Context: an optimization exercise on an open-source flow, tuned for small area, a short achievable clock period and few clock cycles per item. The choices shown serve that exercise and are no tape-out recipe.
Where RTL was checked, it was by simulation tests only, not by an equivalence proof against the original.
The series may have gaps, and a smaller design here may also do less where the tests do not look.
Function not checked in runs 11 to 17: the RTL went through the layout flow alone.
Power is estimated from default activity; no workload was simulated.

### flow/run.sh
#!/bin/bash
# synth_recipe.tcl (not shown) runs the flow's synth.tcl, then flattens the netlist and writes it again
# the make line also repeats each setting of config.mk as NAME=value (left out here)
make -C /OpenROAD-flow-scripts/flow DESIGN_CONFIG=/design/flow/config.mk WORK_HOME=/design/flow/orfs CLKGATE_MAP_FILE= SYNTH_SCRIPT=/design/flow/synth_recipe.tcl finish
### flow/config.mk
export PLATFORM = sky130hd
export DESIGN_NAME = top_module
export DESIGN_NICKNAME = top_module
export VERILOG_FILES = /design/flow/design.v
export SDC_FILE = /design/flow/constraint.sdc
export NUM_CORES = 4
export LEC_CHECK = 0
export CAP_MARGIN = 20
export CORE_MARGIN = 2
export CORE_UTILIZATION = 40
export CTS_BUF_LIST = sky130_fd_sc_hd__clkbuf_8
export CTS_CLUSTER_SIZE = 16
export PLACE_DENSITY = 0.6
export SETUP_SLACK_MARGIN = 3.4
export SLEW_MARGIN = 20
export SYNTH_HIERARCHICAL = 1
export SYNTH_MINIMUM_KEEP_SIZE = 0
### flow/constraint.sdc
create_clock -name core_clock -period 6.0 [get_ports {clk}]
set_input_delay 1.2000 -clock core_clock [delete_from_list [all_inputs] [get_ports {clk}]]
set_output_delay 1.2000 -clock core_clock [all_outputs]
set_load 0.01 [all_outputs]
### flow/design.v
module top_module(clk, reset, INIT, READY, DONE,
                  input_ram_en, input_ram_addr, input_ram_data,
                  filter_rom_en, filter_rom_addr, filter_rom_data,
                  conv_valid, conv_out);
input clk;
input reset;
input INIT;
output READY;
output DONE;
output input_ram_en;
output [9:0] input_ram_addr;
input [63:0] input_ram_data;
output filter_rom_en;
output filter_rom_addr;
input [63:0] filter_rom_data;
output conv_valid;
output [19:0] conv_out;
reg ready_q;
reg rd_en;
reg [9:0] rd_addr;
wire start = ready_q & INIT;
wire rd_last = (rd_addr == 10'd513);
always @(posedge clk) begin
    if (!reset) begin
        ready_q <= 1'b1;
        rd_en <= 1'b0;
        rd_addr <= 10'd0;
    end else begin
        if (start) begin
            ready_q <= 1'b0;
            rd_en <= 1'b1;
            rd_addr <= 10'd0;
        end else if (rd_en) begin
            rd_addr <= rd_addr + 10'd1;
            if (rd_last) rd_en <= 1'b0;
        end
        if (DONE) ready_q <= 1'b1;
    end
end
assign READY = ready_q;
assign input_ram_en = rd_en;
assign input_ram_addr = rd_addr;
assign filter_rom_en = rd_en;
assign filter_rom_addr = rd_addr[0];
reg [4:0] vo_p;
reg [4:0] last_p;
always @(posedge clk) begin
    if (!reset) begin
        vo_p <= 5'd0;
        last_p <= 5'd0;
    end else begin
        vo_p <= {vo_p[3:0], rd_en & rd_addr[0]};
        last_p <= {last_p[3:0], rd_en & rd_last};
    end
end
assign conv_valid = vo_p[4];
assign DONE = last_p[4];
reg [0:0] g_q;
always @(posedge clk)
    g_q <= {1{vo_p[2]}};
reg [19:0] acc;
wire p1;
wire p2;
wire p3;
wire p4;
wire p5;
wire p6;
wire p7;
wire p8;
wire p9;
wire p10;
wire p11;
wire p12;
wire p13;
wire p14;
wire p15;
wire p16;
wire p17;
wire p18;
wire p19;
wire p20;
wire p21;
wire p22;
wire p23;
wire p24;
wire p25;
wire p26;
wire p27;
wire p28;
wire p29;
wire p30;
wire p31;
wire p32;
wire p33;
wire p34;
wire p35;
wire p36;
wire p37;
wire p38;
wire p39;
wire p40;
wire p41;
wire p42;
wire p43;
wire p44;
wire p45;
wire p46;
wire p47;
wire p48;
wire p49;
wire p50;
wire p51;
wire p52;
wire p53;
wire p54;
wire p55;
wire p56;
wire p57;
wire p58;
wire p59;
wire p60;
wire p61;
wire p62;
wire p63;
wire p64;
wire p65;
wire p66;
wire p67;
wire p68;
wire p69;
wire p70;
wire p71;
wire p72;
wire p73;
wire p74;
wire p75;
wire p76;
wire p77;
wire p78;
wire p79;
wire p80;
wire p81;
wire p82;
wire p83;
wire p84;
wire p85;
wire p86;
wire p87;
wire p88;
wire p89;
wire p90;
wire p91;
wire p92;
wire p93;
wire p94;
wire p95;
wire p96;
wire p97;
wire p98;
wire p99;
wire p100;
wire p101;
wire p102;
wire p103;
wire p104;
wire p105;
wire p106;
wire p107;
wire p108;
wire p109;
wire p110;
wire p111;
wire p112;
wire p113;
wire p114;
wire p115;
wire p116;
wire p117;
wire p118;
wire p119;
wire p120;
wire p121;
wire p122;
wire p123;
wire p124;
wire p125;
wire p126;
wire p127;
wire p128;
wire p129;
wire p130;
wire p131;
wire p132;
wire p133;
wire p134;
wire p135;
wire p136;
wire p137;
wire p138;
wire p139;
wire p140;
wire p141;
wire p142;
wire p143;
wire p144;
wire p145;
wire p146;
wire p147;
wire p148;
wire p149;
wire p150;
wire p151;
wire p152;
wire p153;
wire p154;
wire p155;
wire p156;
wire p157;
wire p158;
wire p159;
wire p160;
wire p161;
wire p162;
wire p163;
wire p164;
wire p165;
wire p166;
wire p167;
wire p168;
wire p169;
wire p170;
wire p171;
wire p172;
wire p173;
wire p174;
wire p175;
wire p176;
wire p177;
wire p178;
wire p179;
wire p180;
wire p181;
wire p182;
wire p183;
wire p184;
wire p185;
wire p186;
wire p187;
wire p188;
wire p189;
wire p190;
wire p191;
wire p192;
wire p193;
wire p194;
wire p195;
wire p196;
wire p197;
wire p198;
wire p199;
wire p200;
wire p201;
wire p202;
wire p203;
wire p204;
wire p205;
wire p206;
wire p207;
wire p208;
wire p209;
wire p210;
wire p211;
wire p212;
wire p213;
wire p214;
wire p215;
wire p216;
wire p217;
wire p218;
wire p219;
wire p220;
wire p221;
wire p222;
wire p223;
wire p224;
wire p225;
wire p226;
wire p227;
wire p228;
wire p229;
wire p230;
wire p231;
wire p232;
wire p233;
wire p234;
wire p235;
wire p236;
wire p237;
wire p238;
wire p239;
wire p240;
wire p241;
wire p242;
wire p243;
wire p244;
wire p245;
wire p246;
wire p247;
wire p248;
wire p249;
wire p250;
wire p251;
wire p252;
wire p253;
wire p254;
wire p255;
wire p256;
wire p257;
wire p258;
wire p259;
wire p260;
wire p261;
wire p262;
wire p263;
wire p264;
wire p265;
wire p266;
wire p267;
wire p268;
wire p269;
wire p270;
wire p271;
wire p272;
wire p273;
wire p274;
wire p275;
wire p276;
wire p277;
wire p278;
wire p279;
wire p280;
wire p281;
wire p282;
wire p283;
wire p284;
wire p285;
wire p286;
wire p287;
wire p288;
wire p289;
wire p290;
wire p291;
wire p292;
wire p293;
wire p294;
wire p295;
wire p296;
wire p297;
wire p298;
wire p299;
wire p300;
wire p301;
wire p302;
wire p303;
wire p304;
wire p305;
wire p306;
wire p307;
wire p308;
wire p309;
wire p310;
wire p311;
wire p312;
wire p313;
wire p314;
wire p315;
wire p316;
wire p317;
wire p318;
wire p319;
wire p320;
wire p321;
wire p322;
wire p323;
wire p324;
wire p325;
wire p326;
wire p327;
wire p328;
wire p329;
wire p330;
wire p331;
wire p332;
wire p333;
wire p334;
wire p335;
wire p336;
wire p337;
wire p338;
wire p339;
wire p340;
wire p341;
wire p342;
wire p343;
wire p344;
wire p345;
wire p346;
wire p347;
wire p348;
wire p349;
wire p350;
wire p351;
wire p352;
wire p353;
wire p354;
wire p355;
wire p356;
wire p357;
wire p358;
wire p359;
wire p360;
wire p361;
wire p362;
wire p363;
wire p364;
wire p365;
wire p366;
wire p367;
wire p368;
wire p369;
wire p370;
wire p371;
wire p372;
wire p373;
wire p374;
wire p375;
wire p376;
wire p377;
wire p378;
wire p379;
wire p380;
wire p381;
wire p382;
wire p383;
wire p384;
wire p385;
wire p386;
wire p387;
wire p388;
wire p389;
wire p390;
wire p391;
wire p392;
wire p393;
wire p394;
wire p395;
wire p396;
wire p397;
wire p398;
wire p399;
wire p400;
wire p401;
wire p402;
wire p403;
wire p404;
wire p405;
wire p406;
wire p407;
wire p408;
wire p409;
wire p410;
wire p411;
wire p412;
wire p413;
wire p414;
wire p415;
wire p416;
wire p417;
wire p418;
wire p419;
wire p420;
wire p421;
wire p422;
wire p423;
wire p424;
wire p425;
wire p426;
wire p427;
wire p428;
wire p429;
wire p430;
wire p431;
wire p432;
wire p433;
wire p434;
wire p435;
wire p436;
wire p437;
wire p438;
wire p439;
wire p440;
wire p441;
wire p442;
wire p443;
wire p444;
wire p445;
wire p446;
wire p447;
wire p448;
wire p449;
wire p450;
wire p451;
wire p452;
wire p453;
wire p454;
wire p455;
wire p456;
wire p457;
wire p458;
wire p459;
wire p460;
wire p461;
wire p462;
wire p463;
wire p464;
wire p465;
wire p466;
wire p467;
wire p468;
wire p469;
wire p470;
wire p471;
wire p472;
wire p473;
wire p474;
wire p475;
wire p476;
wire p477;
wire p478;
wire p479;
wire p480;
wire p481;
wire p482;
wire p483;
wire p484;
wire p485;
wire p486;
wire p487;
wire p488;
wire p489;
wire p490;
wire p491;
wire p492;
wire p493;
wire p494;
wire p495;
wire p496;
wire p497;
wire p498;
wire p499;
wire p500;
wire p501;
wire p502;
wire p503;
wire p504;
wire p505;
wire p506;
wire p507;
wire p508;
wire p509;
wire p510;
wire p511;
wire p512;
wire s513;
wire c514;
wire s515;
wire c516;
wire s517;
wire c518;
wire s519;
wire c520;
wire s521;
wire c522;
wire s523;
wire c524;
wire s525;
wire c526;
wire s527;
wire c528;
wire s529;
wire c530;
wire s531;
wire c532;
wire s533;
wire c534;
wire s535;
wire c536;
wire s537;
wire c538;
wire s539;
wire c540;
wire s541;
wire c542;
wire s543;
wire c544;
wire s545;
wire c546;
wire s547;
wire c548;
wire s549;
wire c550;
wire s551;
wire c552;
wire s553;
wire c554;
wire s555;
wire c556;
wire s557;
wire c558;
wire s559;
wire c560;
wire s561;
wire c562;
wire s563;
wire c564;
wire s565;
wire c566;
wire s567;
wire c568;
wire s569;
wire c570;
wire s571;
wire c572;
wire s573;
wire c574;
wire s575;
wire c576;
wire s577;
wire c578;
wire s579;
wire c580;
wire s581;
wire c582;
wire s583;
wire c584;
wire s585;
wire c586;
wire s587;
wire c588;
wire s589;
wire c590;
wire s591;
wire c592;
wire s593;
wire c594;
wire s595;
wire c596;
wire s597;
wire c598;
wire s599;
wire c600;
wire s601;
wire c602;
wire s603;
wire c604;
wire s605;
wire c606;
wire s607;
wire c608;
wire s609;
wire c610;
wire s611;
wire c612;
wire s613;
wire c614;
wire s615;
wire c616;
wire s617;
wire c618;
wire s619;
wire c620;
wire s621;
wire c622;
wire s623;
wire c624;
wire s625;
wire c626;
wire s627;
wire c628;
wire s629;
wire c630;
wire s631;
wire c632;
wire s633;
wire c634;
wire s635;
wire c636;
wire s637;
wire c638;
wire s639;
wire c640;
wire s641;
wire c642;
wire s643;
wire c644;
wire s645;
wire c646;
wire s647;
wire c648;
wire s649;
wire c650;
wire s651;
wire c652;
wire s653;
wire c654;
wire s655;
wire c656;
wire s657;
wire c658;
wire s659;
wire c660;
wire s661;
wire c662;
wire s663;
wire c664;
wire s665;
wire c666;
wire s667;
wire c668;
wire s669;
wire c670;
wire s671;
wire c672;
wire s673;
wire c674;
wire s675;
wire c676;
wire s677;
wire c678;
wire s679;
wire c680;
wire s681;
wire c682;
wire s683;
wire c684;
wire s685;
wire c686;
wire s687;
wire c688;
wire s689;
wire c690;
wire s691;
wire c692;
wire s693;
wire c694;
wire s695;
wire c696;
wire s697;
wire c698;
wire s699;
wire c700;
wire s701;
wire c702;
wire s703;
wire c704;
wire s705;
wire c706;
wire s707;
wire c708;
wire s709;
wire c710;
wire s711;
wire c712;
wire s713;
wire c714;
wire s715;
wire c716;
wire s717;
wire c718;
wire s719;
wire c720;
wire s721;
wire c722;
wire s723;
wire c724;
wire s725;
wire c726;
wire s727;
wire c728;
wire s729;
wire c730;
wire s731;
wire c732;
wire s733;
wire c734;
wire s735;
wire c736;
wire s737;
wire c738;
wire s739;
wire c740;
wire s741;
wire c742;
wire s743;
wire c744;
wire s745;
wire c746;
wire s747;
wire c748;
wire s749;
wire c750;
wire s751;
wire c752;
wire s753;
wire c754;
wire s755;
wire c756;
wire s757;
wire c758;
wire s759;
wire c760;
wire s761;
wire c762;
wire s763;
wire c764;
wire s765;
wire c766;
wire s767;
wire c768;
wire s769;
wire c770;
wire s771;
wire c772;
wire s773;
wire c774;
wire s775;
wire c776;
wire s777;
wire c778;
wire s779;
wire c780;
wire s781;
wire c782;
wire s783;
wire c784;
wire s785;
wire c786;
wire s787;
wire c788;
wire s789;
wire c790;
wire s791;
wire c792;
wire s793;
wire c794;
wire s795;
wire c796;
wire s797;
wire c798;
wire s799;
wire c800;
wire s801;
wire c802;
wire s803;
wire c804;
wire s805;
wire c806;
wire s807;
wire c808;
wire s809;
wire c810;
wire s811;
wire c812;
wire s813;
wire c814;
wire s815;
wire c816;
wire s817;
wire c818;
wire s819;
wire c820;
wire s821;
wire c822;
wire s823;
wire c824;
wire s825;
wire c826;
wire s827;
wire c828;
wire s829;
wire c830;
wire s831;
wire c832;
wire s833;
wire c834;
wire s835;
wire c836;
wire s837;
wire c838;
wire s839;
wire c840;
wire s841;
wire c842;
wire s843;
wire c844;
wire s845;
wire c846;
wire s847;
wire c848;
wire s849;
wire c850;
wire s851;
wire c852;
wire s853;
wire c854;
wire s855;
wire c856;
wire s857;
wire c858;
wire s859;
wire c860;
wire s861;
wire c862;
wire s863;
wire c864;
wire s865;
wire c866;
wire s867;
wire c868;
wire s869;
wire c870;
wire s871;
wire c872;
wire s873;
wire c874;
wire s875;
wire c876;
wire s877;
wire c878;
wire s879;
wire c880;
wire s881;
wire c882;
wire s883;
wire c884;
wire s885;
wire c886;
wire s887;
wire c888;
wire s889;
wire c890;
wire s891;
wire c892;
wire s893;
wire c894;
wire s895;
wire c896;
wire s897;
wire c898;
wire s899;
wire c900;
wire s901;
wire c902;
wire s903;
wire c904;
wire s905;
wire c906;
wire s907;
wire c908;
wire s909;
wire c910;
wire s911;
wire c912;
wire s913;
wire c914;
wire s915;
wire c916;
wire s917;
wire c918;
wire s919;
wire c920;
wire s921;
wire c922;
wire s923;
wire c924;
wire s925;
wire c926;
wire s927;
wire c928;
wire s929;
wire c930;
wire s931;
wire c932;
wire s933;
wire c934;
wire s935;
wire c936;
wire s937;
wire c938;
wire s939;
wire c940;
wire s941;
wire c942;
wire s943;
wire c944;
wire s945;
wire c946;
wire s947;
wire c948;
wire s949;
wire c950;
wire s951;
wire c952;
wire s953;
wire c954;
wire s955;
wire c956;
wire s957;
wire c958;
wire s959;
wire c960;
wire s961;
wire c962;
wire s963;
wire c964;
wire s965;
wire c966;
wire s967;
wire c968;
wire s969;
wire c970;
wire s971;
wire c972;
wire s973;
wire c974;
wire s975;
wire c976;
wire s977;
wire c978;
wire s979;
wire c980;
wire s981;
wire c982;
wire s983;
wire c984;
wire s985;
wire c986;
wire s987;
wire c988;
wire s989;
wire c990;
wire s991;
wire c992;
wire s993;
wire c994;
wire s995;
wire c996;
wire s997;
wire c998;
wire s999;
wire c1000;
wire s1001;
wire c1002;
wire s1003;
wire c1004;
wire s1005;
wire c1006;
wire s1007;
wire c1008;
wire s1009;
wire c1010;
wire s1011;
wire c1012;
wire s1013;
wire c1014;
wire s1015;
wire c1016;
wire s1017;
wire c1018;
wire s1019;
wire c1020;
wire s1021;
wire c1022;
wire s1023;
wire c1024;
wire s1025;
wire c1026;
wire s1027;
wire c1028;
wire s1029;
wire c1030;
wire s1031;
wire c1032;
wire s1033;
wire c1034;
wire s1035;
wire c1036;
wire s1037;
wire c1038;
wire s1039;
wire c1040;
wire s1041;
wire c1042;
wire s1043;
wire c1044;
wire s1045;
wire c1046;
wire s1047;
wire c1048;
wire s1049;
wire c1050;
wire s1051;
wire c1052;
wire s1053;
wire c1054;
wire s1055;
wire c1056;
wire s1057;
wire c1058;
wire s1059;
wire c1060;
wire s1061;
wire c1062;
wire s1063;
wire c1064;
wire s1065;
wire c1066;
wire s1067;
wire c1068;
wire s1069;
wire c1070;
wire s1071;
wire c1072;
wire s1073;
wire c1074;
wire s1075;
wire c1076;
wire s1077;
wire c1078;
wire s1079;
wire c1080;
wire s1081;
wire c1082;
wire s1083;
wire c1084;
wire s1085;
wire c1086;
wire s1087;
wire c1088;
wire s1089;
wire c1090;
wire s1091;
wire c1092;
wire s1093;
wire c1094;
wire s1095;
wire c1096;
wire s1097;
wire c1098;
wire s1099;
wire c1100;
wire s1101;
wire c1102;
wire s1103;
wire c1104;
wire s1105;
wire c1106;
wire s1107;
wire c1108;
wire s1109;
wire c1110;
wire s1111;
wire c1112;
wire s1113;
wire c1114;
wire s1115;
wire c1116;
wire s1117;
wire c1118;
wire s1119;
wire c1120;
wire s1121;
wire c1122;
wire s1123;
wire c1124;
wire s1125;
wire c1126;
wire s1127;
wire c1128;
wire s1129;
wire c1130;
wire s1131;
wire c1132;
wire s1133;
wire c1134;
wire s1135;
wire c1136;
wire s1137;
wire c1138;
wire s1139;
wire c1140;
wire s1141;
wire c1142;
wire s1143;
wire c1144;
wire s1145;
wire c1146;
wire s1147;
wire c1148;
wire s1149;
wire c1150;
wire s1151;
wire c1152;
wire s1153;
wire c1154;
wire s1155;
wire c1156;
wire s1157;
wire c1158;
wire s1159;
wire c1160;
wire s1161;
wire c1162;
wire s1163;
wire c1164;
wire s1165;
wire c1166;
wire s1167;
wire c1168;
wire s1169;
wire c1170;
wire s1171;
wire c1172;
wire s1355;
wire c1356;
wire s1357;
wire c1358;
wire s1359;
wire c1360;
wire s1361;
wire c1362;
wire s1363;
wire c1364;
wire s1365;
wire c1366;
wire s1367;
wire c1368;
wire s1369;
wire c1370;
wire s1371;
wire c1372;
wire s1373;
wire c1374;
wire s1375;
wire c1376;
wire s1377;
wire c1378;
wire s1379;
wire c1380;
wire s1381;
wire c1382;
wire s1383;
wire c1384;
wire s1385;
wire c1386;
wire s1387;
wire c1388;
wire s1389;
wire c1390;
wire s1391;
wire c1392;
wire s1393;
wire c1394;
wire s1395;
wire c1396;
wire s1397;
wire c1398;
wire s1399;
wire c1400;
wire s1401;
wire c1402;
wire s1403;
wire c1404;
wire s1405;
wire c1406;
wire s1407;
wire c1408;
wire s1409;
wire c1410;
wire s1411;
wire c1412;
wire s1413;
wire c1414;
wire s1415;
wire c1416;
wire s1417;
wire c1418;
wire s1419;
wire c1420;
wire s1421;
wire c1422;
wire s1423;
wire c1424;
wire s1425;
wire c1426;
wire s1427;
wire c1428;
wire s1429;
wire c1430;
wire s1431;
wire c1432;
wire s1433;
wire c1434;
wire s1435;
wire c1436;
wire s1437;
wire c1438;
wire s1439;
wire c1440;
wire s1441;
wire c1442;
wire s1443;
wire c1444;
wire s1445;
wire c1446;
wire s1447;
wire c1448;
wire s1449;
wire c1450;
wire s1451;
wire c1452;
wire s1453;
wire c1454;
wire s1455;
wire c1456;
wire s1457;
wire c1458;
wire s1459;
wire c1460;
wire s1461;
wire c1462;
wire s1463;
wire c1464;
wire s1465;
wire c1466;
wire s1467;
wire c1468;
wire s1469;
wire c1470;
wire s1471;
wire c1472;
wire s1473;
wire c1474;
wire s1475;
wire c1476;
wire s1477;
wire c1478;
wire s1479;
wire c1480;
wire s1481;
wire c1482;
wire s1483;
wire c1484;
wire s1485;
wire c1486;
wire s1487;
wire c1488;
wire s1489;
wire c1490;
wire s1491;
wire c1492;
wire s1493;
wire c1494;
wire s1495;
wire c1496;
wire s1497;
wire c1498;
wire s1499;
wire c1500;
wire s1501;
wire c1502;
wire s1503;
wire c1504;
wire s1505;
wire c1506;
wire s1507;
wire c1508;
wire s1509;
wire c1510;
wire s1511;
wire c1512;
wire s1513;
wire c1514;
wire s1515;
wire c1516;
wire s1517;
wire c1518;
wire s1519;
wire c1520;
wire s1521;
wire c1522;
wire s1523;
wire c1524;
wire s1525;
wire c1526;
wire s1527;
wire c1528;
wire s1529;
wire c1530;
wire s1531;
wire c1532;
wire s1533;
wire c1534;
wire s1535;
wire c1536;
wire s1537;
wire c1538;
wire s1539;
wire c1540;
wire s1541;
wire c1542;
wire s1543;
wire c1544;
wire s1545;
wire c1546;
wire s1547;
wire c1548;
wire s1549;
wire c1550;
wire s1551;
wire c1552;
wire s1553;
wire c1554;
wire s1555;
wire c1556;
wire s1557;
wire c1558;
wire s1559;
wire c1560;
wire s1561;
wire c1562;
wire s1563;
wire c1564;
wire s1565;
wire c1566;
wire s1567;
wire c1568;
wire s1569;
wire c1570;
wire s1571;
wire c1572;
wire s1573;
wire c1574;
wire s1575;
wire c1576;
wire s1577;
wire c1578;
wire s1579;
wire c1580;
wire s1581;
wire c1582;
wire s1583;
wire c1584;
wire s1585;
wire c1586;
wire s1587;
wire c1588;
wire s1589;
wire c1590;
wire s1591;
wire c1592;
wire s1593;
wire c1594;
wire s1595;
wire c1596;
wire s1597;
wire c1598;
wire s1599;
wire c1600;
wire s1601;
wire c1602;
wire s1603;
wire c1604;
wire s1605;
wire c1606;
wire s1607;
wire c1608;
wire s1609;
wire c1610;
wire s1611;
wire c1612;
wire s1613;
wire c1614;
wire s1615;
wire c1616;
wire s1617;
wire c1618;
wire s1669;
wire c1670;
wire s1671;
wire c1672;
wire s1673;
wire c1674;
wire s1675;
wire c1676;
wire s1677;
wire c1678;
wire s1679;
wire c1680;
wire s1681;
wire c1682;
wire s1683;
wire c1684;
wire s1685;
wire c1686;
wire s1687;
wire c1688;
wire s1689;
wire c1690;
wire s1691;
wire c1692;
wire s1693;
wire c1694;
wire s1695;
wire c1696;
wire s1697;
wire c1698;
wire s1699;
wire c1700;
wire s1701;
wire c1702;
wire s1703;
wire c1704;
wire s1705;
wire c1706;
wire s1707;
wire c1708;
wire s1709;
wire c1710;
wire a1740;
wire a1741;
wire a1742;
wire a1743;
wire a1744;
wire a1745;
wire a1746;
wire a1747;
wire a1748;
wire a1749;
wire a1750;
wire a1751;
wire a1752;
wire a1753;
wire a1754;
wire a1755;
wire a1756;
wire a1757;
wire a1758;
wire a1759;
wire s1760;
wire c1761;
wire s1762;
wire c1763;
wire s1764;
wire c1765;
wire s1766;
wire c1767;
wire s1768;
wire c1769;
wire s1770;
wire c1771;
wire s1772;
wire c1773;
wire s1774;
wire c1775;
wire s1776;
wire c1777;
wire s1778;
wire c1779;
wire s1780;
wire c1781;
wire s1782;
wire c1783;
wire s1784;
wire c1785;
wire s1786;
wire c1787;
wire s1788;
wire c1789;
wire s1790;
wire c1791;
wire s1792;
wire c1793;
wire s1794;
wire c1795;
wire s1796;
wire c1797;
wire s1798;
wire c1799;
wire s1800;
wire c1801;
assign p1 = ~(input_ram_data[0] & filter_rom_data[0]);
assign p2 = ~(input_ram_data[0] & filter_rom_data[1]);
assign p3 = ~(input_ram_data[0] & filter_rom_data[2]);
assign p4 = ~(input_ram_data[0] & filter_rom_data[3]);
assign p5 = ~(input_ram_data[0] & filter_rom_data[4]);
assign p6 = ~(input_ram_data[0] & filter_rom_data[5]);
assign p7 = ~(input_ram_data[0] & filter_rom_data[6]);
assign p8 = ~(input_ram_data[0] & filter_rom_data[7]);
assign p9 = ~(input_ram_data[1] & filter_rom_data[0]);
assign p10 = ~(input_ram_data[1] & filter_rom_data[1]);
assign p11 = ~(input_ram_data[1] & filter_rom_data[2]);
assign p12 = ~(input_ram_data[1] & filter_rom_data[3]);
assign p13 = ~(input_ram_data[1] & filter_rom_data[4]);
assign p14 = ~(input_ram_data[1] & filter_rom_data[5]);
assign p15 = ~(input_ram_data[1] & filter_rom_data[6]);
assign p16 = ~(input_ram_data[1] & filter_rom_data[7]);
assign p17 = ~(input_ram_data[2] & filter_rom_data[0]);
assign p18 = ~(input_ram_data[2] & filter_rom_data[1]);
assign p19 = ~(input_ram_data[2] & filter_rom_data[2]);
assign p20 = ~(input_ram_data[2] & filter_rom_data[3]);
assign p21 = ~(input_ram_data[2] & filter_rom_data[4]);
assign p22 = ~(input_ram_data[2] & filter_rom_data[5]);
assign p23 = ~(input_ram_data[2] & filter_rom_data[6]);
assign p24 = ~(input_ram_data[2] & filter_rom_data[7]);
assign p25 = ~(input_ram_data[3] & filter_rom_data[0]);
assign p26 = ~(input_ram_data[3] & filter_rom_data[1]);
assign p27 = ~(input_ram_data[3] & filter_rom_data[2]);
assign p28 = ~(input_ram_data[3] & filter_rom_data[3]);
assign p29 = ~(input_ram_data[3] & filter_rom_data[4]);
assign p30 = ~(input_ram_data[3] & filter_rom_data[5]);
assign p31 = ~(input_ram_data[3] & filter_rom_data[6]);
assign p32 = ~(input_ram_data[3] & filter_rom_data[7]);
assign p33 = ~(input_ram_data[4] & filter_rom_data[0]);
assign p34 = ~(input_ram_data[4] & filter_rom_data[1]);
assign p35 = ~(input_ram_data[4] & filter_rom_data[2]);
assign p36 = ~(input_ram_data[4] & filter_rom_data[3]);
assign p37 = ~(input_ram_data[4] & filter_rom_data[4]);
assign p38 = ~(input_ram_data[4] & filter_rom_data[5]);
assign p39 = ~(input_ram_data[4] & filter_rom_data[6]);
assign p40 = ~(input_ram_data[4] & filter_rom_data[7]);
assign p41 = ~(input_ram_data[5] & filter_rom_data[0]);
assign p42 = ~(input_ram_data[5] & filter_rom_data[1]);
assign p43 = ~(input_ram_data[5] & filter_rom_data[2]);
assign p44 = ~(input_ram_data[5] & filter_rom_data[3]);
assign p45 = ~(input_ram_data[5] & filter_rom_data[4]);
assign p46 = ~(input_ram_data[5] & filter_rom_data[5]);
assign p47 = ~(input_ram_data[5] & filter_rom_data[6]);
assign p48 = ~(input_ram_data[5] & filter_rom_data[7]);
assign p49 = ~(input_ram_data[6] & filter_rom_data[0]);
assign p50 = ~(input_ram_data[6] & filter_rom_data[1]);
assign p51 = ~(input_ram_data[6] & filter_rom_data[2]);
assign p52 = ~(input_ram_data[6] & filter_rom_data[3]);
assign p53 = ~(input_ram_data[6] & filter_rom_data[4]);
assign p54 = ~(input_ram_data[6] & filter_rom_data[5]);
assign p55 = ~(input_ram_data[6] & filter_rom_data[6]);
assign p56 = ~(input_ram_data[6] & filter_rom_data[7]);
assign p57 = ~(input_ram_data[7] & filter_rom_data[0]);
assign p58 = ~(input_ram_data[7] & filter_rom_data[1]);
assign p59 = ~(input_ram_data[7] & filter_rom_data[2]);
assign p60 = ~(input_ram_data[7] & filter_rom_data[3]);
assign p61 = ~(input_ram_data[7] & filter_rom_data[4]);
assign p62 = ~(input_ram_data[7] & filter_rom_data[5]);
assign p63 = ~(input_ram_data[7] & filter_rom_data[6]);
assign p64 = ~(input_ram_data[7] & filter_rom_data[7]);
assign p65 = ~(input_ram_data[8] & filter_rom_data[8]);
assign p66 = ~(input_ram_data[8] & filter_rom_data[9]);
assign p67 = ~(input_ram_data[8] & filter_rom_data[10]);
assign p68 = ~(input_ram_data[8] & filter_rom_data[11]);
assign p69 = ~(input_ram_data[8] & filter_rom_data[12]);
assign p70 = ~(input_ram_data[8] & filter_rom_data[13]);
assign p71 = ~(input_ram_data[8] & filter_rom_data[14]);
assign p72 = ~(input_ram_data[8] & filter_rom_data[15]);
assign p73 = ~(input_ram_data[9] & filter_rom_data[8]);
assign p74 = ~(input_ram_data[9] & filter_rom_data[9]);
assign p75 = ~(input_ram_data[9] & filter_rom_data[10]);
assign p76 = ~(input_ram_data[9] & filter_rom_data[11]);
assign p77 = ~(input_ram_data[9] & filter_rom_data[12]);
assign p78 = ~(input_ram_data[9] & filter_rom_data[13]);
assign p79 = ~(input_ram_data[9] & filter_rom_data[14]);
assign p80 = ~(input_ram_data[9] & filter_rom_data[15]);
assign p81 = ~(input_ram_data[10] & filter_rom_data[8]);
assign p82 = ~(input_ram_data[10] & filter_rom_data[9]);
assign p83 = ~(input_ram_data[10] & filter_rom_data[10]);
assign p84 = ~(input_ram_data[10] & filter_rom_data[11]);
assign p85 = ~(input_ram_data[10] & filter_rom_data[12]);
assign p86 = ~(input_ram_data[10] & filter_rom_data[13]);
assign p87 = ~(input_ram_data[10] & filter_rom_data[14]);
assign p88 = ~(input_ram_data[10] & filter_rom_data[15]);
assign p89 = ~(input_ram_data[11] & filter_rom_data[8]);
assign p90 = ~(input_ram_data[11] & filter_rom_data[9]);
assign p91 = ~(input_ram_data[11] & filter_rom_data[10]);
assign p92 = ~(input_ram_data[11] & filter_rom_data[11]);
assign p93 = ~(input_ram_data[11] & filter_rom_data[12]);
assign p94 = ~(input_ram_data[11] & filter_rom_data[13]);
assign p95 = ~(input_ram_data[11] & filter_rom_data[14]);
assign p96 = ~(input_ram_data[11] & filter_rom_data[15]);
assign p97 = ~(input_ram_data[12] & filter_rom_data[8]);
assign p98 = ~(input_ram_data[12] & filter_rom_data[9]);
assign p99 = ~(input_ram_data[12] & filter_rom_data[10]);
assign p100 = ~(input_ram_data[12] & filter_rom_data[11]);
assign p101 = ~(input_ram_data[12] & filter_rom_data[12]);
assign p102 = ~(input_ram_data[12] & filter_rom_data[13]);
assign p103 = ~(input_ram_data[12] & filter_rom_data[14]);
assign p104 = ~(input_ram_data[12] & filter_rom_data[15]);
assign p105 = ~(input_ram_data[13] & filter_rom_data[8]);
assign p106 = ~(input_ram_data[13] & filter_rom_data[9]);
assign p107 = ~(input_ram_data[13] & filter_rom_data[10]);
assign p108 = ~(input_ram_data[13] & filter_rom_data[11]);
assign p109 = ~(input_ram_data[13] & filter_rom_data[12]);
assign p110 = ~(input_ram_data[13] & filter_rom_data[13]);
assign p111 = ~(input_ram_data[13] & filter_rom_data[14]);
assign p112 = ~(input_ram_data[13] & filter_rom_data[15]);
assign p113 = ~(input_ram_data[14] & filter_rom_data[8]);
assign p114 = ~(input_ram_data[14] & filter_rom_data[9]);
assign p115 = ~(input_ram_data[14] & filter_rom_data[10]);
assign p116 = ~(input_ram_data[14] & filter_rom_data[11]);
assign p117 = ~(input_ram_data[14] & filter_rom_data[12]);
assign p118 = ~(input_ram_data[14] & filter_rom_data[13]);
assign p119 = ~(input_ram_data[14] & filter_rom_data[14]);
assign p120 = ~(input_ram_data[14] & filter_rom_data[15]);
assign p121 = ~(input_ram_data[15] & filter_rom_data[8]);
assign p122 = ~(input_ram_data[15] & filter_rom_data[9]);
assign p123 = ~(input_ram_data[15] & filter_rom_data[10]);
assign p124 = ~(input_ram_data[15] & filter_rom_data[11]);
assign p125 = ~(input_ram_data[15] & filter_rom_data[12]);
assign p126 = ~(input_ram_data[15] & filter_rom_data[13]);
assign p127 = ~(input_ram_data[15] & filter_rom_data[14]);
assign p128 = ~(input_ram_data[15] & filter_rom_data[15]);
assign p129 = ~(input_ram_data[16] & filter_rom_data[16]);
assign p130 = ~(input_ram_data[16] & filter_rom_data[17]);
assign p131 = ~(input_ram_data[16] & filter_rom_data[18]);
assign p132 = ~(input_ram_data[16] & filter_rom_data[19]);
assign p133 = ~(input_ram_data[16] & filter_rom_data[20]);
assign p134 = ~(input_ram_data[16] & filter_rom_data[21]);
assign p135 = ~(input_ram_data[16] & filter_rom_data[22]);
assign p136 = ~(input_ram_data[16] & filter_rom_data[23]);
assign p137 = ~(input_ram_data[17] & filter_rom_data[16]);
assign p138 = ~(input_ram_data[17] & filter_rom_data[17]);
assign p139 = ~(input_ram_data[17] & filter_rom_data[18]);
assign p140 = ~(input_ram_data[17] & filter_rom_data[19]);
assign p141 = ~(input_ram_data[17] & filter_rom_data[20]);
assign p142 = ~(input_ram_data[17] & filter_rom_data[21]);
assign p143 = ~(input_ram_data[17] & filter_rom_data[22]);
assign p144 = ~(input_ram_data[17] & filter_rom_data[23]);
assign p145 = ~(input_ram_data[18] & filter_rom_data[16]);
assign p146 = ~(input_ram_data[18] & filter_rom_data[17]);
assign p147 = ~(input_ram_data[18] & filter_rom_data[18]);
assign p148 = ~(input_ram_data[18] & filter_rom_data[19]);
assign p149 = ~(input_ram_data[18] & filter_rom_data[20]);
assign p150 = ~(input_ram_data[18] & filter_rom_data[21]);
assign p151 = ~(input_ram_data[18] & filter_rom_data[22]);
assign p152 = ~(input_ram_data[18] & filter_rom_data[23]);
assign p153 = ~(input_ram_data[19] & filter_rom_data[16]);
assign p154 = ~(input_ram_data[19] & filter_rom_data[17]);
assign p155 = ~(input_ram_data[19] & filter_rom_data[18]);
assign p156 = ~(input_ram_data[19] & filter_rom_data[19]);
assign p157 = ~(input_ram_data[19] & filter_rom_data[20]);
assign p158 = ~(input_ram_data[19] & filter_rom_data[21]);
assign p159 = ~(input_ram_data[19] & filter_rom_data[22]);
assign p160 = ~(input_ram_data[19] & filter_rom_data[23]);
assign p161 = ~(input_ram_data[20] & filter_rom_data[16]);
assign p162 = ~(input_ram_data[20] & filter_rom_data[17]);
assign p163 = ~(input_ram_data[20] & filter_rom_data[18]);
assign p164 = ~(input_ram_data[20] & filter_rom_data[19]);
assign p165 = ~(input_ram_data[20] & filter_rom_data[20]);
assign p166 = ~(input_ram_data[20] & filter_rom_data[21]);
assign p167 = ~(input_ram_data[20] & filter_rom_data[22]);
assign p168 = ~(input_ram_data[20] & filter_rom_data[23]);
assign p169 = ~(input_ram_data[21] & filter_rom_data[16]);
assign p170 = ~(input_ram_data[21] & filter_rom_data[17]);
assign p171 = ~(input_ram_data[21] & filter_rom_data[18]);
assign p172 = ~(input_ram_data[21] & filter_rom_data[19]);
assign p173 = ~(input_ram_data[21] & filter_rom_data[20]);
assign p174 = ~(input_ram_data[21] & filter_rom_data[21]);
assign p175 = ~(input_ram_data[21] & filter_rom_data[22]);
assign p176 = ~(input_ram_data[21] & filter_rom_data[23]);
assign p177 = ~(input_ram_data[22] & filter_rom_data[16]);
assign p178 = ~(input_ram_data[22] & filter_rom_data[17]);
assign p179 = ~(input_ram_data[22] & filter_rom_data[18]);
assign p180 = ~(input_ram_data[22] & filter_rom_data[19]);
assign p181 = ~(input_ram_data[22] & filter_rom_data[20]);
assign p182 = ~(input_ram_data[22] & filter_rom_data[21]);
assign p183 = ~(input_ram_data[22] & filter_rom_data[22]);
assign p184 = ~(input_ram_data[22] & filter_rom_data[23]);
assign p185 = ~(input_ram_data[23] & filter_rom_data[16]);
assign p186 = ~(input_ram_data[23] & filter_rom_data[17]);
assign p187 = ~(input_ram_data[23] & filter_rom_data[18]);
assign p188 = ~(input_ram_data[23] & filter_rom_data[19]);
assign p189 = ~(input_ram_data[23] & filter_rom_data[20]);
assign p190 = ~(input_ram_data[23] & filter_rom_data[21]);
assign p191 = ~(input_ram_data[23] & filter_rom_data[22]);
assign p192 = ~(input_ram_data[23] & filter_rom_data[23]);
assign p193 = ~(input_ram_data[24] & filter_rom_data[24]);
assign p194 = ~(input_ram_data[24] & filter_rom_data[25]);
assign p195 = ~(input_ram_data[24] & filter_rom_data[26]);
assign p196 = ~(input_ram_data[24] & filter_rom_data[27]);
assign p197 = ~(input_ram_data[24] & filter_rom_data[28]);
assign p198 = ~(input_ram_data[24] & filter_rom_data[29]);
assign p199 = ~(input_ram_data[24] & filter_rom_data[30]);
assign p200 = ~(input_ram_data[24] & filter_rom_data[31]);
assign p201 = ~(input_ram_data[25] & filter_rom_data[24]);
assign p202 = ~(input_ram_data[25] & filter_rom_data[25]);
assign p203 = ~(input_ram_data[25] & filter_rom_data[26]);
assign p204 = ~(input_ram_data[25] & filter_rom_data[27]);
assign p205 = ~(input_ram_data[25] & filter_rom_data[28]);
assign p206 = ~(input_ram_data[25] & filter_rom_data[29]);
assign p207 = ~(input_ram_data[25] & filter_rom_data[30]);
assign p208 = ~(input_ram_data[25] & filter_rom_data[31]);
assign p209 = ~(input_ram_data[26] & filter_rom_data[24]);
assign p210 = ~(input_ram_data[26] & filter_rom_data[25]);
assign p211 = ~(input_ram_data[26] & filter_rom_data[26]);
assign p212 = ~(input_ram_data[26] & filter_rom_data[27]);
assign p213 = ~(input_ram_data[26] & filter_rom_data[28]);
assign p214 = ~(input_ram_data[26] & filter_rom_data[29]);
assign p215 = ~(input_ram_data[26] & filter_rom_data[30]);
assign p216 = ~(input_ram_data[26] & filter_rom_data[31]);
assign p217 = ~(input_ram_data[27] & filter_rom_data[24]);
assign p218 = ~(input_ram_data[27] & filter_rom_data[25]);
assign p219 = ~(input_ram_data[27] & filter_rom_data[26]);
assign p220 = ~(input_ram_data[27] & filter_rom_data[27]);
assign p221 = ~(input_ram_data[27] & filter_rom_data[28]);
assign p222 = ~(input_ram_data[27] & filter_rom_data[29]);
assign p223 = ~(input_ram_data[27] & filter_rom_data[30]);
assign p224 = ~(input_ram_data[27] & filter_rom_data[31]);
assign p225 = ~(input_ram_data[28] & filter_rom_data[24]);
assign p226 = ~(input_ram_data[28] & filter_rom_data[25]);
assign p227 = ~(input_ram_data[28] & filter_rom_data[26]);
assign p228 = ~(input_ram_data[28] & filter_rom_data[27]);
assign p229 = ~(input_ram_data[28] & filter_rom_data[28]);
assign p230 = ~(input_ram_data[28] & filter_rom_data[29]);
assign p231 = ~(input_ram_data[28] & filter_rom_data[30]);
assign p232 = ~(input_ram_data[28] & filter_rom_data[31]);
assign p233 = ~(input_ram_data[29] & filter_rom_data[24]);
assign p234 = ~(input_ram_data[29] & filter_rom_data[25]);
assign p235 = ~(input_ram_data[29] & filter_rom_data[26]);
assign p236 = ~(input_ram_data[29] & filter_rom_data[27]);
assign p237 = ~(input_ram_data[29] & filter_rom_data[28]);
assign p238 = ~(input_ram_data[29] & filter_rom_data[29]);
assign p239 = ~(input_ram_data[29] & filter_rom_data[30]);
assign p240 = ~(input_ram_data[29] & filter_rom_data[31]);
assign p241 = ~(input_ram_data[30] & filter_rom_data[24]);
assign p242 = ~(input_ram_data[30] & filter_rom_data[25]);
assign p243 = ~(input_ram_data[30] & filter_rom_data[26]);
assign p244 = ~(input_ram_data[30] & filter_rom_data[27]);
assign p245 = ~(input_ram_data[30] & filter_rom_data[28]);
assign p246 = ~(input_ram_data[30] & filter_rom_data[29]);
assign p247 = ~(input_ram_data[30] & filter_rom_data[30]);
assign p248 = ~(input_ram_data[30] & filter_rom_data[31]);
assign p249 = ~(input_ram_data[31] & filter_rom_data[24]);
assign p250 = ~(input_ram_data[31] & filter_rom_data[25]);
assign p251 = ~(input_ram_data[31] & filter_rom_data[26]);
assign p252 = ~(input_ram_data[31] & filter_rom_data[27]);
assign p253 = ~(input_ram_data[31] & filter_rom_data[28]);
assign p254 = ~(input_ram_data[31] & filter_rom_data[29]);
assign p255 = ~(input_ram_data[31] & filter_rom_data[30]);
assign p256 = ~(input_ram_data[31] & filter_rom_data[31]);
assign p257 = ~(input_ram_data[32] & filter_rom_data[32]);
assign p258 = ~(input_ram_data[32] & filter_rom_data[33]);
assign p259 = ~(input_ram_data[32] & filter_rom_data[34]);
assign p260 = ~(input_ram_data[32] & filter_rom_data[35]);
assign p261 = ~(input_ram_data[32] & filter_rom_data[36]);
assign p262 = ~(input_ram_data[32] & filter_rom_data[37]);
assign p263 = ~(input_ram_data[32] & filter_rom_data[38]);
assign p264 = ~(input_ram_data[32] & filter_rom_data[39]);
assign p265 = ~(input_ram_data[33] & filter_rom_data[32]);
assign p266 = ~(input_ram_data[33] & filter_rom_data[33]);
assign p267 = ~(input_ram_data[33] & filter_rom_data[34]);
assign p268 = ~(input_ram_data[33] & filter_rom_data[35]);
assign p269 = ~(input_ram_data[33] & filter_rom_data[36]);
assign p270 = ~(input_ram_data[33] & filter_rom_data[37]);
assign p271 = ~(input_ram_data[33] & filter_rom_data[38]);
assign p272 = ~(input_ram_data[33] & filter_rom_data[39]);
assign p273 = ~(input_ram_data[34] & filter_rom_data[32]);
assign p274 = ~(input_ram_data[34] & filter_rom_data[33]);
assign p275 = ~(input_ram_data[34] & filter_rom_data[34]);
assign p276 = ~(input_ram_data[34] & filter_rom_data[35]);
assign p277 = ~(input_ram_data[34] & filter_rom_data[36]);
assign p278 = ~(input_ram_data[34] & filter_rom_data[37]);
assign p279 = ~(input_ram_data[34] & filter_rom_data[38]);
assign p280 = ~(input_ram_data[34] & filter_rom_data[39]);
assign p281 = ~(input_ram_data[35] & filter_rom_data[32]);
assign p282 = ~(input_ram_data[35] & filter_rom_data[33]);
assign p283 = ~(input_ram_data[35] & filter_rom_data[34]);
assign p284 = ~(input_ram_data[35] & filter_rom_data[35]);
assign p285 = ~(input_ram_data[35] & filter_rom_data[36]);
assign p286 = ~(input_ram_data[35] & filter_rom_data[37]);
assign p287 = ~(input_ram_data[35] & filter_rom_data[38]);
assign p288 = ~(input_ram_data[35] & filter_rom_data[39]);
assign p289 = ~(input_ram_data[36] & filter_rom_data[32]);
assign p290 = ~(input_ram_data[36] & filter_rom_data[33]);
assign p291 = ~(input_ram_data[36] & filter_rom_data[34]);
assign p292 = ~(input_ram_data[36] & filter_rom_data[35]);
assign p293 = ~(input_ram_data[36] & filter_rom_data[36]);
assign p294 = ~(input_ram_data[36] & filter_rom_data[37]);
assign p295 = ~(input_ram_data[36] & filter_rom_data[38]);
assign p296 = ~(input_ram_data[36] & filter_rom_data[39]);
assign p297 = ~(input_ram_data[37] & filter_rom_data[32]);
assign p298 = ~(input_ram_data[37] & filter_rom_data[33]);
assign p299 = ~(input_ram_data[37] & filter_rom_data[34]);
assign p300 = ~(input_ram_data[37] & filter_rom_data[35]);
assign p301 = ~(input_ram_data[37] & filter_rom_data[36]);
assign p302 = ~(input_ram_data[37] & filter_rom_data[37]);
assign p303 = ~(input_ram_data[37] & filter_rom_data[38]);
assign p304 = ~(input_ram_data[37] & filter_rom_data[39]);
assign p305 = ~(input_ram_data[38] & filter_rom_data[32]);
assign p306 = ~(input_ram_data[38] & filter_rom_data[33]);
assign p307 = ~(input_ram_data[38] & filter_rom_data[34]);
assign p308 = ~(input_ram_data[38] & filter_rom_data[35]);
assign p309 = ~(input_ram_data[38] & filter_rom_data[36]);
assign p310 = ~(input_ram_data[38] & filter_rom_data[37]);
assign p311 = ~(input_ram_data[38] & filter_rom_data[38]);
assign p312 = ~(input_ram_data[38] & filter_rom_data[39]);
assign p313 = ~(input_ram_data[39] & filter_rom_data[32]);
assign p314 = ~(input_ram_data[39] & filter_rom_data[33]);
assign p315 = ~(input_ram_data[39] & filter_rom_data[34]);
assign p316 = ~(input_ram_data[39] & filter_rom_data[35]);
assign p317 = ~(input_ram_data[39] & filter_rom_data[36]);
assign p318 = ~(input_ram_data[39] & filter_rom_data[37]);
assign p319 = ~(input_ram_data[39] & filter_rom_data[38]);
assign p320 = ~(input_ram_data[39] & filter_rom_data[39]);
assign p321 = ~(input_ram_data[40] & filter_rom_data[40]);
assign p322 = ~(input_ram_data[40] & filter_rom_data[41]);
assign p323 = ~(input_ram_data[40] & filter_rom_data[42]);
assign p324 = ~(input_ram_data[40] & filter_rom_data[43]);
assign p325 = ~(input_ram_data[40] & filter_rom_data[44]);
assign p326 = ~(input_ram_data[40] & filter_rom_data[45]);
assign p327 = ~(input_ram_data[40] & filter_rom_data[46]);
assign p328 = ~(input_ram_data[40] & filter_rom_data[47]);
assign p329 = ~(input_ram_data[41] & filter_rom_data[40]);
assign p330 = ~(input_ram_data[41] & filter_rom_data[41]);
assign p331 = ~(input_ram_data[41] & filter_rom_data[42]);
assign p332 = ~(input_ram_data[41] & filter_rom_data[43]);
assign p333 = ~(input_ram_data[41] & filter_rom_data[44]);
assign p334 = ~(input_ram_data[41] & filter_rom_data[45]);
assign p335 = ~(input_ram_data[41] & filter_rom_data[46]);
assign p336 = ~(input_ram_data[41] & filter_rom_data[47]);
assign p337 = ~(input_ram_data[42] & filter_rom_data[40]);
assign p338 = ~(input_ram_data[42] & filter_rom_data[41]);
assign p339 = ~(input_ram_data[42] & filter_rom_data[42]);
assign p340 = ~(input_ram_data[42] & filter_rom_data[43]);
assign p341 = ~(input_ram_data[42] & filter_rom_data[44]);
assign p342 = ~(input_ram_data[42] & filter_rom_data[45]);
assign p343 = ~(input_ram_data[42] & filter_rom_data[46]);
assign p344 = ~(input_ram_data[42] & filter_rom_data[47]);
assign p345 = ~(input_ram_data[43] & filter_rom_data[40]);
assign p346 = ~(input_ram_data[43] & filter_rom_data[41]);
assign p347 = ~(input_ram_data[43] & filter_rom_data[42]);
assign p348 = ~(input_ram_data[43] & filter_rom_data[43]);
assign p349 = ~(input_ram_data[43] & filter_rom_data[44]);
assign p350 = ~(input_ram_data[43] & filter_rom_data[45]);
assign p351 = ~(input_ram_data[43] & filter_rom_data[46]);
assign p352 = ~(input_ram_data[43] & filter_rom_data[47]);
assign p353 = ~(input_ram_data[44] & filter_rom_data[40]);
assign p354 = ~(input_ram_data[44] & filter_rom_data[41]);
assign p355 = ~(input_ram_data[44] & filter_rom_data[42]);
assign p356 = ~(input_ram_data[44] & filter_rom_data[43]);
assign p357 = ~(input_ram_data[44] & filter_rom_data[44]);
assign p358 = ~(input_ram_data[44] & filter_rom_data[45]);
assign p359 = ~(input_ram_data[44] & filter_rom_data[46]);
assign p360 = ~(input_ram_data[44] & filter_rom_data[47]);
assign p361 = ~(input_ram_data[45] & filter_rom_data[40]);
assign p362 = ~(input_ram_data[45] & filter_rom_data[41]);
assign p363 = ~(input_ram_data[45] & filter_rom_data[42]);
assign p364 = ~(input_ram_data[45] & filter_rom_data[43]);
assign p365 = ~(input_ram_data[45] & filter_rom_data[44]);
assign p366 = ~(input_ram_data[45] & filter_rom_data[45]);
assign p367 = ~(input_ram_data[45] & filter_rom_data[46]);
assign p368 = ~(input_ram_data[45] & filter_rom_data[47]);
assign p369 = ~(input_ram_data[46] & filter_rom_data[40]);
assign p370 = ~(input_ram_data[46] & filter_rom_data[41]);
assign p371 = ~(input_ram_data[46] & filter_rom_data[42]);
assign p372 = ~(input_ram_data[46] & filter_rom_data[43]);
assign p373 = ~(input_ram_data[46] & filter_rom_data[44]);
assign p374 = ~(input_ram_data[46] & filter_rom_data[45]);
assign p375 = ~(input_ram_data[46] & filter_rom_data[46]);
assign p376 = ~(input_ram_data[46] & filter_rom_data[47]);
assign p377 = ~(input_ram_data[47] & filter_rom_data[40]);
assign p378 = ~(input_ram_data[47] & filter_rom_data[41]);
assign p379 = ~(input_ram_data[47] & filter_rom_data[42]);
assign p380 = ~(input_ram_data[47] & filter_rom_data[43]);
assign p381 = ~(input_ram_data[47] & filter_rom_data[44]);
assign p382 = ~(input_ram_data[47] & filter_rom_data[45]);
assign p383 = ~(input_ram_data[47] & filter_rom_data[46]);
assign p384 = ~(input_ram_data[47] & filter_rom_data[47]);
assign p385 = ~(input_ram_data[48] & filter_rom_data[48]);
assign p386 = ~(input_ram_data[48] & filter_rom_data[49]);
assign p387 = ~(input_ram_data[48] & filter_rom_data[50]);
assign p388 = ~(input_ram_data[48] & filter_rom_data[51]);
assign p389 = ~(input_ram_data[48] & filter_rom_data[52]);
assign p390 = ~(input_ram_data[48] & filter_rom_data[53]);
assign p391 = ~(input_ram_data[48] & filter_rom_data[54]);
assign p392 = ~(input_ram_data[48] & filter_rom_data[55]);
assign p393 = ~(input_ram_data[49] & filter_rom_data[48]);
assign p394 = ~(input_ram_data[49] & filter_rom_data[49]);
assign p395 = ~(input_ram_data[49] & filter_rom_data[50]);
assign p396 = ~(input_ram_data[49] & filter_rom_data[51]);
assign p397 = ~(input_ram_data[49] & filter_rom_data[52]);
assign p398 = ~(input_ram_data[49] & filter_rom_data[53]);
assign p399 = ~(input_ram_data[49] & filter_rom_data[54]);
assign p400 = ~(input_ram_data[49] & filter_rom_data[55]);
assign p401 = ~(input_ram_data[50] & filter_rom_data[48]);
assign p402 = ~(input_ram_data[50] & filter_rom_data[49]);
assign p403 = ~(input_ram_data[50] & filter_rom_data[50]);
assign p404 = ~(input_ram_data[50] & filter_rom_data[51]);
assign p405 = ~(input_ram_data[50] & filter_rom_data[52]);
assign p406 = ~(input_ram_data[50] & filter_rom_data[53]);
assign p407 = ~(input_ram_data[50] & filter_rom_data[54]);
assign p408 = ~(input_ram_data[50] & filter_rom_data[55]);
assign p409 = ~(input_ram_data[51] & filter_rom_data[48]);
assign p410 = ~(input_ram_data[51] & filter_rom_data[49]);
assign p411 = ~(input_ram_data[51] & filter_rom_data[50]);
assign p412 = ~(input_ram_data[51] & filter_rom_data[51]);
assign p413 = ~(input_ram_data[51] & filter_rom_data[52]);
assign p414 = ~(input_ram_data[51] & filter_rom_data[53]);
assign p415 = ~(input_ram_data[51] & filter_rom_data[54]);
assign p416 = ~(input_ram_data[51] & filter_rom_data[55]);
assign p417 = ~(input_ram_data[52] & filter_rom_data[48]);
assign p418 = ~(input_ram_data[52] & filter_rom_data[49]);
assign p419 = ~(input_ram_data[52] & filter_rom_data[50]);
assign p420 = ~(input_ram_data[52] & filter_rom_data[51]);
assign p421 = ~(input_ram_data[52] & filter_rom_data[52]);
assign p422 = ~(input_ram_data[52] & filter_rom_data[53]);
assign p423 = ~(input_ram_data[52] & filter_rom_data[54]);
assign p424 = ~(input_ram_data[52] & filter_rom_data[55]);
assign p425 = ~(input_ram_data[53] & filter_rom_data[48]);
assign p426 = ~(input_ram_data[53] & filter_rom_data[49]);
assign p427 = ~(input_ram_data[53] & filter_rom_data[50]);
assign p428 = ~(input_ram_data[53] & filter_rom_data[51]);
assign p429 = ~(input_ram_data[53] & filter_rom_data[52]);
assign p430 = ~(input_ram_data[53] & filter_rom_data[53]);
assign p431 = ~(input_ram_data[53] & filter_rom_data[54]);
assign p432 = ~(input_ram_data[53] & filter_rom_data[55]);
assign p433 = ~(input_ram_data[54] & filter_rom_data[48]);
assign p434 = ~(input_ram_data[54] & filter_rom_data[49]);
assign p435 = ~(input_ram_data[54] & filter_rom_data[50]);
assign p436 = ~(input_ram_data[54] & filter_rom_data[51]);
assign p437 = ~(input_ram_data[54] & filter_rom_data[52]);
assign p438 = ~(input_ram_data[54] & filter_rom_data[53]);
assign p439 = ~(input_ram_data[54] & filter_rom_data[54]);
assign p440 = ~(input_ram_data[54] & filter_rom_data[55]);
assign p441 = ~(input_ram_data[55] & filter_rom_data[48]);
assign p442 = ~(input_ram_data[55] & filter_rom_data[49]);
assign p443 = ~(input_ram_data[55] & filter_rom_data[50]);
assign p444 = ~(input_ram_data[55] & filter_rom_data[51]);
assign p445 = ~(input_ram_data[55] & filter_rom_data[52]);
assign p446 = ~(input_ram_data[55] & filter_rom_data[53]);
assign p447 = ~(input_ram_data[55] & filter_rom_data[54]);
assign p448 = ~(input_ram_data[55] & filter_rom_data[55]);
assign p449 = ~(input_ram_data[56] & filter_rom_data[56]);
assign p450 = ~(input_ram_data[56] & filter_rom_data[57]);
assign p451 = ~(input_ram_data[56] & filter_rom_data[58]);
assign p452 = ~(input_ram_data[56] & filter_rom_data[59]);
assign p453 = ~(input_ram_data[56] & filter_rom_data[60]);
assign p454 = ~(input_ram_data[56] & filter_rom_data[61]);
assign p455 = ~(input_ram_data[56] & filter_rom_data[62]);
assign p456 = ~(input_ram_data[56] & filter_rom_data[63]);
assign p457 = ~(input_ram_data[57] & filter_rom_data[56]);
assign p458 = ~(input_ram_data[57] & filter_rom_data[57]);
assign p459 = ~(input_ram_data[57] & filter_rom_data[58]);
assign p460 = ~(input_ram_data[57] & filter_rom_data[59]);
assign p461 = ~(input_ram_data[57] & filter_rom_data[60]);
assign p462 = ~(input_ram_data[57] & filter_rom_data[61]);
assign p463 = ~(input_ram_data[57] & filter_rom_data[62]);
assign p464 = ~(input_ram_data[57] & filter_rom_data[63]);
assign p465 = ~(input_ram_data[58] & filter_rom_data[56]);
assign p466 = ~(input_ram_data[58] & filter_rom_data[57]);
assign p467 = ~(input_ram_data[58] & filter_rom_data[58]);
assign p468 = ~(input_ram_data[58] & filter_rom_data[59]);
assign p469 = ~(input_ram_data[58] & filter_rom_data[60]);
assign p470 = ~(input_ram_data[58] & filter_rom_data[61]);
assign p471 = ~(input_ram_data[58] & filter_rom_data[62]);
assign p472 = ~(input_ram_data[58] & filter_rom_data[63]);
assign p473 = ~(input_ram_data[59] & filter_rom_data[56]);
assign p474 = ~(input_ram_data[59] & filter_rom_data[57]);
assign p475 = ~(input_ram_data[59] & filter_rom_data[58]);
assign p476 = ~(input_ram_data[59] & filter_rom_data[59]);
assign p477 = ~(input_ram_data[59] & filter_rom_data[60]);
assign p478 = ~(input_ram_data[59] & filter_rom_data[61]);
assign p479 = ~(input_ram_data[59] & filter_rom_data[62]);
assign p480 = ~(input_ram_data[59] & filter_rom_data[63]);
assign p481 = ~(input_ram_data[60] & filter_rom_data[56]);
assign p482 = ~(input_ram_data[60] & filter_rom_data[57]);
assign p483 = ~(input_ram_data[60] & filter_rom_data[58]);
assign p484 = ~(input_ram_data[60] & filter_rom_data[59]);
assign p485 = ~(input_ram_data[60] & filter_rom_data[60]);
assign p486 = ~(input_ram_data[60] & filter_rom_data[61]);
assign p487 = ~(input_ram_data[60] & filter_rom_data[62]);
assign p488 = ~(input_ram_data[60] & filter_rom_data[63]);
assign p489 = ~(input_ram_data[61] & filter_rom_data[56]);
assign p490 = ~(input_ram_data[61] & filter_rom_data[57]);
assign p491 = ~(input_ram_data[61] & filter_rom_data[58]);
assign p492 = ~(input_ram_data[61] & filter_rom_data[59]);
assign p493 = ~(input_ram_data[61] & filter_rom_data[60]);
assign p494 = ~(input_ram_data[61] & filter_rom_data[61]);
assign p495 = ~(input_ram_data[61] & filter_rom_data[62]);
assign p496 = ~(input_ram_data[61] & filter_rom_data[63]);
assign p497 = ~(input_ram_data[62] & filter_rom_data[56]);
assign p498 = ~(input_ram_data[62] & filter_rom_data[57]);
assign p499 = ~(input_ram_data[62] & filter_rom_data[58]);
assign p500 = ~(input_ram_data[62] & filter_rom_data[59]);
assign p501 = ~(input_ram_data[62] & filter_rom_data[60]);
assign p502 = ~(input_ram_data[62] & filter_rom_data[61]);
assign p503 = ~(input_ram_data[62] & filter_rom_data[62]);
assign p504 = ~(input_ram_data[62] & filter_rom_data[63]);
assign p505 = ~(input_ram_data[63] & filter_rom_data[56]);
assign p506 = ~(input_ram_data[63] & filter_rom_data[57]);
assign p507 = ~(input_ram_data[63] & filter_rom_data[58]);
assign p508 = ~(input_ram_data[63] & filter_rom_data[59]);
assign p509 = ~(input_ram_data[63] & filter_rom_data[60]);
assign p510 = ~(input_ram_data[63] & filter_rom_data[61]);
assign p511 = ~(input_ram_data[63] & filter_rom_data[62]);
assign p512 = ~(input_ram_data[63] & filter_rom_data[63]);
fa_cell u_s513 (.a(p1), .b(p129), .c(p193), .s(s513), .co(c514));
fa_cell u_s515 (.a(p257), .b(p321), .c(p385), .s(s515), .co(c516));
fa_cell u_s517 (.a(p449), .b(p65), .c(s513), .s(s517), .co(c518));
fa_cell u_s519 (.a(p130), .b(p137), .c(p194), .s(s519), .co(c520));
fa_cell u_s521 (.a(p2), .b(p201), .c(p258), .s(s521), .co(c522));
fa_cell u_s523 (.a(p265), .b(p322), .c(p329), .s(s523), .co(c524));
fa_cell u_s525 (.a(p386), .b(p393), .c(p450), .s(s525), .co(c526));
fa_cell u_s527 (.a(p457), .b(p66), .c(p73), .s(s527), .co(c528));
fa_cell u_s529 (.a(p9), .b(c514), .c(c516), .s(s529), .co(c530));
fa_cell u_s531 (.a(s519), .b(s521), .c(s523), .s(s531), .co(c532));
fa_cell u_s533 (.a(s525), .b(s527), .c(c518), .s(s533), .co(c534));
fa_cell u_s535 (.a(p10), .b(p131), .c(p138), .s(s535), .co(c536));
fa_cell u_s537 (.a(p145), .b(p17), .c(p195), .s(s537), .co(c538));
fa_cell u_s539 (.a(p202), .b(p209), .c(p259), .s(s539), .co(c540));
fa_cell u_s541 (.a(p266), .b(p273), .c(p3), .s(s541), .co(c542));
fa_cell u_s543 (.a(p323), .b(p330), .c(p337), .s(s543), .co(c544));
fa_cell u_s545 (.a(p387), .b(p394), .c(p401), .s(s545), .co(c546));
fa_cell u_s547 (.a(p451), .b(p458), .c(p465), .s(s547), .co(c548));
fa_cell u_s549 (.a(p67), .b(p74), .c(p81), .s(s549), .co(c550));
fa_cell u_s551 (.a(c520), .b(c522), .c(c524), .s(s551), .co(c552));
fa_cell u_s553 (.a(c526), .b(c528), .c(s535), .s(s553), .co(c554));
fa_cell u_s555 (.a(s537), .b(s539), .c(s541), .s(s555), .co(c556));
fa_cell u_s557 (.a(s543), .b(s545), .c(s547), .s(s557), .co(c558));
fa_cell u_s559 (.a(s549), .b(c530), .c(c532), .s(s559), .co(c560));
fa_cell u_s561 (.a(p11), .b(p132), .c(p139), .s(s561), .co(c562));
fa_cell u_s563 (.a(p146), .b(p153), .c(p18), .s(s563), .co(c564));
fa_cell u_s565 (.a(p196), .b(p203), .c(p210), .s(s565), .co(c566));
fa_cell u_s567 (.a(p217), .b(p25), .c(p260), .s(s567), .co(c568));
fa_cell u_s569 (.a(p267), .b(p274), .c(p281), .s(s569), .co(c570));
fa_cell u_s571 (.a(p324), .b(p331), .c(p338), .s(s571), .co(c572));
fa_cell u_s573 (.a(p345), .b(p388), .c(p395), .s(s573), .co(c574));
fa_cell u_s575 (.a(p4), .b(p402), .c(p409), .s(s575), .co(c576));
fa_cell u_s577 (.a(p452), .b(p459), .c(p466), .s(s577), .co(c578));
fa_cell u_s579 (.a(p473), .b(p68), .c(p75), .s(s579), .co(c580));
fa_cell u_s581 (.a(p82), .b(p89), .c(c536), .s(s581), .co(c582));
fa_cell u_s583 (.a(c538), .b(c540), .c(c542), .s(s583), .co(c584));
fa_cell u_s585 (.a(c544), .b(c546), .c(c548), .s(s585), .co(c586));
fa_cell u_s587 (.a(c550), .b(s561), .c(s563), .s(s587), .co(c588));
fa_cell u_s589 (.a(s565), .b(s567), .c(s569), .s(s589), .co(c590));
fa_cell u_s591 (.a(s571), .b(s573), .c(s575), .s(s591), .co(c592));
fa_cell u_s593 (.a(s577), .b(s579), .c(c552), .s(s593), .co(c594));
fa_cell u_s595 (.a(c554), .b(c556), .c(c558), .s(s595), .co(c596));
fa_cell u_s597 (.a(s581), .b(s583), .c(s585), .s(s597), .co(c598));
fa_cell u_s599 (.a(p12), .b(p133), .c(p140), .s(s599), .co(c600));
fa_cell u_s601 (.a(p147), .b(p154), .c(p161), .s(s601), .co(c602));
fa_cell u_s603 (.a(p19), .b(p197), .c(p204), .s(s603), .co(c604));
fa_cell u_s605 (.a(p211), .b(p218), .c(p225), .s(s605), .co(c606));
fa_cell u_s607 (.a(p26), .b(p261), .c(p268), .s(s607), .co(c608));
fa_cell u_s609 (.a(p275), .b(p282), .c(p289), .s(s609), .co(c610));
fa_cell u_s611 (.a(p325), .b(p33), .c(p332), .s(s611), .co(c612));
fa_cell u_s613 (.a(p339), .b(p346), .c(p353), .s(s613), .co(c614));
fa_cell u_s615 (.a(p389), .b(p396), .c(p403), .s(s615), .co(c616));
fa_cell u_s617 (.a(p410), .b(p417), .c(p453), .s(s617), .co(c618));
fa_cell u_s619 (.a(p460), .b(p467), .c(p474), .s(s619), .co(c620));
fa_cell u_s621 (.a(p481), .b(p5), .c(p69), .s(s621), .co(c622));
fa_cell u_s623 (.a(p76), .b(p83), .c(p90), .s(s623), .co(c624));
fa_cell u_s625 (.a(p97), .b(c562), .c(c564), .s(s625), .co(c626));
fa_cell u_s627 (.a(c566), .b(c568), .c(c570), .s(s627), .co(c628));
fa_cell u_s629 (.a(c572), .b(c574), .c(c576), .s(s629), .co(c630));
fa_cell u_s631 (.a(c578), .b(c580), .c(s599), .s(s631), .co(c632));
fa_cell u_s633 (.a(s601), .b(s603), .c(s605), .s(s633), .co(c634));
fa_cell u_s635 (.a(s607), .b(s609), .c(s611), .s(s635), .co(c636));
fa_cell u_s637 (.a(s613), .b(s615), .c(s617), .s(s637), .co(c638));
fa_cell u_s639 (.a(s619), .b(s621), .c(s623), .s(s639), .co(c640));
fa_cell u_s641 (.a(c582), .b(c584), .c(c586), .s(s641), .co(c642));
fa_cell u_s643 (.a(c588), .b(c590), .c(c592), .s(s643), .co(c644));
fa_cell u_s645 (.a(s625), .b(s627), .c(s629), .s(s645), .co(c646));
fa_cell u_s647 (.a(p105), .b(p13), .c(p134), .s(s647), .co(c648));
fa_cell u_s649 (.a(p141), .b(p148), .c(p155), .s(s649), .co(c650));
fa_cell u_s651 (.a(p162), .b(p169), .c(p198), .s(s651), .co(c652));
fa_cell u_s653 (.a(p20), .b(p205), .c(p212), .s(s653), .co(c654));
fa_cell u_s655 (.a(p219), .b(p226), .c(p233), .s(s655), .co(c656));
fa_cell u_s657 (.a(p262), .b(p269), .c(p27), .s(s657), .co(c658));
fa_cell u_s659 (.a(p276), .b(p283), .c(p290), .s(s659), .co(c660));
fa_cell u_s661 (.a(p297), .b(p326), .c(p333), .s(s661), .co(c662));
fa_cell u_s663 (.a(p34), .b(p340), .c(p347), .s(s663), .co(c664));
fa_cell u_s665 (.a(p354), .b(p361), .c(p390), .s(s665), .co(c666));
fa_cell u_s667 (.a(p397), .b(p404), .c(p41), .s(s667), .co(c668));
fa_cell u_s669 (.a(p411), .b(p418), .c(p425), .s(s669), .co(c670));
fa_cell u_s671 (.a(p454), .b(p461), .c(p468), .s(s671), .co(c672));
fa_cell u_s673 (.a(p475), .b(p482), .c(p489), .s(s673), .co(c674));
fa_cell u_s675 (.a(p6), .b(p70), .c(p77), .s(s675), .co(c676));
fa_cell u_s677 (.a(p84), .b(p91), .c(p98), .s(s677), .co(c678));
fa_cell u_s679 (.a(c600), .b(c602), .c(c604), .s(s679), .co(c680));
fa_cell u_s681 (.a(c606), .b(c608), .c(c610), .s(s681), .co(c682));
fa_cell u_s683 (.a(c612), .b(c614), .c(c616), .s(s683), .co(c684));
fa_cell u_s685 (.a(c618), .b(c620), .c(c622), .s(s685), .co(c686));
fa_cell u_s687 (.a(c624), .b(s647), .c(s649), .s(s687), .co(c688));
fa_cell u_s689 (.a(s651), .b(s653), .c(s655), .s(s689), .co(c690));
fa_cell u_s691 (.a(s657), .b(s659), .c(s661), .s(s691), .co(c692));
fa_cell u_s693 (.a(s663), .b(s665), .c(s667), .s(s693), .co(c694));
fa_cell u_s695 (.a(s669), .b(s671), .c(s673), .s(s695), .co(c696));
fa_cell u_s697 (.a(s675), .b(s677), .c(c626), .s(s697), .co(c698));
fa_cell u_s699 (.a(c628), .b(c630), .c(c632), .s(s699), .co(c700));
fa_cell u_s701 (.a(c634), .b(c636), .c(c638), .s(s701), .co(c702));
fa_cell u_s703 (.a(c640), .b(s679), .c(s681), .s(s703), .co(c704));
fa_cell u_s705 (.a(p106), .b(p113), .c(p135), .s(s705), .co(c706));
fa_cell u_s707 (.a(p14), .b(p142), .c(p149), .s(s707), .co(c708));
fa_cell u_s709 (.a(p156), .b(p163), .c(p170), .s(s709), .co(c710));
fa_cell u_s711 (.a(p177), .b(p199), .c(p206), .s(s711), .co(c712));
fa_cell u_s713 (.a(p21), .b(p213), .c(p220), .s(s713), .co(c714));
fa_cell u_s715 (.a(p227), .b(p234), .c(p241), .s(s715), .co(c716));
fa_cell u_s717 (.a(p263), .b(p270), .c(p277), .s(s717), .co(c718));
fa_cell u_s719 (.a(p28), .b(p284), .c(p291), .s(s719), .co(c720));
fa_cell u_s721 (.a(p298), .b(p305), .c(p327), .s(s721), .co(c722));
fa_cell u_s723 (.a(p334), .b(p341), .c(p348), .s(s723), .co(c724));
fa_cell u_s725 (.a(p35), .b(p355), .c(p362), .s(s725), .co(c726));
fa_cell u_s727 (.a(p369), .b(p391), .c(p398), .s(s727), .co(c728));
fa_cell u_s729 (.a(p405), .b(p412), .c(p419), .s(s729), .co(c730));
fa_cell u_s731 (.a(p42), .b(p426), .c(p433), .s(s731), .co(c732));
fa_cell u_s733 (.a(p455), .b(p462), .c(p469), .s(s733), .co(c734));
fa_cell u_s735 (.a(p476), .b(p483), .c(p49), .s(s735), .co(c736));
fa_cell u_s737 (.a(p490), .b(p497), .c(p7), .s(s737), .co(c738));
fa_cell u_s739 (.a(p71), .b(p78), .c(p85), .s(s739), .co(c740));
fa_cell u_s741 (.a(p92), .b(p99), .c(c648), .s(s741), .co(c742));
fa_cell u_s743 (.a(c650), .b(c652), .c(c654), .s(s743), .co(c744));
fa_cell u_s745 (.a(c656), .b(c658), .c(c660), .s(s745), .co(c746));
fa_cell u_s747 (.a(c662), .b(c664), .c(c666), .s(s747), .co(c748));
fa_cell u_s749 (.a(c668), .b(c670), .c(c672), .s(s749), .co(c750));
fa_cell u_s751 (.a(c674), .b(c676), .c(c678), .s(s751), .co(c752));
fa_cell u_s753 (.a(s705), .b(s707), .c(s709), .s(s753), .co(c754));
fa_cell u_s755 (.a(s711), .b(s713), .c(s715), .s(s755), .co(c756));
fa_cell u_s757 (.a(s717), .b(s719), .c(s721), .s(s757), .co(c758));
fa_cell u_s759 (.a(s723), .b(s725), .c(s727), .s(s759), .co(c760));
fa_cell u_s761 (.a(s729), .b(s731), .c(s733), .s(s761), .co(c762));
fa_cell u_s763 (.a(s735), .b(s737), .c(s739), .s(s763), .co(c764));
fa_cell u_s765 (.a(c680), .b(c682), .c(c684), .s(s765), .co(c766));
fa_cell u_s767 (.a(c686), .b(c688), .c(c690), .s(s767), .co(c768));
fa_cell u_s769 (.a(c692), .b(c694), .c(c696), .s(s769), .co(c770));
fa_cell u_s771 (.a(s741), .b(s743), .c(s745), .s(s771), .co(c772));
fa_cell u_s773 (.a(s747), .b(s749), .c(s751), .s(s773), .co(c774));
fa_cell u_s775 (.a(p100), .b(p107), .c(p114), .s(s775), .co(c776));
fa_cell u_s777 (.a(p121), .b(p136), .c(p143), .s(s777), .co(c778));
fa_cell u_s779 (.a(p15), .b(p150), .c(p157), .s(s779), .co(c780));
fa_cell u_s781 (.a(p164), .b(p171), .c(p178), .s(s781), .co(c782));
fa_cell u_s783 (.a(p185), .b(p200), .c(p207), .s(s783), .co(c784));
fa_cell u_s785 (.a(p214), .b(p22), .c(p221), .s(s785), .co(c786));
fa_cell u_s787 (.a(p228), .b(p235), .c(p242), .s(s787), .co(c788));
fa_cell u_s789 (.a(p249), .b(p264), .c(p271), .s(s789), .co(c790));
fa_cell u_s791 (.a(p278), .b(p285), .c(p29), .s(s791), .co(c792));
fa_cell u_s793 (.a(p292), .b(p299), .c(p306), .s(s793), .co(c794));
fa_cell u_s795 (.a(p313), .b(p328), .c(p335), .s(s795), .co(c796));
fa_cell u_s797 (.a(p342), .b(p349), .c(p356), .s(s797), .co(c798));
fa_cell u_s799 (.a(p36), .b(p363), .c(p370), .s(s799), .co(c800));
fa_cell u_s801 (.a(p377), .b(p392), .c(p399), .s(s801), .co(c802));
fa_cell u_s803 (.a(p406), .b(p413), .c(p420), .s(s803), .co(c804));
fa_cell u_s805 (.a(p427), .b(p43), .c(p434), .s(s805), .co(c806));
fa_cell u_s807 (.a(p441), .b(p456), .c(p463), .s(s807), .co(c808));
fa_cell u_s809 (.a(p470), .b(p477), .c(p484), .s(s809), .co(c810));
fa_cell u_s811 (.a(p491), .b(p498), .c(p50), .s(s811), .co(c812));
fa_cell u_s813 (.a(p505), .b(p57), .c(p72), .s(s813), .co(c814));
fa_cell u_s815 (.a(p79), .b(p8), .c(p86), .s(s815), .co(c816));
fa_cell u_s817 (.a(p93), .b(c706), .c(c708), .s(s817), .co(c818));
fa_cell u_s819 (.a(c710), .b(c712), .c(c714), .s(s819), .co(c820));
fa_cell u_s821 (.a(c716), .b(c718), .c(c720), .s(s821), .co(c822));
fa_cell u_s823 (.a(c722), .b(c724), .c(c726), .s(s823), .co(c824));
fa_cell u_s825 (.a(c728), .b(c730), .c(c732), .s(s825), .co(c826));
fa_cell u_s827 (.a(c734), .b(c736), .c(c738), .s(s827), .co(c828));
fa_cell u_s829 (.a(c740), .b(s775), .c(s777), .s(s829), .co(c830));
fa_cell u_s831 (.a(s779), .b(s781), .c(s783), .s(s831), .co(c832));
fa_cell u_s833 (.a(s785), .b(s787), .c(s789), .s(s833), .co(c834));
fa_cell u_s835 (.a(s791), .b(s793), .c(s795), .s(s835), .co(c836));
fa_cell u_s837 (.a(s797), .b(s799), .c(s801), .s(s837), .co(c838));
fa_cell u_s839 (.a(s803), .b(s805), .c(s807), .s(s839), .co(c840));
fa_cell u_s841 (.a(s809), .b(s811), .c(s813), .s(s841), .co(c842));
fa_cell u_s843 (.a(s815), .b(c742), .c(c744), .s(s843), .co(c844));
fa_cell u_s845 (.a(c746), .b(c748), .c(c750), .s(s845), .co(c846));
fa_cell u_s847 (.a(c752), .b(c754), .c(c756), .s(s847), .co(c848));
fa_cell u_s849 (.a(c758), .b(c760), .c(c762), .s(s849), .co(c850));
fa_cell u_s851 (.a(c764), .b(s817), .c(s819), .s(s851), .co(c852));
fa_cell u_s853 (.a(s821), .b(s823), .c(s825), .s(s853), .co(c854));
fa_cell u_s855 (.a(p101), .b(p108), .c(p115), .s(s855), .co(c856));
fa_cell u_s857 (.a(p122), .b(p144), .c(p151), .s(s857), .co(c858));
fa_cell u_s859 (.a(p158), .b(p16), .c(p165), .s(s859), .co(c860));
fa_cell u_s861 (.a(p172), .b(p179), .c(p186), .s(s861), .co(c862));
fa_cell u_s863 (.a(p208), .b(p215), .c(p222), .s(s863), .co(c864));
fa_cell u_s865 (.a(p229), .b(p23), .c(p236), .s(s865), .co(c866));
fa_cell u_s867 (.a(p243), .b(p250), .c(p272), .s(s867), .co(c868));
fa_cell u_s869 (.a(p279), .b(p286), .c(p293), .s(s869), .co(c870));
fa_cell u_s871 (.a(p30), .b(p300), .c(p307), .s(s871), .co(c872));
fa_cell u_s873 (.a(p314), .b(p336), .c(p343), .s(s873), .co(c874));
fa_cell u_s875 (.a(p350), .b(p357), .c(p364), .s(s875), .co(c876));
fa_cell u_s877 (.a(p37), .b(p371), .c(p378), .s(s877), .co(c878));
fa_cell u_s879 (.a(p400), .b(p407), .c(p414), .s(s879), .co(c880));
fa_cell u_s881 (.a(p421), .b(p428), .c(p435), .s(s881), .co(c882));
fa_cell u_s883 (.a(p44), .b(p442), .c(p464), .s(s883), .co(c884));
fa_cell u_s885 (.a(p471), .b(p478), .c(p485), .s(s885), .co(c886));
fa_cell u_s887 (.a(p492), .b(p499), .c(p506), .s(s887), .co(c888));
fa_cell u_s889 (.a(p51), .b(p58), .c(p80), .s(s889), .co(c890));
fa_cell u_s891 (.a(p87), .b(p94), .c(c776), .s(s891), .co(c892));
fa_cell u_s893 (.a(c778), .b(c780), .c(c782), .s(s893), .co(c894));
fa_cell u_s895 (.a(c784), .b(c786), .c(c788), .s(s895), .co(c896));
fa_cell u_s897 (.a(c790), .b(c792), .c(c794), .s(s897), .co(c898));
fa_cell u_s899 (.a(c796), .b(c798), .c(c800), .s(s899), .co(c900));
fa_cell u_s901 (.a(c802), .b(c804), .c(c806), .s(s901), .co(c902));
fa_cell u_s903 (.a(c808), .b(c810), .c(c812), .s(s903), .co(c904));
fa_cell u_s905 (.a(c814), .b(c816), .c(s855), .s(s905), .co(c906));
fa_cell u_s907 (.a(s857), .b(s859), .c(s861), .s(s907), .co(c908));
fa_cell u_s909 (.a(s863), .b(s865), .c(s867), .s(s909), .co(c910));
fa_cell u_s911 (.a(s869), .b(s871), .c(s873), .s(s911), .co(c912));
fa_cell u_s913 (.a(s875), .b(s877), .c(s879), .s(s913), .co(c914));
fa_cell u_s915 (.a(s881), .b(s883), .c(s885), .s(s915), .co(c916));
fa_cell u_s917 (.a(s887), .b(s889), .c(c818), .s(s917), .co(c918));
fa_cell u_s919 (.a(c820), .b(c822), .c(c824), .s(s919), .co(c920));
fa_cell u_s921 (.a(c826), .b(c828), .c(c830), .s(s921), .co(c922));
fa_cell u_s923 (.a(c832), .b(c834), .c(c836), .s(s923), .co(c924));
fa_cell u_s925 (.a(c838), .b(c840), .c(c842), .s(s925), .co(c926));
fa_cell u_s927 (.a(s891), .b(s893), .c(s895), .s(s927), .co(c928));
fa_cell u_s929 (.a(s897), .b(s899), .c(s901), .s(s929), .co(c930));
fa_cell u_s931 (.a(p102), .b(p109), .c(p116), .s(s931), .co(c932));
fa_cell u_s933 (.a(p123), .b(p152), .c(p159), .s(s933), .co(c934));
fa_cell u_s935 (.a(p166), .b(p173), .c(p180), .s(s935), .co(c936));
fa_cell u_s937 (.a(p187), .b(p216), .c(p223), .s(s937), .co(c938));
fa_cell u_s939 (.a(p230), .b(p237), .c(p24), .s(s939), .co(c940));
fa_cell u_s941 (.a(p244), .b(p251), .c(p280), .s(s941), .co(c942));
fa_cell u_s943 (.a(p287), .b(p294), .c(p301), .s(s943), .co(c944));
fa_cell u_s945 (.a(p308), .b(p31), .c(p315), .s(s945), .co(c946));
fa_cell u_s947 (.a(p344), .b(p351), .c(p358), .s(s947), .co(c948));
fa_cell u_s949 (.a(p365), .b(p372), .c(p379), .s(s949), .co(c950));
fa_cell u_s951 (.a(p38), .b(p408), .c(p415), .s(s951), .co(c952));
fa_cell u_s953 (.a(p422), .b(p429), .c(p436), .s(s953), .co(c954));
fa_cell u_s955 (.a(p443), .b(p45), .c(p472), .s(s955), .co(c956));
fa_cell u_s957 (.a(p479), .b(p486), .c(p493), .s(s957), .co(c958));
fa_cell u_s959 (.a(p500), .b(p507), .c(p52), .s(s959), .co(c960));
fa_cell u_s961 (.a(p59), .b(p88), .c(p95), .s(s961), .co(c962));
fa_cell u_s963 (.a(c856), .b(c858), .c(c860), .s(s963), .co(c964));
fa_cell u_s965 (.a(c862), .b(c864), .c(c866), .s(s965), .co(c966));
fa_cell u_s967 (.a(c868), .b(c870), .c(c872), .s(s967), .co(c968));
fa_cell u_s969 (.a(c874), .b(c876), .c(c878), .s(s969), .co(c970));
fa_cell u_s971 (.a(c880), .b(c882), .c(c884), .s(s971), .co(c972));
fa_cell u_s973 (.a(c886), .b(c888), .c(c890), .s(s973), .co(c974));
fa_cell u_s975 (.a(s931), .b(s933), .c(s935), .s(s975), .co(c976));
fa_cell u_s977 (.a(s937), .b(s939), .c(s941), .s(s977), .co(c978));
fa_cell u_s979 (.a(s943), .b(s945), .c(s947), .s(s979), .co(c980));
fa_cell u_s981 (.a(s949), .b(s951), .c(s953), .s(s981), .co(c982));
fa_cell u_s983 (.a(s955), .b(s957), .c(s959), .s(s983), .co(c984));
fa_cell u_s985 (.a(s961), .b(c892), .c(c894), .s(s985), .co(c986));
fa_cell u_s987 (.a(c896), .b(c898), .c(c900), .s(s987), .co(c988));
fa_cell u_s989 (.a(c902), .b(c904), .c(c906), .s(s989), .co(c990));
fa_cell u_s991 (.a(c908), .b(c910), .c(c912), .s(s991), .co(c992));
fa_cell u_s993 (.a(c914), .b(c916), .c(s963), .s(s993), .co(c994));
fa_cell u_s995 (.a(s965), .b(s967), .c(s969), .s(s995), .co(c996));
fa_cell u_s997 (.a(p103), .b(p110), .c(p117), .s(s997), .co(c998));
fa_cell u_s999 (.a(p124), .b(p160), .c(p167), .s(s999), .co(c1000));
fa_cell u_s1001 (.a(p174), .b(p181), .c(p188), .s(s1001), .co(c1002));
fa_cell u_s1003 (.a(p224), .b(p231), .c(p238), .s(s1003), .co(c1004));
fa_cell u_s1005 (.a(p245), .b(p252), .c(p288), .s(s1005), .co(c1006));
fa_cell u_s1007 (.a(p295), .b(p302), .c(p309), .s(s1007), .co(c1008));
fa_cell u_s1009 (.a(p316), .b(p32), .c(p352), .s(s1009), .co(c1010));
fa_cell u_s1011 (.a(p359), .b(p366), .c(p373), .s(s1011), .co(c1012));
fa_cell u_s1013 (.a(p380), .b(p39), .c(p416), .s(s1013), .co(c1014));
fa_cell u_s1015 (.a(p423), .b(p430), .c(p437), .s(s1015), .co(c1016));
fa_cell u_s1017 (.a(p444), .b(p46), .c(p480), .s(s1017), .co(c1018));
fa_cell u_s1019 (.a(p487), .b(p494), .c(p501), .s(s1019), .co(c1020));
fa_cell u_s1021 (.a(p508), .b(p53), .c(p60), .s(s1021), .co(c1022));
fa_cell u_s1023 (.a(p96), .b(c932), .c(c934), .s(s1023), .co(c1024));
fa_cell u_s1025 (.a(c936), .b(c938), .c(c940), .s(s1025), .co(c1026));
fa_cell u_s1027 (.a(c942), .b(c944), .c(c946), .s(s1027), .co(c1028));
fa_cell u_s1029 (.a(c948), .b(c950), .c(c952), .s(s1029), .co(c1030));
fa_cell u_s1031 (.a(c954), .b(c956), .c(c958), .s(s1031), .co(c1032));
fa_cell u_s1033 (.a(c960), .b(c962), .c(s1001), .s(s1033), .co(c1034));
fa_cell u_s1035 (.a(s1003), .b(s1005), .c(s1007), .s(s1035), .co(c1036));
fa_cell u_s1037 (.a(s1009), .b(s1011), .c(s1013), .s(s1037), .co(c1038));
fa_cell u_s1039 (.a(s1015), .b(s1017), .c(s1019), .s(s1039), .co(c1040));
fa_cell u_s1041 (.a(s1021), .b(s997), .c(s999), .s(s1041), .co(c1042));
fa_cell u_s1043 (.a(c964), .b(c966), .c(c968), .s(s1043), .co(c1044));
fa_cell u_s1045 (.a(c970), .b(c972), .c(c974), .s(s1045), .co(c1046));
fa_cell u_s1047 (.a(c976), .b(c978), .c(c980), .s(s1047), .co(c1048));
fa_cell u_s1049 (.a(c982), .b(c984), .c(s1023), .s(s1049), .co(c1050));
fa_cell u_s1051 (.a(s1025), .b(s1027), .c(s1029), .s(s1051), .co(c1052));
fa_cell u_s1053 (.a(p104), .b(p111), .c(p118), .s(s1053), .co(c1054));
fa_cell u_s1055 (.a(p125), .b(p168), .c(p175), .s(s1055), .co(c1056));
fa_cell u_s1057 (.a(p182), .b(p189), .c(p232), .s(s1057), .co(c1058));
fa_cell u_s1059 (.a(p239), .b(p246), .c(p253), .s(s1059), .co(c1060));
fa_cell u_s1061 (.a(p296), .b(p303), .c(p310), .s(s1061), .co(c1062));
fa_cell u_s1063 (.a(p317), .b(p360), .c(p367), .s(s1063), .co(c1064));
fa_cell u_s1065 (.a(p374), .b(p381), .c(p40), .s(s1065), .co(c1066));
fa_cell u_s1067 (.a(p424), .b(p431), .c(p438), .s(s1067), .co(c1068));
fa_cell u_s1069 (.a(p445), .b(p47), .c(p488), .s(s1069), .co(c1070));
fa_cell u_s1071 (.a(p495), .b(p502), .c(p509), .s(s1071), .co(c1072));
fa_cell u_s1073 (.a(p54), .b(p61), .c(c1000), .s(s1073), .co(c1074));
fa_cell u_s1075 (.a(c1002), .b(c1004), .c(c1006), .s(s1075), .co(c1076));
fa_cell u_s1077 (.a(c1008), .b(c1010), .c(c1012), .s(s1077), .co(c1078));
fa_cell u_s1079 (.a(c1014), .b(c1016), .c(c1018), .s(s1079), .co(c1080));
fa_cell u_s1081 (.a(c1020), .b(c1022), .c(c998), .s(s1081), .co(c1082));
fa_cell u_s1083 (.a(s1053), .b(s1055), .c(s1057), .s(s1083), .co(c1084));
fa_cell u_s1085 (.a(s1059), .b(s1061), .c(s1063), .s(s1085), .co(c1086));
fa_cell u_s1087 (.a(s1065), .b(s1067), .c(s1069), .s(s1087), .co(c1088));
fa_cell u_s1089 (.a(s1071), .b(c1024), .c(c1026), .s(s1089), .co(c1090));
fa_cell u_s1091 (.a(c1028), .b(c1030), .c(c1032), .s(s1091), .co(c1092));
fa_cell u_s1093 (.a(c1034), .b(c1036), .c(c1038), .s(s1093), .co(c1094));
fa_cell u_s1095 (.a(c1040), .b(c1042), .c(s1073), .s(s1095), .co(c1096));
fa_cell u_s1097 (.a(s1075), .b(s1077), .c(s1079), .s(s1097), .co(c1098));
fa_cell u_s1099 (.a(p112), .b(p119), .c(p126), .s(s1099), .co(c1100));
fa_cell u_s1101 (.a(p176), .b(p183), .c(p190), .s(s1101), .co(c1102));
fa_cell u_s1103 (.a(p240), .b(p247), .c(p254), .s(s1103), .co(c1104));
fa_cell u_s1105 (.a(p304), .b(p311), .c(p318), .s(s1105), .co(c1106));
fa_cell u_s1107 (.a(p368), .b(p375), .c(p382), .s(s1107), .co(c1108));
fa_cell u_s1109 (.a(p432), .b(p439), .c(p446), .s(s1109), .co(c1110));
fa_cell u_s1111 (.a(p48), .b(p496), .c(p503), .s(s1111), .co(c1112));
fa_cell u_s1113 (.a(p510), .b(p55), .c(p62), .s(s1113), .co(c1114));
fa_cell u_s1115 (.a(c1054), .b(c1056), .c(c1058), .s(s1115), .co(c1116));
fa_cell u_s1117 (.a(c1060), .b(c1062), .c(c1064), .s(s1117), .co(c1118));
fa_cell u_s1119 (.a(c1066), .b(c1068), .c(c1070), .s(s1119), .co(c1120));
fa_cell u_s1121 (.a(c1072), .b(s1099), .c(s1101), .s(s1121), .co(c1122));
fa_cell u_s1123 (.a(s1103), .b(s1105), .c(s1107), .s(s1123), .co(c1124));
fa_cell u_s1125 (.a(s1109), .b(s1111), .c(s1113), .s(s1125), .co(c1126));
fa_cell u_s1127 (.a(c1074), .b(c1076), .c(c1078), .s(s1127), .co(c1128));
fa_cell u_s1129 (.a(c1080), .b(c1082), .c(c1084), .s(s1129), .co(c1130));
fa_cell u_s1131 (.a(c1086), .b(c1088), .c(s1115), .s(s1131), .co(c1132));
fa_cell u_s1133 (.a(p120), .b(p127), .c(p184), .s(s1133), .co(c1134));
fa_cell u_s1135 (.a(p191), .b(p248), .c(p255), .s(s1135), .co(c1136));
fa_cell u_s1137 (.a(p312), .b(p319), .c(p376), .s(s1137), .co(c1138));
fa_cell u_s1139 (.a(p383), .b(p440), .c(p447), .s(s1139), .co(c1140));
fa_cell u_s1141 (.a(p504), .b(p511), .c(p56), .s(s1141), .co(c1142));
fa_cell u_s1143 (.a(p63), .b(c1100), .c(c1102), .s(s1143), .co(c1144));
fa_cell u_s1145 (.a(c1104), .b(c1106), .c(c1108), .s(s1145), .co(c1146));
fa_cell u_s1147 (.a(c1110), .b(c1112), .c(c1114), .s(s1147), .co(c1148));
fa_cell u_s1149 (.a(s1133), .b(s1135), .c(s1137), .s(s1149), .co(c1150));
fa_cell u_s1151 (.a(s1139), .b(s1141), .c(c1116), .s(s1151), .co(c1152));
fa_cell u_s1153 (.a(c1118), .b(c1120), .c(c1122), .s(s1153), .co(c1154));
fa_cell u_s1155 (.a(c1124), .b(c1126), .c(s1143), .s(s1155), .co(c1156));
fa_cell u_s1157 (.a(p128), .b(p192), .c(p256), .s(s1157), .co(c1158));
fa_cell u_s1159 (.a(p320), .b(p384), .c(p448), .s(s1159), .co(c1160));
fa_cell u_s1161 (.a(p512), .b(p64), .c(c1134), .s(s1161), .co(c1162));
fa_cell u_s1163 (.a(c1136), .b(c1138), .c(c1140), .s(s1163), .co(c1164));
fa_cell u_s1165 (.a(c1142), .b(s1157), .c(s1159), .s(s1165), .co(c1166));
fa_cell u_s1167 (.a(c1144), .b(c1146), .c(c1148), .s(s1167), .co(c1168));
fa_cell u_s1169 (.a(c1150), .b(s1161), .c(s1163), .s(s1169), .co(c1170));
fa_cell u_s1171 (.a(c1158), .b(c1160), .c(c1162), .s(s1171), .co(c1172));
fa_cell u_s1355 (.a(k1_1175), .b(k1_1176), .c(k1_1177), .s(s1355), .co(c1356));
fa_cell u_s1357 (.a(k1_1178), .b(k1_1179), .c(k1_1180), .s(s1357), .co(c1358));
fa_cell u_s1359 (.a(k1_1181), .b(k1_1182), .c(k1_1183), .s(s1359), .co(c1360));
fa_cell u_s1361 (.a(c1356), .b(s1357), .c(s1359), .s(s1361), .co(c1362));
fa_cell u_s1363 (.a(k1_1184), .b(k1_1185), .c(k1_1186), .s(s1363), .co(c1364));
fa_cell u_s1365 (.a(k1_1187), .b(k1_1188), .c(k1_1189), .s(s1365), .co(c1366));
fa_cell u_s1367 (.a(k1_1190), .b(c1358), .c(c1360), .s(s1367), .co(c1368));
fa_cell u_s1369 (.a(s1363), .b(s1365), .c(c1362), .s(s1369), .co(c1370));
fa_cell u_s1371 (.a(k1_1191), .b(k1_1192), .c(k1_1193), .s(s1371), .co(c1372));
fa_cell u_s1373 (.a(k1_1194), .b(k1_1195), .c(k1_1196), .s(s1373), .co(c1374));
fa_cell u_s1375 (.a(k1_1197), .b(k1_1198), .c(k1_1199), .s(s1375), .co(c1376));
fa_cell u_s1377 (.a(k1_1200), .b(k1_1201), .c(c1364), .s(s1377), .co(c1378));
fa_cell u_s1379 (.a(c1366), .b(s1371), .c(s1373), .s(s1379), .co(c1380));
fa_cell u_s1381 (.a(s1375), .b(c1368), .c(s1377), .s(s1381), .co(c1382));
fa_cell u_s1383 (.a(s1379), .b(c1370), .c(s1381), .s(s1383), .co(c1384));
fa_cell u_s1385 (.a(k1_1202), .b(k1_1203), .c(k1_1204), .s(s1385), .co(c1386));
fa_cell u_s1387 (.a(k1_1205), .b(k1_1206), .c(k1_1207), .s(s1387), .co(c1388));
fa_cell u_s1389 (.a(k1_1208), .b(k1_1209), .c(k1_1210), .s(s1389), .co(c1390));
fa_cell u_s1391 (.a(k1_1211), .b(k1_1212), .c(k1_1213), .s(s1391), .co(c1392));
fa_cell u_s1393 (.a(k1_1214), .b(k1_1215), .c(c1372), .s(s1393), .co(c1394));
fa_cell u_s1395 (.a(c1374), .b(c1376), .c(s1385), .s(s1395), .co(c1396));
fa_cell u_s1397 (.a(s1387), .b(s1389), .c(s1391), .s(s1397), .co(c1398));
fa_cell u_s1399 (.a(c1378), .b(c1380), .c(s1393), .s(s1399), .co(c1400));
fa_cell u_s1401 (.a(s1395), .b(s1397), .c(c1382), .s(s1401), .co(c1402));
fa_cell u_s1403 (.a(k1_1216), .b(k1_1217), .c(k1_1218), .s(s1403), .co(c1404));
fa_cell u_s1405 (.a(k1_1219), .b(k1_1220), .c(k1_1221), .s(s1405), .co(c1406));
fa_cell u_s1407 (.a(k1_1222), .b(k1_1223), .c(k1_1224), .s(s1407), .co(c1408));
fa_cell u_s1409 (.a(k1_1225), .b(k1_1226), .c(k1_1227), .s(s1409), .co(c1410));
fa_cell u_s1411 (.a(k1_1228), .b(k1_1229), .c(k1_1230), .s(s1411), .co(c1412));
fa_cell u_s1413 (.a(c1386), .b(c1388), .c(c1390), .s(s1413), .co(c1414));
fa_cell u_s1415 (.a(c1392), .b(s1403), .c(s1405), .s(s1415), .co(c1416));
fa_cell u_s1417 (.a(s1407), .b(s1409), .c(s1411), .s(s1417), .co(c1418));
fa_cell u_s1419 (.a(c1394), .b(c1396), .c(c1398), .s(s1419), .co(c1420));
fa_cell u_s1421 (.a(s1413), .b(s1415), .c(s1417), .s(s1421), .co(c1422));
fa_cell u_s1423 (.a(c1400), .b(s1419), .c(s1421), .s(s1423), .co(c1424));
fa_cell u_s1425 (.a(k1_1231), .b(k1_1232), .c(k1_1233), .s(s1425), .co(c1426));
fa_cell u_s1427 (.a(k1_1234), .b(k1_1235), .c(k1_1236), .s(s1427), .co(c1428));
fa_cell u_s1429 (.a(k1_1237), .b(k1_1238), .c(k1_1239), .s(s1429), .co(c1430));
fa_cell u_s1431 (.a(k1_1240), .b(k1_1241), .c(k1_1242), .s(s1431), .co(c1432));
fa_cell u_s1433 (.a(k1_1243), .b(k1_1244), .c(k1_1245), .s(s1433), .co(c1434));
fa_cell u_s1435 (.a(k1_1246), .b(k1_1247), .c(k1_1248), .s(s1435), .co(c1436));
fa_cell u_s1437 (.a(k1_1249), .b(c1404), .c(c1406), .s(s1437), .co(c1438));
fa_cell u_s1439 (.a(c1408), .b(c1410), .c(c1412), .s(s1439), .co(c1440));
fa_cell u_s1441 (.a(s1425), .b(s1427), .c(s1429), .s(s1441), .co(c1442));
fa_cell u_s1443 (.a(s1431), .b(s1433), .c(s1435), .s(s1443), .co(c1444));
fa_cell u_s1445 (.a(c1414), .b(c1416), .c(c1418), .s(s1445), .co(c1446));
fa_cell u_s1447 (.a(s1437), .b(s1439), .c(s1441), .s(s1447), .co(c1448));
fa_cell u_s1449 (.a(s1443), .b(c1420), .c(c1422), .s(s1449), .co(c1450));
fa_cell u_s1451 (.a(k1_1250), .b(k1_1251), .c(k1_1252), .s(s1451), .co(c1452));
fa_cell u_s1453 (.a(k1_1253), .b(k1_1254), .c(k1_1255), .s(s1453), .co(c1454));
fa_cell u_s1455 (.a(k1_1256), .b(k1_1257), .c(k1_1258), .s(s1455), .co(c1456));
fa_cell u_s1457 (.a(k1_1259), .b(k1_1260), .c(k1_1261), .s(s1457), .co(c1458));
fa_cell u_s1459 (.a(k1_1262), .b(k1_1263), .c(k1_1264), .s(s1459), .co(c1460));
fa_cell u_s1461 (.a(k1_1265), .b(k1_1266), .c(k1_1267), .s(s1461), .co(c1462));
fa_cell u_s1463 (.a(k1_1268), .b(k1_1269), .c(c1426), .s(s1463), .co(c1464));
fa_cell u_s1465 (.a(c1428), .b(c1430), .c(c1432), .s(s1465), .co(c1466));
fa_cell u_s1467 (.a(c1434), .b(c1436), .c(s1451), .s(s1467), .co(c1468));
fa_cell u_s1469 (.a(s1453), .b(s1455), .c(s1457), .s(s1469), .co(c1470));
fa_cell u_s1471 (.a(s1459), .b(s1461), .c(c1438), .s(s1471), .co(c1472));
fa_cell u_s1473 (.a(c1440), .b(c1442), .c(c1444), .s(s1473), .co(c1474));
fa_cell u_s1475 (.a(s1463), .b(s1465), .c(s1467), .s(s1475), .co(c1476));
fa_cell u_s1477 (.a(s1469), .b(c1446), .c(s1471), .s(s1477), .co(c1478));
fa_cell u_s1479 (.a(c1448), .b(s1473), .c(s1475), .s(s1479), .co(c1480));
fa_cell u_s1481 (.a(k1_1270), .b(k1_1271), .c(k1_1272), .s(s1481), .co(c1482));
fa_cell u_s1483 (.a(k1_1273), .b(k1_1274), .c(k1_1275), .s(s1483), .co(c1484));
fa_cell u_s1485 (.a(k1_1276), .b(k1_1277), .c(k1_1278), .s(s1485), .co(c1486));
fa_cell u_s1487 (.a(k1_1279), .b(k1_1280), .c(k1_1281), .s(s1487), .co(c1488));
fa_cell u_s1489 (.a(k1_1282), .b(k1_1283), .c(k1_1284), .s(s1489), .co(c1490));
fa_cell u_s1491 (.a(k1_1285), .b(k1_1286), .c(k1_1287), .s(s1491), .co(c1492));
fa_cell u_s1493 (.a(k1_1288), .b(k1_1289), .c(c1452), .s(s1493), .co(c1494));
fa_cell u_s1495 (.a(c1454), .b(c1456), .c(c1458), .s(s1495), .co(c1496));
fa_cell u_s1497 (.a(c1460), .b(c1462), .c(s1481), .s(s1497), .co(c1498));
fa_cell u_s1499 (.a(s1483), .b(s1485), .c(s1487), .s(s1499), .co(c1500));
fa_cell u_s1501 (.a(s1489), .b(s1491), .c(c1464), .s(s1501), .co(c1502));
fa_cell u_s1503 (.a(c1466), .b(c1468), .c(c1470), .s(s1503), .co(c1504));
fa_cell u_s1505 (.a(s1493), .b(s1495), .c(s1497), .s(s1505), .co(c1506));
fa_cell u_s1507 (.a(s1499), .b(c1472), .c(c1474), .s(s1507), .co(c1508));
fa_cell u_s1509 (.a(s1501), .b(c1476), .c(s1503), .s(s1509), .co(c1510));
fa_cell u_s1511 (.a(k1_1290), .b(k1_1291), .c(k1_1292), .s(s1511), .co(c1512));
fa_cell u_s1513 (.a(k1_1293), .b(k1_1294), .c(k1_1295), .s(s1513), .co(c1514));
fa_cell u_s1515 (.a(k1_1296), .b(k1_1297), .c(k1_1298), .s(s1515), .co(c1516));
fa_cell u_s1517 (.a(k1_1299), .b(k1_1300), .c(k1_1301), .s(s1517), .co(c1518));
fa_cell u_s1519 (.a(k1_1302), .b(k1_1303), .c(k1_1304), .s(s1519), .co(c1520));
fa_cell u_s1521 (.a(k1_1305), .b(k1_1306), .c(c1482), .s(s1521), .co(c1522));
fa_cell u_s1523 (.a(c1484), .b(c1486), .c(c1488), .s(s1523), .co(c1524));
fa_cell u_s1525 (.a(c1490), .b(c1492), .c(s1511), .s(s1525), .co(c1526));
fa_cell u_s1527 (.a(s1513), .b(s1515), .c(s1517), .s(s1527), .co(c1528));
fa_cell u_s1529 (.a(s1519), .b(c1494), .c(c1496), .s(s1529), .co(c1530));
fa_cell u_s1531 (.a(c1498), .b(c1500), .c(s1521), .s(s1531), .co(c1532));
fa_cell u_s1533 (.a(s1523), .b(s1525), .c(s1527), .s(s1533), .co(c1534));
fa_cell u_s1535 (.a(c1502), .b(c1504), .c(s1529), .s(s1535), .co(c1536));
fa_cell u_s1537 (.a(c1506), .b(s1531), .c(s1533), .s(s1537), .co(c1538));
fa_cell u_s1539 (.a(k1_1307), .b(k1_1308), .c(k1_1309), .s(s1539), .co(c1540));
fa_cell u_s1541 (.a(k1_1310), .b(k1_1311), .c(k1_1312), .s(s1541), .co(c1542));
fa_cell u_s1543 (.a(k1_1313), .b(k1_1314), .c(k1_1315), .s(s1543), .co(c1544));
fa_cell u_s1545 (.a(k1_1316), .b(k1_1317), .c(k1_1318), .s(s1545), .co(c1546));
fa_cell u_s1547 (.a(k1_1319), .b(k1_1320), .c(c1512), .s(s1547), .co(c1548));
fa_cell u_s1549 (.a(c1514), .b(c1516), .c(c1518), .s(s1549), .co(c1550));
fa_cell u_s1551 (.a(c1520), .b(s1539), .c(s1541), .s(s1551), .co(c1552));
fa_cell u_s1553 (.a(s1543), .b(s1545), .c(c1522), .s(s1553), .co(c1554));
fa_cell u_s1555 (.a(c1524), .b(c1526), .c(c1528), .s(s1555), .co(c1556));
fa_cell u_s1557 (.a(s1547), .b(s1549), .c(s1551), .s(s1557), .co(c1558));
fa_cell u_s1559 (.a(c1530), .b(c1532), .c(s1553), .s(s1559), .co(c1560));
fa_cell u_s1561 (.a(c1534), .b(s1555), .c(s1557), .s(s1561), .co(c1562));
fa_cell u_s1563 (.a(k1_1321), .b(k1_1322), .c(k1_1323), .s(s1563), .co(c1564));
fa_cell u_s1565 (.a(k1_1324), .b(k1_1325), .c(k1_1326), .s(s1565), .co(c1566));
fa_cell u_s1567 (.a(k1_1327), .b(k1_1328), .c(k1_1329), .s(s1567), .co(c1568));
fa_cell u_s1569 (.a(k1_1330), .b(k1_1331), .c(k1_1332), .s(s1569), .co(c1570));
fa_cell u_s1571 (.a(k1_1333), .b(c1540), .c(c1542), .s(s1571), .co(c1572));
fa_cell u_s1573 (.a(c1544), .b(c1546), .c(s1563), .s(s1573), .co(c1574));
fa_cell u_s1575 (.a(s1565), .b(s1567), .c(s1569), .s(s1575), .co(c1576));
fa_cell u_s1577 (.a(c1548), .b(c1550), .c(c1552), .s(s1577), .co(c1578));
fa_cell u_s1579 (.a(s1571), .b(s1573), .c(s1575), .s(s1579), .co(c1580));
fa_cell u_s1581 (.a(c1554), .b(c1556), .c(c1558), .s(s1581), .co(c1582));
fa_cell u_s1583 (.a(k1_1334), .b(k1_1335), .c(k1_1336), .s(s1583), .co(c1584));
fa_cell u_s1585 (.a(k1_1337), .b(k1_1338), .c(k1_1339), .s(s1585), .co(c1586));
fa_cell u_s1587 (.a(k1_1340), .b(k1_1341), .c(k1_1342), .s(s1587), .co(c1588));
fa_cell u_s1589 (.a(c1564), .b(c1566), .c(c1568), .s(s1589), .co(c1590));
fa_cell u_s1591 (.a(c1570), .b(s1583), .c(s1585), .s(s1591), .co(c1592));
fa_cell u_s1593 (.a(s1587), .b(c1572), .c(c1574), .s(s1593), .co(c1594));
fa_cell u_s1595 (.a(c1576), .b(s1589), .c(s1591), .s(s1595), .co(c1596));
fa_cell u_s1597 (.a(c1578), .b(c1580), .c(s1593), .s(s1597), .co(c1598));
fa_cell u_s1599 (.a(k1_1343), .b(k1_1344), .c(k1_1345), .s(s1599), .co(c1600));
fa_cell u_s1601 (.a(k1_1346), .b(k1_1347), .c(k1_1348), .s(s1601), .co(c1602));
fa_cell u_s1603 (.a(c1584), .b(c1586), .c(c1588), .s(s1603), .co(c1604));
fa_cell u_s1605 (.a(s1599), .b(s1601), .c(c1590), .s(s1605), .co(c1606));
fa_cell u_s1607 (.a(c1592), .b(s1603), .c(c1594), .s(s1607), .co(c1608));
fa_cell u_s1609 (.a(k1_1349), .b(k1_1350), .c(k1_1351), .s(s1609), .co(c1610));
fa_cell u_s1611 (.a(k1_1352), .b(k1_1353), .c(c1600), .s(s1611), .co(c1612));
fa_cell u_s1613 (.a(c1602), .b(s1609), .c(c1604), .s(s1613), .co(c1614));
fa_cell u_s1615 (.a(s1611), .b(c1606), .c(s1613), .s(s1615), .co(c1616));
fa_cell u_s1617 (.a(k1_1354), .b(c1610), .c(c1612), .s(s1617), .co(c1618));
fa_cell u_s1669 (.a(k2_1626), .b(k2_1627), .c(k2_1628), .s(s1669), .co(c1670));
fa_cell u_s1671 (.a(k2_1629), .b(k2_1630), .c(c1670), .s(s1671), .co(c1672));
fa_cell u_s1673 (.a(k2_1631), .b(k2_1632), .c(k2_1633), .s(s1673), .co(c1674));
fa_cell u_s1675 (.a(k2_1634), .b(s1673), .c(c1672), .s(s1675), .co(c1676));
fa_cell u_s1677 (.a(k2_1635), .b(k2_1636), .c(k2_1637), .s(s1677), .co(c1678));
fa_cell u_s1679 (.a(c1674), .b(s1677), .c(c1676), .s(s1679), .co(c1680));
fa_cell u_s1681 (.a(k2_1638), .b(k2_1639), .c(k2_1640), .s(s1681), .co(c1682));
fa_cell u_s1683 (.a(k2_1641), .b(k2_1642), .c(c1678), .s(s1683), .co(c1684));
fa_cell u_s1685 (.a(k2_1643), .b(k2_1644), .c(k2_1645), .s(s1685), .co(c1686));
fa_cell u_s1687 (.a(k2_1646), .b(c1682), .c(s1685), .s(s1687), .co(c1688));
fa_cell u_s1689 (.a(k2_1647), .b(k2_1648), .c(k2_1649), .s(s1689), .co(c1690));
fa_cell u_s1691 (.a(k2_1650), .b(c1686), .c(s1689), .s(s1691), .co(c1692));
fa_cell u_s1693 (.a(k2_1651), .b(k2_1652), .c(k2_1653), .s(s1693), .co(c1694));
fa_cell u_s1695 (.a(k2_1654), .b(k2_1655), .c(c1690), .s(s1695), .co(c1696));
fa_cell u_s1697 (.a(s1693), .b(c1692), .c(s1695), .s(s1697), .co(c1698));
fa_cell u_s1699 (.a(k2_1656), .b(k2_1657), .c(k2_1658), .s(s1699), .co(c1700));
fa_cell u_s1701 (.a(c1694), .b(s1699), .c(c1696), .s(s1701), .co(c1702));
fa_cell u_s1703 (.a(k2_1659), .b(k2_1660), .c(k2_1661), .s(s1703), .co(c1704));
fa_cell u_s1705 (.a(k2_1662), .b(c1700), .c(s1703), .s(s1705), .co(c1706));
fa_cell u_s1707 (.a(k2_1663), .b(k2_1664), .c(c1704), .s(s1707), .co(c1708));
fa_cell u_s1709 (.a(k2_1665), .b(k2_1666), .c(k2_1667), .s(s1709), .co(c1710));
assign a1740 = ~(acc[0] & g_q[0]);
assign a1741 = ~(acc[1] & g_q[0]);
assign a1742 = ~(acc[2] & g_q[0]);
assign a1743 = ~(acc[3] & g_q[0]);
assign a1744 = ~(acc[4] & g_q[0]);
assign a1745 = ~(acc[5] & g_q[0]);
assign a1746 = ~(acc[6] & g_q[0]);
assign a1747 = ~(acc[7] & g_q[0]);
assign a1748 = ~(acc[8] & g_q[0]);
assign a1749 = ~(acc[9] & g_q[0]);
assign a1750 = ~(acc[10] & g_q[0]);
assign a1751 = ~(acc[11] & g_q[0]);
assign a1752 = ~(acc[12] & g_q[0]);
assign a1753 = ~(acc[13] & g_q[0]);
assign a1754 = ~(acc[14] & g_q[0]);
assign a1755 = ~(acc[15] & g_q[0]);
assign a1756 = ~(acc[16] & g_q[0]);
assign a1757 = ~(acc[17] & g_q[0]);
assign a1758 = ~(acc[18] & g_q[0]);
assign a1759 = ~(acc[19] & g_q[0]);
hai_cell u_s1760 (.a(k3_1722), .b(k3_1723), .s(s1760), .co(c1761));
hai_cell u_s1762 (.a(k3_1725), .b(k3_1726), .s(s1762), .co(c1763));
hai_cell u_s1764 (.a(k3_1727), .b(k3_1728), .s(s1764), .co(c1765));
hai_cell u_s1766 (.a(k3_1711), .b(k3_1712), .s(s1766), .co(c1767));
hai_cell u_s1768 (.a(k3_1713), .b(a1741), .s(s1768), .co(c1769));
hai_cell u_s1770 (.a(k3_1714), .b(a1742), .s(s1770), .co(c1771));
fa_cell u_s1772 (.a(k3_1715), .b(k3_1716), .c(a1743), .s(s1772), .co(c1773));
hai_cell u_s1774 (.a(k3_1717), .b(a1744), .s(s1774), .co(c1775));
hai_cell u_s1776 (.a(k3_1718), .b(a1745), .s(s1776), .co(c1777));
hai_cell u_s1778 (.a(k3_1719), .b(a1746), .s(s1778), .co(c1779));
hai_cell u_s1780 (.a(k3_1720), .b(a1747), .s(s1780), .co(c1781));
hai_cell u_s1782 (.a(k3_1721), .b(a1748), .s(s1782), .co(c1783));
fa_cell u_s1784 (.a(k3_1724), .b(a1749), .c(s1760), .s(s1784), .co(c1785));
fa_cell u_s1786 (.a(a1750), .b(c1761), .c(s1762), .s(s1786), .co(c1787));
fa_cell u_s1788 (.a(a1751), .b(c1763), .c(s1764), .s(s1788), .co(c1789));
fa_cell u_s1790 (.a(k3_1729), .b(a1752), .c(c1765), .s(s1790), .co(c1791));
fa_cell u_s1792 (.a(k3_1730), .b(k3_1731), .c(a1753), .s(s1792), .co(c1793));
fa_cell u_s1794 (.a(k3_1732), .b(k3_1733), .c(a1754), .s(s1794), .co(c1795));
fa_cell u_s1796 (.a(k3_1734), .b(k3_1735), .c(a1755), .s(s1796), .co(c1797));
fa_cell u_s1798 (.a(k3_1736), .b(k3_1737), .c(a1756), .s(s1798), .co(c1799));
fa_cell u_s1800 (.a(k3_1738), .b(k3_1739), .c(a1757), .s(s1800), .co(c1801));
reg k1_1173;
reg k1_1174;
reg k1_1175;
reg k1_1176;
reg k1_1177;
reg k1_1178;
reg k1_1179;
reg k1_1180;
reg k1_1181;
reg k1_1182;
reg k1_1183;
reg k1_1184;
reg k1_1185;
reg k1_1186;
reg k1_1187;
reg k1_1188;
reg k1_1189;
reg k1_1190;
reg k1_1191;
reg k1_1192;
reg k1_1193;
reg k1_1194;
reg k1_1195;
reg k1_1196;
reg k1_1197;
reg k1_1198;
reg k1_1199;
reg k1_1200;
reg k1_1201;
reg k1_1202;
reg k1_1203;
reg k1_1204;
reg k1_1205;
reg k1_1206;
reg k1_1207;
reg k1_1208;
reg k1_1209;
reg k1_1210;
reg k1_1211;
reg k1_1212;
reg k1_1213;
reg k1_1214;
reg k1_1215;
reg k1_1216;
reg k1_1217;
reg k1_1218;
reg k1_1219;
reg k1_1220;
reg k1_1221;
reg k1_1222;
reg k1_1223;
reg k1_1224;
reg k1_1225;
reg k1_1226;
reg k1_1227;
reg k1_1228;
reg k1_1229;
reg k1_1230;
reg k1_1231;
reg k1_1232;
reg k1_1233;
reg k1_1234;
reg k1_1235;
reg k1_1236;
reg k1_1237;
reg k1_1238;
reg k1_1239;
reg k1_1240;
reg k1_1241;
reg k1_1242;
reg k1_1243;
reg k1_1244;
reg k1_1245;
reg k1_1246;
reg k1_1247;
reg k1_1248;
reg k1_1249;
reg k1_1250;
reg k1_1251;
reg k1_1252;
reg k1_1253;
reg k1_1254;
reg k1_1255;
reg k1_1256;
reg k1_1257;
reg k1_1258;
reg k1_1259;
reg k1_1260;
reg k1_1261;
reg k1_1262;
reg k1_1263;
reg k1_1264;
reg k1_1265;
reg k1_1266;
reg k1_1267;
reg k1_1268;
reg k1_1269;
reg k1_1270;
reg k1_1271;
reg k1_1272;
reg k1_1273;
reg k1_1274;
reg k1_1275;
reg k1_1276;
reg k1_1277;
reg k1_1278;
reg k1_1279;
reg k1_1280;
reg k1_1281;
reg k1_1282;
reg k1_1283;
reg k1_1284;
reg k1_1285;
reg k1_1286;
reg k1_1287;
reg k1_1288;
reg k1_1289;
reg k1_1290;
reg k1_1291;
reg k1_1292;
reg k1_1293;
reg k1_1294;
reg k1_1295;
reg k1_1296;
reg k1_1297;
reg k1_1298;
reg k1_1299;
reg k1_1300;
reg k1_1301;
reg k1_1302;
reg k1_1303;
reg k1_1304;
reg k1_1305;
reg k1_1306;
reg k1_1307;
reg k1_1308;
reg k1_1309;
reg k1_1310;
reg k1_1311;
reg k1_1312;
reg k1_1313;
reg k1_1314;
reg k1_1315;
reg k1_1316;
reg k1_1317;
reg k1_1318;
reg k1_1319;
reg k1_1320;
reg k1_1321;
reg k1_1322;
reg k1_1323;
reg k1_1324;
reg k1_1325;
reg k1_1326;
reg k1_1327;
reg k1_1328;
reg k1_1329;
reg k1_1330;
reg k1_1331;
reg k1_1332;
reg k1_1333;
reg k1_1334;
reg k1_1335;
reg k1_1336;
reg k1_1337;
reg k1_1338;
reg k1_1339;
reg k1_1340;
reg k1_1341;
reg k1_1342;
reg k1_1343;
reg k1_1344;
reg k1_1345;
reg k1_1346;
reg k1_1347;
reg k1_1348;
reg k1_1349;
reg k1_1350;
reg k1_1351;
reg k1_1352;
reg k1_1353;
reg k1_1354;
reg k2_1619;
reg k2_1620;
reg k2_1621;
reg k2_1622;
reg k2_1623;
reg k2_1624;
reg k2_1625;
reg k2_1626;
reg k2_1627;
reg k2_1628;
reg k2_1629;
reg k2_1630;
reg k2_1631;
reg k2_1632;
reg k2_1633;
reg k2_1634;
reg k2_1635;
reg k2_1636;
reg k2_1637;
reg k2_1638;
reg k2_1639;
reg k2_1640;
reg k2_1641;
reg k2_1642;
reg k2_1643;
reg k2_1644;
reg k2_1645;
reg k2_1646;
reg k2_1647;
reg k2_1648;
reg k2_1649;
reg k2_1650;
reg k2_1651;
reg k2_1652;
reg k2_1653;
reg k2_1654;
reg k2_1655;
reg k2_1656;
reg k2_1657;
reg k2_1658;
reg k2_1659;
reg k2_1660;
reg k2_1661;
reg k2_1662;
reg k2_1663;
reg k2_1664;
reg k2_1665;
reg k2_1666;
reg k2_1667;
reg k2_1668;
reg k3_1711;
reg k3_1712;
reg k3_1713;
reg k3_1714;
reg k3_1715;
reg k3_1716;
reg k3_1717;
reg k3_1718;
reg k3_1719;
reg k3_1720;
reg k3_1721;
reg k3_1722;
reg k3_1723;
reg k3_1724;
reg k3_1725;
reg k3_1726;
reg k3_1727;
reg k3_1728;
reg k3_1729;
reg k3_1730;
reg k3_1731;
reg k3_1732;
reg k3_1733;
reg k3_1734;
reg k3_1735;
reg k3_1736;
reg k3_1737;
reg k3_1738;
reg k3_1739;
always @(posedge clk) begin
    k1_1173 <= s515;
    k1_1174 <= s517;
    k1_1175 <= s529;
    k1_1176 <= s531;
    k1_1177 <= s533;
    k1_1178 <= s551;
    k1_1179 <= s553;
    k1_1180 <= s555;
    k1_1181 <= s557;
    k1_1182 <= c534;
    k1_1183 <= s559;
    k1_1184 <= s587;
    k1_1185 <= s589;
    k1_1186 <= s591;
    k1_1187 <= c560;
    k1_1188 <= s593;
    k1_1189 <= s595;
    k1_1190 <= s597;
    k1_1191 <= s631;
    k1_1192 <= s633;
    k1_1193 <= s635;
    k1_1194 <= s637;
    k1_1195 <= s639;
    k1_1196 <= c594;
    k1_1197 <= c596;
    k1_1198 <= c598;
    k1_1199 <= s641;
    k1_1200 <= s643;
    k1_1201 <= s645;
    k1_1202 <= s683;
    k1_1203 <= s685;
    k1_1204 <= s687;
    k1_1205 <= s689;
    k1_1206 <= s691;
    k1_1207 <= s693;
    k1_1208 <= s695;
    k1_1209 <= c642;
    k1_1210 <= c644;
    k1_1211 <= c646;
    k1_1212 <= s697;
    k1_1213 <= s699;
    k1_1214 <= s701;
    k1_1215 <= s703;
    k1_1216 <= s753;
    k1_1217 <= s755;
    k1_1218 <= s757;
    k1_1219 <= s759;
    k1_1220 <= s761;
    k1_1221 <= s763;
    k1_1222 <= c698;
    k1_1223 <= c700;
    k1_1224 <= c702;
    k1_1225 <= c704;
    k1_1226 <= s765;
    k1_1227 <= s767;
    k1_1228 <= s769;
    k1_1229 <= s771;
    k1_1230 <= s773;
    k1_1231 <= s827;
    k1_1232 <= s829;
    k1_1233 <= s831;
    k1_1234 <= s833;
    k1_1235 <= s835;
    k1_1236 <= s837;
    k1_1237 <= s839;
    k1_1238 <= s841;
    k1_1239 <= c766;
    k1_1240 <= c768;
    k1_1241 <= c770;
    k1_1242 <= c772;
    k1_1243 <= c774;
    k1_1244 <= s843;
    k1_1245 <= s845;
    k1_1246 <= s847;
    k1_1247 <= s849;
    k1_1248 <= s851;
    k1_1249 <= s853;
    k1_1250 <= s903;
    k1_1251 <= s905;
    k1_1252 <= s907;
    k1_1253 <= s909;
    k1_1254 <= s911;
    k1_1255 <= s913;
    k1_1256 <= s915;
    k1_1257 <= c844;
    k1_1258 <= c846;
    k1_1259 <= c848;
    k1_1260 <= c850;
    k1_1261 <= c852;
    k1_1262 <= c854;
    k1_1263 <= s917;
    k1_1264 <= s919;
    k1_1265 <= s921;
    k1_1266 <= s923;
    k1_1267 <= s925;
    k1_1268 <= s927;
    k1_1269 <= s929;
    k1_1270 <= s971;
    k1_1271 <= s973;
    k1_1272 <= s975;
    k1_1273 <= s977;
    k1_1274 <= s979;
    k1_1275 <= s981;
    k1_1276 <= s983;
    k1_1277 <= c918;
    k1_1278 <= c920;
    k1_1279 <= c922;
    k1_1280 <= c924;
    k1_1281 <= c926;
    k1_1282 <= c928;
    k1_1283 <= c930;
    k1_1284 <= s985;
    k1_1285 <= s987;
    k1_1286 <= s989;
    k1_1287 <= s991;
    k1_1288 <= s993;
    k1_1289 <= s995;
    k1_1290 <= s1031;
    k1_1291 <= s1033;
    k1_1292 <= s1035;
    k1_1293 <= s1037;
    k1_1294 <= s1039;
    k1_1295 <= s1041;
    k1_1296 <= c986;
    k1_1297 <= c988;
    k1_1298 <= c990;
    k1_1299 <= c992;
    k1_1300 <= c994;
    k1_1301 <= c996;
    k1_1302 <= s1043;
    k1_1303 <= s1045;
    k1_1304 <= s1047;
    k1_1305 <= s1049;
    k1_1306 <= s1051;
    k1_1307 <= s1081;
    k1_1308 <= s1083;
    k1_1309 <= s1085;
    k1_1310 <= s1087;
    k1_1311 <= c1044;
    k1_1312 <= c1046;
    k1_1313 <= c1048;
    k1_1314 <= c1050;
    k1_1315 <= c1052;
    k1_1316 <= s1089;
    k1_1317 <= s1091;
    k1_1318 <= s1093;
    k1_1319 <= s1095;
    k1_1320 <= s1097;
    k1_1321 <= s1117;
    k1_1322 <= s1119;
    k1_1323 <= s1121;
    k1_1324 <= s1123;
    k1_1325 <= s1125;
    k1_1326 <= c1090;
    k1_1327 <= c1092;
    k1_1328 <= c1094;
    k1_1329 <= c1096;
    k1_1330 <= c1098;
    k1_1331 <= s1127;
    k1_1332 <= s1129;
    k1_1333 <= s1131;
    k1_1334 <= s1145;
    k1_1335 <= s1147;
    k1_1336 <= s1149;
    k1_1337 <= c1128;
    k1_1338 <= c1130;
    k1_1339 <= c1132;
    k1_1340 <= s1151;
    k1_1341 <= s1153;
    k1_1342 <= s1155;
    k1_1343 <= s1165;
    k1_1344 <= c1152;
    k1_1345 <= c1154;
    k1_1346 <= c1156;
    k1_1347 <= s1167;
    k1_1348 <= s1169;
    k1_1349 <= c1164;
    k1_1350 <= c1166;
    k1_1351 <= c1168;
    k1_1352 <= c1170;
    k1_1353 <= s1171;
    k1_1354 <= c1172;
    k2_1619 <= k1_1173;
    k2_1620 <= k1_1174;
    k2_1621 <= s1355;
    k2_1622 <= s1361;
    k2_1623 <= s1367;
    k2_1624 <= s1369;
    k2_1625 <= s1383;
    k2_1626 <= s1399;
    k2_1627 <= c1384;
    k2_1628 <= s1401;
    k2_1629 <= c1402;
    k2_1630 <= s1423;
    k2_1631 <= s1445;
    k2_1632 <= s1447;
    k2_1633 <= c1424;
    k2_1634 <= s1449;
    k2_1635 <= c1450;
    k2_1636 <= s1477;
    k2_1637 <= s1479;
    k2_1638 <= s1505;
    k2_1639 <= c1478;
    k2_1640 <= s1507;
    k2_1641 <= c1480;
    k2_1642 <= s1509;
    k2_1643 <= c1508;
    k2_1644 <= c1510;
    k2_1645 <= s1535;
    k2_1646 <= s1537;
    k2_1647 <= c1536;
    k2_1648 <= s1559;
    k2_1649 <= c1538;
    k2_1650 <= s1561;
    k2_1651 <= s1577;
    k2_1652 <= s1579;
    k2_1653 <= c1560;
    k2_1654 <= c1562;
    k2_1655 <= s1581;
    k2_1656 <= s1595;
    k2_1657 <= c1582;
    k2_1658 <= s1597;
    k2_1659 <= s1605;
    k2_1660 <= c1596;
    k2_1661 <= c1598;
    k2_1662 <= s1607;
    k2_1663 <= c1608;
    k2_1664 <= s1615;
    k2_1665 <= c1614;
    k2_1666 <= s1617;
    k2_1667 <= c1616;
    k2_1668 <= c1618;
    k3_1711 <= k2_1619;
    k3_1712 <= k2_1620;
    k3_1713 <= k2_1621;
    k3_1714 <= k2_1622;
    k3_1715 <= k2_1623;
    k3_1716 <= k2_1624;
    k3_1717 <= k2_1625;
    k3_1718 <= s1669;
    k3_1719 <= s1671;
    k3_1720 <= s1675;
    k3_1721 <= s1679;
    k3_1722 <= s1681;
    k3_1723 <= s1683;
    k3_1724 <= c1680;
    k3_1725 <= c1684;
    k3_1726 <= s1687;
    k3_1727 <= c1688;
    k3_1728 <= s1691;
    k3_1729 <= s1697;
    k3_1730 <= c1698;
    k3_1731 <= s1701;
    k3_1732 <= s1705;
    k3_1733 <= c1702;
    k3_1734 <= c1706;
    k3_1735 <= s1707;
    k3_1736 <= s1709;
    k3_1737 <= c1708;
    k3_1738 <= k2_1668;
    k3_1739 <= c1710;
end
always @(posedge clk)
    acc <= ~({a1759, a1758, s1800, s1798, s1796, s1794, s1792, s1790, s1788, s1786, s1784, s1782, s1780, s1778, s1776, s1774, s1772, s1770, s1768, s1766} + {1'b1, c1801, c1799, c1797, c1795, c1793, c1791, c1789, c1787, c1785, c1783, c1781, c1779, c1777, c1775, c1773, c1771, c1769, c1767, a1740} + 20'd1);
assign conv_out = acc;
endmodule
module fa_cell(input a, input b, input c, output s, output co);
assign s = a ^ b ^ c;
assign co = (a & b) | (a & c) | (b & c);
endmodule
module hai_cell(input a, input b, output s, output co);
assign s = ~(a ^ b);
assign co = a | b;
endmodule
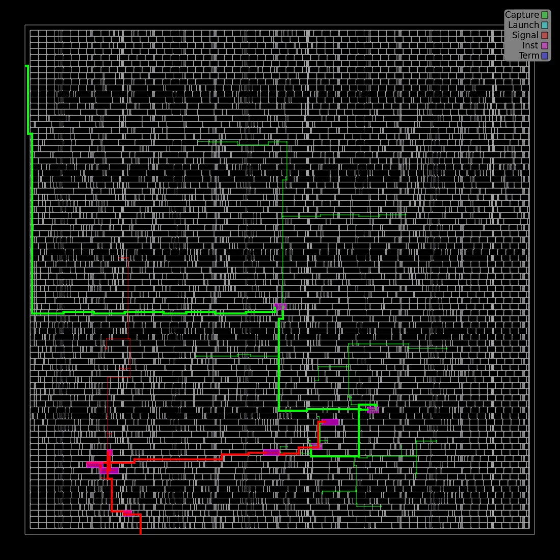
(run_1/worst_path.png)
Final WS setup: 3.34 ns
fin crit period: 2.66 ns
Sum Neg Setup Slack: 0 ns
Final Non-Filler Cells: 2,521

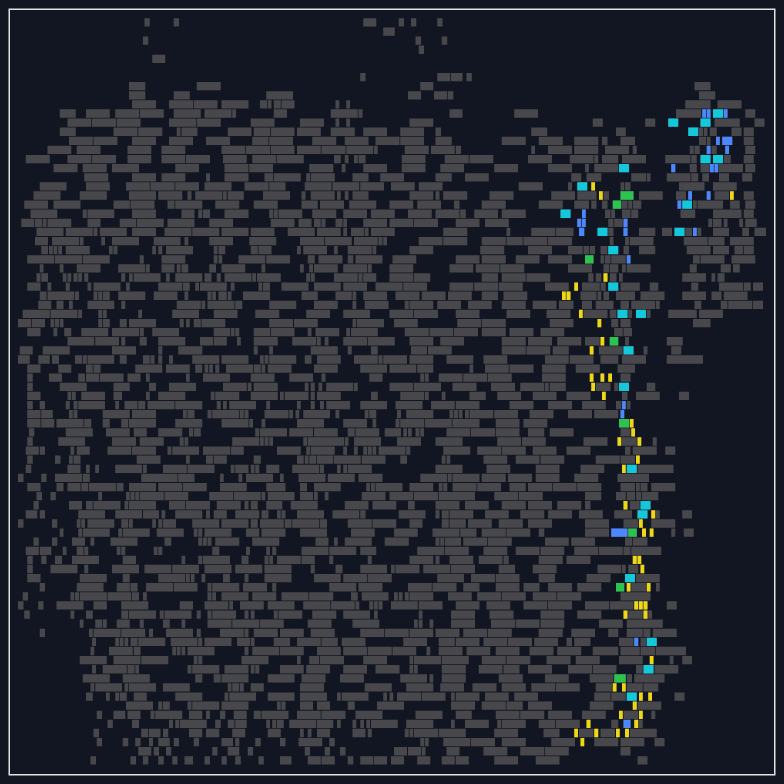
(run_1/logic_types.png)
family	color	cells	most used
inverters	yellow	52	inv_1
XOR/XNOR gates	cyan	25	xor2_1
NOR gates	blue	26	nor2_1
AND-OR and OR-AND gates	green	8	a21o_1

==> flow_metrics.py, run 1 <==
metrics = {
    "timing": {
        "finalSetupViolations": 0,
        "clock_skew_ns": 0.0470,
        "relSlewSlack_pct": 69.8,
        "tightest_slew_ns": 0.450,
        "rsz0062_at_grt": "true",
        "hold_slack_ns": 0.323,
    },
    "final_layout": {
        "stdcell_area_mm2": 0.0244,
        "layout_common_cells": "401 x nand2_1, 296 x dfxtp_1, 256 x fa_1",
        "multi_input_area_share_pct": 60.0,
        "nNetsFinal": 2457,
        "area_growth_pct": 21.7,
        "postLayoutCoreUtil_pct": 49.0,
        "buffer_area_share_pct": 5.42,
        "layout_commonest_cell": "nand2_1",
        "seq_share_pct": 25.0,
        "nMultiInputCombCells": 1217,
        "nFillCells": 4507,
        "nonClockInverterCount": 52,
        "dominant-cell-class": "multi-input combinational cells",
    },
    "logic_synthesis": {
        "syn_area_mm2": 0.0201,
        "synth_flop_cell": "dfxtp_1",
        "synth_largest_area_cell": "fa_1",
        "syn_inst": 1709,
    },
    "clock_network": {
        "cts_setup_buffers": 3,
        "postCtsHoldBufs": 0,
        "cts_max_path_buffers": 3,
        "cts_resized": 494,
    },
    "pwr": {
        "vdd_ir_drop_max_mv": 0.267,
    },
    "worst_setup_path": {
        "critPathCaptureType": "flip-flop",
        "cp_data_arrival_time_ns": 3.15,
        "max_stage_delay_ns": 0.55,
        "worst-path-buf-inv": 1,
    },
    "run_status": {
        "status": "no timing/DRC/antenna violations",
    },
    "detailed_routing": {
        "wl_met1_mm": 25.6,
        "wl_met2_mm": 30.5,
    },
    "placement": {
        "routabilityCongestion": 0.955,
    },
    "die": {
        "coreArea_mm2": 0.0499,
        "die_x_um": 228,
    },
}
Testbench counts for the RTL of run 1, summed over its fixed seeds: cycles 8,320, items 4,112.
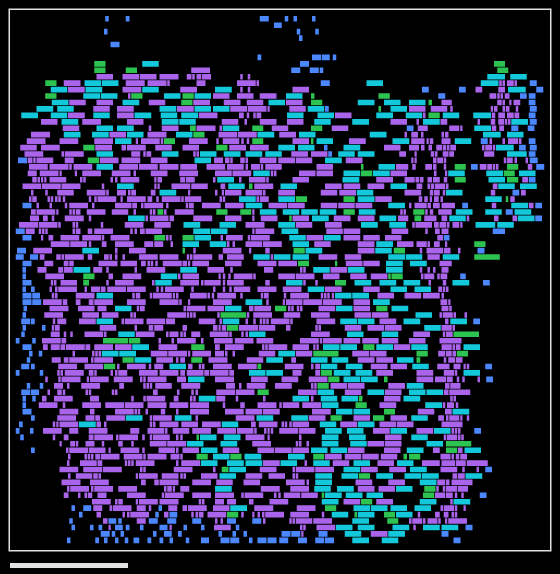
(run_1/placement_by_type.png)
Scale bar: 50 µm.
class	color	cells	share of their area
clock drivers and dummy loads	green	104	5.6%
other buffers and delay cells	blue	170	5.6%
combinational and other logic	purple	1,269	63%
flops	cyan	304	26%

## run 1: power by group through the flow
stage	combinational, mW	sequential (mW)	clock (mW)
2_1_floorplan	4.35	3.35	0
3_3_place_gp	6.17	3.44	0
3_5_place_dp	6.34	3.47	0
4_1_cts	6.33	3.42	2.34
5_1_grt	7.35	3.50	2.43
6_report	6.42	3.41	2.29
## run 1: per-module statistics from Yosys (local to each module, per instance)
module,times used,flops+latches
fa_cell,493,0
hai_cell,11,0
top_module,1,304
## run 1: logic make-up (layout without fill, tap and decap cells)
logic type | after synthesis | after routing | synth area share, %
AO/OA/AOI/OAI | 56 | 56 | 1.96
XOR/XNOR | 25 | 25 | 1.09
adder cells (fa/ha/maj) | 526 | 526 | 51.2
buffers and inverters | 188 | 326 | 3.56
flip-flops | 304 | 304 | 30.3
other | 0 | 2 | 0
AND/OR/NAND/NOR | 610 | 610 | 11.9
## run 1: final timing paths
| path | start | endpoint | cells after the start |
|---|---|---|---|
| worst min register to register | k2_1624 | k3_1716 | 0 |
| worst max register to register | g_q | acc[13] | 9 |
| worst max-delay path | input_ram_data[26] | k1_1213 | 5 |
| worst min-delay path | k2_1624 | k3_1716 | 0 |
==> run_1/detail.png <==
Window x 99 to 129, y 99 to 129 µm. Cells in gray, sequential cells in the stronger gray; small squares are vias.
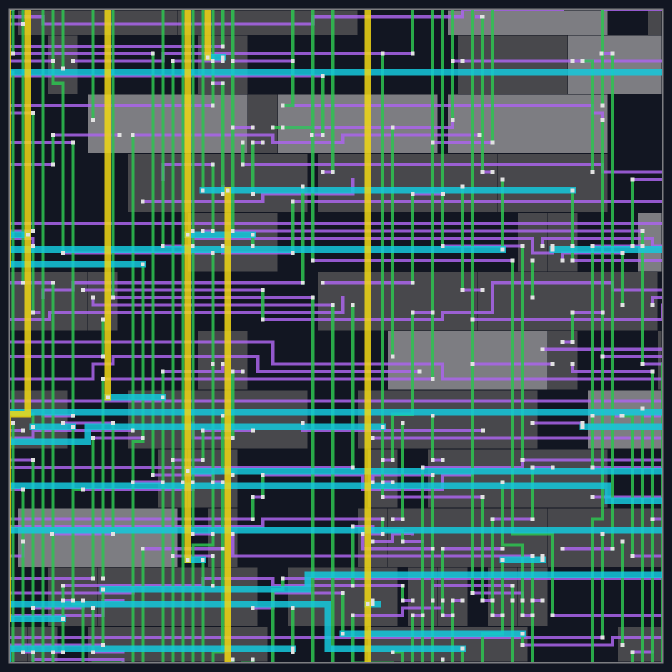

==> run 2: changes to the inputs <==
==> flow/flow/run.sh (new file) <==
#!/bin/bash
# Layout flow: the standard ORFS flow (standard.sh), unchanged except that the
# port buffers that global placement inserts on every input and output are
# sky130_fd_sc_hd__buf_1 cells (timing repair may still resize them).
# The whole make output goes to flow_make.log in the work folder; ORFS also keeps
# each step's own log under orfs/logs/.
set -euo pipefail
export BUFFER_PORTS_ARGS="-buffer_cell sky130_fd_sc_hd__buf_1"
bash standard.sh "BUFFER_PORTS_ARGS=-buffer_cell sky130_fd_sc_hd__buf_1" finish > flow_make.log 2>&1
==> flow/standard.sh (new file) <==
#!/bin/bash
# synth_recipe.tcl (not shown) runs the flow's synth.tcl, then flattens the netlist and writes it again
# the make line also repeats each setting of config.mk as NAME=value (left out here)
make -C /OpenROAD-flow-scripts/flow DESIGN_CONFIG=/design/flow/config.mk WORK_HOME=/design/flow/orfs CLKGATE_MAP_FILE= SYNTH_SCRIPT=/design/flow/synth_recipe.tcl "${@:-finish}"
removed: flow/run.sh
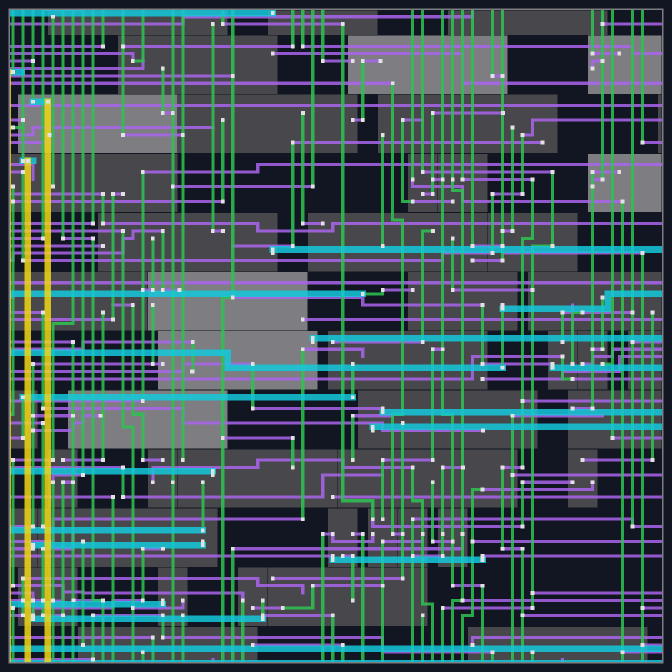
(run_2/detail.png)
Window x 99 to 129, y 99 to 129 µm. Cells in gray, sequential cells in the stronger gray; small squares are vias.
layer	color
metal 1	purple
metal 2	green
metal 3	cyan
metal 4	yellow
cells with their middle in the window	39
most frequent	nand2_1 (14), fa_2 (12)
sequential cells in the window	5

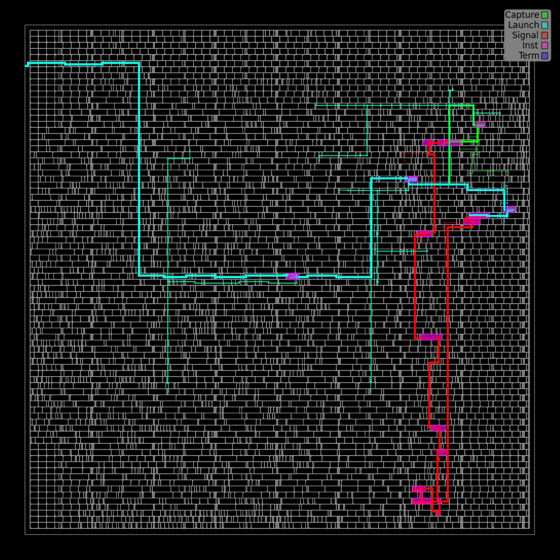
(run_2/worst_path.png)
Final WS setup: 3.39 ns
post-layout util: 47.9%

==> flow_metrics.py, run 2 <==
metrics = {
    "hold_path": {
        "holdCritStartpoint": "k2_1625",
        "min_to": "k3_1717",
        "worstHoldPathCells": 0,
    },
    "detailed_routing": {
        "wl_met1_mm": 26.8,
        "wl_met2_mm": 30.0,
        "ant_nets": 0,
    },
    "final_layout": {
        "area_growth_pct": 19.0,
        "diodes": 0,
        "nFillCells": 4544,
        "multi_input_area_share_pct": 61.5,
        "dominant-cell-class": "multi-input combinational cells",
        "seq_share_pct": 25.5,
        "layout.cells.non_filler": 2517,
        "nonClockInverterCount": 52,
        "stdcell_area_mm2": 0.0239,
        "layout_commonest_cell": "nand2_1",
        "nonClockBufferCount": 177,
        "nMultiInputCombCells": 1217,
        "nNetsFinal": 2464,
    },
    "timing": {
        "rsz0062_at_grt": "true",
        "clock_skew_ns": 0.0385,
        "relSlewSlack_pct": 60.4,
        "setup_tns_ns": 0,
        "min_period_ns": 2.61,
        "tightest_slew_ns": 0.587,
    },
    "die": {
        "coreArea_mm2": 0.0499,
        "die_x_um": 228,
    },
    "logic_synthesis": {
        "synth_compound_gate_area_share_pct": 1.96,
        "synth_top_family_by_area": "adder cells",
        "synth-simple-area-share_pct": 11.9,
        "synth_fa_ha_area_share_pct": 51.2,
        "synthMuxAreaShare_pct": 0,
        "synth_xor_area_share_pct": 1.09,
        "syn_area_mm2": 0.0201,
        "synth_largest_area_cell": "fa_1",
        "syn_inst": 1709,
        "synth_flop_cell": "dfxtp_1",
    },
    "placement": {
        "routabilityCongestion": 0.961,
    },
    "worst_setup_path": {
        "worst-path-stages": 13,
        "worst-path-buf-inv": 4,
        "rr_worst_depth": 13,
        "cp_data_arrival_time_ns": 3.13,
        "worstSetupStartpointType": "flip-flop",
        "max_stage_delay_ns": 0.40,
    },
    "clock_network": {
        "cts_max_path_buffers": 3,
        "postCtsHoldBufs": 0,
    },
    "grt": {
        "antenna_found_initial": 3,
    },
    "pwr": {
        "vdd_ir_drop_max_mv": 0.249,
    },
    "run_status": {
        "status": "no timing/DRC/antenna violations",
    },
}
-- run 2: changes by cell type in the layout (fill, tap and decap cells not counted), sizes merged, moves of 2 or more --
cell,previous run,this run
dlygate4sd2,36,0
clkdlybuf4s15,38,0
diode,2,0
buf,78,170
clkdlybuf4s18,14,0
clkinvlp,3,1
clkdlybuf4s50,2,0
bufinv,6,4
clkbuf,75,73
-- run 2: per-module statistics from Yosys, one instance, submodules excluded --
module | cells | cell area [µm²]
fa_cell | 1 | 20.0
hai_cell | 5 | 27.5
top_module | 1161 | 9920
-- run 2: worst max path at each step --
stage                        from      end  slack [ns]
2_1_floorplan  input_ram_data[34]  k1_1229        3.14
3_3_place_gp   filter_rom_data[0]  k1_1213        2.37
3_5_place_dp   filter_rom_data[0]  k1_1213        2.35
4_1_cts                       g_q  acc[16]        3.39
5_1_grt                       g_q  acc[15]        3.27
6_report                      g_q  acc[18]        3.39
-- run 2: power by group through the flow --
stage / clock (mW) / combinational (mW) / sequential, mW
detailed placement: 0 / 6.18 / 3.47
global route: 2.22 / 7.41 / 3.51
CTS: 2.12 / 6.35 / 3.43
finish: 2.07 / 6.44 / 3.43
floorplan: 0 / 4.35 / 3.35
global placement: 0 / 6.02 / 3.45
==> run 3: changes to the inputs <==
--- a/flow/config.mk
+++ b/flow/config.mk
@@ -9,7 +9,7 @@
 export CORE_MARGIN = 2
 export CORE_UTILIZATION = 40
 export CTS_BUF_LIST = sky130_fd_sc_hd__clkbuf_8
-export CTS_CLUSTER_SIZE = 16
+export CTS_CLUSTER_SIZE = 30
 export PLACE_DENSITY = 0.6
 export SETUP_SLACK_MARGIN = 3.4
 export SLEW_MARGIN = 20
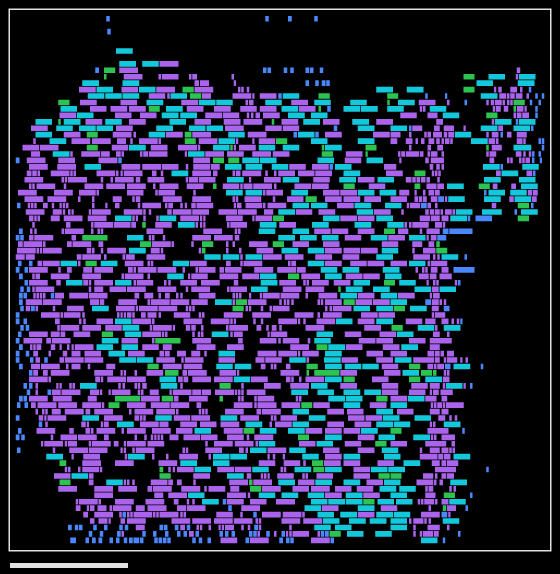
(run_3/placement_by_type.png)
Scale bar: 50 µm.
class	color	cells	share of their area
clock drivers and dummy loads	green	95	5.0%
combinational and other logic	purple	1,269	65%
flops	cyan	304	26%
other buffers and delay cells	blue	177	4.0%

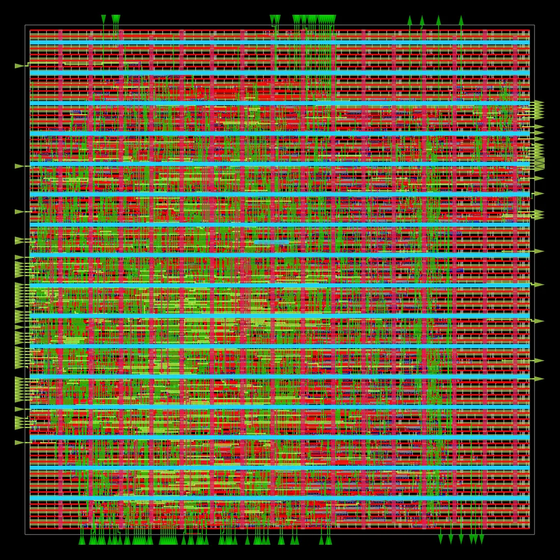
(run_3/layout.png)
num rows: 82
die height: 228 µm
Final Non-Filler Cells: 2,517
IO Pins: 167

==> flow_metrics.py, run 3 <==
metrics = {
    "run_status": {
        "status": "no timing/DRC/antenna violations",
    },
    "placement": {
        "routabilityCongestion": 0.961,
    },
    "final_layout": {
        "nFillCells": 4544,
        "area_growth_pct": 19.0,
        "layout_commonest_cell": "nand2_1",
        "stdcell_area_mm2": 0.0239,
        "nNetsFinal": 2464,
    },
    "pwr": {
        "top_power_group": "combinational cells",
        "p_clk_mw": 2.07,
    },
    "logic_synthesis": {
        "syn_area_mm2": 0.0201,
        "syn_inst": 1709,
        "synth_largest_area_cell": "fa_1",
        "synth_xor_area_share_pct": 1.09,
        "synth_top_family_by_area": "adder cells",
    },
    "detailed_routing": {
        "wl_met2_mm": 30.0,
        "ant_nets": 0,
    },
    "timing": {
        "clock_skew_ns": 0.0385,
        "finalSetupViolations": 0,
        "setup_ws_ns": 3.39,
        "relSlewSlack_pct": 60.4,
    },
    "worst_setup_path": {
        "rr_worst_depth": 13,
        "startpoint": "g_q",
        "critPathCaptureType": "flip-flop",
        "worstSetupStartpointType": "flip-flop",
    },
    "grt": {
        "antenna_found_initial": 3,
    },
    "clock_network": {
        "cts_resized": 163,
    },
    "die": {
        "die_x_um": 228,
    },
}
[run 3: cell counts in the layout (fill, tap and decap cells not counted)]
Identical to the previous run, type by type.
[run 3: worst max-delay path, cell delays in order, from the launching register on]
cell and delay, ns:
dfxtp_4 0.37, buf_12 0.14, nand2_1 0.05, inv_1 0.05, ha_1 0.26, inv_1 0.07, inv_1 0.06, fa_2 0.40
nand2b_4 0.17, a21oi_4 0.18, o2111ai_4 0.19, a21oi_4 0.24, o221a_2 0.22, o211ai_1 0.08
[run 3: Yosys stat by module (local to each module, per instance)]
module | times used | cells inside
top_module | 1 | 1161
fa_cell | 493 | 1
hai_cell | 11 | 5
[run 3: cell families (layout without fill, tap and decap cells)]
logic type,Yosys count,count (layout)
buffers and inverters,188,324
DFF,304,304
AOI/OAI and AO/OA,56,56
adders and majority gates,526,526
and+or+nand+nor,610,610
xor gates and xnor gates,25,25
[run 3: area by class of cell]
| class | instances | share of cell area [%] |
|---|---|---|
| multi-input combinational | 1217 | 61.5 |
| sequential | 304 | 25.5 |
| timing repair buffer | 177 | 3.87 |
| clock buffer | 66 | 3.80 |
| tap | 672 | 3.52 |
| clock inverter | 29 | 1.05 |
| inverter | 52 | 0.817 |
==> run_3/logic_types.png <==
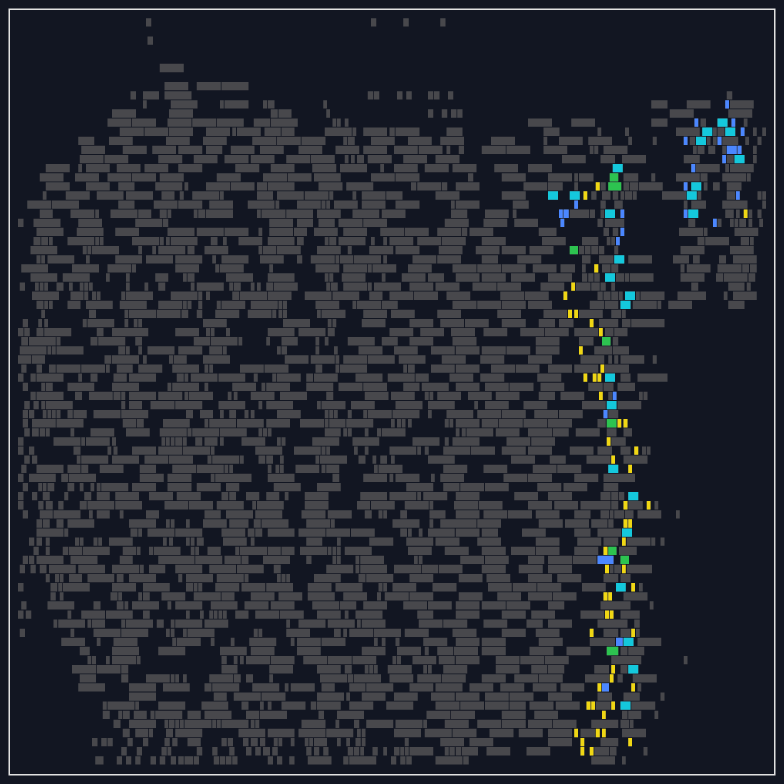

==> run 4: changes to the inputs <==
--- a/flow/config.mk
+++ b/flow/config.mk
@@ -8,8 +8,6 @@
 export CAP_MARGIN = 20
 export CORE_MARGIN = 2
 export CORE_UTILIZATION = 40
-export CTS_BUF_LIST = sky130_fd_sc_hd__clkbuf_8
-export CTS_CLUSTER_SIZE = 30
 export PLACE_DENSITY = 0.6
 export SETUP_SLACK_MARGIN = 3.4
 export SLEW_MARGIN = 20
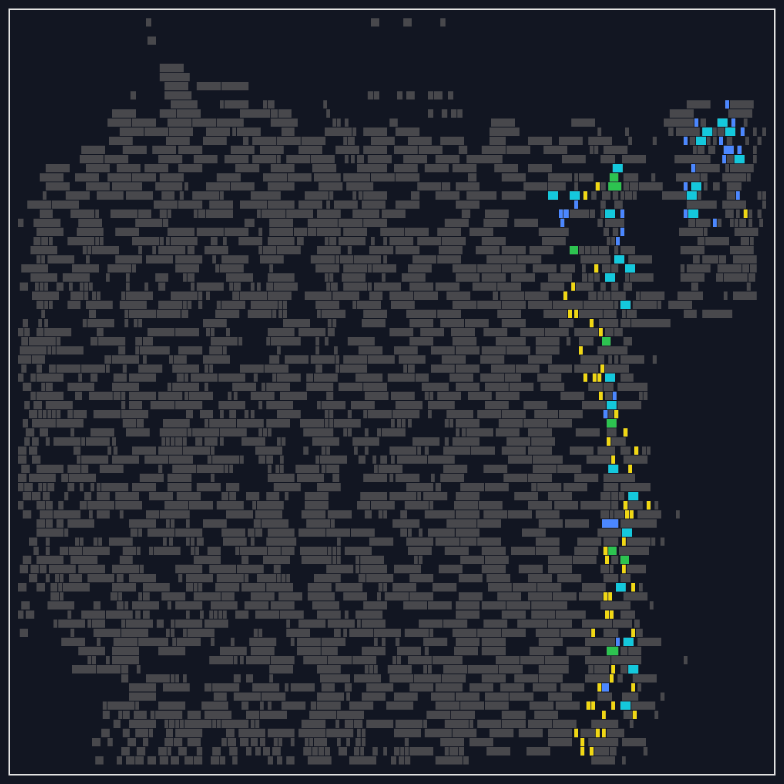
(run_4/logic_types.png)
family	color	cells	most used
NOR gates	blue	26	nor2_1
inverters	yellow	52	inv_1
XOR/XNOR gates	cyan	25	xor2_1
AND-OR and OR-AND gates	green	8	a21o_1

==> flow_metrics.py, run 4 <==
metrics = {
    "worst_setup_path": {
        "cp_data_arrival_time_ns": 3.03,
        "crit_end": "k1_1229",
        "rr_worst_depth": 10,
        "critPathCaptureType": "flip-flop",
        "r2r_end": "acc[15]",
        "startpoint": "input_ram_data[21]",
        "regToRegStartpoint": "g_q",
    },
    "grt": {
        "antenna_found_initial": 3,
    },
    "final_layout": {
        "nFillCells": 4501,
        "diodes": 0,
        "layout_common_cells": "397 x nand2_1, 303 x dfxtp_1, 254 x fa_1",
        "nNetsFinal": 2443,
        "stdcell_area_mm2": 0.0242,
        "area_growth_pct": 20.4,
    },
    "timing": {
        "tightest_slew_ns": 0.387,
        "hold_slack_ns": 0.325,
        "relSlewSlack_pct": 74.0,
        "finalSetupViolations": 0,
        "rsz0062_at_grt": "true",
        "setup_tns_ns": 0,
    },
    "pwr": {
        "p_clk_mw": 2.25,
        "top_power_group": "combinational cells",
        "vdd_ir_drop_max_mv": 0.292,
        "pg_seq_mw": 3.42,
        "pg_comb_mw": 6.61,
    },
    "hold_path": {
        "worstHoldPathCells": 0,
        "min_to": "k3_1713",
        "holdCritStartpoint": "k2_1621",
    },
    "logic_synthesis": {
        "synth_compound_gate_area_share_pct": 1.96,
        "synthMuxAreaShare_pct": 0,
        "synth_xor_area_share_pct": 1.09,
        "synth_flop_cell": "dfxtp_1",
        "syn_area_mm2": 0.0201,
        "synth_largest_area_cell": "fa_1",
        "synth_fa_ha_area_share_pct": 51.2,
        "syn_inst": 1709,
    },
    "clock_network": {
        "cts_max_path_buffers": 3,
        "cts_resized": 185,
        "cts_setup_buffers": 2,
    },
    "die": {
        "ios": 167,
        "coreArea_mm2": 0.0499,
        "die_x_um": 228,
        "rows": 82,
        "die_y_um": 228,
    },
    "run_status": {
        "status": "no timing/DRC/antenna violations",
    },
    "detailed_routing": {
        "ant_nets": 0,
        "wl_met2_mm": 29.9,
        "wl_met1_mm": 26.1,
    },
    "placement": {
        "routabilityCongestion": 0.961,
    },
}
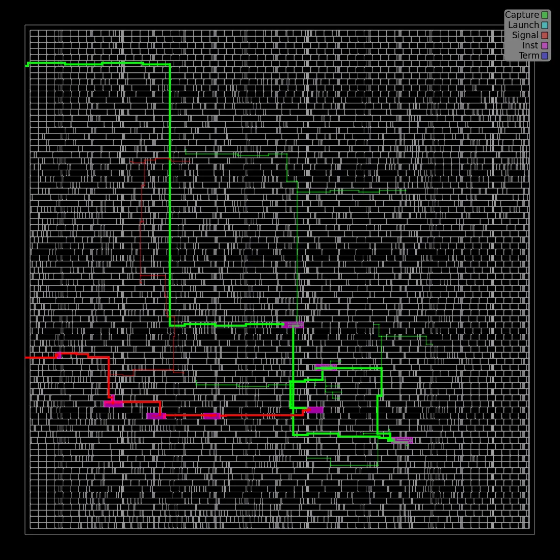
(run_4/worst_path.png)
Final Non-Filler Cells: 2,485
Final WS setup: 3.37 ns
post-layout util: 48.5%
fin crit period: 2.63 ns

==> run 4: cell types whose count changed in the layout (fill, tap and decap cells not counted), moves of 5 or more <==
cell       previous run  this run
buf_2               122        57
buf_4                 7        18
clkbuf_1              0         5
clkbuf_16             1        36
clkbuf_4              2        59
clkbuf_8             66         6
ha_1                 23        18
ha_4                  4        10
inv_1                64        51
==> run 4: worst max-delay path, cell delays in order <==
cell and delay [ns]:
buf_2 0.28, nand2_1 0.13, fa_2 0.40, fa_2 0.56
fa_1 0.46
==> run 4: per-module statistics from Yosys (local to each module, per instance) <==
module / area [µm²] / flip-flops and latches
top_module: 9920 / 304
hai_cell: 27.5 / 0
fa_cell: 20.0 / 0
==> run 4: final cells by class <==
type	instances	area (µm²)	share of cell area, %
Multi-Input combinational cell	1217	14800	61.1
Tap cell	672	841	3.48
Clock buffer	47	1000	4.14
Timing Repair Buffer	176	1080	4.47
Inverter	52	195	0.807
Sequential cell	304	6090	25.2
Clock inverter	17	210	0.869
==> run_4/layout.png <==
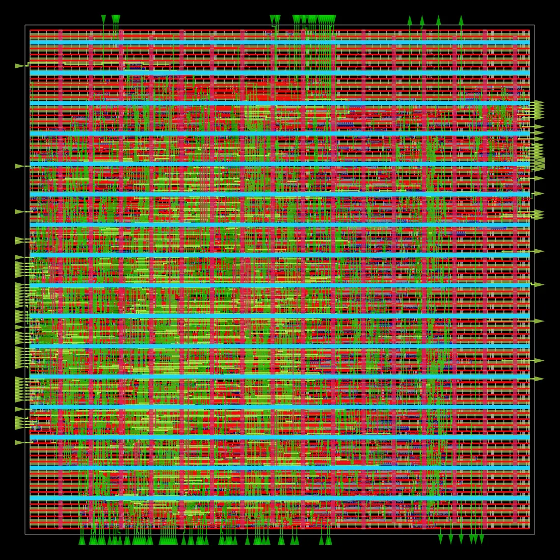

==> run 5: changes to the inputs <==
==> flow/flow/run.sh (replaced) <==
#!/bin/bash
# Layout flow: the standard ORFS flow (standard.sh), with two changes:
#  - the port buffers that global placement puts on every input and output are
#    sky130_fd_sc_hd__buf_1 cells (timing repair may still resize them);
#  - clock tree synthesis arguments: -sink_clustering_enable -repair_clock_nets -dont_use_dummy_load -buf_list sky130_fd_sc_hd__clkbuf_8 -sink_clustering_size 15 -sink_clustering_max_diameter 60
# The whole make output goes to flow_make.log in the work folder; ORFS also keeps
# each step's own log under orfs/logs/.
set -euo pipefail
export BUFFER_PORTS_ARGS="-buffer_cell sky130_fd_sc_hd__buf_1"
export CTS_ARGS="-sink_clustering_enable -repair_clock_nets -dont_use_dummy_load -buf_list sky130_fd_sc_hd__clkbuf_8 -sink_clustering_size 15 -sink_clustering_max_diameter 60"
bash standard.sh "BUFFER_PORTS_ARGS=$BUFFER_PORTS_ARGS" "CTS_ARGS=$CTS_ARGS" finish > flow_make.log 2>&1
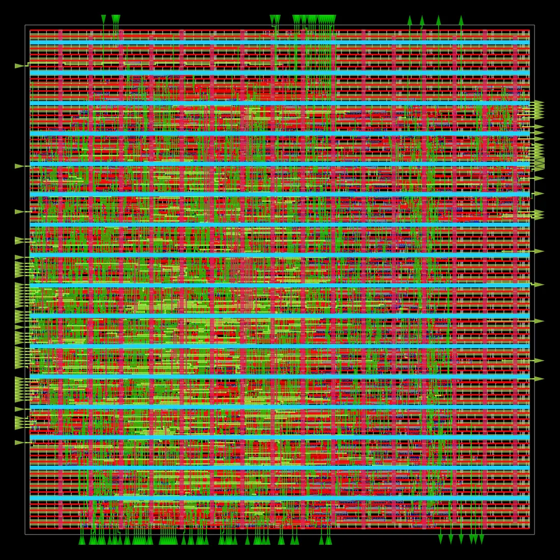
(run_5/layout.png)
Final Non-Filler Cells: 2,448
Die ar.: 0.0520 mm²
post-layout util: 46.4%
Total Routed Length: 63.4 mm

==> flow_metrics.py, run 5 <==
metrics = {
    "run_status": {
        "status": "no timing/DRC/antenna violations",
    },
    "final_layout": {
        "dominant-cell-class": "multi-input combinational cells",
        "numSequentialCells": 304,
        "area_growth_pct": 15.1,
        "clkbuf_count": 31,
        "regArea_mm2": 0.00609,
        "nonClockInverterCount": 52,
        "nNetsFinal": 2434,
    },
    "timing": {
        "tightest_slew_ns": 0.423,
        "clock_skew_ns": 0.0590,
        "relSlewSlack_pct": 71.8,
    },
    "die": {
        "coreArea_mm2": 0.0499,
        "ios": 167,
        "die_x_um": 228,
        "die_y_um": 228,
    },
    "pwr": {
        "pg_comb_mw": 6.41,
        "top_power_group": "combinational cells",
    },
    "grt": {
        "antenna_found_initial": 2,
    },
    "worst_setup_path": {
        "worstSetupStartpointType": "input pin",
    },
    "logic_synthesis": {
        "syn_inst": 1709,
        "synth_fa_ha_area_share_pct": 51.2,
        "synth-simple-area-share_pct": 11.9,
        "synth_compound_gate_area_share_pct": 1.96,
    },
    "clock_network": {
        "cts_max_path_buffers": 3,
        "cts_resized": 165,
    },
    "detailed_routing": {
        "ant_nets": 0,
    },
}
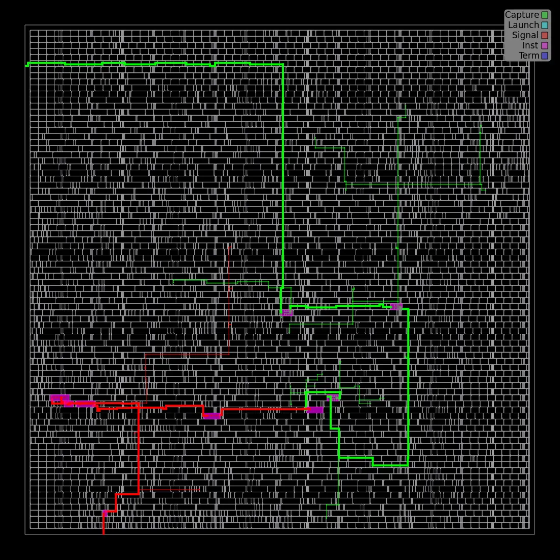
(run_5/worst_path.png)
fin crit period: 2.61 ns
Final WS setup: 3.39 ns

run 5: cell counts after synthesis:
Identical to the previous run, type by type.
run 5: path summary, 6_finish.rpt:
path	from	end	slack [ns]	depth (start not counted)
worst max-delay path	filter_rom_data[2]	k1_1229	3.39	5
worst max register to register	g_q	acc[15]	3.40	10
worst min-delay path	k2_1621	k3_1713	0.33	0
worst min register to register	k2_1621	k3_1713	0.33	0
run 5: per-layer routing:
metal  track usage [%]  up-vias  routed length [µm]
met3              5.81      136                6130
li1                  -     5225                   -
met5                 0        -                   0
met1              33.5     6763               26000
met2              40.5      704               29400
met4              6.19        0                1890
run 5: worst reg2reg max path: stages (launching register included):
cell and delay (ns):
dfxtp_4 0.37, buf_12 0.13, nand2_1 0.07, fa_1 0.48, ha_4 0.32, o211a_1 0.18, o31ai_4 0.10, a211o_1 0.35
nand3b_1 0.18, a31oi_2 0.13, xor2_1 0.16
run 5: per-stage QoR:
stage / setup WS, ns / util (%) / area, µm²
6_report: 3.39 / 46.4 / 23100
5_1_grt: 3.27 / 46.4 / 23100
4_1_cts: 3.40 / 46.2 / 23000
3_5_place_dp: 2.35 / 44.7 / 22300
3_3_place_gp: 2.37 / 44.7 / 22300
2_1_floorplan: 3.14 / - / 23300
==> run_5/logic_types.png <==
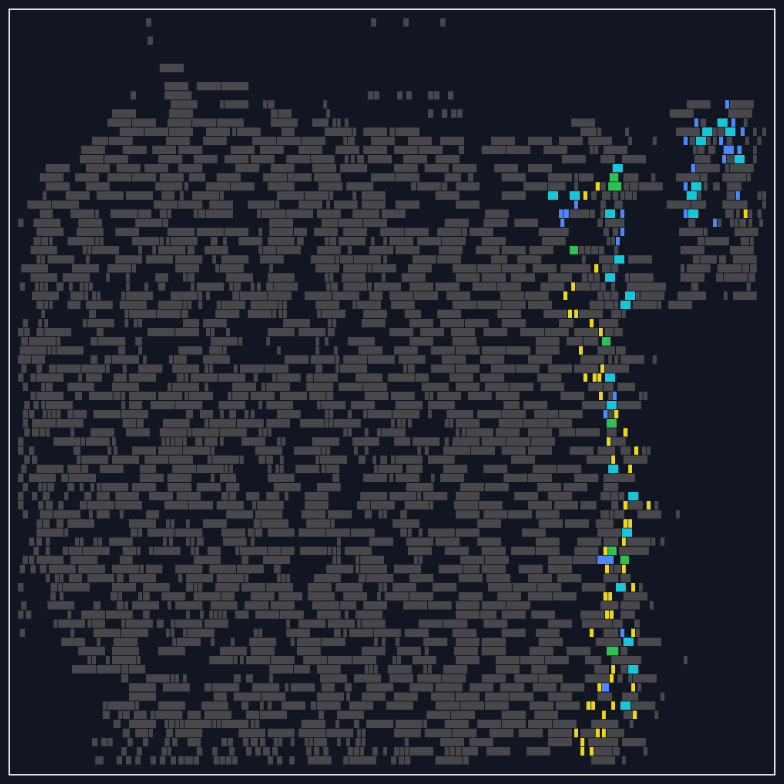

==> run 6: changes to the inputs <==
--- a/flow/design.v
+++ b/flow/design.v
@@ -2614,18 +2614,29 @@
 assign a1757 = ~(acc[17] & g_q[0]);
 assign a1758 = ~(acc[18] & g_q[0]);
 assign a1759 = ~(acc[19] & g_q[0]);
-hai_cell u_s1760 (.a(k3_1722), .b(k3_1723), .s(s1760), .co(c1761));
-hai_cell u_s1762 (.a(k3_1725), .b(k3_1726), .s(s1762), .co(c1763));
-hai_cell u_s1764 (.a(k3_1727), .b(k3_1728), .s(s1764), .co(c1765));
-hai_cell u_s1766 (.a(k3_1711), .b(k3_1712), .s(s1766), .co(c1767));
-hai_cell u_s1768 (.a(k3_1713), .b(a1741), .s(s1768), .co(c1769));
-hai_cell u_s1770 (.a(k3_1714), .b(a1742), .s(s1770), .co(c1771));
+xnor_cell u_s1760 (.a(k3_1722), .b(k3_1723), .y(s1760));
+or_cell u_c1761 (.a(k3_1722), .b(k3_1723), .y(c1761));
+xnor_cell u_s1762 (.a(k3_1725), .b(k3_1726), .y(s1762));
+or_cell u_c1763 (.a(k3_1725), .b(k3_1726), .y(c1763));
+xnor_cell u_s1764 (.a(k3_1727), .b(k3_1728), .y(s1764));
+or_cell u_c1765 (.a(k3_1727), .b(k3_1728), .y(c1765));
+xnor_cell u_s1766 (.a(k3_1711), .b(k3_1712), .y(s1766));
+or_cell u_c1767 (.a(k3_1711), .b(k3_1712), .y(c1767));
+xnor_cell u_s1768 (.a(k3_1713), .b(a1741), .y(s1768));
+or_cell u_c1769 (.a(k3_1713), .b(a1741), .y(c1769));
+xnor_cell u_s1770 (.a(k3_1714), .b(a1742), .y(s1770));
+or_cell u_c1771 (.a(k3_1714), .b(a1742), .y(c1771));
 fa_cell u_s1772 (.a(k3_1715), .b(k3_1716), .c(a1743), .s(s1772), .co(c1773));
-hai_cell u_s1774 (.a(k3_1717), .b(a1744), .s(s1774), .co(c1775));
-hai_cell u_s1776 (.a(k3_1718), .b(a1745), .s(s1776), .co(c1777));
-hai_cell u_s1778 (.a(k3_1719), .b(a1746), .s(s1778), .co(c1779));
-hai_cell u_s1780 (.a(k3_1720), .b(a1747), .s(s1780), .co(c1781));
-hai_cell u_s1782 (.a(k3_1721), .b(a1748), .s(s1782), .co(c1783));
+xnor_cell u_s1774 (.a(k3_1717), .b(a1744), .y(s1774));
+or_cell u_c1775 (.a(k3_1717), .b(a1744), .y(c1775));
+xnor_cell u_s1776 (.a(k3_1718), .b(a1745), .y(s1776));
+or_cell u_c1777 (.a(k3_1718), .b(a1745), .y(c1777));
+xnor_cell u_s1778 (.a(k3_1719), .b(a1746), .y(s1778));
+or_cell u_c1779 (.a(k3_1719), .b(a1746), .y(c1779));
+xnor_cell u_s1780 (.a(k3_1720), .b(a1747), .y(s1780));
+or_cell u_c1781 (.a(k3_1720), .b(a1747), .y(c1781));
+xnor_cell u_s1782 (.a(k3_1721), .b(a1748), .y(s1782));
+or_cell u_c1783 (.a(k3_1721), .b(a1748), .y(c1783));
 fa_cell u_s1784 (.a(k3_1724), .b(a1749), .c(s1760), .s(s1784), .co(c1785));
 fa_cell u_s1786 (.a(a1750), .b(c1761), .c(s1762), .s(s1786), .co(c1787));
 fa_cell u_s1788 (.a(a1751), .b(c1763), .c(s1764), .s(s1788), .co(c1789));
@@ -3167,7 +3178,9 @@
 assign s = a ^ b ^ c;
 assign co = (a & b) | (a & c) | (b & c);
 endmodule
-module hai_cell(input a, input b, output s, output co);
-assign s = ~(a ^ b);
-assign co = a | b;
+module xnor_cell(input a, input b, output y);
+assign y = ~(a ^ b);
+endmodule
+module or_cell(input a, input b, output y);
+assign y = a | b;
 endmodule
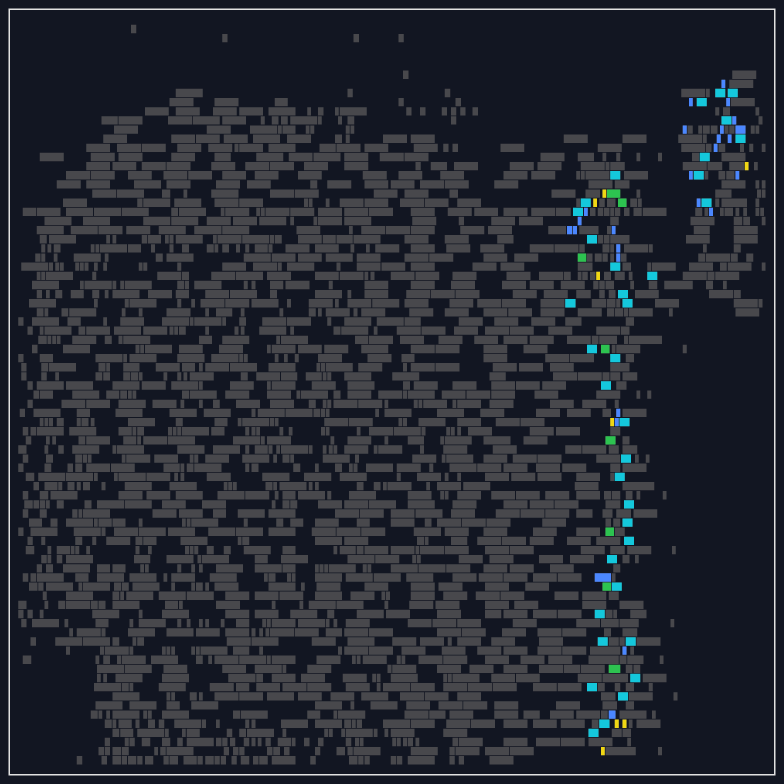
(run_6/logic_types.png)
family	color	cells	most used
XOR/XNOR gates	cyan	36	xnor2_1
AND-OR and OR-AND gates	green	8	a21o_1
NOR gates	blue	26	nor2_1
inverters	yellow	8	inv_1

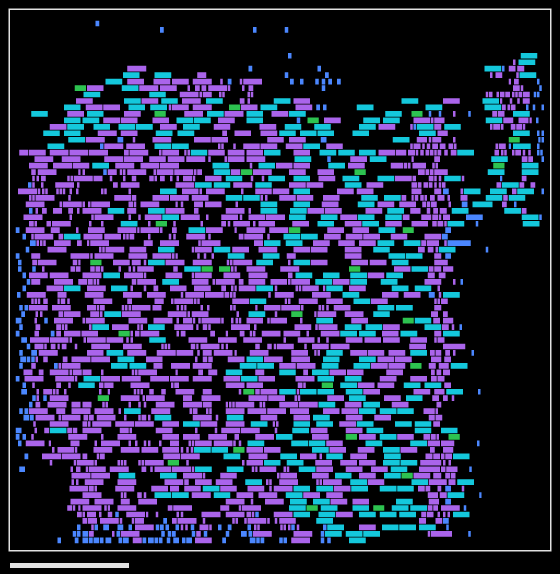
(run_6/placement_by_type.png)
Scale bar: 50 µm.
class	color	cells	share of their area
other buffers and delay cells	blue	177	4.3%
clock drivers	green	30	1.9%
combinational and other logic	purple	1,236	66%
flops	cyan	304	27%

==> flow_metrics.py, run 6 <==
metrics = {
    "die": {
        "rows": 81,
        "die_area_mm2": 0.0517,
    },
    "hold_path": {
        "holdCritStartpoint": "k2_1620",
    },
    "worst_setup_path": {
        "worstSetupStartpointType": "input pin",
        "regToRegStartpoint": "g_q",
        "startpoint": "filter_rom_data[29]",
        "regToRegSetupSlack_ns": 3.43,
        "rr_worst_depth": 10,
        "r2r_end": "acc[15]",
        "cp_data_arrival_time_ns": 3.11,
    },
    "logic_synthesis": {
        "synth_compound_gate_area_share_pct": 1.98,
        "syn_inst": 1676,
        "synth_largest_area_cell": "fa_1",
        "synth_flop_cell": "dfxtp_1",
        "synth-simple-area-share_pct": 12.3,
        "synth_top_family_by_area": "adder cells",
        "synth_fa_ha_area_share_pct": 50.9,
        "syn_area_mm2": 0.0200,
    },
    "timing": {
        "finalSetupViolations": 0,
        "rsz0062_at_grt": "true",
        "setup_ws_ns": 3.36,
        "clock_skew_ns": 0.0785,
    },
    "detailed_routing": {
        "wl_met2_mm": 29.1,
        "ant_nets": 0,
    },
    "clock_network": {
        "cts_setup_buffers": 3,
        "cts_resized": 144,
    },
    "final_layout": {
        "regArea_mm2": 0.00609,
        "layout_common_cells": "400 x nand2_1, 302 x dfxtp_1, 255 x fa_1",
        "layout.cells.non_filler": 2413,
    },
    "grt": {
        "met1_usage_pct": 32.3,
    },
    "run_status": {
        "status": "no timing/DRC/antenna violations",
    },
    "pwr": {
        "p_clk_mw": 1.13,
        "top_power_group": "combinational cells",
    },
}
Testbench counts for the RTL of run 6, summed over its fixed seeds: cycles 8,320, items 4,112.
[run 6: cell families (layout without fill, tap and decap cells)]
logic type	count (synthesis)	count (layout)
AO/OA/AOI/OAI	56	56
flip-flops	304	304
other	0	2
AND/OR/NAND/NOR	621	621
adder cells (fa/ha/maj)	515	515
XOR/XNOR	36	36
buffers and inverters	144	215
[run 6: worst max-delay path: stages]
cell and delay, ns:
buf_2 0.25, nand2_1 0.13, fa_2 0.40, fa_1 0.62, fa_1 0.50
[run 6: layout make-up]
| type | count | share of cell area (%) |
|---|---|---|
| tap | 664 | 3.61 |
| multi-input combinational | 1228 | 63.8 |
| clock buffer | 30 | 1.79 |
| inverter | 8 | 0.131 |
| sequential | 304 | 26.5 |
| timing repair buffer | 177 | 4.16 |
| antenna | 2 | 0.0218 |
[run 6: per-stage QoR]
stage	hold WS [ns]	utilization [%]	power, mW
after floorplan	0.310	-	7.70
after global routing	0.337	46.9	12.1
after CTS	0.334	46.6	10.9
after global placement	0.313	45.1	9.48
final	0.332	46.9	10.9
after detailed placement	0.312	45.1	9.65
[run 6: modules after synthesis (local to each module, per instance)]
module,cells inside,flops+latches
or_cell,1,0
xnor_cell,1,0
top_module,1161,304
fa_cell,1,0
==> run_6/sizes.png <==
Scale bar: 50 µm.
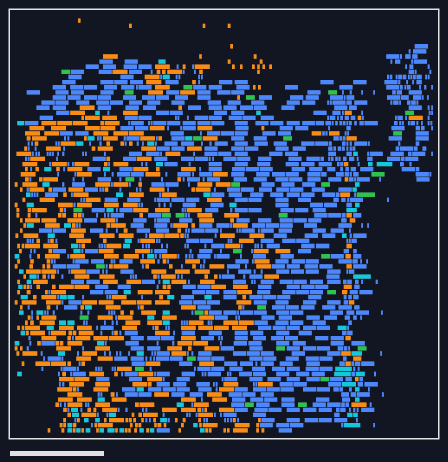

==> run 7: changes to the inputs <==
--- a/flow/config.mk
+++ b/flow/config.mk
@@ -7,8 +7,8 @@
 export LEC_CHECK = 0
 export CAP_MARGIN = 20
 export CORE_MARGIN = 2
-export CORE_UTILIZATION = 40
-export PLACE_DENSITY = 0.6
+export CORE_UTILIZATION = 55
+export PLACE_DENSITY = 0.75
 export SETUP_SLACK_MARGIN = 3.4
 export SLEW_MARGIN = 20
 export SYNTH_HIERARCHICAL = 1
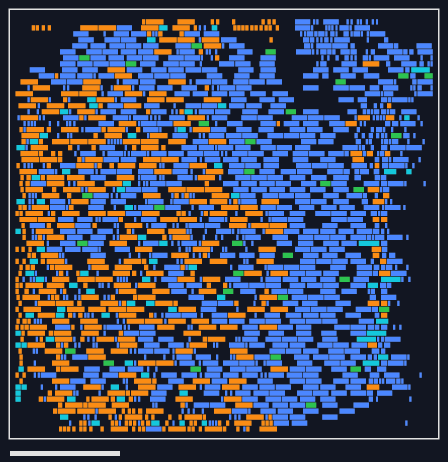
(run_7/sizes.png)
Scale bar: 50 µm.
size	color	cells
_6 and larger	green	30
_3 and _4 cells	cyan	75
_2 cells	orange	478
_0 and _1 cells	blue	1,155

==> flow_metrics.py, run 7 <==
metrics = {
    "run_status": {
        "status": "no timing/DRC/antenna violations",
    },
    "detailed_routing": {
        "routed.top_layer": "met5",
        "ant_nets": 0,
    },
    "worst_setup_path": {
        "startpoint": "input_ram_data[3]",
        "cpMaxStageDelayCell": "fa_2",
        "worstSetupStartpointType": "input pin",
        "worst-path-stages": 5,
        "worst-path-buf-inv": 1,
        "rr_worst_depth": 9,
        "regToRegSetupSlack_ns": 3.46,
        "max_stage_delay_ns": 0.63,
    },
    "die": {
        "die_y_um": 194,
    },
    "hold_path": {
        "worstHoldPathCells": 0,
        "holdCritStartpoint": "k2_1620",
    },
    "logic_synthesis": {
        "synth_compound_gate_area_share_pct": 1.98,
        "synth_flop_cell": "dfxtp_1",
        "synth_largest_area_cell": "fa_1",
        "synth_xor_area_share_pct": 1.58,
        "synth_top_family_by_area": "adder cells",
        "synthMuxAreaShare_pct": 0,
        "syn_area_mm2": 0.0200,
        "synth-simple-area-share_pct": 12.3,
    },
    "grt": {
        "antenna_found_initial": 1,
    },
    "timing": {
        "setup_tns_ns": 0,
        "relSlewSlack_pct": 71.5,
        "min_period_ns": 2.61,
    },
    "final_layout": {
        "layout_commonest_cell": "nand2_1",
        "postLayoutCoreUtil_pct": 63.4,
        "stdcell_area_mm2": 0.0226,
        "layout_common_cells": "401 x nand2_1, 302 x dfxtp_1, 256 x fa_1",
        "nFillCells": 2759,
    },
    "pwr": {
        "vdd_ir_drop_max_mv": 0.231,
        "power_mw": 10.8,
    },
    "placement": {
        "place_area_mm2": 0.0219,
    },
    "clock_network": {
        "cts_max_path_buffers": 3,
    },
}
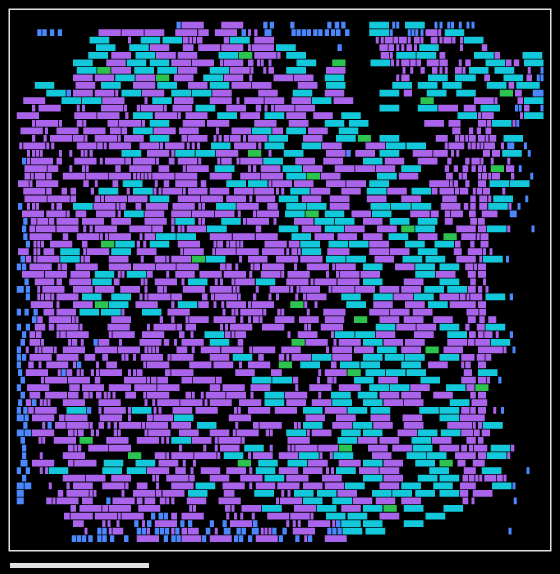
(run_7/placement_by_type.png)
Scale bar: 50 µm.
class	color	cells	share of their area
flops	cyan	304	28%
combinational and other logic	purple	1,236	67%
other buffers and delay cells	blue	169	3.8%
clock drivers	green	29	1.8%

-- run 7: what timing repair did --
action | CTS | global route
setup endpoints to repair | 122 | 24
pin swaps | 4 | 5
gates resized for setup | 141 | 37
hold buffers | 0 | 0
setup buffers | 3 | 0
-- run 7: power by group through the flow --
stage          combinational [mW]  clock [mW]  sequential (mW)
6_report                     6.26        1.09             3.44
5_1_grt                      7.16        1.20             3.53
4_1_cts                      6.19        1.12             3.44
3_5_place_dp                 6.12           0             3.49
3_3_place_gp                 5.80           0             3.47
2_1_floorplan                4.34           0             3.36
-- run 7: metrics by stage --
stage / hold slack [ns] / cells
floorplan: 0.310 / 1676
global placement: 0.315 / 2167
detailed placement: 0.313 / 2167
CTS: 0.336 / 2199
global route: 0.336 / 2199
finish: 0.332 / 2199
-- run 7: layout make-up --
cell class,count,area (µm²),share of cell area (%)
well taps,461,577,2.55
inverters,8,30.0,0.133
clock buffers,29,399,1.77
multi-input cells,1228,14700,64.9
repair buffers,169,840,3.71
flip-flops and latches,304,6090,26.9
==> run_7/layout.png <==
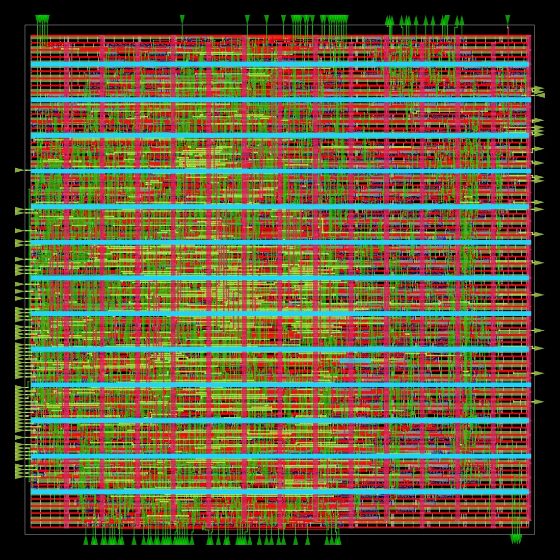

==> run 8: changes to the inputs <==
--- a/flow/config.mk
+++ b/flow/config.mk
@@ -7,8 +7,8 @@
 export LEC_CHECK = 0
 export CAP_MARGIN = 20
 export CORE_MARGIN = 2
-export CORE_UTILIZATION = 55
-export PLACE_DENSITY = 0.75
+export CORE_UTILIZATION = 70
+export PLACE_DENSITY = 0.85
 export SETUP_SLACK_MARGIN = 3.4
 export SLEW_MARGIN = 20
 export SYNTH_HIERARCHICAL = 1
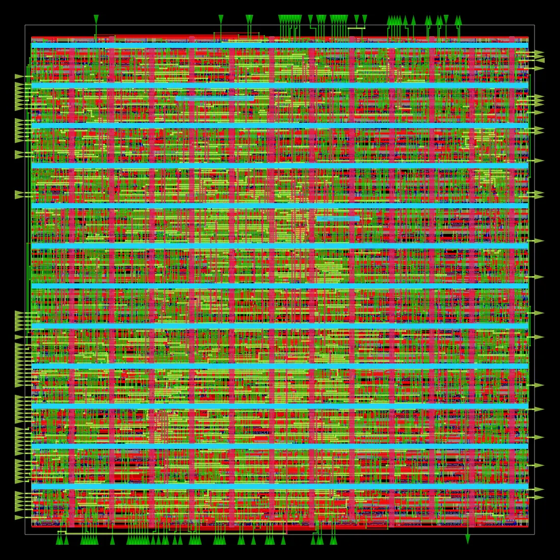
(run_8/layout.png)
width of the die: 173 µm
num rows: 61
cell area after layout: 0.0225 mm²
die height: 173 µm
Die ar.: 0.0299 mm²

==> flow_metrics.py, run 8 <==
metrics = {
    "run_status": {
        "status": "no timing/DRC/antenna violations",
    },
    "worst_setup_path": {
        "regToRegSetupSlack_ns": 3.33,
        "path_common_cell": "nand2_1",
        "worstSetupStartpointType": "flip-flop",
        "cpMaxStageDelayCell": "ha_1",
        "critPathCaptureType": "flip-flop",
        "path_delay_family": "adder cells",
    },
    "grt": {
        "antenna_found_initial": 5,
    },
    "placement": {
        "dp.cells": 2084,
        "routabilityCongestion": 1.01,
        "pre_cts_ws_ns": 2.35,
    },
    "final_layout": {
        "postLayoutCoreUtil_pct": 80.7,
        "nNetsFinal": 2384,
        "layout_commonest_cell": "nand2_1",
        "multi_input_area_share_pct": 65.1,
        "clock_area_share_pct": 1.53,
        "layout_common_cells": "400 x nand2_1, 303 x dfxtp_1, 254 x fa_1",
        "nFillCells": 1548,
        "buffer_area_share_pct": 4.10,
        "diodes": 1,
    },
    "die": {
        "ios": 167,
    },
    "logic_synthesis": {
        "synth_largest_area_cell": "fa_1",
        "synth_compound_gate_area_share_pct": 1.98,
        "synth_xor_area_share_pct": 1.58,
        "synthMuxAreaShare_pct": 0,
        "syn_inst": 1676,
    },
    "clock_network": {
        "cts_max_path_buffers": 3,
    },
    "timing": {
        "tightest_slew_ns": 0.456,
        "clock_skew_ns": 0.0484,
        "setup_tns_ns": 0,
        "min_period_ns": 2.67,
        "relSlewSlack_pct": 69.1,
    },
    "pwr": {
        "top_power_group": "combinational cells",
        "pg_comb_mw": 6.90,
    },
    "detailed_routing": {
        "ant_nets": 0,
    },
}
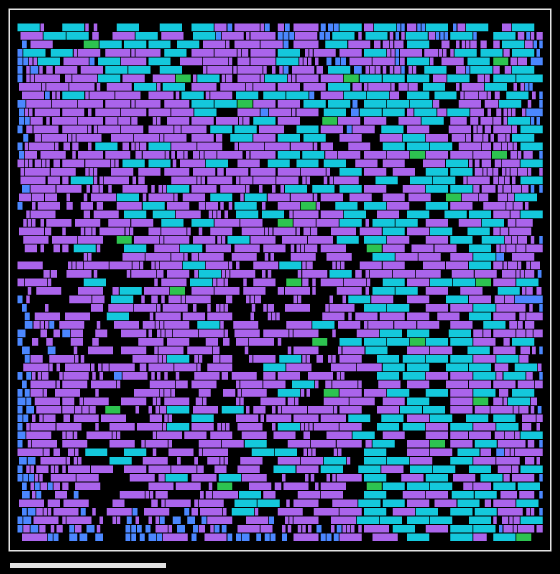
(run_8/placement_by_type.png)
Scale bar: 50 µm.
class	color	cells	share of their area
combinational and other logic	purple	1,236	67%
flops	cyan	304	28%
other buffers and delay cells	blue	171	4.2%
clock drivers	green	25	1.6%

==> run 8: per-layer routing <==
layer | track usage (%) | part of all wire, % | up-vias
li1 | - | - | 5142
met1 | 56.2 | 35 | 6813
met2 | 69.5 | 47 | 1116
met3 | 12.8 | 13 | 230
met4 | 14.4 | 4.0 | 4
met5 | 0 | 0.059 | -
==> run 8: modules after synthesis (local to each module, per instance) <==
module | area, µm² | flops+latches | cells | copies in the design
fa_cell | 20.0 | 0 | 1 | 493
top_module | 9920 | 304 | 1161 | 1
xnor_cell | 8.76 | 0 | 1 | 11
or_cell | 6.26 | 0 | 1 | 11
==> run 8: logic make-up (layout without fill, tap and decap cells) <==
| family | after synthesis | count (layout) |
|---|---|---|
| AND/OR/NAND/NOR | 621 | 621 |
| adder cells (fa/ha/maj) | 515 | 515 |
| flip-flops | 304 | 304 |
| buffers and inverters | 144 | 204 |
| AO/OA/AOI/OAI | 56 | 56 |
| XOR/XNOR | 36 | 36 |
| other | 0 | 1 |
==> run 8: path summary, 6_finish.rpt <==
check,start,to,depth (start not counted)
max reg2reg,g_q,acc[19],10
min reg2reg,k2_1620,k3_1712,0
max,g_q,acc[19],10
min,k2_1620,k3_1712,0
==> run_8/sizes.png <==
Scale bar: 50 µm.
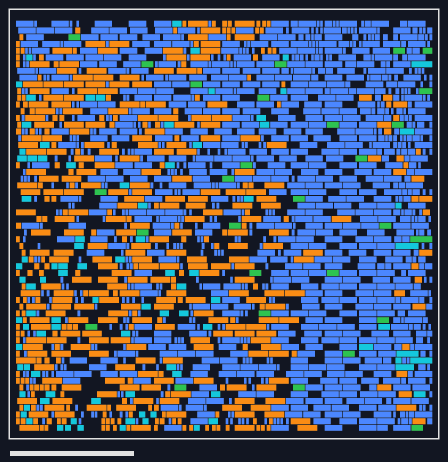

==> run 9: changes to the inputs <==
==> flow/flow/run.sh (replaced) <==
#!/bin/bash
# Layout flow: the standard ORFS flow (standard.sh), with these changes:
#  - port buffers: at the start of global placement, flow/pre_gpl.tcl removes the
#    synthesis buffers (as the standard flow does there) and puts a
#    sky130_fd_sc_hd__buf_2 on every input port and a sky130_fd_sc_hd__buf_1 on every
#    output port, in place of the standard buffer_ports call; they are kept through
#    the step's own remove_buffers and released for timing repair by
#    flow/post_gpl.tcl;
#  - clock tree synthesis arguments: -sink_clustering_enable -repair_clock_nets -dont_use_dummy_load -buf_list sky130_fd_sc_hd__clkbuf_8 -sink_clustering_size 15 -sink_clustering_max_diameter 60
# The whole make output goes to flow_make.log in the work folder; ORFS also keeps
# each step's own log under orfs/logs/.
set -euo pipefail
export CTS_ARGS="-sink_clustering_enable -repair_clock_nets -dont_use_dummy_load -buf_list sky130_fd_sc_hd__clkbuf_8 -sink_clustering_size 15 -sink_clustering_max_diameter 60"
bash standard.sh "DONT_BUFFER_PORTS=1" "PRE_GLOBAL_PLACE_TCL=$PWD/flow/pre_gpl.tcl" "POST_GLOBAL_PLACE_TCL=$PWD/flow/post_gpl.tcl" "CTS_ARGS=$CTS_ARGS" finish > flow_make.log 2>&1
==> flow/flow/post_gpl.tcl (new file) <==
# Let timing repair resize the port buffers again.
unset_dont_touch [get_cells {input* output*}]
==> flow/flow/pre_gpl.tcl (new file) <==
# Buffer every input and output port (the standard flow's buffer_ports, with chosen cells).
remove_buffers
buffer_ports -inputs -buffer_cell sky130_fd_sc_hd__buf_2
buffer_ports -outputs -buffer_cell sky130_fd_sc_hd__buf_1
set_dont_touch [get_cells {input* output*}]
puts "port buffers: [llength [get_cells {input* output*}]]"
--- a/flow/config.mk
+++ b/flow/config.mk
@@ -7,8 +7,8 @@
 export LEC_CHECK = 0
 export CAP_MARGIN = 20
 export CORE_MARGIN = 2
-export CORE_UTILIZATION = 70
-export PLACE_DENSITY = 0.85
+export CORE_UTILIZATION = 55
+export PLACE_DENSITY = 0.75
 export SETUP_SLACK_MARGIN = 3.4
 export SLEW_MARGIN = 20
 export SYNTH_HIERARCHICAL = 1
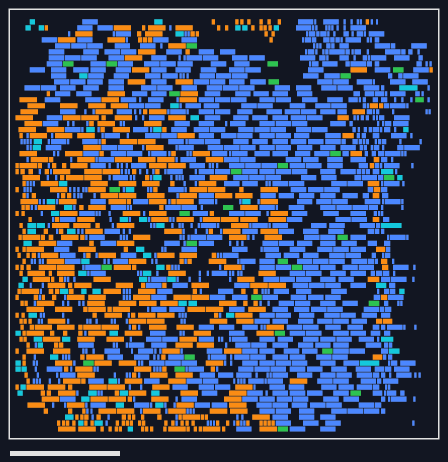
(run_9/sizes.png)
Scale bar: 50 µm.
size	color	cells
_2 cells	orange	472
_0 and _1 cells	blue	1,158
_3 and _4 cells	cyan	79
_6 and larger	green	30

==> flow_metrics.py, run 9 <==
metrics = {
    "die": {
        "ios": 167,
        "die_y_um": 194,
        "coreArea_mm2": 0.0357,
        "rows": 69,
        "die_area_mm2": 0.0378,
        "die_x_um": 194,
    },
    "logic_synthesis": {
        "syn_inst": 1676,
        "synth_warnings": 7,
        "synth_top_area_share_pct": 49.6,
        "syn_area_mm2": 0.0200,
        "synth_flop_cell": "dfxtp_1",
        "synth_largest_area_cell": "fa_1",
        "synth_common_cells": "552 x nand2_1, 494 x fa_1, 304 x dfxtp_1",
    },
    "timing": {
        "hold_slack_ns": 0.334,
        "relSlewSlack_pct": 67.3,
        "finalSetupViolations": 0,
        "setup_tns_ns": 0,
        "tightest_slew_ns": 0.488,
        "rsz0062_at_grt": "true",
    },
    "worst_setup_path": {
        "worstSetupStartpointType": "input pin",
        "crit_end": "k1_1288",
        "regToRegSetupSlack_ns": 3.49,
        "regToRegStartpoint": "g_q",
        "path_common_cell": "fa_1",
        "cp_data_arrival_time_ns": 3.08,
        "rr_worst_depth": 9,
        "r2r_end": "acc[13]",
        "worst-path-stages": 5,
        "worst-path-buf-inv": 1,
        "max_stage_delay_ns": 0.53,
        "critPathCaptureType": "flip-flop",
        "crit_chain": "buf_2 -> nand2_1 -> fa_1 -> fa_1 -> fa_1",
        "cpMaxStageDelayCell": "fa_1",
    },
    "pwr": {
        "vdd_ir_drop_max_mv": 0.277,
        "power_mw": 10.7,
        "pg_seq_mw": 3.42,
        "switching_power_mw": 4.47,
        "top_power_group": "combinational cells",
    },
    "hold_path": {
        "worstHoldPathCells": 0,
        "holdCritStartpoint": "k2_1620",
        "min_to": "k3_1712",
    },
    "placement": {
        "dp.cells": 2167,
        "place_area_mm2": 0.0220,
    },
    "final_layout": {
        "layout_commonest_cell": "nand2_1",
        "stdcell_area_mm2": 0.0226,
        "nNetsFinal": 2387,
        "layout.cells.non_filler": 2200,
        "area_growth_pct": 13.2,
        "layout_common_cells": "401 x nand2_1, 302 x dfxtp_1, 255 x fa_1",
    },
    "detailed_routing": {
        "ant_nets": 0,
        "drt-total-wl_mm": 58.4,
    },
    "clock_network": {
        "postCtsHoldBufs": 0,
        "cts_max_path_buffers": 3,
        "cts.sinks": 304,
    },
    "run_status": {
        "status": "no timing/DRC/antenna violations",
    },
}
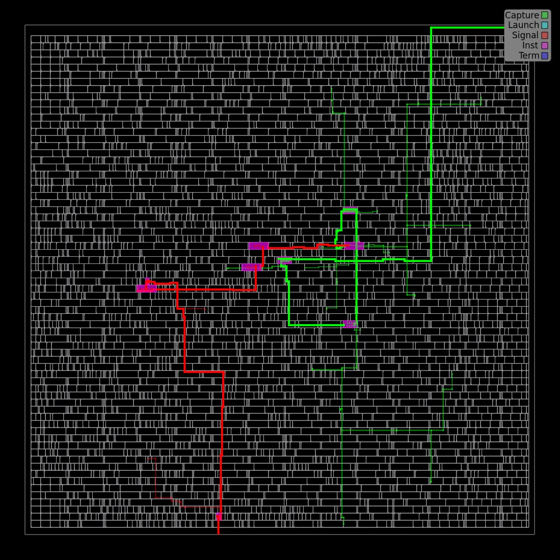
(run_9/worst_path.png)
post-layout util: 63.4%
fin crit period: 2.60 ns

## run 9: final cells by class
class,count,area (µm²)
clock buffer,29,399
fill,2764,13100
sequential,304,6090
multi-input combinational,1228,14600
inverter,8,30.0
tap,461,577
timing repair buffer,170,865
## run 9: repair_timing
item | CTS | global route
resized for setup | 8 | 34
endpoints found under the setup margin | 16 | 24
pin swaps | 3 | 1
setup buffers | 4 | 0
## run 9: metal layers
metal / track usage (%) / vias to the layer above / part of all wire [%]
li1: - / 5146 / -
met1: 40.2 / 6528 / 38
met2: 53.8 / 684 / 48
met3: 10.0 / 148 / 11
met4: 9.40 / 0 / 3.6
met5: 0 / - / 0
## run 9: kinds of logic after synthesis
group | synth area share [%]
flip-flops | 30.5
buffers and inverters | 2.76
AND/OR/NAND/NOR | 12.3
AO/OA/AOI/OAI | 1.98
adder cells (fa/ha/maj) | 50.9
XOR/XNOR | 1.58
## run 9: through the flow
step	setup slack, ns	util [%]
floorplan	3.14	-
global placement	2.77	61.8
detailed placement	2.74	61.8
CTS	3.40	63.0
global route	3.38	63.4
finish	3.40	63.4
==> run_9/detail.png <==
Window x 82 to 112, y 82 to 112 µm. Cells in gray, sequential cells in the stronger gray; small squares are vias.
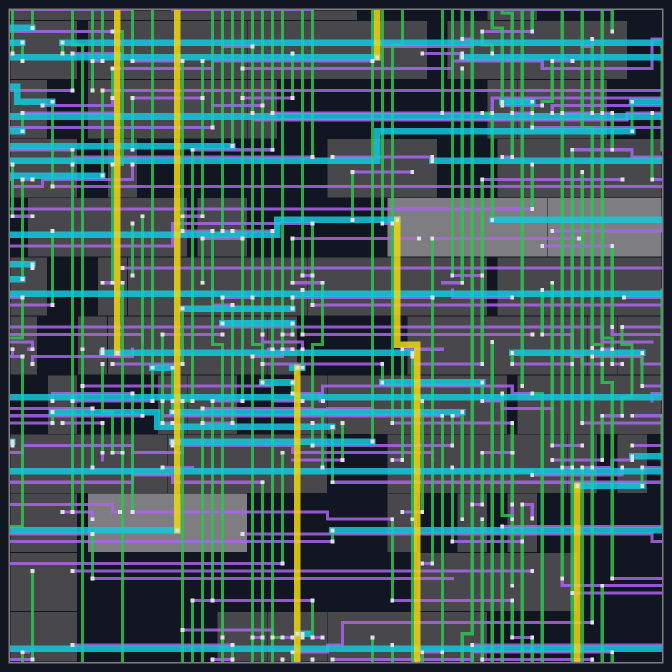

==> run 10: changes to the inputs <==
--- a/flow/flow/run.sh
+++ b/flow/flow/run.sh
@@ -2,7 +2,7 @@
 # Layout flow: the standard ORFS flow (standard.sh), with these changes:
 #  - port buffers: at the start of global placement, flow/pre_gpl.tcl removes the
 #    synthesis buffers (as the standard flow does there) and puts a
-#    sky130_fd_sc_hd__buf_2 on every input port and a sky130_fd_sc_hd__buf_1 on every
+#    sky130_fd_sc_hd__buf_4 on every input port and a sky130_fd_sc_hd__buf_1 on every
 #    output port, in place of the standard buffer_ports call; they are kept through
 #    the step's own remove_buffers and released for timing repair by
 #    flow/post_gpl.tcl;
==> flow/flow/pre_gpl.tcl (replaced) <==
# Buffer every input and output port (the standard flow's buffer_ports, with chosen cells).
remove_buffers
buffer_ports -inputs -buffer_cell sky130_fd_sc_hd__buf_4
buffer_ports -outputs -buffer_cell sky130_fd_sc_hd__buf_1
set_dont_touch [get_cells {input* output*}]
puts "port buffers: [llength [get_cells {input* output*}]]"
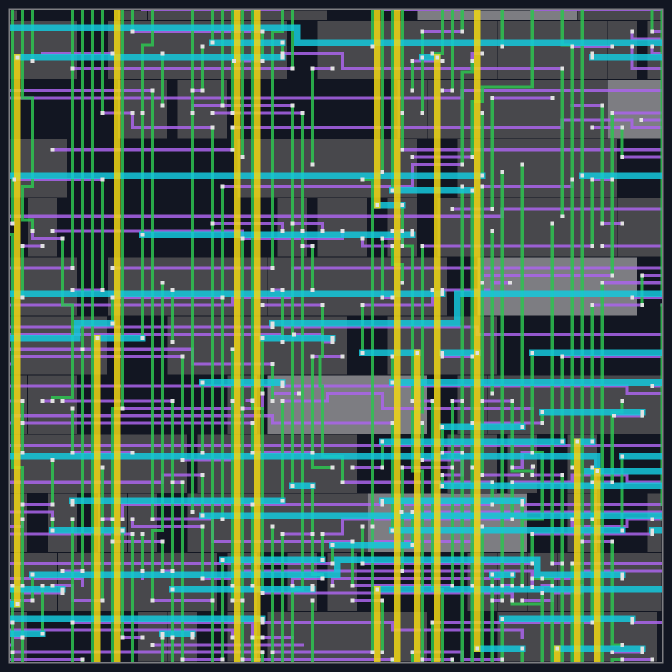
(run_10/detail.png)
Window x 82 to 112, y 82 to 112 µm. Cells in gray, sequential cells in the stronger gray; small squares are vias.
layer	color
metal 2	green
metal 3	cyan
metal 1	purple
metal 4	yellow
sequential cells in the window	3
cells with their middle in the window	53
most frequent	nand2_1 (24), fa_2 (10), fa_1 (7)

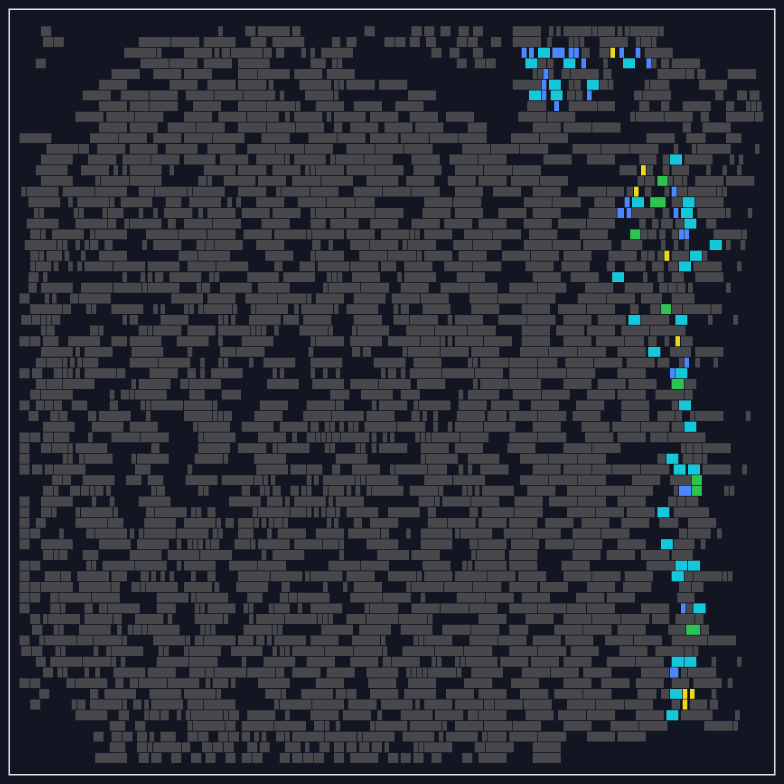
(run_10/logic_types.png)
family	color	cells	most used
XOR/XNOR gates	cyan	36	xnor2_1
NOR gates	blue	26	nor2_1
AND-OR and OR-AND gates	green	8	a21o_1
inverters	yellow	8	inv_1

==> flow_metrics.py, run 10 <==
metrics = {
    "run_status": {
        "status": "no timing/DRC/antenna violations",
    },
    "worst_setup_path": {
        "r2r_end": "k2_1637",
        "worstSetupStartpointType": "input pin",
        "critPathCaptureType": "flip-flop",
        "startpoint": "filter_rom_data[6]",
        "cp_data_arrival_time_ns": 3.05,
        "regToRegSetupSlack_ns": 3.49,
    },
    "die": {
        "n_tap_cell": 461,
        "rows": 69,
        "die_area_mm2": 0.0378,
        "coreArea_mm2": 0.0357,
        "die_y_um": 194,
    },
    "logic_synthesis": {
        "synth_flop_cell": "dfxtp_1",
        "synth_largest_area_cell": "fa_1",
        "synth_common_cells": "552 x nand2_1, 494 x fa_1, 304 x dfxtp_1",
        "synth_warnings": 7,
        "synth_top_area_share_pct": 49.6,
    },
    "timing": {
        "clock_skew_ns": 0.0479,
        "rsz0062_at_grt": "true",
        "relSlewSlack_pct": 69.9,
        "setup_tns_ns": 0,
        "tightest_slew_ns": 0.449,
        "hold_slack_ns": 0.334,
        "setup_ws_ns": 3.43,
    },
    "pwr": {
        "pg_seq_mw": 3.41,
        "power_mw": 10.9,
        "pg_comb_mw": 6.45,
        "switching_power_mw": 4.57,
        "vdd_ir_drop_max_mv": 0.264,
        "top_power_group": "combinational cells",
        "p_clk_mw": 1.06,
    },
    "clock_network": {
        "postCtsHoldBufs": 0,
        "cts_resized": 7,
        "cts.sinks": 304,
        "cts_max_path_buffers": 3,
    },
    "final_layout": {
        "multi_input_area_share_pct": 64.1,
        "postLayoutCoreUtil_pct": 64.1,
        "clock_area_share_pct": 1.62,
        "layout_common_cells": "400 x nand2_1, 303 x dfxtp_1, 256 x fa_1",
        "layout_commonest_cell": "nand2_1",
        "buffer_area_share_pct": 4.97,
        "nonClockBufferCount": 169,
        "diodes": 0,
        "dominant-cell-class": "multi-input combinational cells",
        "multi_input_area_mm2": 0.0147,
        "layout.cells.non_filler": 2197,
        "nNetsFinal": 2384,
        "clkbuf_count": 27,
        "nonClockInverterCount": 8,
        "numSequentialCells": 304,
        "nFillCells": 2730,
        "area_growth_pct": 14.6,
    },
    "detailed_routing": {
        "ant_nets": 0,
        "drt-total-wl_mm": 58.8,
    },
    "hold_path": {
        "worstHoldPathCells": 0,
        "holdCritStartpoint": "k2_1620",
    },
    "placement": {
        "place_area_mm2": 0.0223,
        "dp.cells": 2167,
        "pre_cts_ws_ns": 2.86,
    },
    "grt": {
        "antenna_found_initial": 4,
    },
}
## run 10: cell counts after synthesis
No cell type changed its count.
## run 10: kinds of logic after synthesis
group	after synthesis	synth area share, %
and+or+nand+nor	621	12.3
adders and majority gates	515	50.9
DFF	304	30.5
buffers and inverters	144	2.76
AOI/OAI and AO/OA	56	1.98
xor gates and xnor gates	36	1.58
## run 10: per-layer routing
| layer | wire, µm | vias to the layer above | GRT usage, % |
|---|---|---|---|
| met3 | 6170 | 147 | 8.42 |
| met1 | 22500 | 6483 | 42.4 |
| met2 | 27800 | 726 | 52.4 |
| met5 | 13 | - | 0 |
| li1 | - | 5147 | - |
| met4 | 2280 | 2 | 11.0 |
## run 10: critical path, stage by stage
cell	delay, ns
buf_4	0.21
nand2_2	0.08
fa_2	0.38
fa_1	0.51
fa_1	0.67
## run 10: modules after synthesis (local to each module, per instance)
module      times used  flip-flops and latches  area [µm²]  cells
fa_cell            493                       0        20.0      1
or_cell             11                       0        6.26      1
top_module           1                     304        9920   1161
xnor_cell           11                       0        8.76      1
==> run_10/layout.png <==
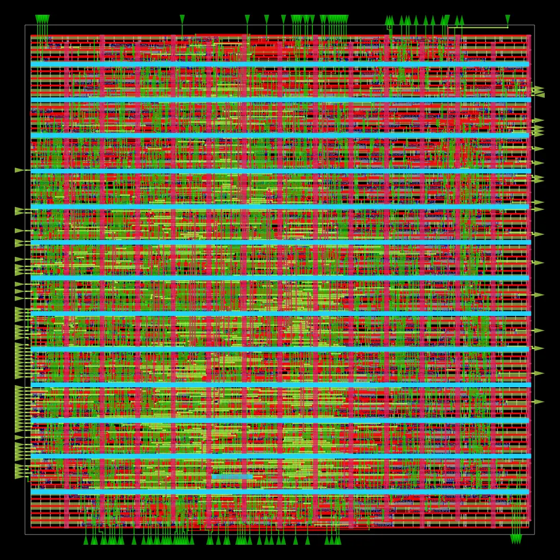

--- run 11: outline of the changes from run 10 ---
flow/design.v: 3186 -> 3194 lines; modules unchanged: 3
  top_module: edited, 3176 -> 3184 lines
--- a/flow/config.mk
+++ b/flow/config.mk
@@ -10,5 +10,5 @@
 export CORE_UTILIZATION = 55
 export PLACE_DENSITY = 0.75
-export SETUP_SLACK_MARGIN = 3.4
+export SETUP_SLACK_MARGIN = 3.5
 export SLEW_MARGIN = 20
 export SYNTH_HIERARCHICAL = 1
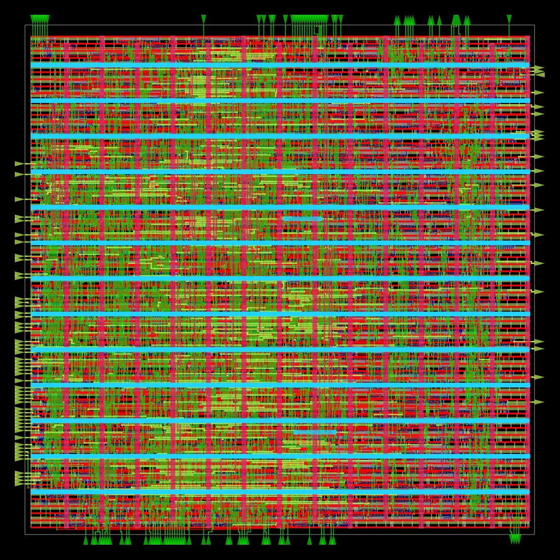
(run_11/layout.png)
Die ar.: 0.0380 mm²
die height: 195 µm
num rows: 69
Total Routed Length: 58.7 mm

==> flow_metrics.py, run 11 <==
metrics = {
    "final_layout": {
        "stdcell_area_mm2": 0.0234,
        "nonClockBufferCount": 175,
        "diodes": 1,
        "layout_common_cells": "358 x nand2_1, 305 x dfxtp_1, 252 x fa_1",
        "layout_commonest_cell": "nand2_1",
        "multi_input_area_share_pct": 63.8,
        "clock_area_share_pct": 1.70,
        "nonClockInverterCount": 8,
        "buffer_area_share_pct": 5.55,
        "postLayoutCoreUtil_pct": 65.6,
        "clkbuf_count": 29,
        "nMultiInputCombCells": 1228,
    },
    "placement": {
        "pre_cts_ws_ns": 2.83,
        "dp.cells": 2172,
        "place_area_mm2": 0.0227,
    },
    "grt": {
        "use_met2_pct": 52.7,
        "antenna_found_initial": 5,
        "met1_usage_pct": 42.6,
        "grtUsageMet3_pct": 7.10,
    },
    "hold_path": {
        "worstHoldPathCells": 0,
        "holdCritStartpoint": "k1_1173",
    },
    "logic_synthesis": {
        "synth_top_area_share_pct": 49.4,
        "synth_flop_cell": "dfxtp_1",
        "synth_common_cells": "552 x nand2_1, 494 x fa_1, 308 x dfxtp_1",
        "syn_area_mm2": 0.0200,
    },
    "worst_setup_path": {
        "worstSetupStartpointType": "input pin",
        "max_stage_delay_ns": 0.54,
        "cp_data_arrival_time_ns": 3.00,
        "rr_worst_depth": 10,
        "path_common_cell": "fa_2",
        "crit_chain": "buf_4 -> nand2_2 -> fa_2 -> fa_2 -> fa_1",
    },
    "die": {
        "coreArea_mm2": 0.0357,
    },
    "clock_network": {
        "cts.sinks": 308,
        "postCtsHoldBufs": 0,
    },
    "pwr": {
        "power_mw": 10.8,
    },
    "timing": {
        "min_period_ns": 2.55,
        "rsz0062_at_grt": "true",
    },
    "run_status": {
        "status": "no timing/DRC/antenna violations",
    },
    "detailed_routing": {
        "routed.top_layer": "met5",
        "wl_met1_mm": 22.9,
    },
}
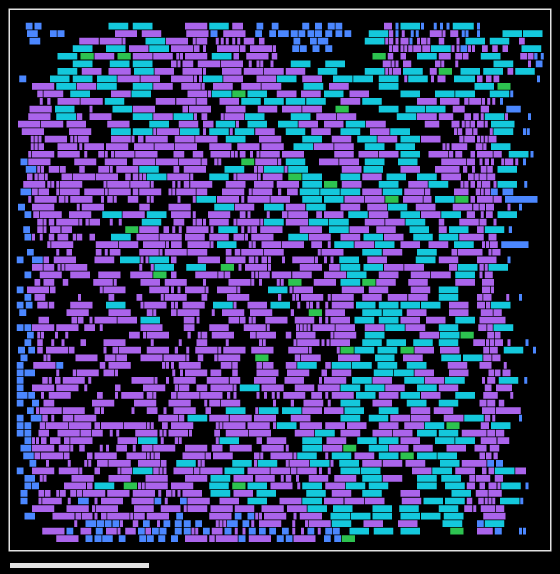
(run_11/placement_by_type.png)
Scale bar: 50 µm.
class	color	cells	share of their area
flops	cyan	308	27%
clock drivers	green	29	1.7%
other buffers and delay cells	blue	175	5.7%
combinational and other logic	purple	1,236	66%

## run 11: cell count changes after synthesis
| cell | change |
|---|---|
| dfxtp_1 | +4 |
## run 11: logic make-up (layout without fill, tap and decap cells)
family,Yosys count,count (layout),synth area share [%]
xor+xnor,36,36,1.57
fa+ha+maj,515,515,50.7
other cells,0,1,0
flops,308,308,30.8
buf+inv,144,212,2.75
simple gates,621,621,12.3
compound gates,56,56,1.97
## run 11: what timing repair did
action | 4_1_cts | 5_1_grt
gates cloned | 2 | 0
endpoints found under the setup margin | 14 | 16
buffers inserted | 5 | 1
pin swaps | 8 | 16
gates resized for setup | 28 | 42
## run 11: critical path: cells and delay by family
kind,cells,cell delay [ns]
and+or+nand+nor,1,0.11
adders and majority gates,3,1.47
buffers and inverters,1,0.21
## run 11: Yosys stat by module, one instance, submodules excluded
module | cells | copies in the design | area (µm²) | flip-flops and latches
top_module | 1165 | 1 | 10000 | 308
fa_cell | 1 | 493 | 20.0 | 0
xnor_cell | 1 | 11 | 8.76 | 0
or_cell | 1 | 11 | 6.26 | 0
==> run_11/detail.png <==
Window x 82 to 112, y 82 to 112 µm. Cells in gray, sequential cells in the stronger gray; small squares are vias.
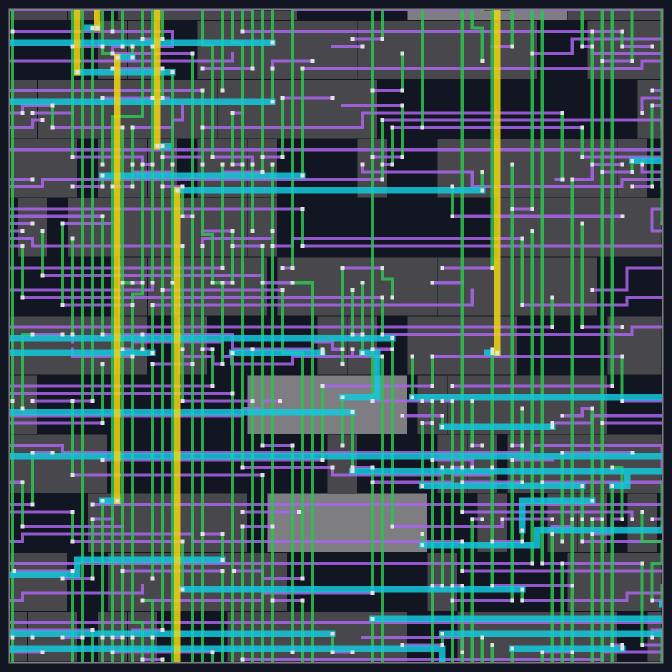

--- run 12 (changed files replaced; the others as in run 11) ---
removed: flow/flow/run.sh
removed: flow/flow/post_gpl.tcl
removed: flow/flow/pre_gpl.tcl
removed: flow/standard.sh
==> flow/design.v <==
`timescale 1ns / 1ps
module mul (	
            input clk, reset, enable,
			input [8-1 :0]num_1, num_2,
			output reg [2*8 - 1 :0] out_num
			);
parameter word_length = 2* 8;
always@(posedge clk)
    begin
        if (!reset)
            out_num <={word_length{1'b0}};
        else if (enable)
            out_num <= num_1 * num_2;
        end            
endmodule
`timescale 1ns / 1ps
module adder #(parameter num_width = (2*8))(
                input [num_width -1 : 0] num_1, num_2,
                input clk, reset, enable,
                output reg [num_width : 0] out_num
                );
parameter word_length = num_width + 1;
always@(posedge clk)
    begin
        if (!reset)
            out_num <= {word_length{1'b0}};
            else if (enable)
            out_num <= num_1 + num_2;
    end
endmodule
`timescale 1ns / 1ps
module multiplier_array #(parameter array_size = 16,
                          parameter num_width = 8 )(
                    clk,
                    reset,
                    enable,
                    num_1,
                    num_2,
                    out_num
                    );
input clk;
input reset;
input enable;
input [(num_width * array_size )-1:0] num_1;
input [(num_width * array_size )-1:0] num_2;
output  [(2*num_width * array_size) -1 : 0] out_num;
wire [num_width - 1: 0] w_num_1 [array_size - 1 : 0];
wire [num_width - 1: 0] w_num_2 [array_size - 1 : 0];
wire [2*num_width - 1 : 0] w_out_num [array_size -1 : 0];
parameter input_width = (num_width * array_size);
genvar i;
for (i = 0; i < array_size ; i = i + 1) begin
    assign w_num_1[i] = num_1[((i+1)*input_width/(array_size) -1 ):(i*input_width/(array_size))];
    assign w_num_2[i] = num_2[((i+1)*input_width/(array_size) -1 ):(i*input_width/(array_size))];
    end
generate 
for (i = 0; i < array_size; i = i + 1) begin
        mul #(num_width) mo(
               .clk(clk),
               .reset(reset),
               .enable(enable),
               .num_1(w_num_1[i]),
               .num_2(w_num_2[i]),
               .out_num(w_out_num[i])         
                );
    end 
    endgenerate   
assign out_num = { w_out_num[15], w_out_num[14], w_out_num[13], w_out_num[12],
                         w_out_num[11],w_out_num[10],w_out_num[9],w_out_num[8],
                         w_out_num[7], w_out_num[6], w_out_num[5], w_out_num[4], 
                         w_out_num[3], w_out_num[2], w_out_num[1], w_out_num[0]};        
endmodule
`timescale 1ns / 1ps
module L1_adder_array #(parameter data_width = 16,
                        parameter array_size = 8)
                        (
                        clk,
                        reset,
                        enable,
                        num_1,
                        num_2,
                        out_num                            
                        );
input clk;
input reset;
input enable;
input [(data_width * array_size )-1:0] num_1;           
input [(data_width * array_size )-1:0] num_2; 
output [((data_width  * array_size ) + array_size - 1) :0] out_num;         
wire [data_width-1: 0]w_num_1[array_size-1 : 0];
wire [data_width-1: 0]w_num_2[array_size-1 : 0];
wire [data_width : 0] w_out_num [array_size -1 : 0];
parameter output_width = (data_width  * array_size ) + array_size ;      
genvar i;
for (i = 0 ; i < array_size ; i = i +1) begin
    assign w_num_1[i] = num_1[((i+1)*data_width - 1 ): (i*data_width)];
    assign w_num_2[i] = num_2[((i+1)*data_width - 1 ): (i*data_width)];
 end
generate
for(i = 0; i < array_size; i = i + 1) begin
        adder #(.num_width(16)) a0(
                  .clk(clk),
                  .reset(reset),
                  .enable(enable),
                  .num_1(w_num_1[i]),
                  .num_2(w_num_2[i]),
                  .out_num(w_out_num[i])  
                  );
end
endgenerate
for (i = 0 ; i < array_size; i = i + 1) begin
assign out_num[((i+1)*output_width/array_size)-1 : ((i)*output_width/array_size)] = w_out_num[i];
end
endmodule
`timescale 1ns / 1ps
module L2_adder_array #(parameter data_width = 17,
                        parameter array_size = 4
                        )(
                        clk,
                        reset,
                        enable,
                        num_1,
                        num_2,
                        out_num                            
                        );
input clk;
input reset;
input enable;
input [(data_width * array_size )-1:0] num_1;           
input [(data_width * array_size )-1:0] num_2; 
output [((data_width  * array_size ) + array_size - 1) :0] out_num;         
wire [data_width-1: 0] w_num_1 [array_size-1 : 0];
wire [data_width-1: 0] w_num_2[array_size-1 : 0];
wire [data_width : 0] w_out_num [array_size -1 : 0];
parameter output_width = (data_width  * array_size ) + array_size;
genvar i;
for (i = 0 ; i < array_size ; i = i + 1) begin
    assign w_num_1[i] = num_1[((i+1)*data_width) -1 :(i*data_width)];
    assign w_num_2[i] = num_2[((i+1)*data_width) -1 :(i*data_width)];
end
generate
for(i = 0; i < array_size; i = i + 1) begin
        adder #(.num_width(17)) a0(
                  .clk(clk),
                  .reset(reset),
                  .enable(enable),
                  .num_1(w_num_1[i]),
                  .num_2(w_num_2[i]),
                  .out_num(w_out_num[i])  
                  );
end
endgenerate
for (i = 0 ; i < array_size; i = i + 1) begin
assign out_num[((i+1)*output_width/array_size)-1 : ((i)*output_width/array_size)] = w_out_num[i];
end
endmodule
`timescale 1ns / 1ps
module L3_adder_array #(parameter data_width = 18,
                        parameter array_size = 2
                        )(
                        clk,
                        reset,
                        enable,
                        num_1,
                        num_2,
                        out_num                            
                        );
input clk;
input reset;
input enable;
input [(data_width * array_size )-1:0] num_1;           
input [(data_width * array_size )-1:0] num_2; 
output [((data_width  * array_size ) + array_size - 1) :0] out_num;         
wire [data_width-1: 0] w_num_1 [array_size-1 : 0];
wire [data_width-1: 0] w_num_2[array_size-1 : 0];
wire [data_width : 0] w_out_num [array_size -1 : 0];
parameter output_width = (data_width  * array_size ) + array_size;
genvar i;
for (i = 0 ; i < array_size ; i = i + 1) begin
    assign w_num_1[i] = num_1[((i+1)*data_width) -1 :(i*data_width)];
    assign w_num_2[i] = num_2[((i+1)*data_width) -1 :(i*data_width)];
end
generate
for(i = 0; i < array_size; i = i + 1) begin
        adder #(.num_width(18)) a0(
                  .clk(clk),
                  .reset(reset),
                  .enable(enable),
                  .num_1(w_num_1[i]),
                  .num_2(w_num_2[i]),
                  .out_num(w_out_num[i])  
                  );
end
endgenerate
    for (i = 0 ; i < array_size; i = i + 1) begin
    assign out_num[((i+1)*output_width/array_size)-1 : ((i)*output_width/array_size)] = w_out_num[i];
    end
endmodule
`timescale 1ns / 1ps
module L4_adder_array #(parameter data_width = 19,
                        parameter array_size = 1
                        )(
                        clk,
                        reset,
                        enable,
                        num_1,
                        num_2,
                        out_num                            
                        );
input clk;
input reset;
input enable;
input [(data_width * array_size )-1:0] num_1;           
input [(data_width * array_size )-1:0] num_2; 
output  [((data_width  * array_size ) + array_size - 1) :0] out_num;         
wire [data_width-1: 0] w_num_1 [array_size-1 : 0];
wire [data_width-1: 0] w_num_2[array_size-1 : 0];
wire [data_width : 0] w_out_num [array_size -1 : 0];
parameter output_width = (data_width  * array_size ) + array_size;
genvar i;
for (i = 0 ; i < array_size ; i = i + 1) begin
    assign w_num_1[i] = num_1[((i+1)*data_width) -1 :(i*data_width)];
    assign w_num_2[i] = num_2[((i+1)*data_width) -1 :(i*data_width)];
end
generate
for(i = 0; i < array_size; i = i + 1) begin
        adder #(.num_width(19)) a0(
                  .clk(clk),
                  .reset(reset),
                  .enable(enable),
                  .num_1(w_num_1[i]),
                  .num_2(w_num_2[i]),
                  .out_num(w_out_num[i])  
                  );
end
endgenerate
    for (i = 0 ; i < array_size; i = i + 1) begin
    assign out_num[((i+1)*output_width/array_size)-1 : ((i)*output_width/array_size)] = w_out_num[i];
    end
endmodule
`timescale 1ns / 1ps
module DataPath #(parameter mul_out_width = 256, 
                  parameter l1_adder_out_width = 136,
                  parameter l2_adder_out_width = 72,
                  parameter l3_adder_out_width = 38,
                  parameter l4_adder_out_width = 20)(
                clk, reset,
                mul_enable,
                l1_add_enable,
                l2_add_enable,
                l3_add_enable,
                l4_add_enable,
                input_matrix_reg,
                filter_matrix_reg,
                conv_out
                );
input clk;
input reset;
input mul_enable;
input l1_add_enable;
input l2_add_enable;
input l3_add_enable;
input l4_add_enable;
input [127:0]input_matrix_reg;      
input [127:0] filter_matrix_reg;    
output reg [l4_adder_out_width -1 :0] conv_out;
wire [mul_out_width -1 : 0] multiplier_out;
wire [l1_adder_out_width -1 : 0] l1_adder_out;
wire [l2_adder_out_width -1 : 0] l2_adder_out;
wire [l3_adder_out_width -1 : 0] l3_adder_out;
wire [l4_adder_out_width -1 : 0] l4_adder_out;
multiplier_array #(16,8) m0 (
                          .clk(clk),
                          .reset(reset),
                          .enable(mul_enable),
                          .num_1(input_matrix_reg),
                          .num_2(filter_matrix_reg),
                          .out_num(multiplier_out)  
                          );
L1_adder_array a0 (
                        .clk(clk),
                        .reset(reset),
                        .enable(l1_add_enable),
                        .num_1(multiplier_out[255:128]),
                        .num_2(multiplier_out[127:0]),
                        .out_num(l1_adder_out)
                        );
L2_adder_array a1 (
                    .clk(clk),
                    .reset(reset),
                    .enable(l2_add_enable),
                    .num_1(l1_adder_out[135:68]),
                    .num_2(l1_adder_out[67:0]),
                    .out_num(l2_adder_out)
                    );
L3_adder_array a2 (
                    .clk(clk),
                    .reset(reset),
                    .enable(l3_add_enable),
                    .num_1(l2_adder_out[71:36]),
                    .num_2(l2_adder_out[35:0]),
                    .out_num(l3_adder_out)
                    );          
L4_adder_array a3 (
                    .clk(clk),
                    .reset(reset),
                    .enable(l4_add_enable),
                    .num_1(l3_adder_out[37:19]),
                    .num_2(l3_adder_out[18:0]),
                    .out_num(l4_adder_out)
                    );                              
always@(posedge clk)
    begin
        if(!reset)
        conv_out <= {l4_adder_out_width{1'b0}};
        else
        conv_out <= l4_adder_out;
    end                                           
endmodule
`timescale 1ns / 1ps
module controller(  
                    clk,
                    reset,   
                    START,
                    BUSY,
                    DONE,
                    input_matrix_ram_en,
                    input_matrix_ram_read_en,
                    input_matrix_ram_address,
                    filter_matrix_rom_en,
                    filter_matrix_rom_read_en,
                    filter_matrix_rom_address,
                    data_path_signal,
                    result_valid                             
    );
input clk;
input reset;
input START;      
output reg BUSY;
output reg DONE;
output reg input_matrix_ram_en;
output reg input_matrix_ram_read_en;
output reg [9:0] input_matrix_ram_address;
output reg filter_matrix_rom_en;
output reg filter_matrix_rom_read_en;
output reg filter_matrix_rom_address;
output reg [4:0] data_path_signal;           
output reg result_valid;                     
parameter counter_size = 10;
reg [counter_size-1:0] count, count_next;
reg [counter_size-1:0] state_counter, state_counter_next; 
reg [9:0] w_input_matrix_ram_address, w_input_matrix_ram_address_next; 
reg w_filter_matrix_rom_address, w_filter_matrix_rom_address_next;
   parameter STATE_SIZE = 8;
   parameter INIT = 8'd0,
             LOAD = 8'd1,
             MULT = 8'd2,
             L1_ADD = 8'd3,
             L2_ADD = 8'd4,
             L3_ADD = 8'd5,
             L4_ADD = 8'd6,
             MEM_STORE = 8'd7;
reg [STATE_SIZE-1: 0] current_state, next_state;
always@(posedge clk)
    begin
    if(!reset) begin
        current_state <= INIT;
        count <= {counter_size{1'b0}};
        state_counter <= {counter_size{1'b0}};
        w_input_matrix_ram_address <= {10{1'b0}};
        w_filter_matrix_rom_address <= 1'b0;
        end
        else
        begin
        current_state <= next_state;
        count <= count_next;
        state_counter <= state_counter_next;
        w_input_matrix_ram_address <= w_input_matrix_ram_address_next;
        w_filter_matrix_rom_address <= w_filter_matrix_rom_address_next;
        end  
        end           
always@(*)
begin
    next_state = current_state;       
    count_next = count + 1;           
    state_counter_next = state_counter;     
    w_input_matrix_ram_address_next = w_input_matrix_ram_address;  
    w_filter_matrix_rom_address_next = w_filter_matrix_rom_address;    
    DONE = 1'b0;
    case(current_state)
    INIT: if(START) begin
            next_state = LOAD;           
            w_input_matrix_ram_address_next = {10{1'b0}};  
            w_filter_matrix_rom_address_next = 1'b0;
            state_counter_next = {counter_size{1'b0}}; 
            count_next = {counter_size{1'b0}}; 
          end  
    LOAD: begin
            w_filter_matrix_rom_address_next = w_filter_matrix_rom_address + 1 ; 
            w_input_matrix_ram_address_next = w_input_matrix_ram_address + 1;
            if(count == 1) begin
            next_state = MULT;                           
            count_next = {counter_size{1'b0}};           
           end 
           end
    MULT: 
            if(count == 15) begin
            next_state = L1_ADD;
            count_next = {counter_size{1'b0}};
            end
    L1_ADD: if (count == 7)begin
            next_state = L2_ADD;
            count_next = {counter_size{1'b0}};
            end
    L2_ADD: if (count == 7)begin
            next_state = L3_ADD;
            count_next = {counter_size{1'b0}};
            end
    L3_ADD: if (count == 7)begin
            next_state = L4_ADD;
            count_next = {counter_size{1'b0}};
            end
    L4_ADD: if (count == 7)begin
            next_state = MEM_STORE;
            count_next = {counter_size{1'b0}};
            end
   MEM_STORE:  
            if (state_counter == 256) begin
                next_state = INIT;
                DONE = 1'b1;
                end
                else
                    begin
                        if (count == 10)begin            
                        next_state = LOAD;
                        state_counter_next = state_counter + 1; 
                        count_next = {counter_size{1'b0}};
                        end
                        end
   default: next_state = INIT;
    endcase
end
always@(*)
begin
    BUSY = 1'b1;
    input_matrix_ram_en = 1'b0;
    input_matrix_ram_read_en = 1'b0;
    filter_matrix_rom_en = 1'b0;
    filter_matrix_rom_read_en = 1'b0;   
    data_path_signal = 5'b00000;   
    input_matrix_ram_address = w_input_matrix_ram_address;
    filter_matrix_rom_address = w_filter_matrix_rom_address;
    result_valid = 1'b0;
    case(current_state)
    INIT: begin
          BUSY = 1'b0;
          end
    LOAD: 
           begin           
           input_matrix_ram_en = 1'b1;
           filter_matrix_rom_en = 1'b1;
           data_path_signal = 5'b00000;
           end  
    MULT:
           begin          
           data_path_signal = 5'b10000;          
           end           
    L1_ADD:
           begin
           data_path_signal = 5'b01000;
           end 
    L2_ADD:
           begin
           data_path_signal = 5'b00100;
           end 
    L3_ADD:
           begin
           data_path_signal = 5'b00010;
           end 
    L4_ADD:
           begin
           data_path_signal = 5'b00001;
           end 
    MEM_STORE:
           begin
           data_path_signal = 5'b00000;
           result_valid = (count == 0);
           end              
    default : 
           begin
           data_path_signal = 5'b00000;   
           end                                                                      
    endcase
end
endmodule   
`timescale 1ns / 1ps
module top_module(  clk,
                    reset,
                    INIT,
                    READY,
                    DONE,
                    input_ram_en,
                    input_ram_addr,
                    input_ram_data,
                    filter_rom_en,
                    filter_rom_addr,
                    filter_rom_data,
                    conv_valid,
                    conv_out
                    );
input clk;
input reset;
input INIT;
output reg READY;
output reg DONE;
output input_ram_en;
output [9:0] input_ram_addr;
input [63:0] input_ram_data;
output filter_rom_en;
output filter_rom_addr;
input [63:0] filter_rom_data;
output conv_valid;
output [19:0] conv_out;
wire w_START;
wire w_ready;
wire w_input_matrix_ram_en;
reg w_input_matrix_ram_wea;
wire [9:0] w_input_matrix_ram_address;
reg [63:0] w_input_matrix_ram_dina;             
wire [63:0] w_input_matrix_ram_douta;
wire w_filter_matrix_rom_read_en;
wire w_filter_matrix_rom_en;
wire [0:0] w_filter_matrix_rom_address;      
wire [63:0]w_filter_matrix_rom_douta;
reg [127:0] w_input_matrix_reg;
reg [127:0] w_filter_matrix_reg;
wire [4:0]w_data_path_signal;
wire w_mul_enable;
wire w_l1_add_enable;
wire w_l2_add_enable;
wire w_l3_add_enable;
wire w_l4_add_enable;
wire [19:0] w_conv_out;
wire w_BUSY;
wire w_DONE;
wire w_conv_valid;
wire w_input_matrix_ram_read_en;
assign input_ram_en = w_input_matrix_ram_en;
assign input_ram_addr = w_input_matrix_ram_address;
assign w_input_matrix_ram_douta = input_ram_data;
assign filter_rom_en = w_filter_matrix_rom_en;
assign filter_rom_addr = w_filter_matrix_rom_address;
assign w_filter_matrix_rom_douta = filter_rom_data;
 controller controller_0(  
                    .clk(clk),
                    .reset(reset),   
                    .START(w_START),         
                    .BUSY(w_BUSY),
                    .DONE(w_DONE),
                    .input_matrix_ram_en(w_input_matrix_ram_en),
                    .input_matrix_ram_read_en(w_input_matrix_ram_read_en),
                    .input_matrix_ram_address(w_input_matrix_ram_address),
                    .filter_matrix_rom_en(w_filter_matrix_rom_en),
                    .filter_matrix_rom_read_en(w_filter_matrix_rom_read_en),
                    .filter_matrix_rom_address(w_filter_matrix_rom_address),
                    .data_path_signal(w_data_path_signal),
                    .result_valid(w_conv_valid)                             
    );
assign {w_mul_enable, w_l1_add_enable, w_l2_add_enable, w_l3_add_enable, w_l4_add_enable} = {w_data_path_signal};
DataPath data_path_0 (
                    .clk(clk), 
                    .reset(reset),
                    .mul_enable(w_mul_enable),                           
                    .l1_add_enable(w_l1_add_enable),                     
                    .l2_add_enable(w_l2_add_enable),                     
                    .l3_add_enable(w_l3_add_enable),                     
                    .l4_add_enable(w_l4_add_enable),                     
                    .input_matrix_reg(w_input_matrix_reg),
                    .filter_matrix_reg(w_filter_matrix_reg),
                    .conv_out(w_conv_out)
                    );
assign conv_out = w_conv_out;
assign conv_valid = w_conv_valid;
reg w_input_matrix_ram_valid;
reg w_filter_matrix_rom_valid;
always@(posedge clk)
    begin
    if(!reset) begin
    w_input_matrix_ram_valid <= 1'b0;
    w_filter_matrix_rom_valid <= 1'b0;
    end
    else begin
    w_input_matrix_ram_valid <= w_input_matrix_ram_en;
    w_filter_matrix_rom_valid <= w_filter_matrix_rom_en;
    end
    end
always@(posedge clk)
    begin
    if(w_input_matrix_ram_valid) begin
    w_input_matrix_reg[63:0] <= w_input_matrix_ram_douta;
    w_input_matrix_reg[127:64] <= w_input_matrix_reg[63:0];
    end
    if(w_filter_matrix_rom_valid) begin   
    w_filter_matrix_reg[63:0] <= w_filter_matrix_rom_douta;
    w_filter_matrix_reg[127:64] <= w_filter_matrix_reg[63:0];
    end
end
always@(*)
    begin
     w_input_matrix_ram_wea = 1'b0;    
     w_input_matrix_ram_dina = {64{1'b0}};
     READY = ~ w_BUSY;
     DONE = w_DONE;
    end
assign w_START = INIT;   
endmodule
==> flow/run.sh <==
#!/bin/bash
# synth_recipe.tcl (not shown) runs the flow's synth.tcl, then flattens the netlist and writes it again
# the make line also repeats each setting of config.mk as NAME=value (left out here)
make -C /OpenROAD-flow-scripts/flow DESIGN_CONFIG=/design/flow/config.mk WORK_HOME=/design/flow/orfs CLKGATE_MAP_FILE= SYNTH_SCRIPT=/design/flow/synth_recipe.tcl finish
==> flow/config.mk <==
export PLATFORM = sky130hd
export DESIGN_NAME = top_module
export DESIGN_NICKNAME = top_module
export VERILOG_FILES = /design/flow/design.v
export SDC_FILE = /design/flow/constraint.sdc
export NUM_CORES = 4
export LEC_CHECK = 0
export CAP_MARGIN = 20
export CORE_MARGIN = 2
export CORE_UTILIZATION = 40
export PLACE_DENSITY = 0.6
export SLEW_MARGIN = 20
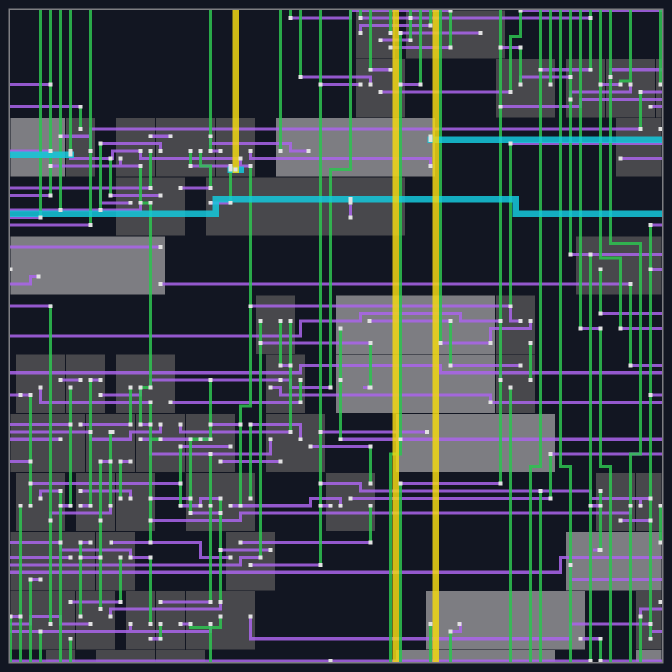
(run_12/detail.png)
Window x 198 to 228, y 198 to 228 µm. Cells in gray, sequential cells in the stronger gray; small squares are vias.
layer	color
metal 1	purple
metal 2	green
metal 4	yellow
metal 3	cyan
cells with their middle in the window	48
sequential cells in the window	7
most frequent	dfxtp_1 (7), o21ai_0 (6), a21oi_1 (5)
netlist names of flops here include	data_path_0.a1.genblk2.a0.out_num (6), data_path_0.a0.genblk2.a0.out_num (1)

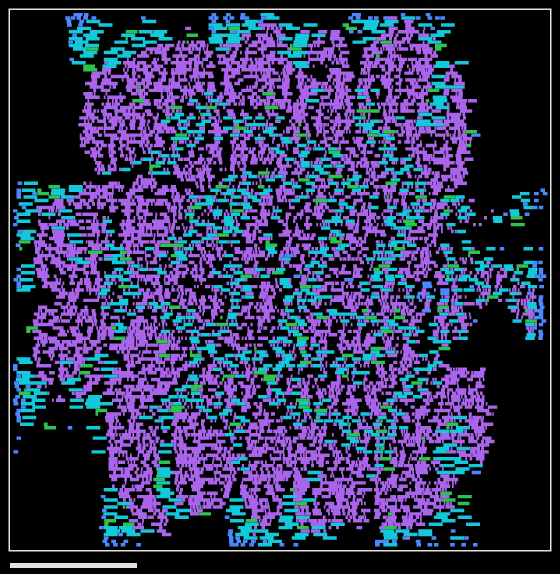
(run_12/placement_by_type.png)
Scale bar: 100 µm.
class	color	cells	share of their area
clock drivers and dummy loads	green	193	4.7%
combinational and other logic	purple	6,870	67%
other buffers and delay cells	blue	187	2.5%
flops	cyan	833	25%

==> flow_metrics.py, run 12 <==
metrics = {
    "logic_synthesis": {
        "synth_compound_gate_area_share_pct": 12.4,
        "syn_area_mm2": 0.0714,
        "synth-simple-area-share_pct": 19.4,
        "synth_largest_area_cell": "fa_1",
        "synth_flop_cell": "dfxtp_1",
        "synth_fa_ha_area_share_pct": 31.2,
    },
    "final_layout": {
        "nNetsFinal": 9551,
        "clock_area_share_pct": 4.52,
        "diodes": 0,
        "layout.cells.non_filler": 10438,
        "nonClockBufferCount": 187,
        "nonClockInverterCount": 913,
        "clkbuf_count": 140,
        "nMultiInputCombCells": 5957,
        "seq_share_pct": 24.3,
        "postLayoutCoreUtil_pct": 44.4,
        "regArea_mm2": 0.0192,
        "nFillCells": 17366,
        "layout_commonest_cell": "nand2_1",
    },
    "worst_setup_path": {
        "max_stage_delay_ns": 0.53,
        "cpMaxStageDelayCell": "fa_1",
        "crit_chain": "and2_1 -> fa_1 -> inv_1 -> fa_1 -> inv_1 -> fa_1 -> inv_1 -> fa_1 -> inv_1 -> ha_1 -> a21boi_0 -> o21ai_0 -> o21ai_0 -> a22oi_1 -> or4_1 -> nand4_1",
        "worst-path-stages": 16,
        "startpoint": "w_filter_matrix_reg[34]",
        "worst-path-buf-inv": 4,
        "crit_end": "data_path_0.m0.genblk2[4].mo.out_num[13]",
        "path_delay_family": "adder cells",
        "rr_worst_depth": 16,
    },
    "die": {
        "coreArea_mm2": 0.178,
        "ios": 167,
        "n_tap_cell": 2355,
        "rows": 155,
        "die_x_um": 427,
    },
    "pwr": {
        "power_mw": 40.4,
        "switching_power_mw": 18.6,
        "pg_seq_mw": 7.98,
        "p_clk_mw": 6.60,
    },
    "timing": {
        "relSlewSlack_pct": 28.2,
        "hold_slack_ns": 0.450,
        "rsz0062_at_grt": "false",
        "setup_tns_ns": 0,
        "min_period_ns": 4.69,
        "tightest_slew_ns": 1.08,
        "finalSetupViolations": 0,
        "setup_ws_ns": 1.31,
    },
    "clock_network": {
        "cts_max_path_buffers": 3,
        "postCtsHoldBufs": 0,
        "cts_resized": 0,
        "cts.sinks": 833,
        "cts_setup_buffers": 0,
    },
    "detailed_routing": {
        "drt-total-wl_mm": 173,
        "wl_met3_mm": 5.53,
        "wl_met2_mm": 82.6,
        "routed.top_layer": "met4",
    },
    "placement": {
        "routabilityCongestion": 0.860,
    },
    "grt": {
        "use_met2_pct": 32.6,
        "grt-busiest-layer": "met2",
        "grtUsageMet3_pct": 1.95,
    },
    "run_status": {
        "status": "no timing/DRC/antenna violations",
    },
}
## run 12: cell types whose count changed after synthesis, moves of 169 or more
cell / delta
o21ai_0: +232
nor2_1: +213
dfxtp_1: +269
xnor2_1: +198
ha_1: +813
edfxtp_1: +256
and2_1: +820
a21oi_1: +600
nand2_1: +491
inv_1: +904
nand3_1: +169
## run 12: how the worst min path moves through the flow
stage | startpoint | endpoint | cells after the start
3_3_place_gp | data_path_0.a3.genblk2[0].a0.out_num[10] | data_path_0.a3.genblk2[0].a0.out_num[10] | 2
6_report | data_path_0.a3.genblk2[0].a0.out_num[9] | data_path_0.a3.genblk2[0].a0.out_num[9] | 2
5_1_grt | data_path_0.a3.genblk2[0].a0.out_num[9] | data_path_0.a3.genblk2[0].a0.out_num[9] | 2
3_5_place_dp | data_path_0.a3.genblk2[0].a0.out_num[9] | data_path_0.a3.genblk2[0].a0.out_num[9] | 2
4_1_cts | data_path_0.a3.genblk2[0].a0.out_num[9] | data_path_0.a3.genblk2[0].a0.out_num[9] | 2
2_1_floorplan | data_path_0.a3.genblk2[0].a0.out_num[0] | data_path_0.conv_out[0] | 1
==> run_12/layout.png <==
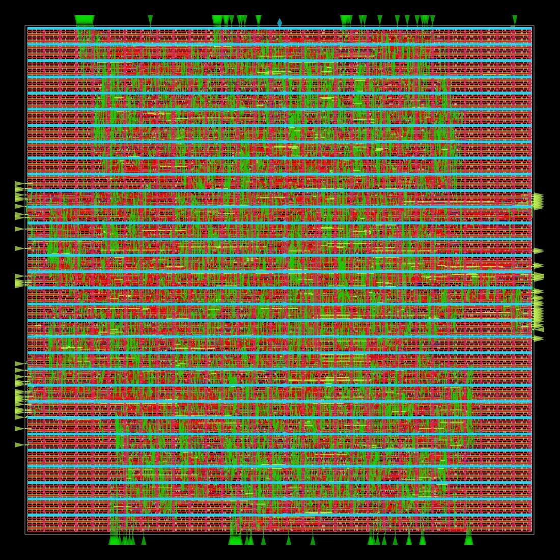

--- run 13: outline of the changes from run 12 ---
flow/design.v: 616 -> 2832 lines; modules unchanged: 0
  top_module: edited, 120 -> 2828 lines
  fa_cell: new, 4 lines
  removed: mul, adder, multiplier_array, L1_adder_array, L2_adder_array, L3_adder_array, L4_adder_array, DataPath, controller
==> module fa_cell as of run 13 <==
module fa_cell(input a, input b, input c, output s, output co);
assign s = a ^ b ^ c;
assign co = (a & b) | (a & c) | (b & c);
endmodule
--- a/flow/config.mk
+++ b/flow/config.mk
@@ -11,2 +11,4 @@
 export PLACE_DENSITY = 0.6
 export SLEW_MARGIN = 20
+export SYNTH_HIERARCHICAL = 1
+export SYNTH_MINIMUM_KEEP_SIZE = 0
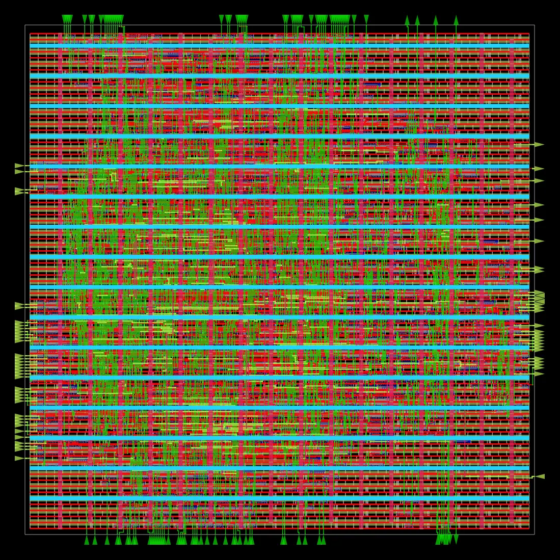
(run_13/layout.png)
Total Routed Length: 53.4 mm
die height: 230 µm
Die ar.: 0.0527 mm²
width of the die: 230 µm

==> flow_metrics.py, run 13 <==
metrics = {
    "final_layout": {
        "multi_input_area_mm2": 0.0134,
        "nNetsFinal": 2442,
        "layout_common_cells": "539 x nand2_1, 495 x fa_1, 317 x dfxtp_1",
        "stdcell_area_mm2": 0.0237,
        "layout.cells.non_filler": 2474,
        "diodes": 0,
        "layout_commonest_cell": "nand2_1",
    },
    "logic_synthesis": {
        "synth_top_area_share_pct": 48.6,
        "synth_warnings": 7,
        "synth_largest_area_cell": "fa_1",
    },
    "run_status": {
        "status": "no timing/DRC/antenna violations",
    },
    "worst_setup_path": {
        "path_delay_family": "adder cells",
        "cp_data_arrival_time_ns": 4.14,
        "r2r_end": "acc[18]",
        "max_stage_delay_ns": 0.81,
    },
    "clock_network": {
        "cts_resized": 0,
        "cts.sinks": 317,
        "postCtsHoldBufs": 0,
    },
    "placement": {
        "pre_cts_ws_ns": 2.30,
        "routabilityCongestion": 0.906,
    },
    "timing": {
        "setup_ws_ns": 2.31,
        "relSlewSlack_pct": 49.3,
    },
    "die": {
        "rows": 82,
    },
    "pwr": {
        "pg_comb_mw": 6.82,
    },
    "detailed_routing": {
        "wl_met2_mm": 27.5,
    },
}
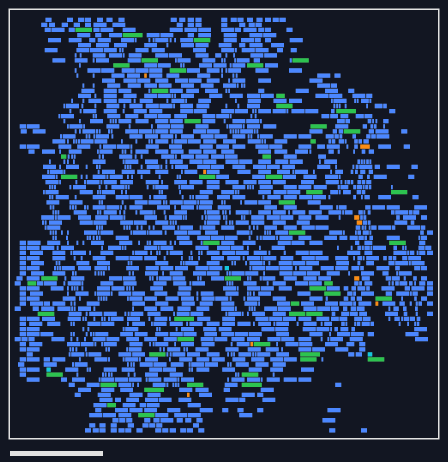
(run_13/sizes.png)
Scale bar: 50 µm.
size	color	cells
_0 and _1 cells	blue	1,737
_3 and _4 cells	cyan	3
_2 cells	orange	9
_6 and larger	green	53

## run 13: logic make-up after synthesis
family,after synthesis,share of synthesized area (%)
and+or+nand+nor,605,11.7
AOI/OAI and AO/OA,55,1.83
buffers and inverters,171,3.19
xor gates and xnor gates,22,0.946
adders and majority gates,536,51.2
DFF,317,31.2
## run 13: final cells by class
type / instances / share of cell area, %
inverter: 35 / 0.555
timing repair buffer: 166 / 7.02
sequential: 317 / 26.8
tap: 672 / 3.55
clock buffer: 50 / 4.55
clock inverter: 16 / 1.04
multi-input combinational: 1218 / 56.5
## run 13: worst max-delay path by stage
stage	from	endpoint	slack [ns]	cells after the start
floorplan	vo_p[3]	acc[18]	2.88	11
global placement	vo_p[3]	acc[18]	2.38	9
detailed placement	vo_p[3]	acc[18]	2.30	9
CTS	vo_p[3]	acc[18]	2.28	9
global route	vo_p[3]	acc[16]	2.07	10
finish	vo_p[3]	acc[18]	2.31	9
## run 13: Yosys stat by module (local to each module, per instance)
module	flops+latches	cells inside	times used	cell area, µm²
top_module	317	1226	1	10800
fa_cell	0	1	480	20.0
==> run_13/detail.png <==
Window x 100 to 130, y 100 to 130 µm. Cells in gray, sequential cells in the stronger gray; small squares are vias.
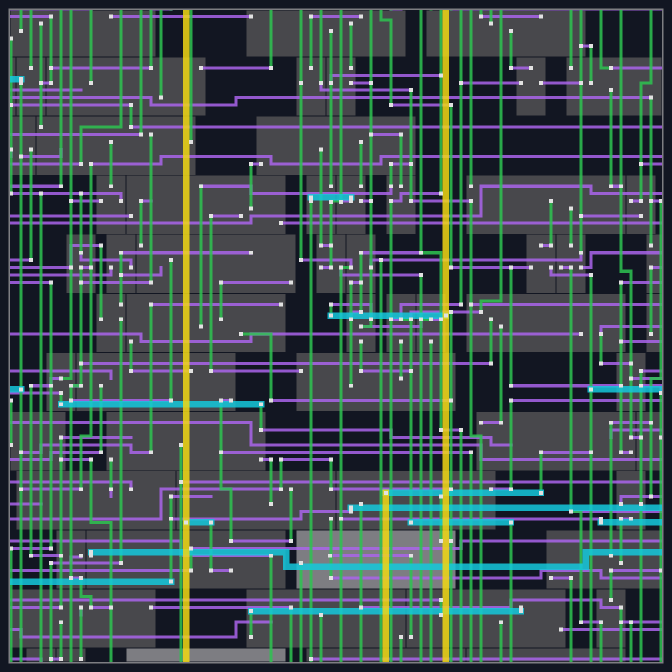

==> run 14: changes to the inputs <==
--- a/flow/config.mk
+++ b/flow/config.mk
@@ -9,6 +9,7 @@
 export CORE_MARGIN = 2
 export CORE_UTILIZATION = 40
 export PLACE_DENSITY = 0.6
+export SETUP_SLACK_MARGIN = 3.6
 export SLEW_MARGIN = 20
 export SYNTH_HIERARCHICAL = 1
 export SYNTH_MINIMUM_KEEP_SIZE = 0
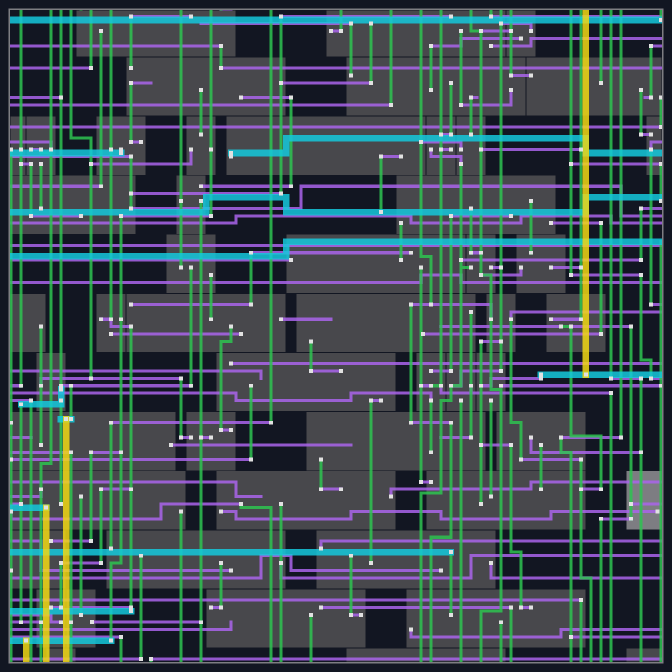
(run_14/detail.png)
Window x 100 to 130, y 100 to 130 µm. Cells in gray, sequential cells in the stronger gray; small squares are vias.
layer	color
metal 3	cyan
metal 2	green
metal 4	yellow
metal 1	purple
cells with their middle in the window	43
sequential cells in the window	0
most frequent	nand2_1 (16), fa_2 (14), fa_1 (6)

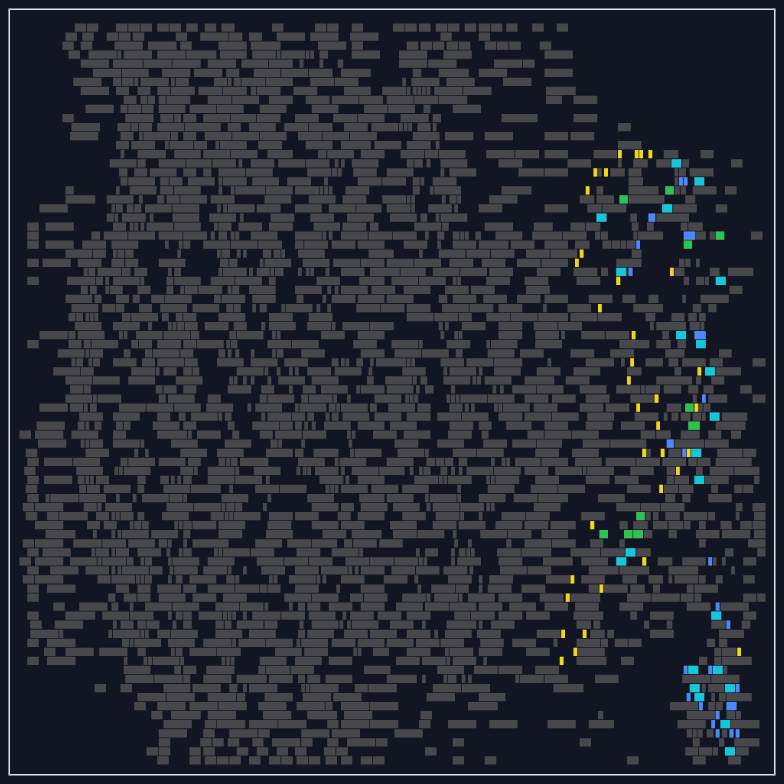
(run_14/logic_types.png)
family	color	cells	most used
XOR/XNOR gates	cyan	22	xor2_1
AND-OR and OR-AND gates	green	10	a21o_1
NOR gates	blue	24	nor2_1
inverters	yellow	35	inv_1

==> flow_metrics.py, run 14 <==
metrics = {
    "worst_setup_path": {
        "max_stage_delay_ns": 0.41,
        "cp_data_arrival_time_ns": 3.44,
        "cpMaxStageDelayCell": "fa_2",
        "critPathCaptureType": "flip-flop",
    },
    "final_layout": {
        "numSequentialCells": 317,
        "nonClockInverterCount": 35,
        "area_growth_pct": 33.7,
        "nonClockBufferCount": 289,
        "diodes": 1,
        "multi_input_area_share_pct": 55.7,
        "layout_commonest_cell": "nand2_1",
    },
    "logic_synthesis": {
        "synthMuxAreaShare_pct": 0,
        "syn_inst": 1706,
        "synth_fa_ha_area_share_pct": 51.2,
        "synth_warnings": 7,
        "synth_xor_area_share_pct": 0.946,
        "synth_top_area_share_pct": 48.6,
    },
    "detailed_routing": {
        "routed.top_layer": "met5",
        "wl_met3_mm": 2.99,
        "drt-total-wl_mm": 58.3,
    },
    "timing": {
        "relSlewSlack_pct": 75.6,
        "hold_slack_ns": 0.326,
        "rsz0062_at_grt": "true",
        "setup_tns_ns": 0,
        "tightest_slew_ns": 0.365,
        "min_period_ns": 3.00,
        "finalSetupViolations": 0,
    },
    "clock_network": {
        "cts_max_path_buffers": 3,
        "postCtsHoldBufs": 0,
        "cts.sinks": 317,
    },
    "grt": {
        "use_met2_pct": 41.2,
    },
    "run_status": {
        "status": "no timing/DRC/antenna violations",
    },
    "die": {
        "ios": 167,
        "rows": 82,
        "coreArea_mm2": 0.0502,
        "die_x_um": 230,
    },
    "placement": {
        "dp.cells": 2408,
    },
    "pwr": {
        "pg_comb_mw": 7.98,
    },
}
## run 14: cell types whose count changed in the layout (fill, tap and decap cells not counted), moves of 18 or more
| cell | previous run | this run |
|---|---|---|
| fa_1 | 495 | 175 |
| fa_2 | 0 | 320 |
| nand2_1 | 539 | 361 |
| dfxtp_1 | 317 | 154 |
| dfxtp_4 | 0 | 136 |
| nand2_2 | 0 | 118 |
| buf_4 | 0 | 61 |
| nand2_4 | 0 | 60 |
| buf_6 | 0 | 55 |
| clkdlybuf4s50_1 | 166 | 130 |
| dfxtp_2 | 0 | 27 |
| clkdlybuf4s15_2 | 0 | 18 |
## run 14: worst paths after layout
check / to / cells past startpoint / slack (ns) / from
min reg2reg: r1589 / 0 / 0.33 / r1308
min: r1589 / 0 / 0.33 / r1308
max reg2reg: acc[18] / 11 / 3.00 / vo_p[3]
max: acc[18] / 11 / 3.00 / vo_p[3]
## run 14: metrics by stage
stage | utilization [%] | power (mW) | setup WS, ns
finish | 54.3 | 13.7 | 3.00
global route | 54.3 | 15.1 | 2.89
CTS | 52.9 | 13.8 | 2.94
detailed placement | 46.5 | 10.9 | 2.75
global placement | 46.5 | 10.6 | 2.75
floorplan | - | 8.31 | 3.18
==> run_14/placement_by_type.png <==
Scale bar: 50 µm.
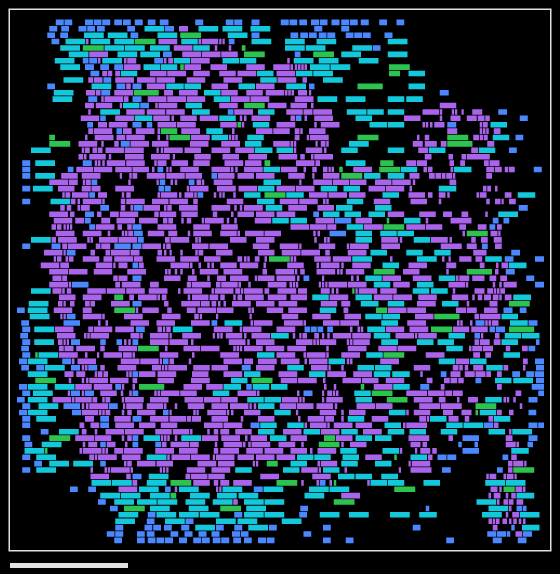

==> run 15: changes to the inputs <==
--- a/flow/config.mk
+++ b/flow/config.mk
@@ -9,7 +9,7 @@
 export CORE_MARGIN = 2
 export CORE_UTILIZATION = 40
 export PLACE_DENSITY = 0.6
-export SETUP_SLACK_MARGIN = 3.6
+export SETUP_SLACK_MARGIN = 3.0
 export SLEW_MARGIN = 20
 export SYNTH_HIERARCHICAL = 1
 export SYNTH_MINIMUM_KEEP_SIZE = 0
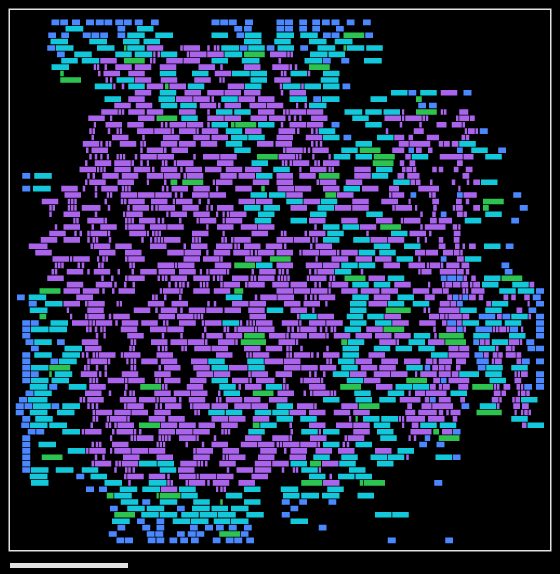
(run_15/placement_by_type.png)
Scale bar: 50 µm.
class	color	cells	share of their area
other buffers and delay cells	blue	189	8.0%
flops	cyan	317	28%
clock drivers and dummy loads	green	65	5.3%
combinational and other logic	purple	1,253	59%

==> flow_metrics.py, run 15 <==
metrics = {
    "timing": {
        "hold_slack_ns": 0.324,
        "setup_ws_ns": 3.01,
        "rsz0062_at_grt": "true",
        "finalSetupViolations": 0,
        "relSlewSlack_pct": 68.5,
    },
    "worst_setup_path": {
        "r2r_end": "acc[18]",
        "worst-path-buf-inv": 2,
        "path_delay_family": "adder cells",
        "worstSetupStartpointType": "flip-flop",
        "cp_data_arrival_time_ns": 3.42,
        "crit_chain": "buf_6 -> buf_8 -> and2_4 -> fa_2 -> ha_4 -> ha_4 -> fa_2 -> a211o_1 -> a21oi_4 -> a21oi_4 -> a2111oi_4 -> xnor2_1",
    },
    "clock_network": {
        "postCtsHoldBufs": 0,
    },
    "placement": {
        "dp.cells": 2408,
    },
    "logic_synthesis": {
        "synth_warnings": 7,
        "synth_flop_cell": "dfxtp_1",
        "synth_fa_ha_area_share_pct": 51.2,
        "synth_xor_area_share_pct": 0.946,
        "synthMuxAreaShare_pct": 0,
        "syn_inst": 1706,
    },
    "run_status": {
        "status": "no timing/DRC/antenna violations",
    },
    "die": {
        "die_x_um": 230,
    },
    "pwr": {
        "power_mw": 13.0,
    },
    "grt": {
        "grt-busiest-layer": "met2",
        "use_met2_pct": 38.1,
        "antenna_found_initial": 1,
    },
    "final_layout": {
        "area_growth_pct": 19.1,
    },
}
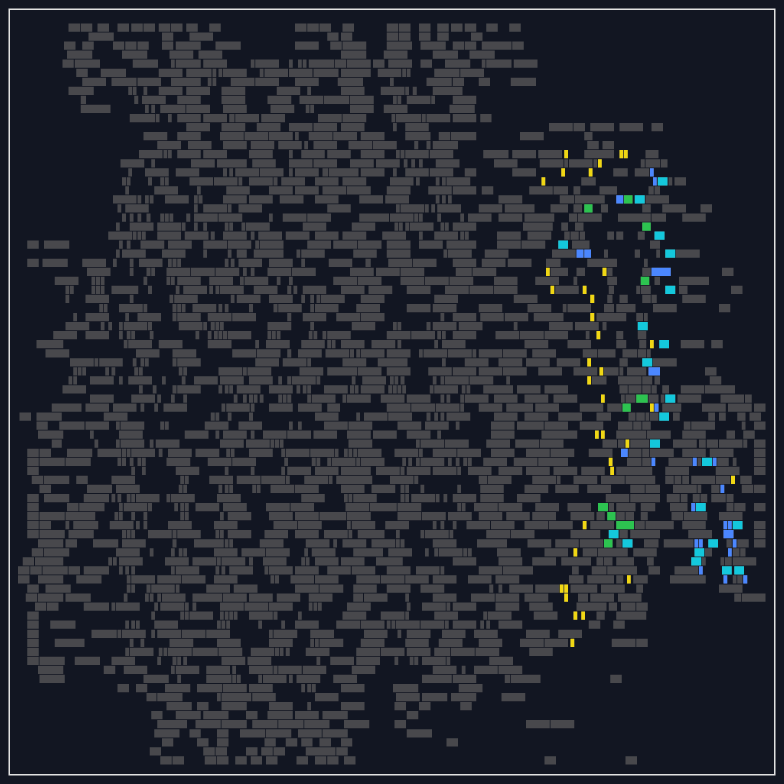
(run_15/logic_types.png)
family	color	cells	most used
inverters	yellow	35	inv_1
NOR gates	blue	24	nor2_1
XOR/XNOR gates	cyan	22	xor2_1
AND-OR and OR-AND gates	green	10	a21o_1

[run 15: cell counts after synthesis]
No cell type changed its count.
[run 15: power by group through the flow]
stage               clock network, mW  logic, mW  registers, mW
finish                           2.31       7.36           3.32
global route                     2.44       8.48           3.39
CTS                              2.36       7.09           3.33
detailed placement                  0       6.95           3.37
global placement                    0       6.74           3.36
floorplan                           0       4.67           3.17
[run 15: logic make-up after synthesis]
kind of cell               Yosys count
buffers and inverters              171
AOI/OAI and AO/OA                   55
DFF                                317
xor gates and xnor gates            22
and+or+nand+nor                    605
adders and majority gates          536
[run 15: how the worst max path moves through the flow]
stage                   end    start  depth (start not counted)
floorplan           acc[18]  vo_p[3]                         12
global placement    acc[18]  vo_p[3]                          9
detailed placement  acc[15]  vo_p[3]                         10
CTS                 acc[18]  vo_p[3]                         12
global route        acc[19]  vo_p[3]                         11
finish              acc[18]  vo_p[3]                         12
[run 15: layout make-up]
| cell class | count | area (µm²) |
|---|---|---|
| clock inverter | 18 | 221 |
| sequential | 317 | 6470 |
| tap | 672 | 841 |
| clock buffer | 47 | 1030 |
| timing repair buffer | 189 | 1880 |
| fill | 4390 | 25900 |
| inverter | 35 | 131 |
| multi-input combinational | 1218 | 13700 |
==> run_15/layout.png <==
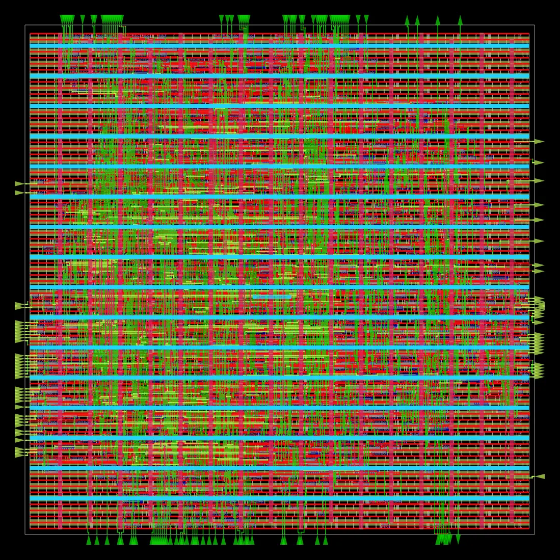

## Run 16: large edit since run 15, in outline
flow/design.v: 2832 -> 2950 lines; modules unchanged: 1
  top_module: edited, 2828 -> 2942 lines
  hai_cell: new, 4 lines
==> module hai_cell as of run 16 <==
module hai_cell(input a, input b, output s, output co);
assign s = ~(a ^ b);
assign co = a | b;
endmodule
--- a/flow/config.mk
+++ b/flow/config.mk
@@ -10,5 +10,5 @@
 export CORE_UTILIZATION = 40
 export PLACE_DENSITY = 0.6
-export SETUP_SLACK_MARGIN = 3.0
+export SETUP_SLACK_MARGIN = 3.4
 export SLEW_MARGIN = 20
 export SYNTH_HIERARCHICAL = 1
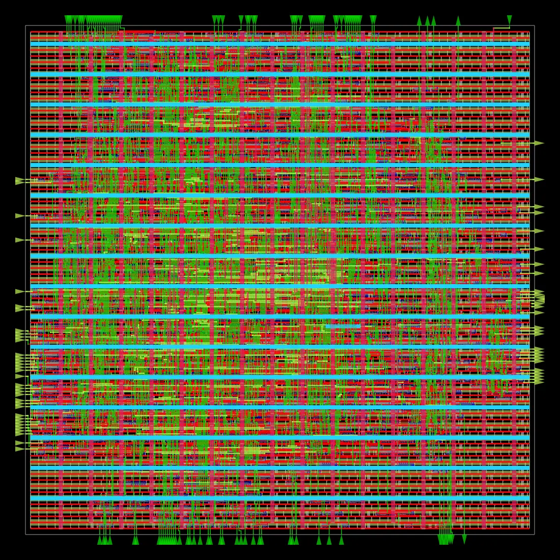
(run_16/layout.png)
Total Routed Length: 57.6 mm
cell area after layout: 0.0258 mm²
Die ar.: 0.0523 mm²
Final Non-Filler Cells: 2,531
die height: 229 µm

==> flow_metrics.py, run 16 <==
metrics = {
    "worst_setup_path": {
        "regToRegSetupSlack_ns": 3.03,
        "critPathCaptureType": "flip-flop",
        "worst-path-buf-inv": 0,
        "worstSetupStartpointType": "flip-flop",
        "path_delay_family": "adder cells",
        "max_stage_delay_ns": 0.57,
        "rr_worst_depth": 5,
        "cp_data_arrival_time_ns": 3.38,
        "r2r_end": "k2_1613",
    },
    "final_layout": {
        "layout_commonest_cell": "nand2_1",
        "clkbuf_count": 47,
        "numSequentialCells": 318,
        "nonClockInverterCount": 46,
        "regArea_mm2": 0.00687,
        "buffer_area_share_pct": 8.82,
        "clock_area_share_pct": 4.90,
        "diodes": 0,
    },
    "die": {
        "ios": 167,
        "rows": 82,
    },
    "clock_network": {
        "cts.sinks": 318,
        "postCtsHoldBufs": 0,
    },
    "pwr": {
        "top_power_group": "combinational cells",
        "pg_seq_mw": 3.35,
        "vdd_ir_drop_max_mv": 0.391,
    },
    "logic_synthesis": {
        "synth_compound_gate_area_share_pct": 1.48,
        "synth-simple-area-share_pct": 11.6,
        "synth_top_family_by_area": "adder cells",
        "syn_area_mm2": 0.0202,
        "synth_fa_ha_area_share_pct": 51.0,
    },
    "placement": {
        "routabilityCongestion": 0.925,
    },
    "hold_path": {
        "holdCritStartpoint": "k1_1309",
        "worstHoldPathCells": 0,
        "min_to": "k2_1590",
    },
    "run_status": {
        "status": "no timing/DRC/antenna violations",
    },
    "grt": {
        "met1_usage_pct": 26.2,
    },
    "timing": {
        "hold_slack_ns": 0.324,
        "rsz0062_at_grt": "true",
    },
}
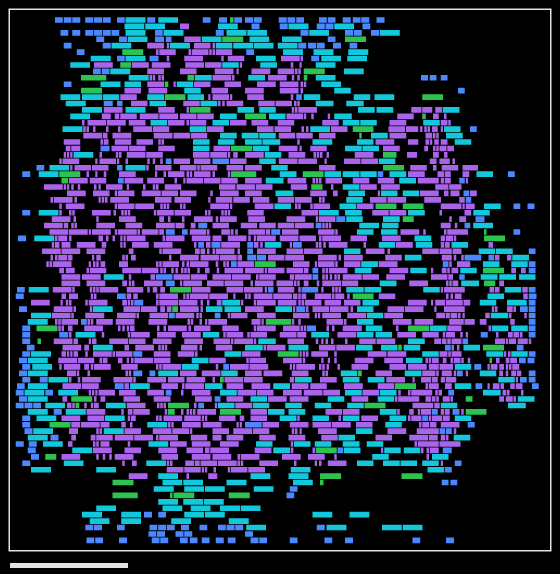
(run_16/placement_by_type.png)
Scale bar: 50 µm.
class	color	cells	share of their area
combinational and other logic	purple	1,240	58%
clock drivers and dummy loads	green	67	5.1%
other buffers and delay cells	blue	234	9.1%
flops	cyan	318	27%

==> run 16: cell count changes after synthesis, moves of 3 or more <==
cell | before | now
nor2_1 | 19 | 16
and2_1 | 21 | 10
o211ai_1 | 5 | 1
ha_1 | 41 | 30
inv_1 | 35 | 46
nand2_1 | 539 | 548
a21oi_1 | 15 | 11
==> run 16: per-stage QoR <==
stage,power (mW),worst slack (ns)
floorplan,8.55,3.18
global placement,10.8,2.89
detailed placement,11.1,2.84
CTS,14.0,3.04
global route,15.7,3.00
finish,14.4,3.03
==> run 16: repair_timing <==
action,CTS,global route
cloned,0,0
pin swaps,136,157
setup buffers,25,43
endpoints found under the setup margin,160,100
resized for setup,491,210
==> run 16: worst max path at each step <==
stage | endpoint | slack (ns) | start | cells past startpoint
after floorplan | k2_1606 | 3.18 | k1_1391 | 5
after global placement | acc[18] | 2.89 | g_q | 12
after detailed placement | acc[18] | 2.84 | g_q | 12
after CTS | k2_1613 | 3.04 | k1_1410 | 5
after global routing | k2_1613 | 3.00 | k1_1412 | 5
final | k2_1613 | 3.03 | k1_1412 | 5
==> run 16: layer usage <==
layer	share of wire [%]	vias to the layer above
li1	-	5346
met1	38	6639
met2	51	495
met3	7.6	146
met4	3.5	2
met5	0.023	-
==> run_16/logic_types.png <==
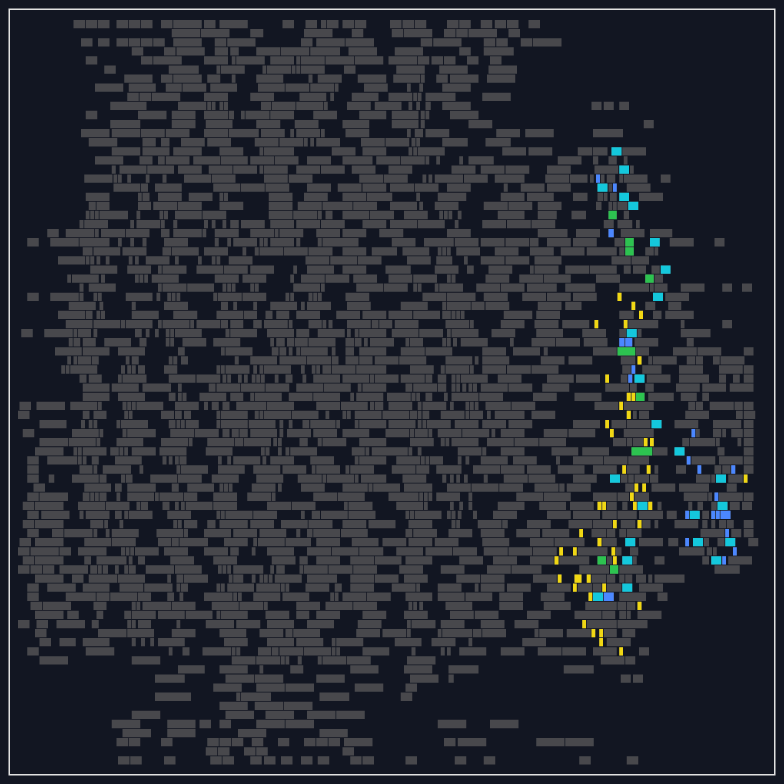

## Run 17: large edit since run 16, in outline
flow/design.v: 2950 -> 3059 lines; modules unchanged: 2
  top_module: edited, 2942 -> 3051 lines
--- a/flow/config.mk
+++ b/flow/config.mk
@@ -10,5 +10,5 @@
 export CORE_UTILIZATION = 40
 export PLACE_DENSITY = 0.6
-export SETUP_SLACK_MARGIN = 3.4
+export SETUP_SLACK_MARGIN = 3.6
 export SLEW_MARGIN = 20
 export SYNTH_HIERARCHICAL = 1
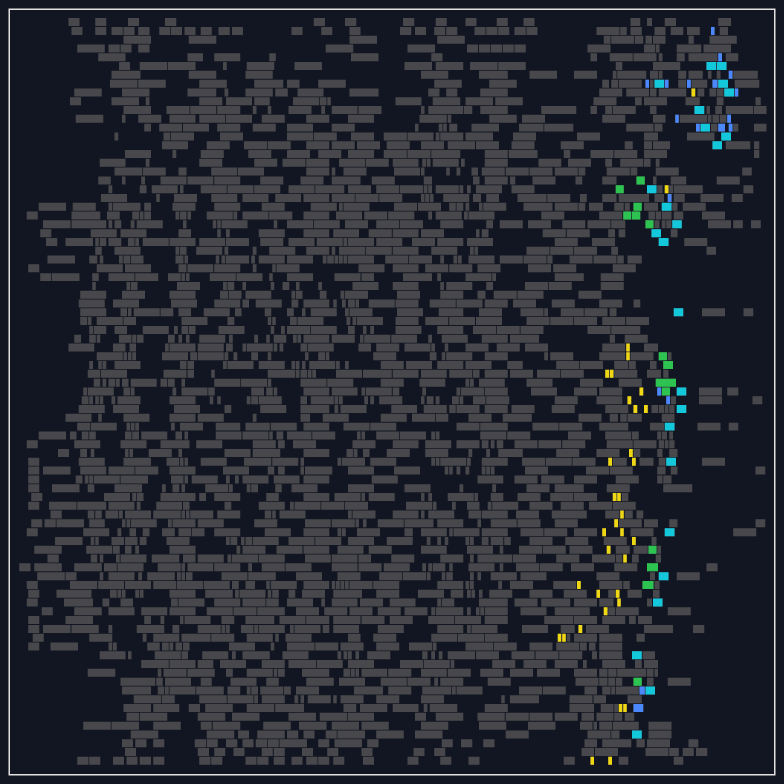
(run_17/logic_types.png)
family	color	cells	most used
XOR/XNOR gates	cyan	25	xor2_1
AND-OR and OR-AND gates	green	14	a21o_1
inverters	yellow	34	inv_1
NOR gates	blue	18	nor2_1

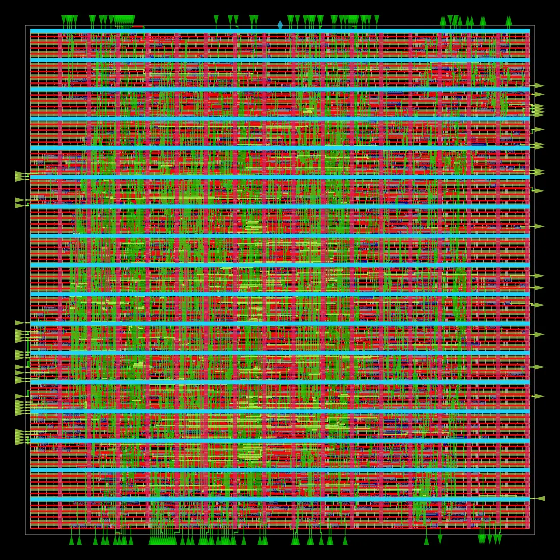
(run_17/layout.png)
cell area after layout: 0.0279 mm²
Final Non-Filler Cells: 2,626
num rows: 85

==> flow_metrics.py, run 17 <==
metrics = {
    "pwr": {
        "power_mw": 12.8,
        "switching_power_mw": 4.69,
    },
    "worst_setup_path": {
        "r2r_end": "k1_1371",
        "path_delay_family": "adder cells",
        "max_stage_delay_ns": 0.67,
        "cpMaxStageDelayCell": "fa_2",
        "path_common_cell": "fa_2",
        "cp_data_arrival_time_ns": 3.27,
    },
    "timing": {
        "finalSetupViolations": 0,
        "setup_tns_ns": 0,
    },
    "detailed_routing": {
        "drt-total-wl_mm": 60.1,
        "ant_nets": 0,
    },
    "final_layout": {
        "multi_input_area_mm2": 0.0152,
        "area_growth_pct": 29.0,
        "dominant-cell-class": "multi-input combinational cells",
        "nonClockInverterCount": 34,
        "multi_input_area_share_pct": 54.6,
    },
    "clock_network": {
        "postCtsHoldBufs": 0,
    },
    "logic_synthesis": {
        "synth_flop_cell": "dfxtp_1",
        "synth-simple-area-share_pct": 11.7,
        "synth_top_area_share_pct": 47.8,
        "synth_common_cells": "534 x nand2_1, 515 x fa_1, 364 x dfxtp_1",
        "synth_compound_gate_area_share_pct": 1.23,
    },
    "hold_path": {
        "holdCritStartpoint": "k1_1309",
    },
    "run_status": {
        "status": "no timing/DRC/antenna violations",
    },
    "die": {
        "ios": 167,
    },
}
-- run 17: changes by cell type after synthesis, moves of 4 or more --
cell      previous run  this run
nand2_1            548       534
dfxtp_1            318       364
fa_1               495       515
nand2b_1             2        34
xor2_1              12        16
inv_1               46        34
ha_1                30        26
-- run 17: power by group through the flow --
| stage | logic, mW | registers, mW | clock network, mW |
|---|---|---|---|
| 4_1_cts | 6.09 | 3.78 | 2.93 |
| 3_3_place_gp | 5.69 | 3.82 | 0 |
| 6_report | 6.18 | 3.78 | 2.85 |
| 5_1_grt | 7.14 | 3.86 | 3.03 |
| 2_1_floorplan | 4.04 | 3.62 | 0 |
| 3_5_place_dp | 5.89 | 3.84 | 0 |
-- run 17: worst max path at each step --
stage / from / cells past startpoint / end / slack, ns
global route: f_q[23] / 5 / k1_1382 / 3.22
global placement: f_q[58] / 5 / k1_1341 / 2.95
floorplan: x_q[53] / 6 / k1_1346 / 3.41
CTS: x_q[3] / 5 / k1_1371 / 3.29
finish: x_q[5] / 5 / k1_1371 / 3.24
detailed placement: f_q[58] / 5 / k1_1341 / 2.92

==> notes/layouts.md <==
Pictures saved along the way, in no particular order.

Cells colored by class.
Scale bar: 50 µm.
image #1
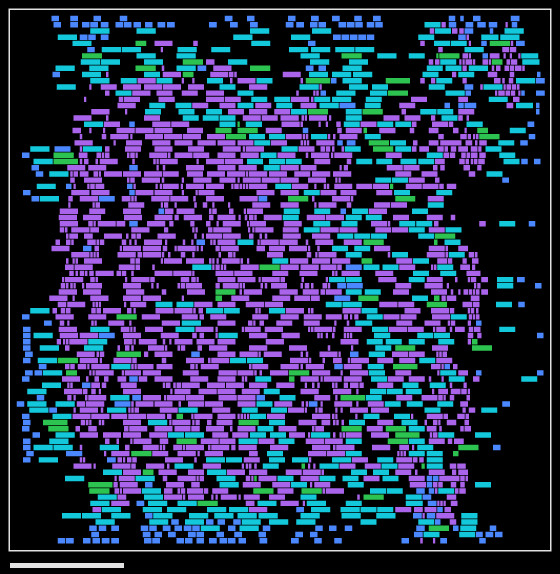
image #2
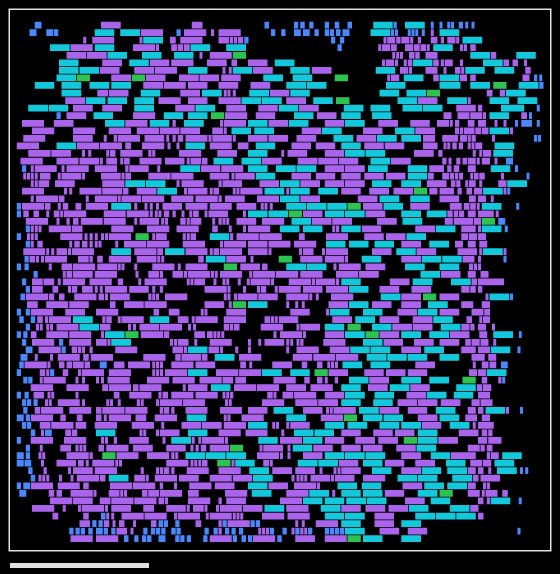
image #3
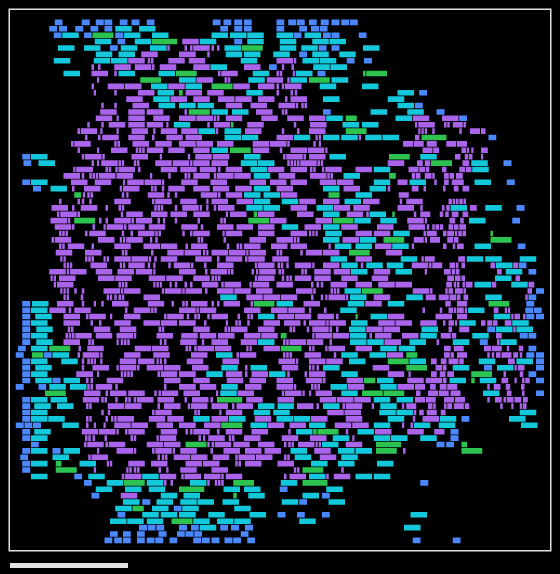
image #4
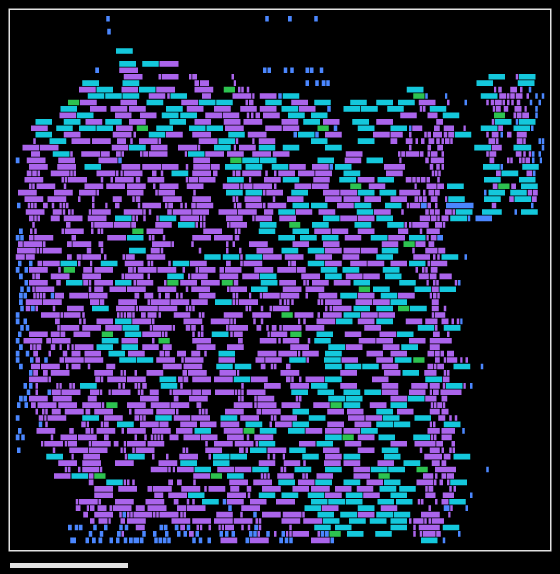
run 5 -> image #4
run 9 -> image #2
run 13 -> image #3
run 17 -> image #1
Of these, smallest die: image #2
Of these, highest utilization: image #2


==> gallery <==
Gate-type map.
picture 1
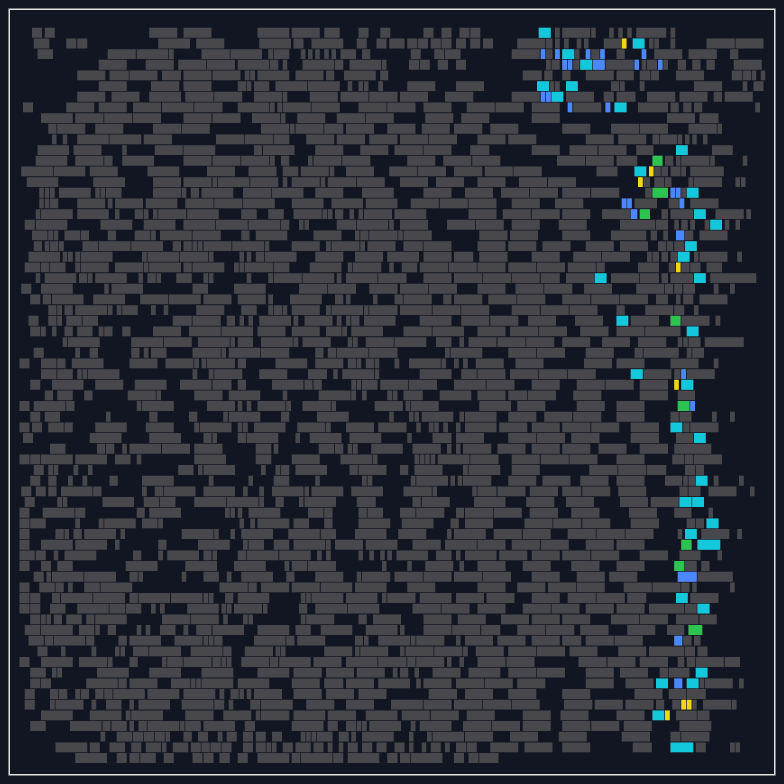
picture 2
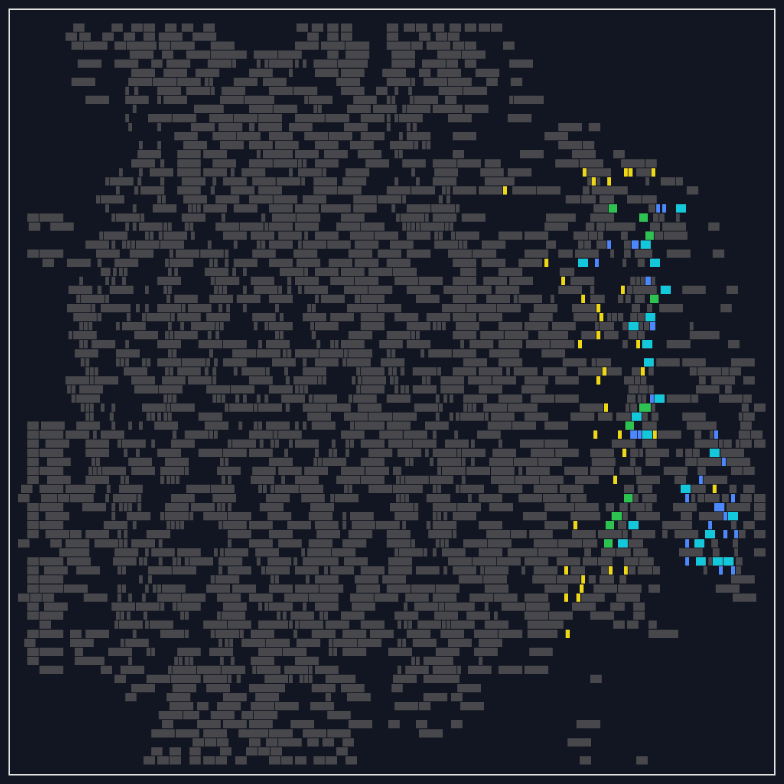
picture 3
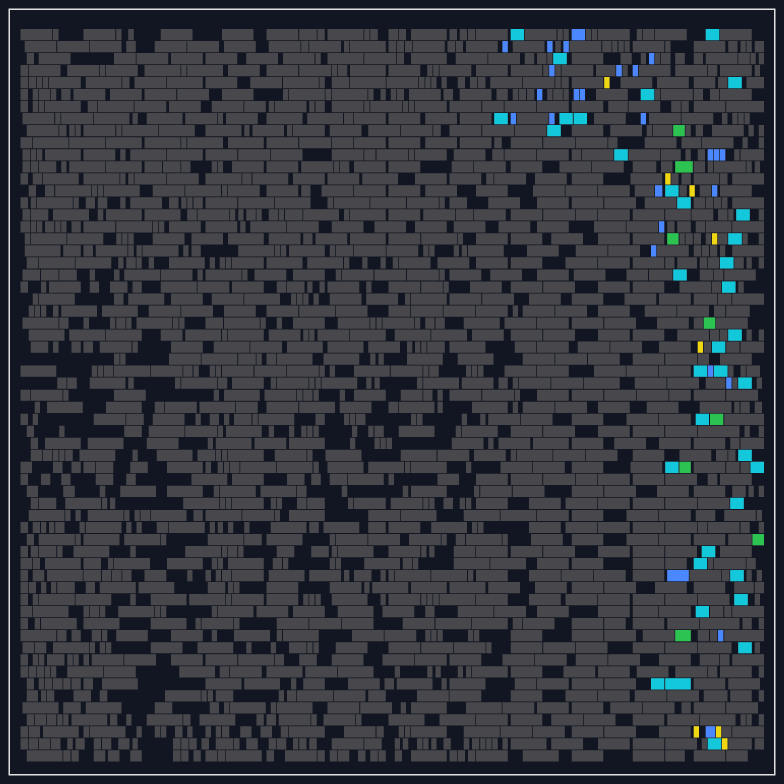
Picture 2 is run 13.
Picture 1 is run 11.
Picture 3 is run 8.

what the ideal ports hide:
How much do the figures lean on ideal ports? The routed layouts below were timed once more, with nothing changed but the port constraints. Step 1, drivers: a clkbuf_16 drives clk and a buf_2 each remaining input, both assumed. Step 2, shift: input delay + t, output delay - t, t = (earliest + latest rising clock arrival at the registers) / 2. This alone moves slack from input paths to output paths. Slacks: no drivers / after step 1 / after step 2; pairs: no drivers / after step 1.
| run | t, ns | setup slack, ns |
|---|---|---|
| run 1 | 0.696 | 3.342 / 3.364 / 2.668 |
| run 2 | 0.706 | 3.392 / 3.392 / 2.730 |
| run 3 | 0.706 | 3.392 / 3.392 / 2.730 |
| run 4 | 0.608 | 3.368 / 3.400 / 2.792 |
| run 5 | 0.689 | 3.390 / 3.404 / 2.732 |
| run 6 | 0.662 | 3.358 / 3.393 / 2.731 |
| run 7 | 0.635 | 3.393 / 3.418 / 2.782 |
| run 8 | 0.615 | 3.335 / 3.335 / 2.788 |
| run 9 | 0.627 | 3.396 / 3.412 / 2.785 |
| run 10 | 0.615 | 3.429 / 3.447 / 2.837 |
| run 11 | 0.635 | 3.447 / 3.472 / 2.838 |
| run 12 | 0.804 | 1.307 / 1.307 / 1.307 |
| run 13 | 0.597 | 2.312 / 2.312 / 2.312 |
| run 14 | 0.619 | 3.000 / 3.000 / 3.000 |
| run 15 | 0.613 | 3.011 / 3.011 / 3.011 |
| run 16 | 0.607 | 3.031 / 3.031 / 3.031 |
| run 17 | 0.623 | 3.239 / 3.239 / 3.239 |
After both steps setup and hold are still met in every run listed.
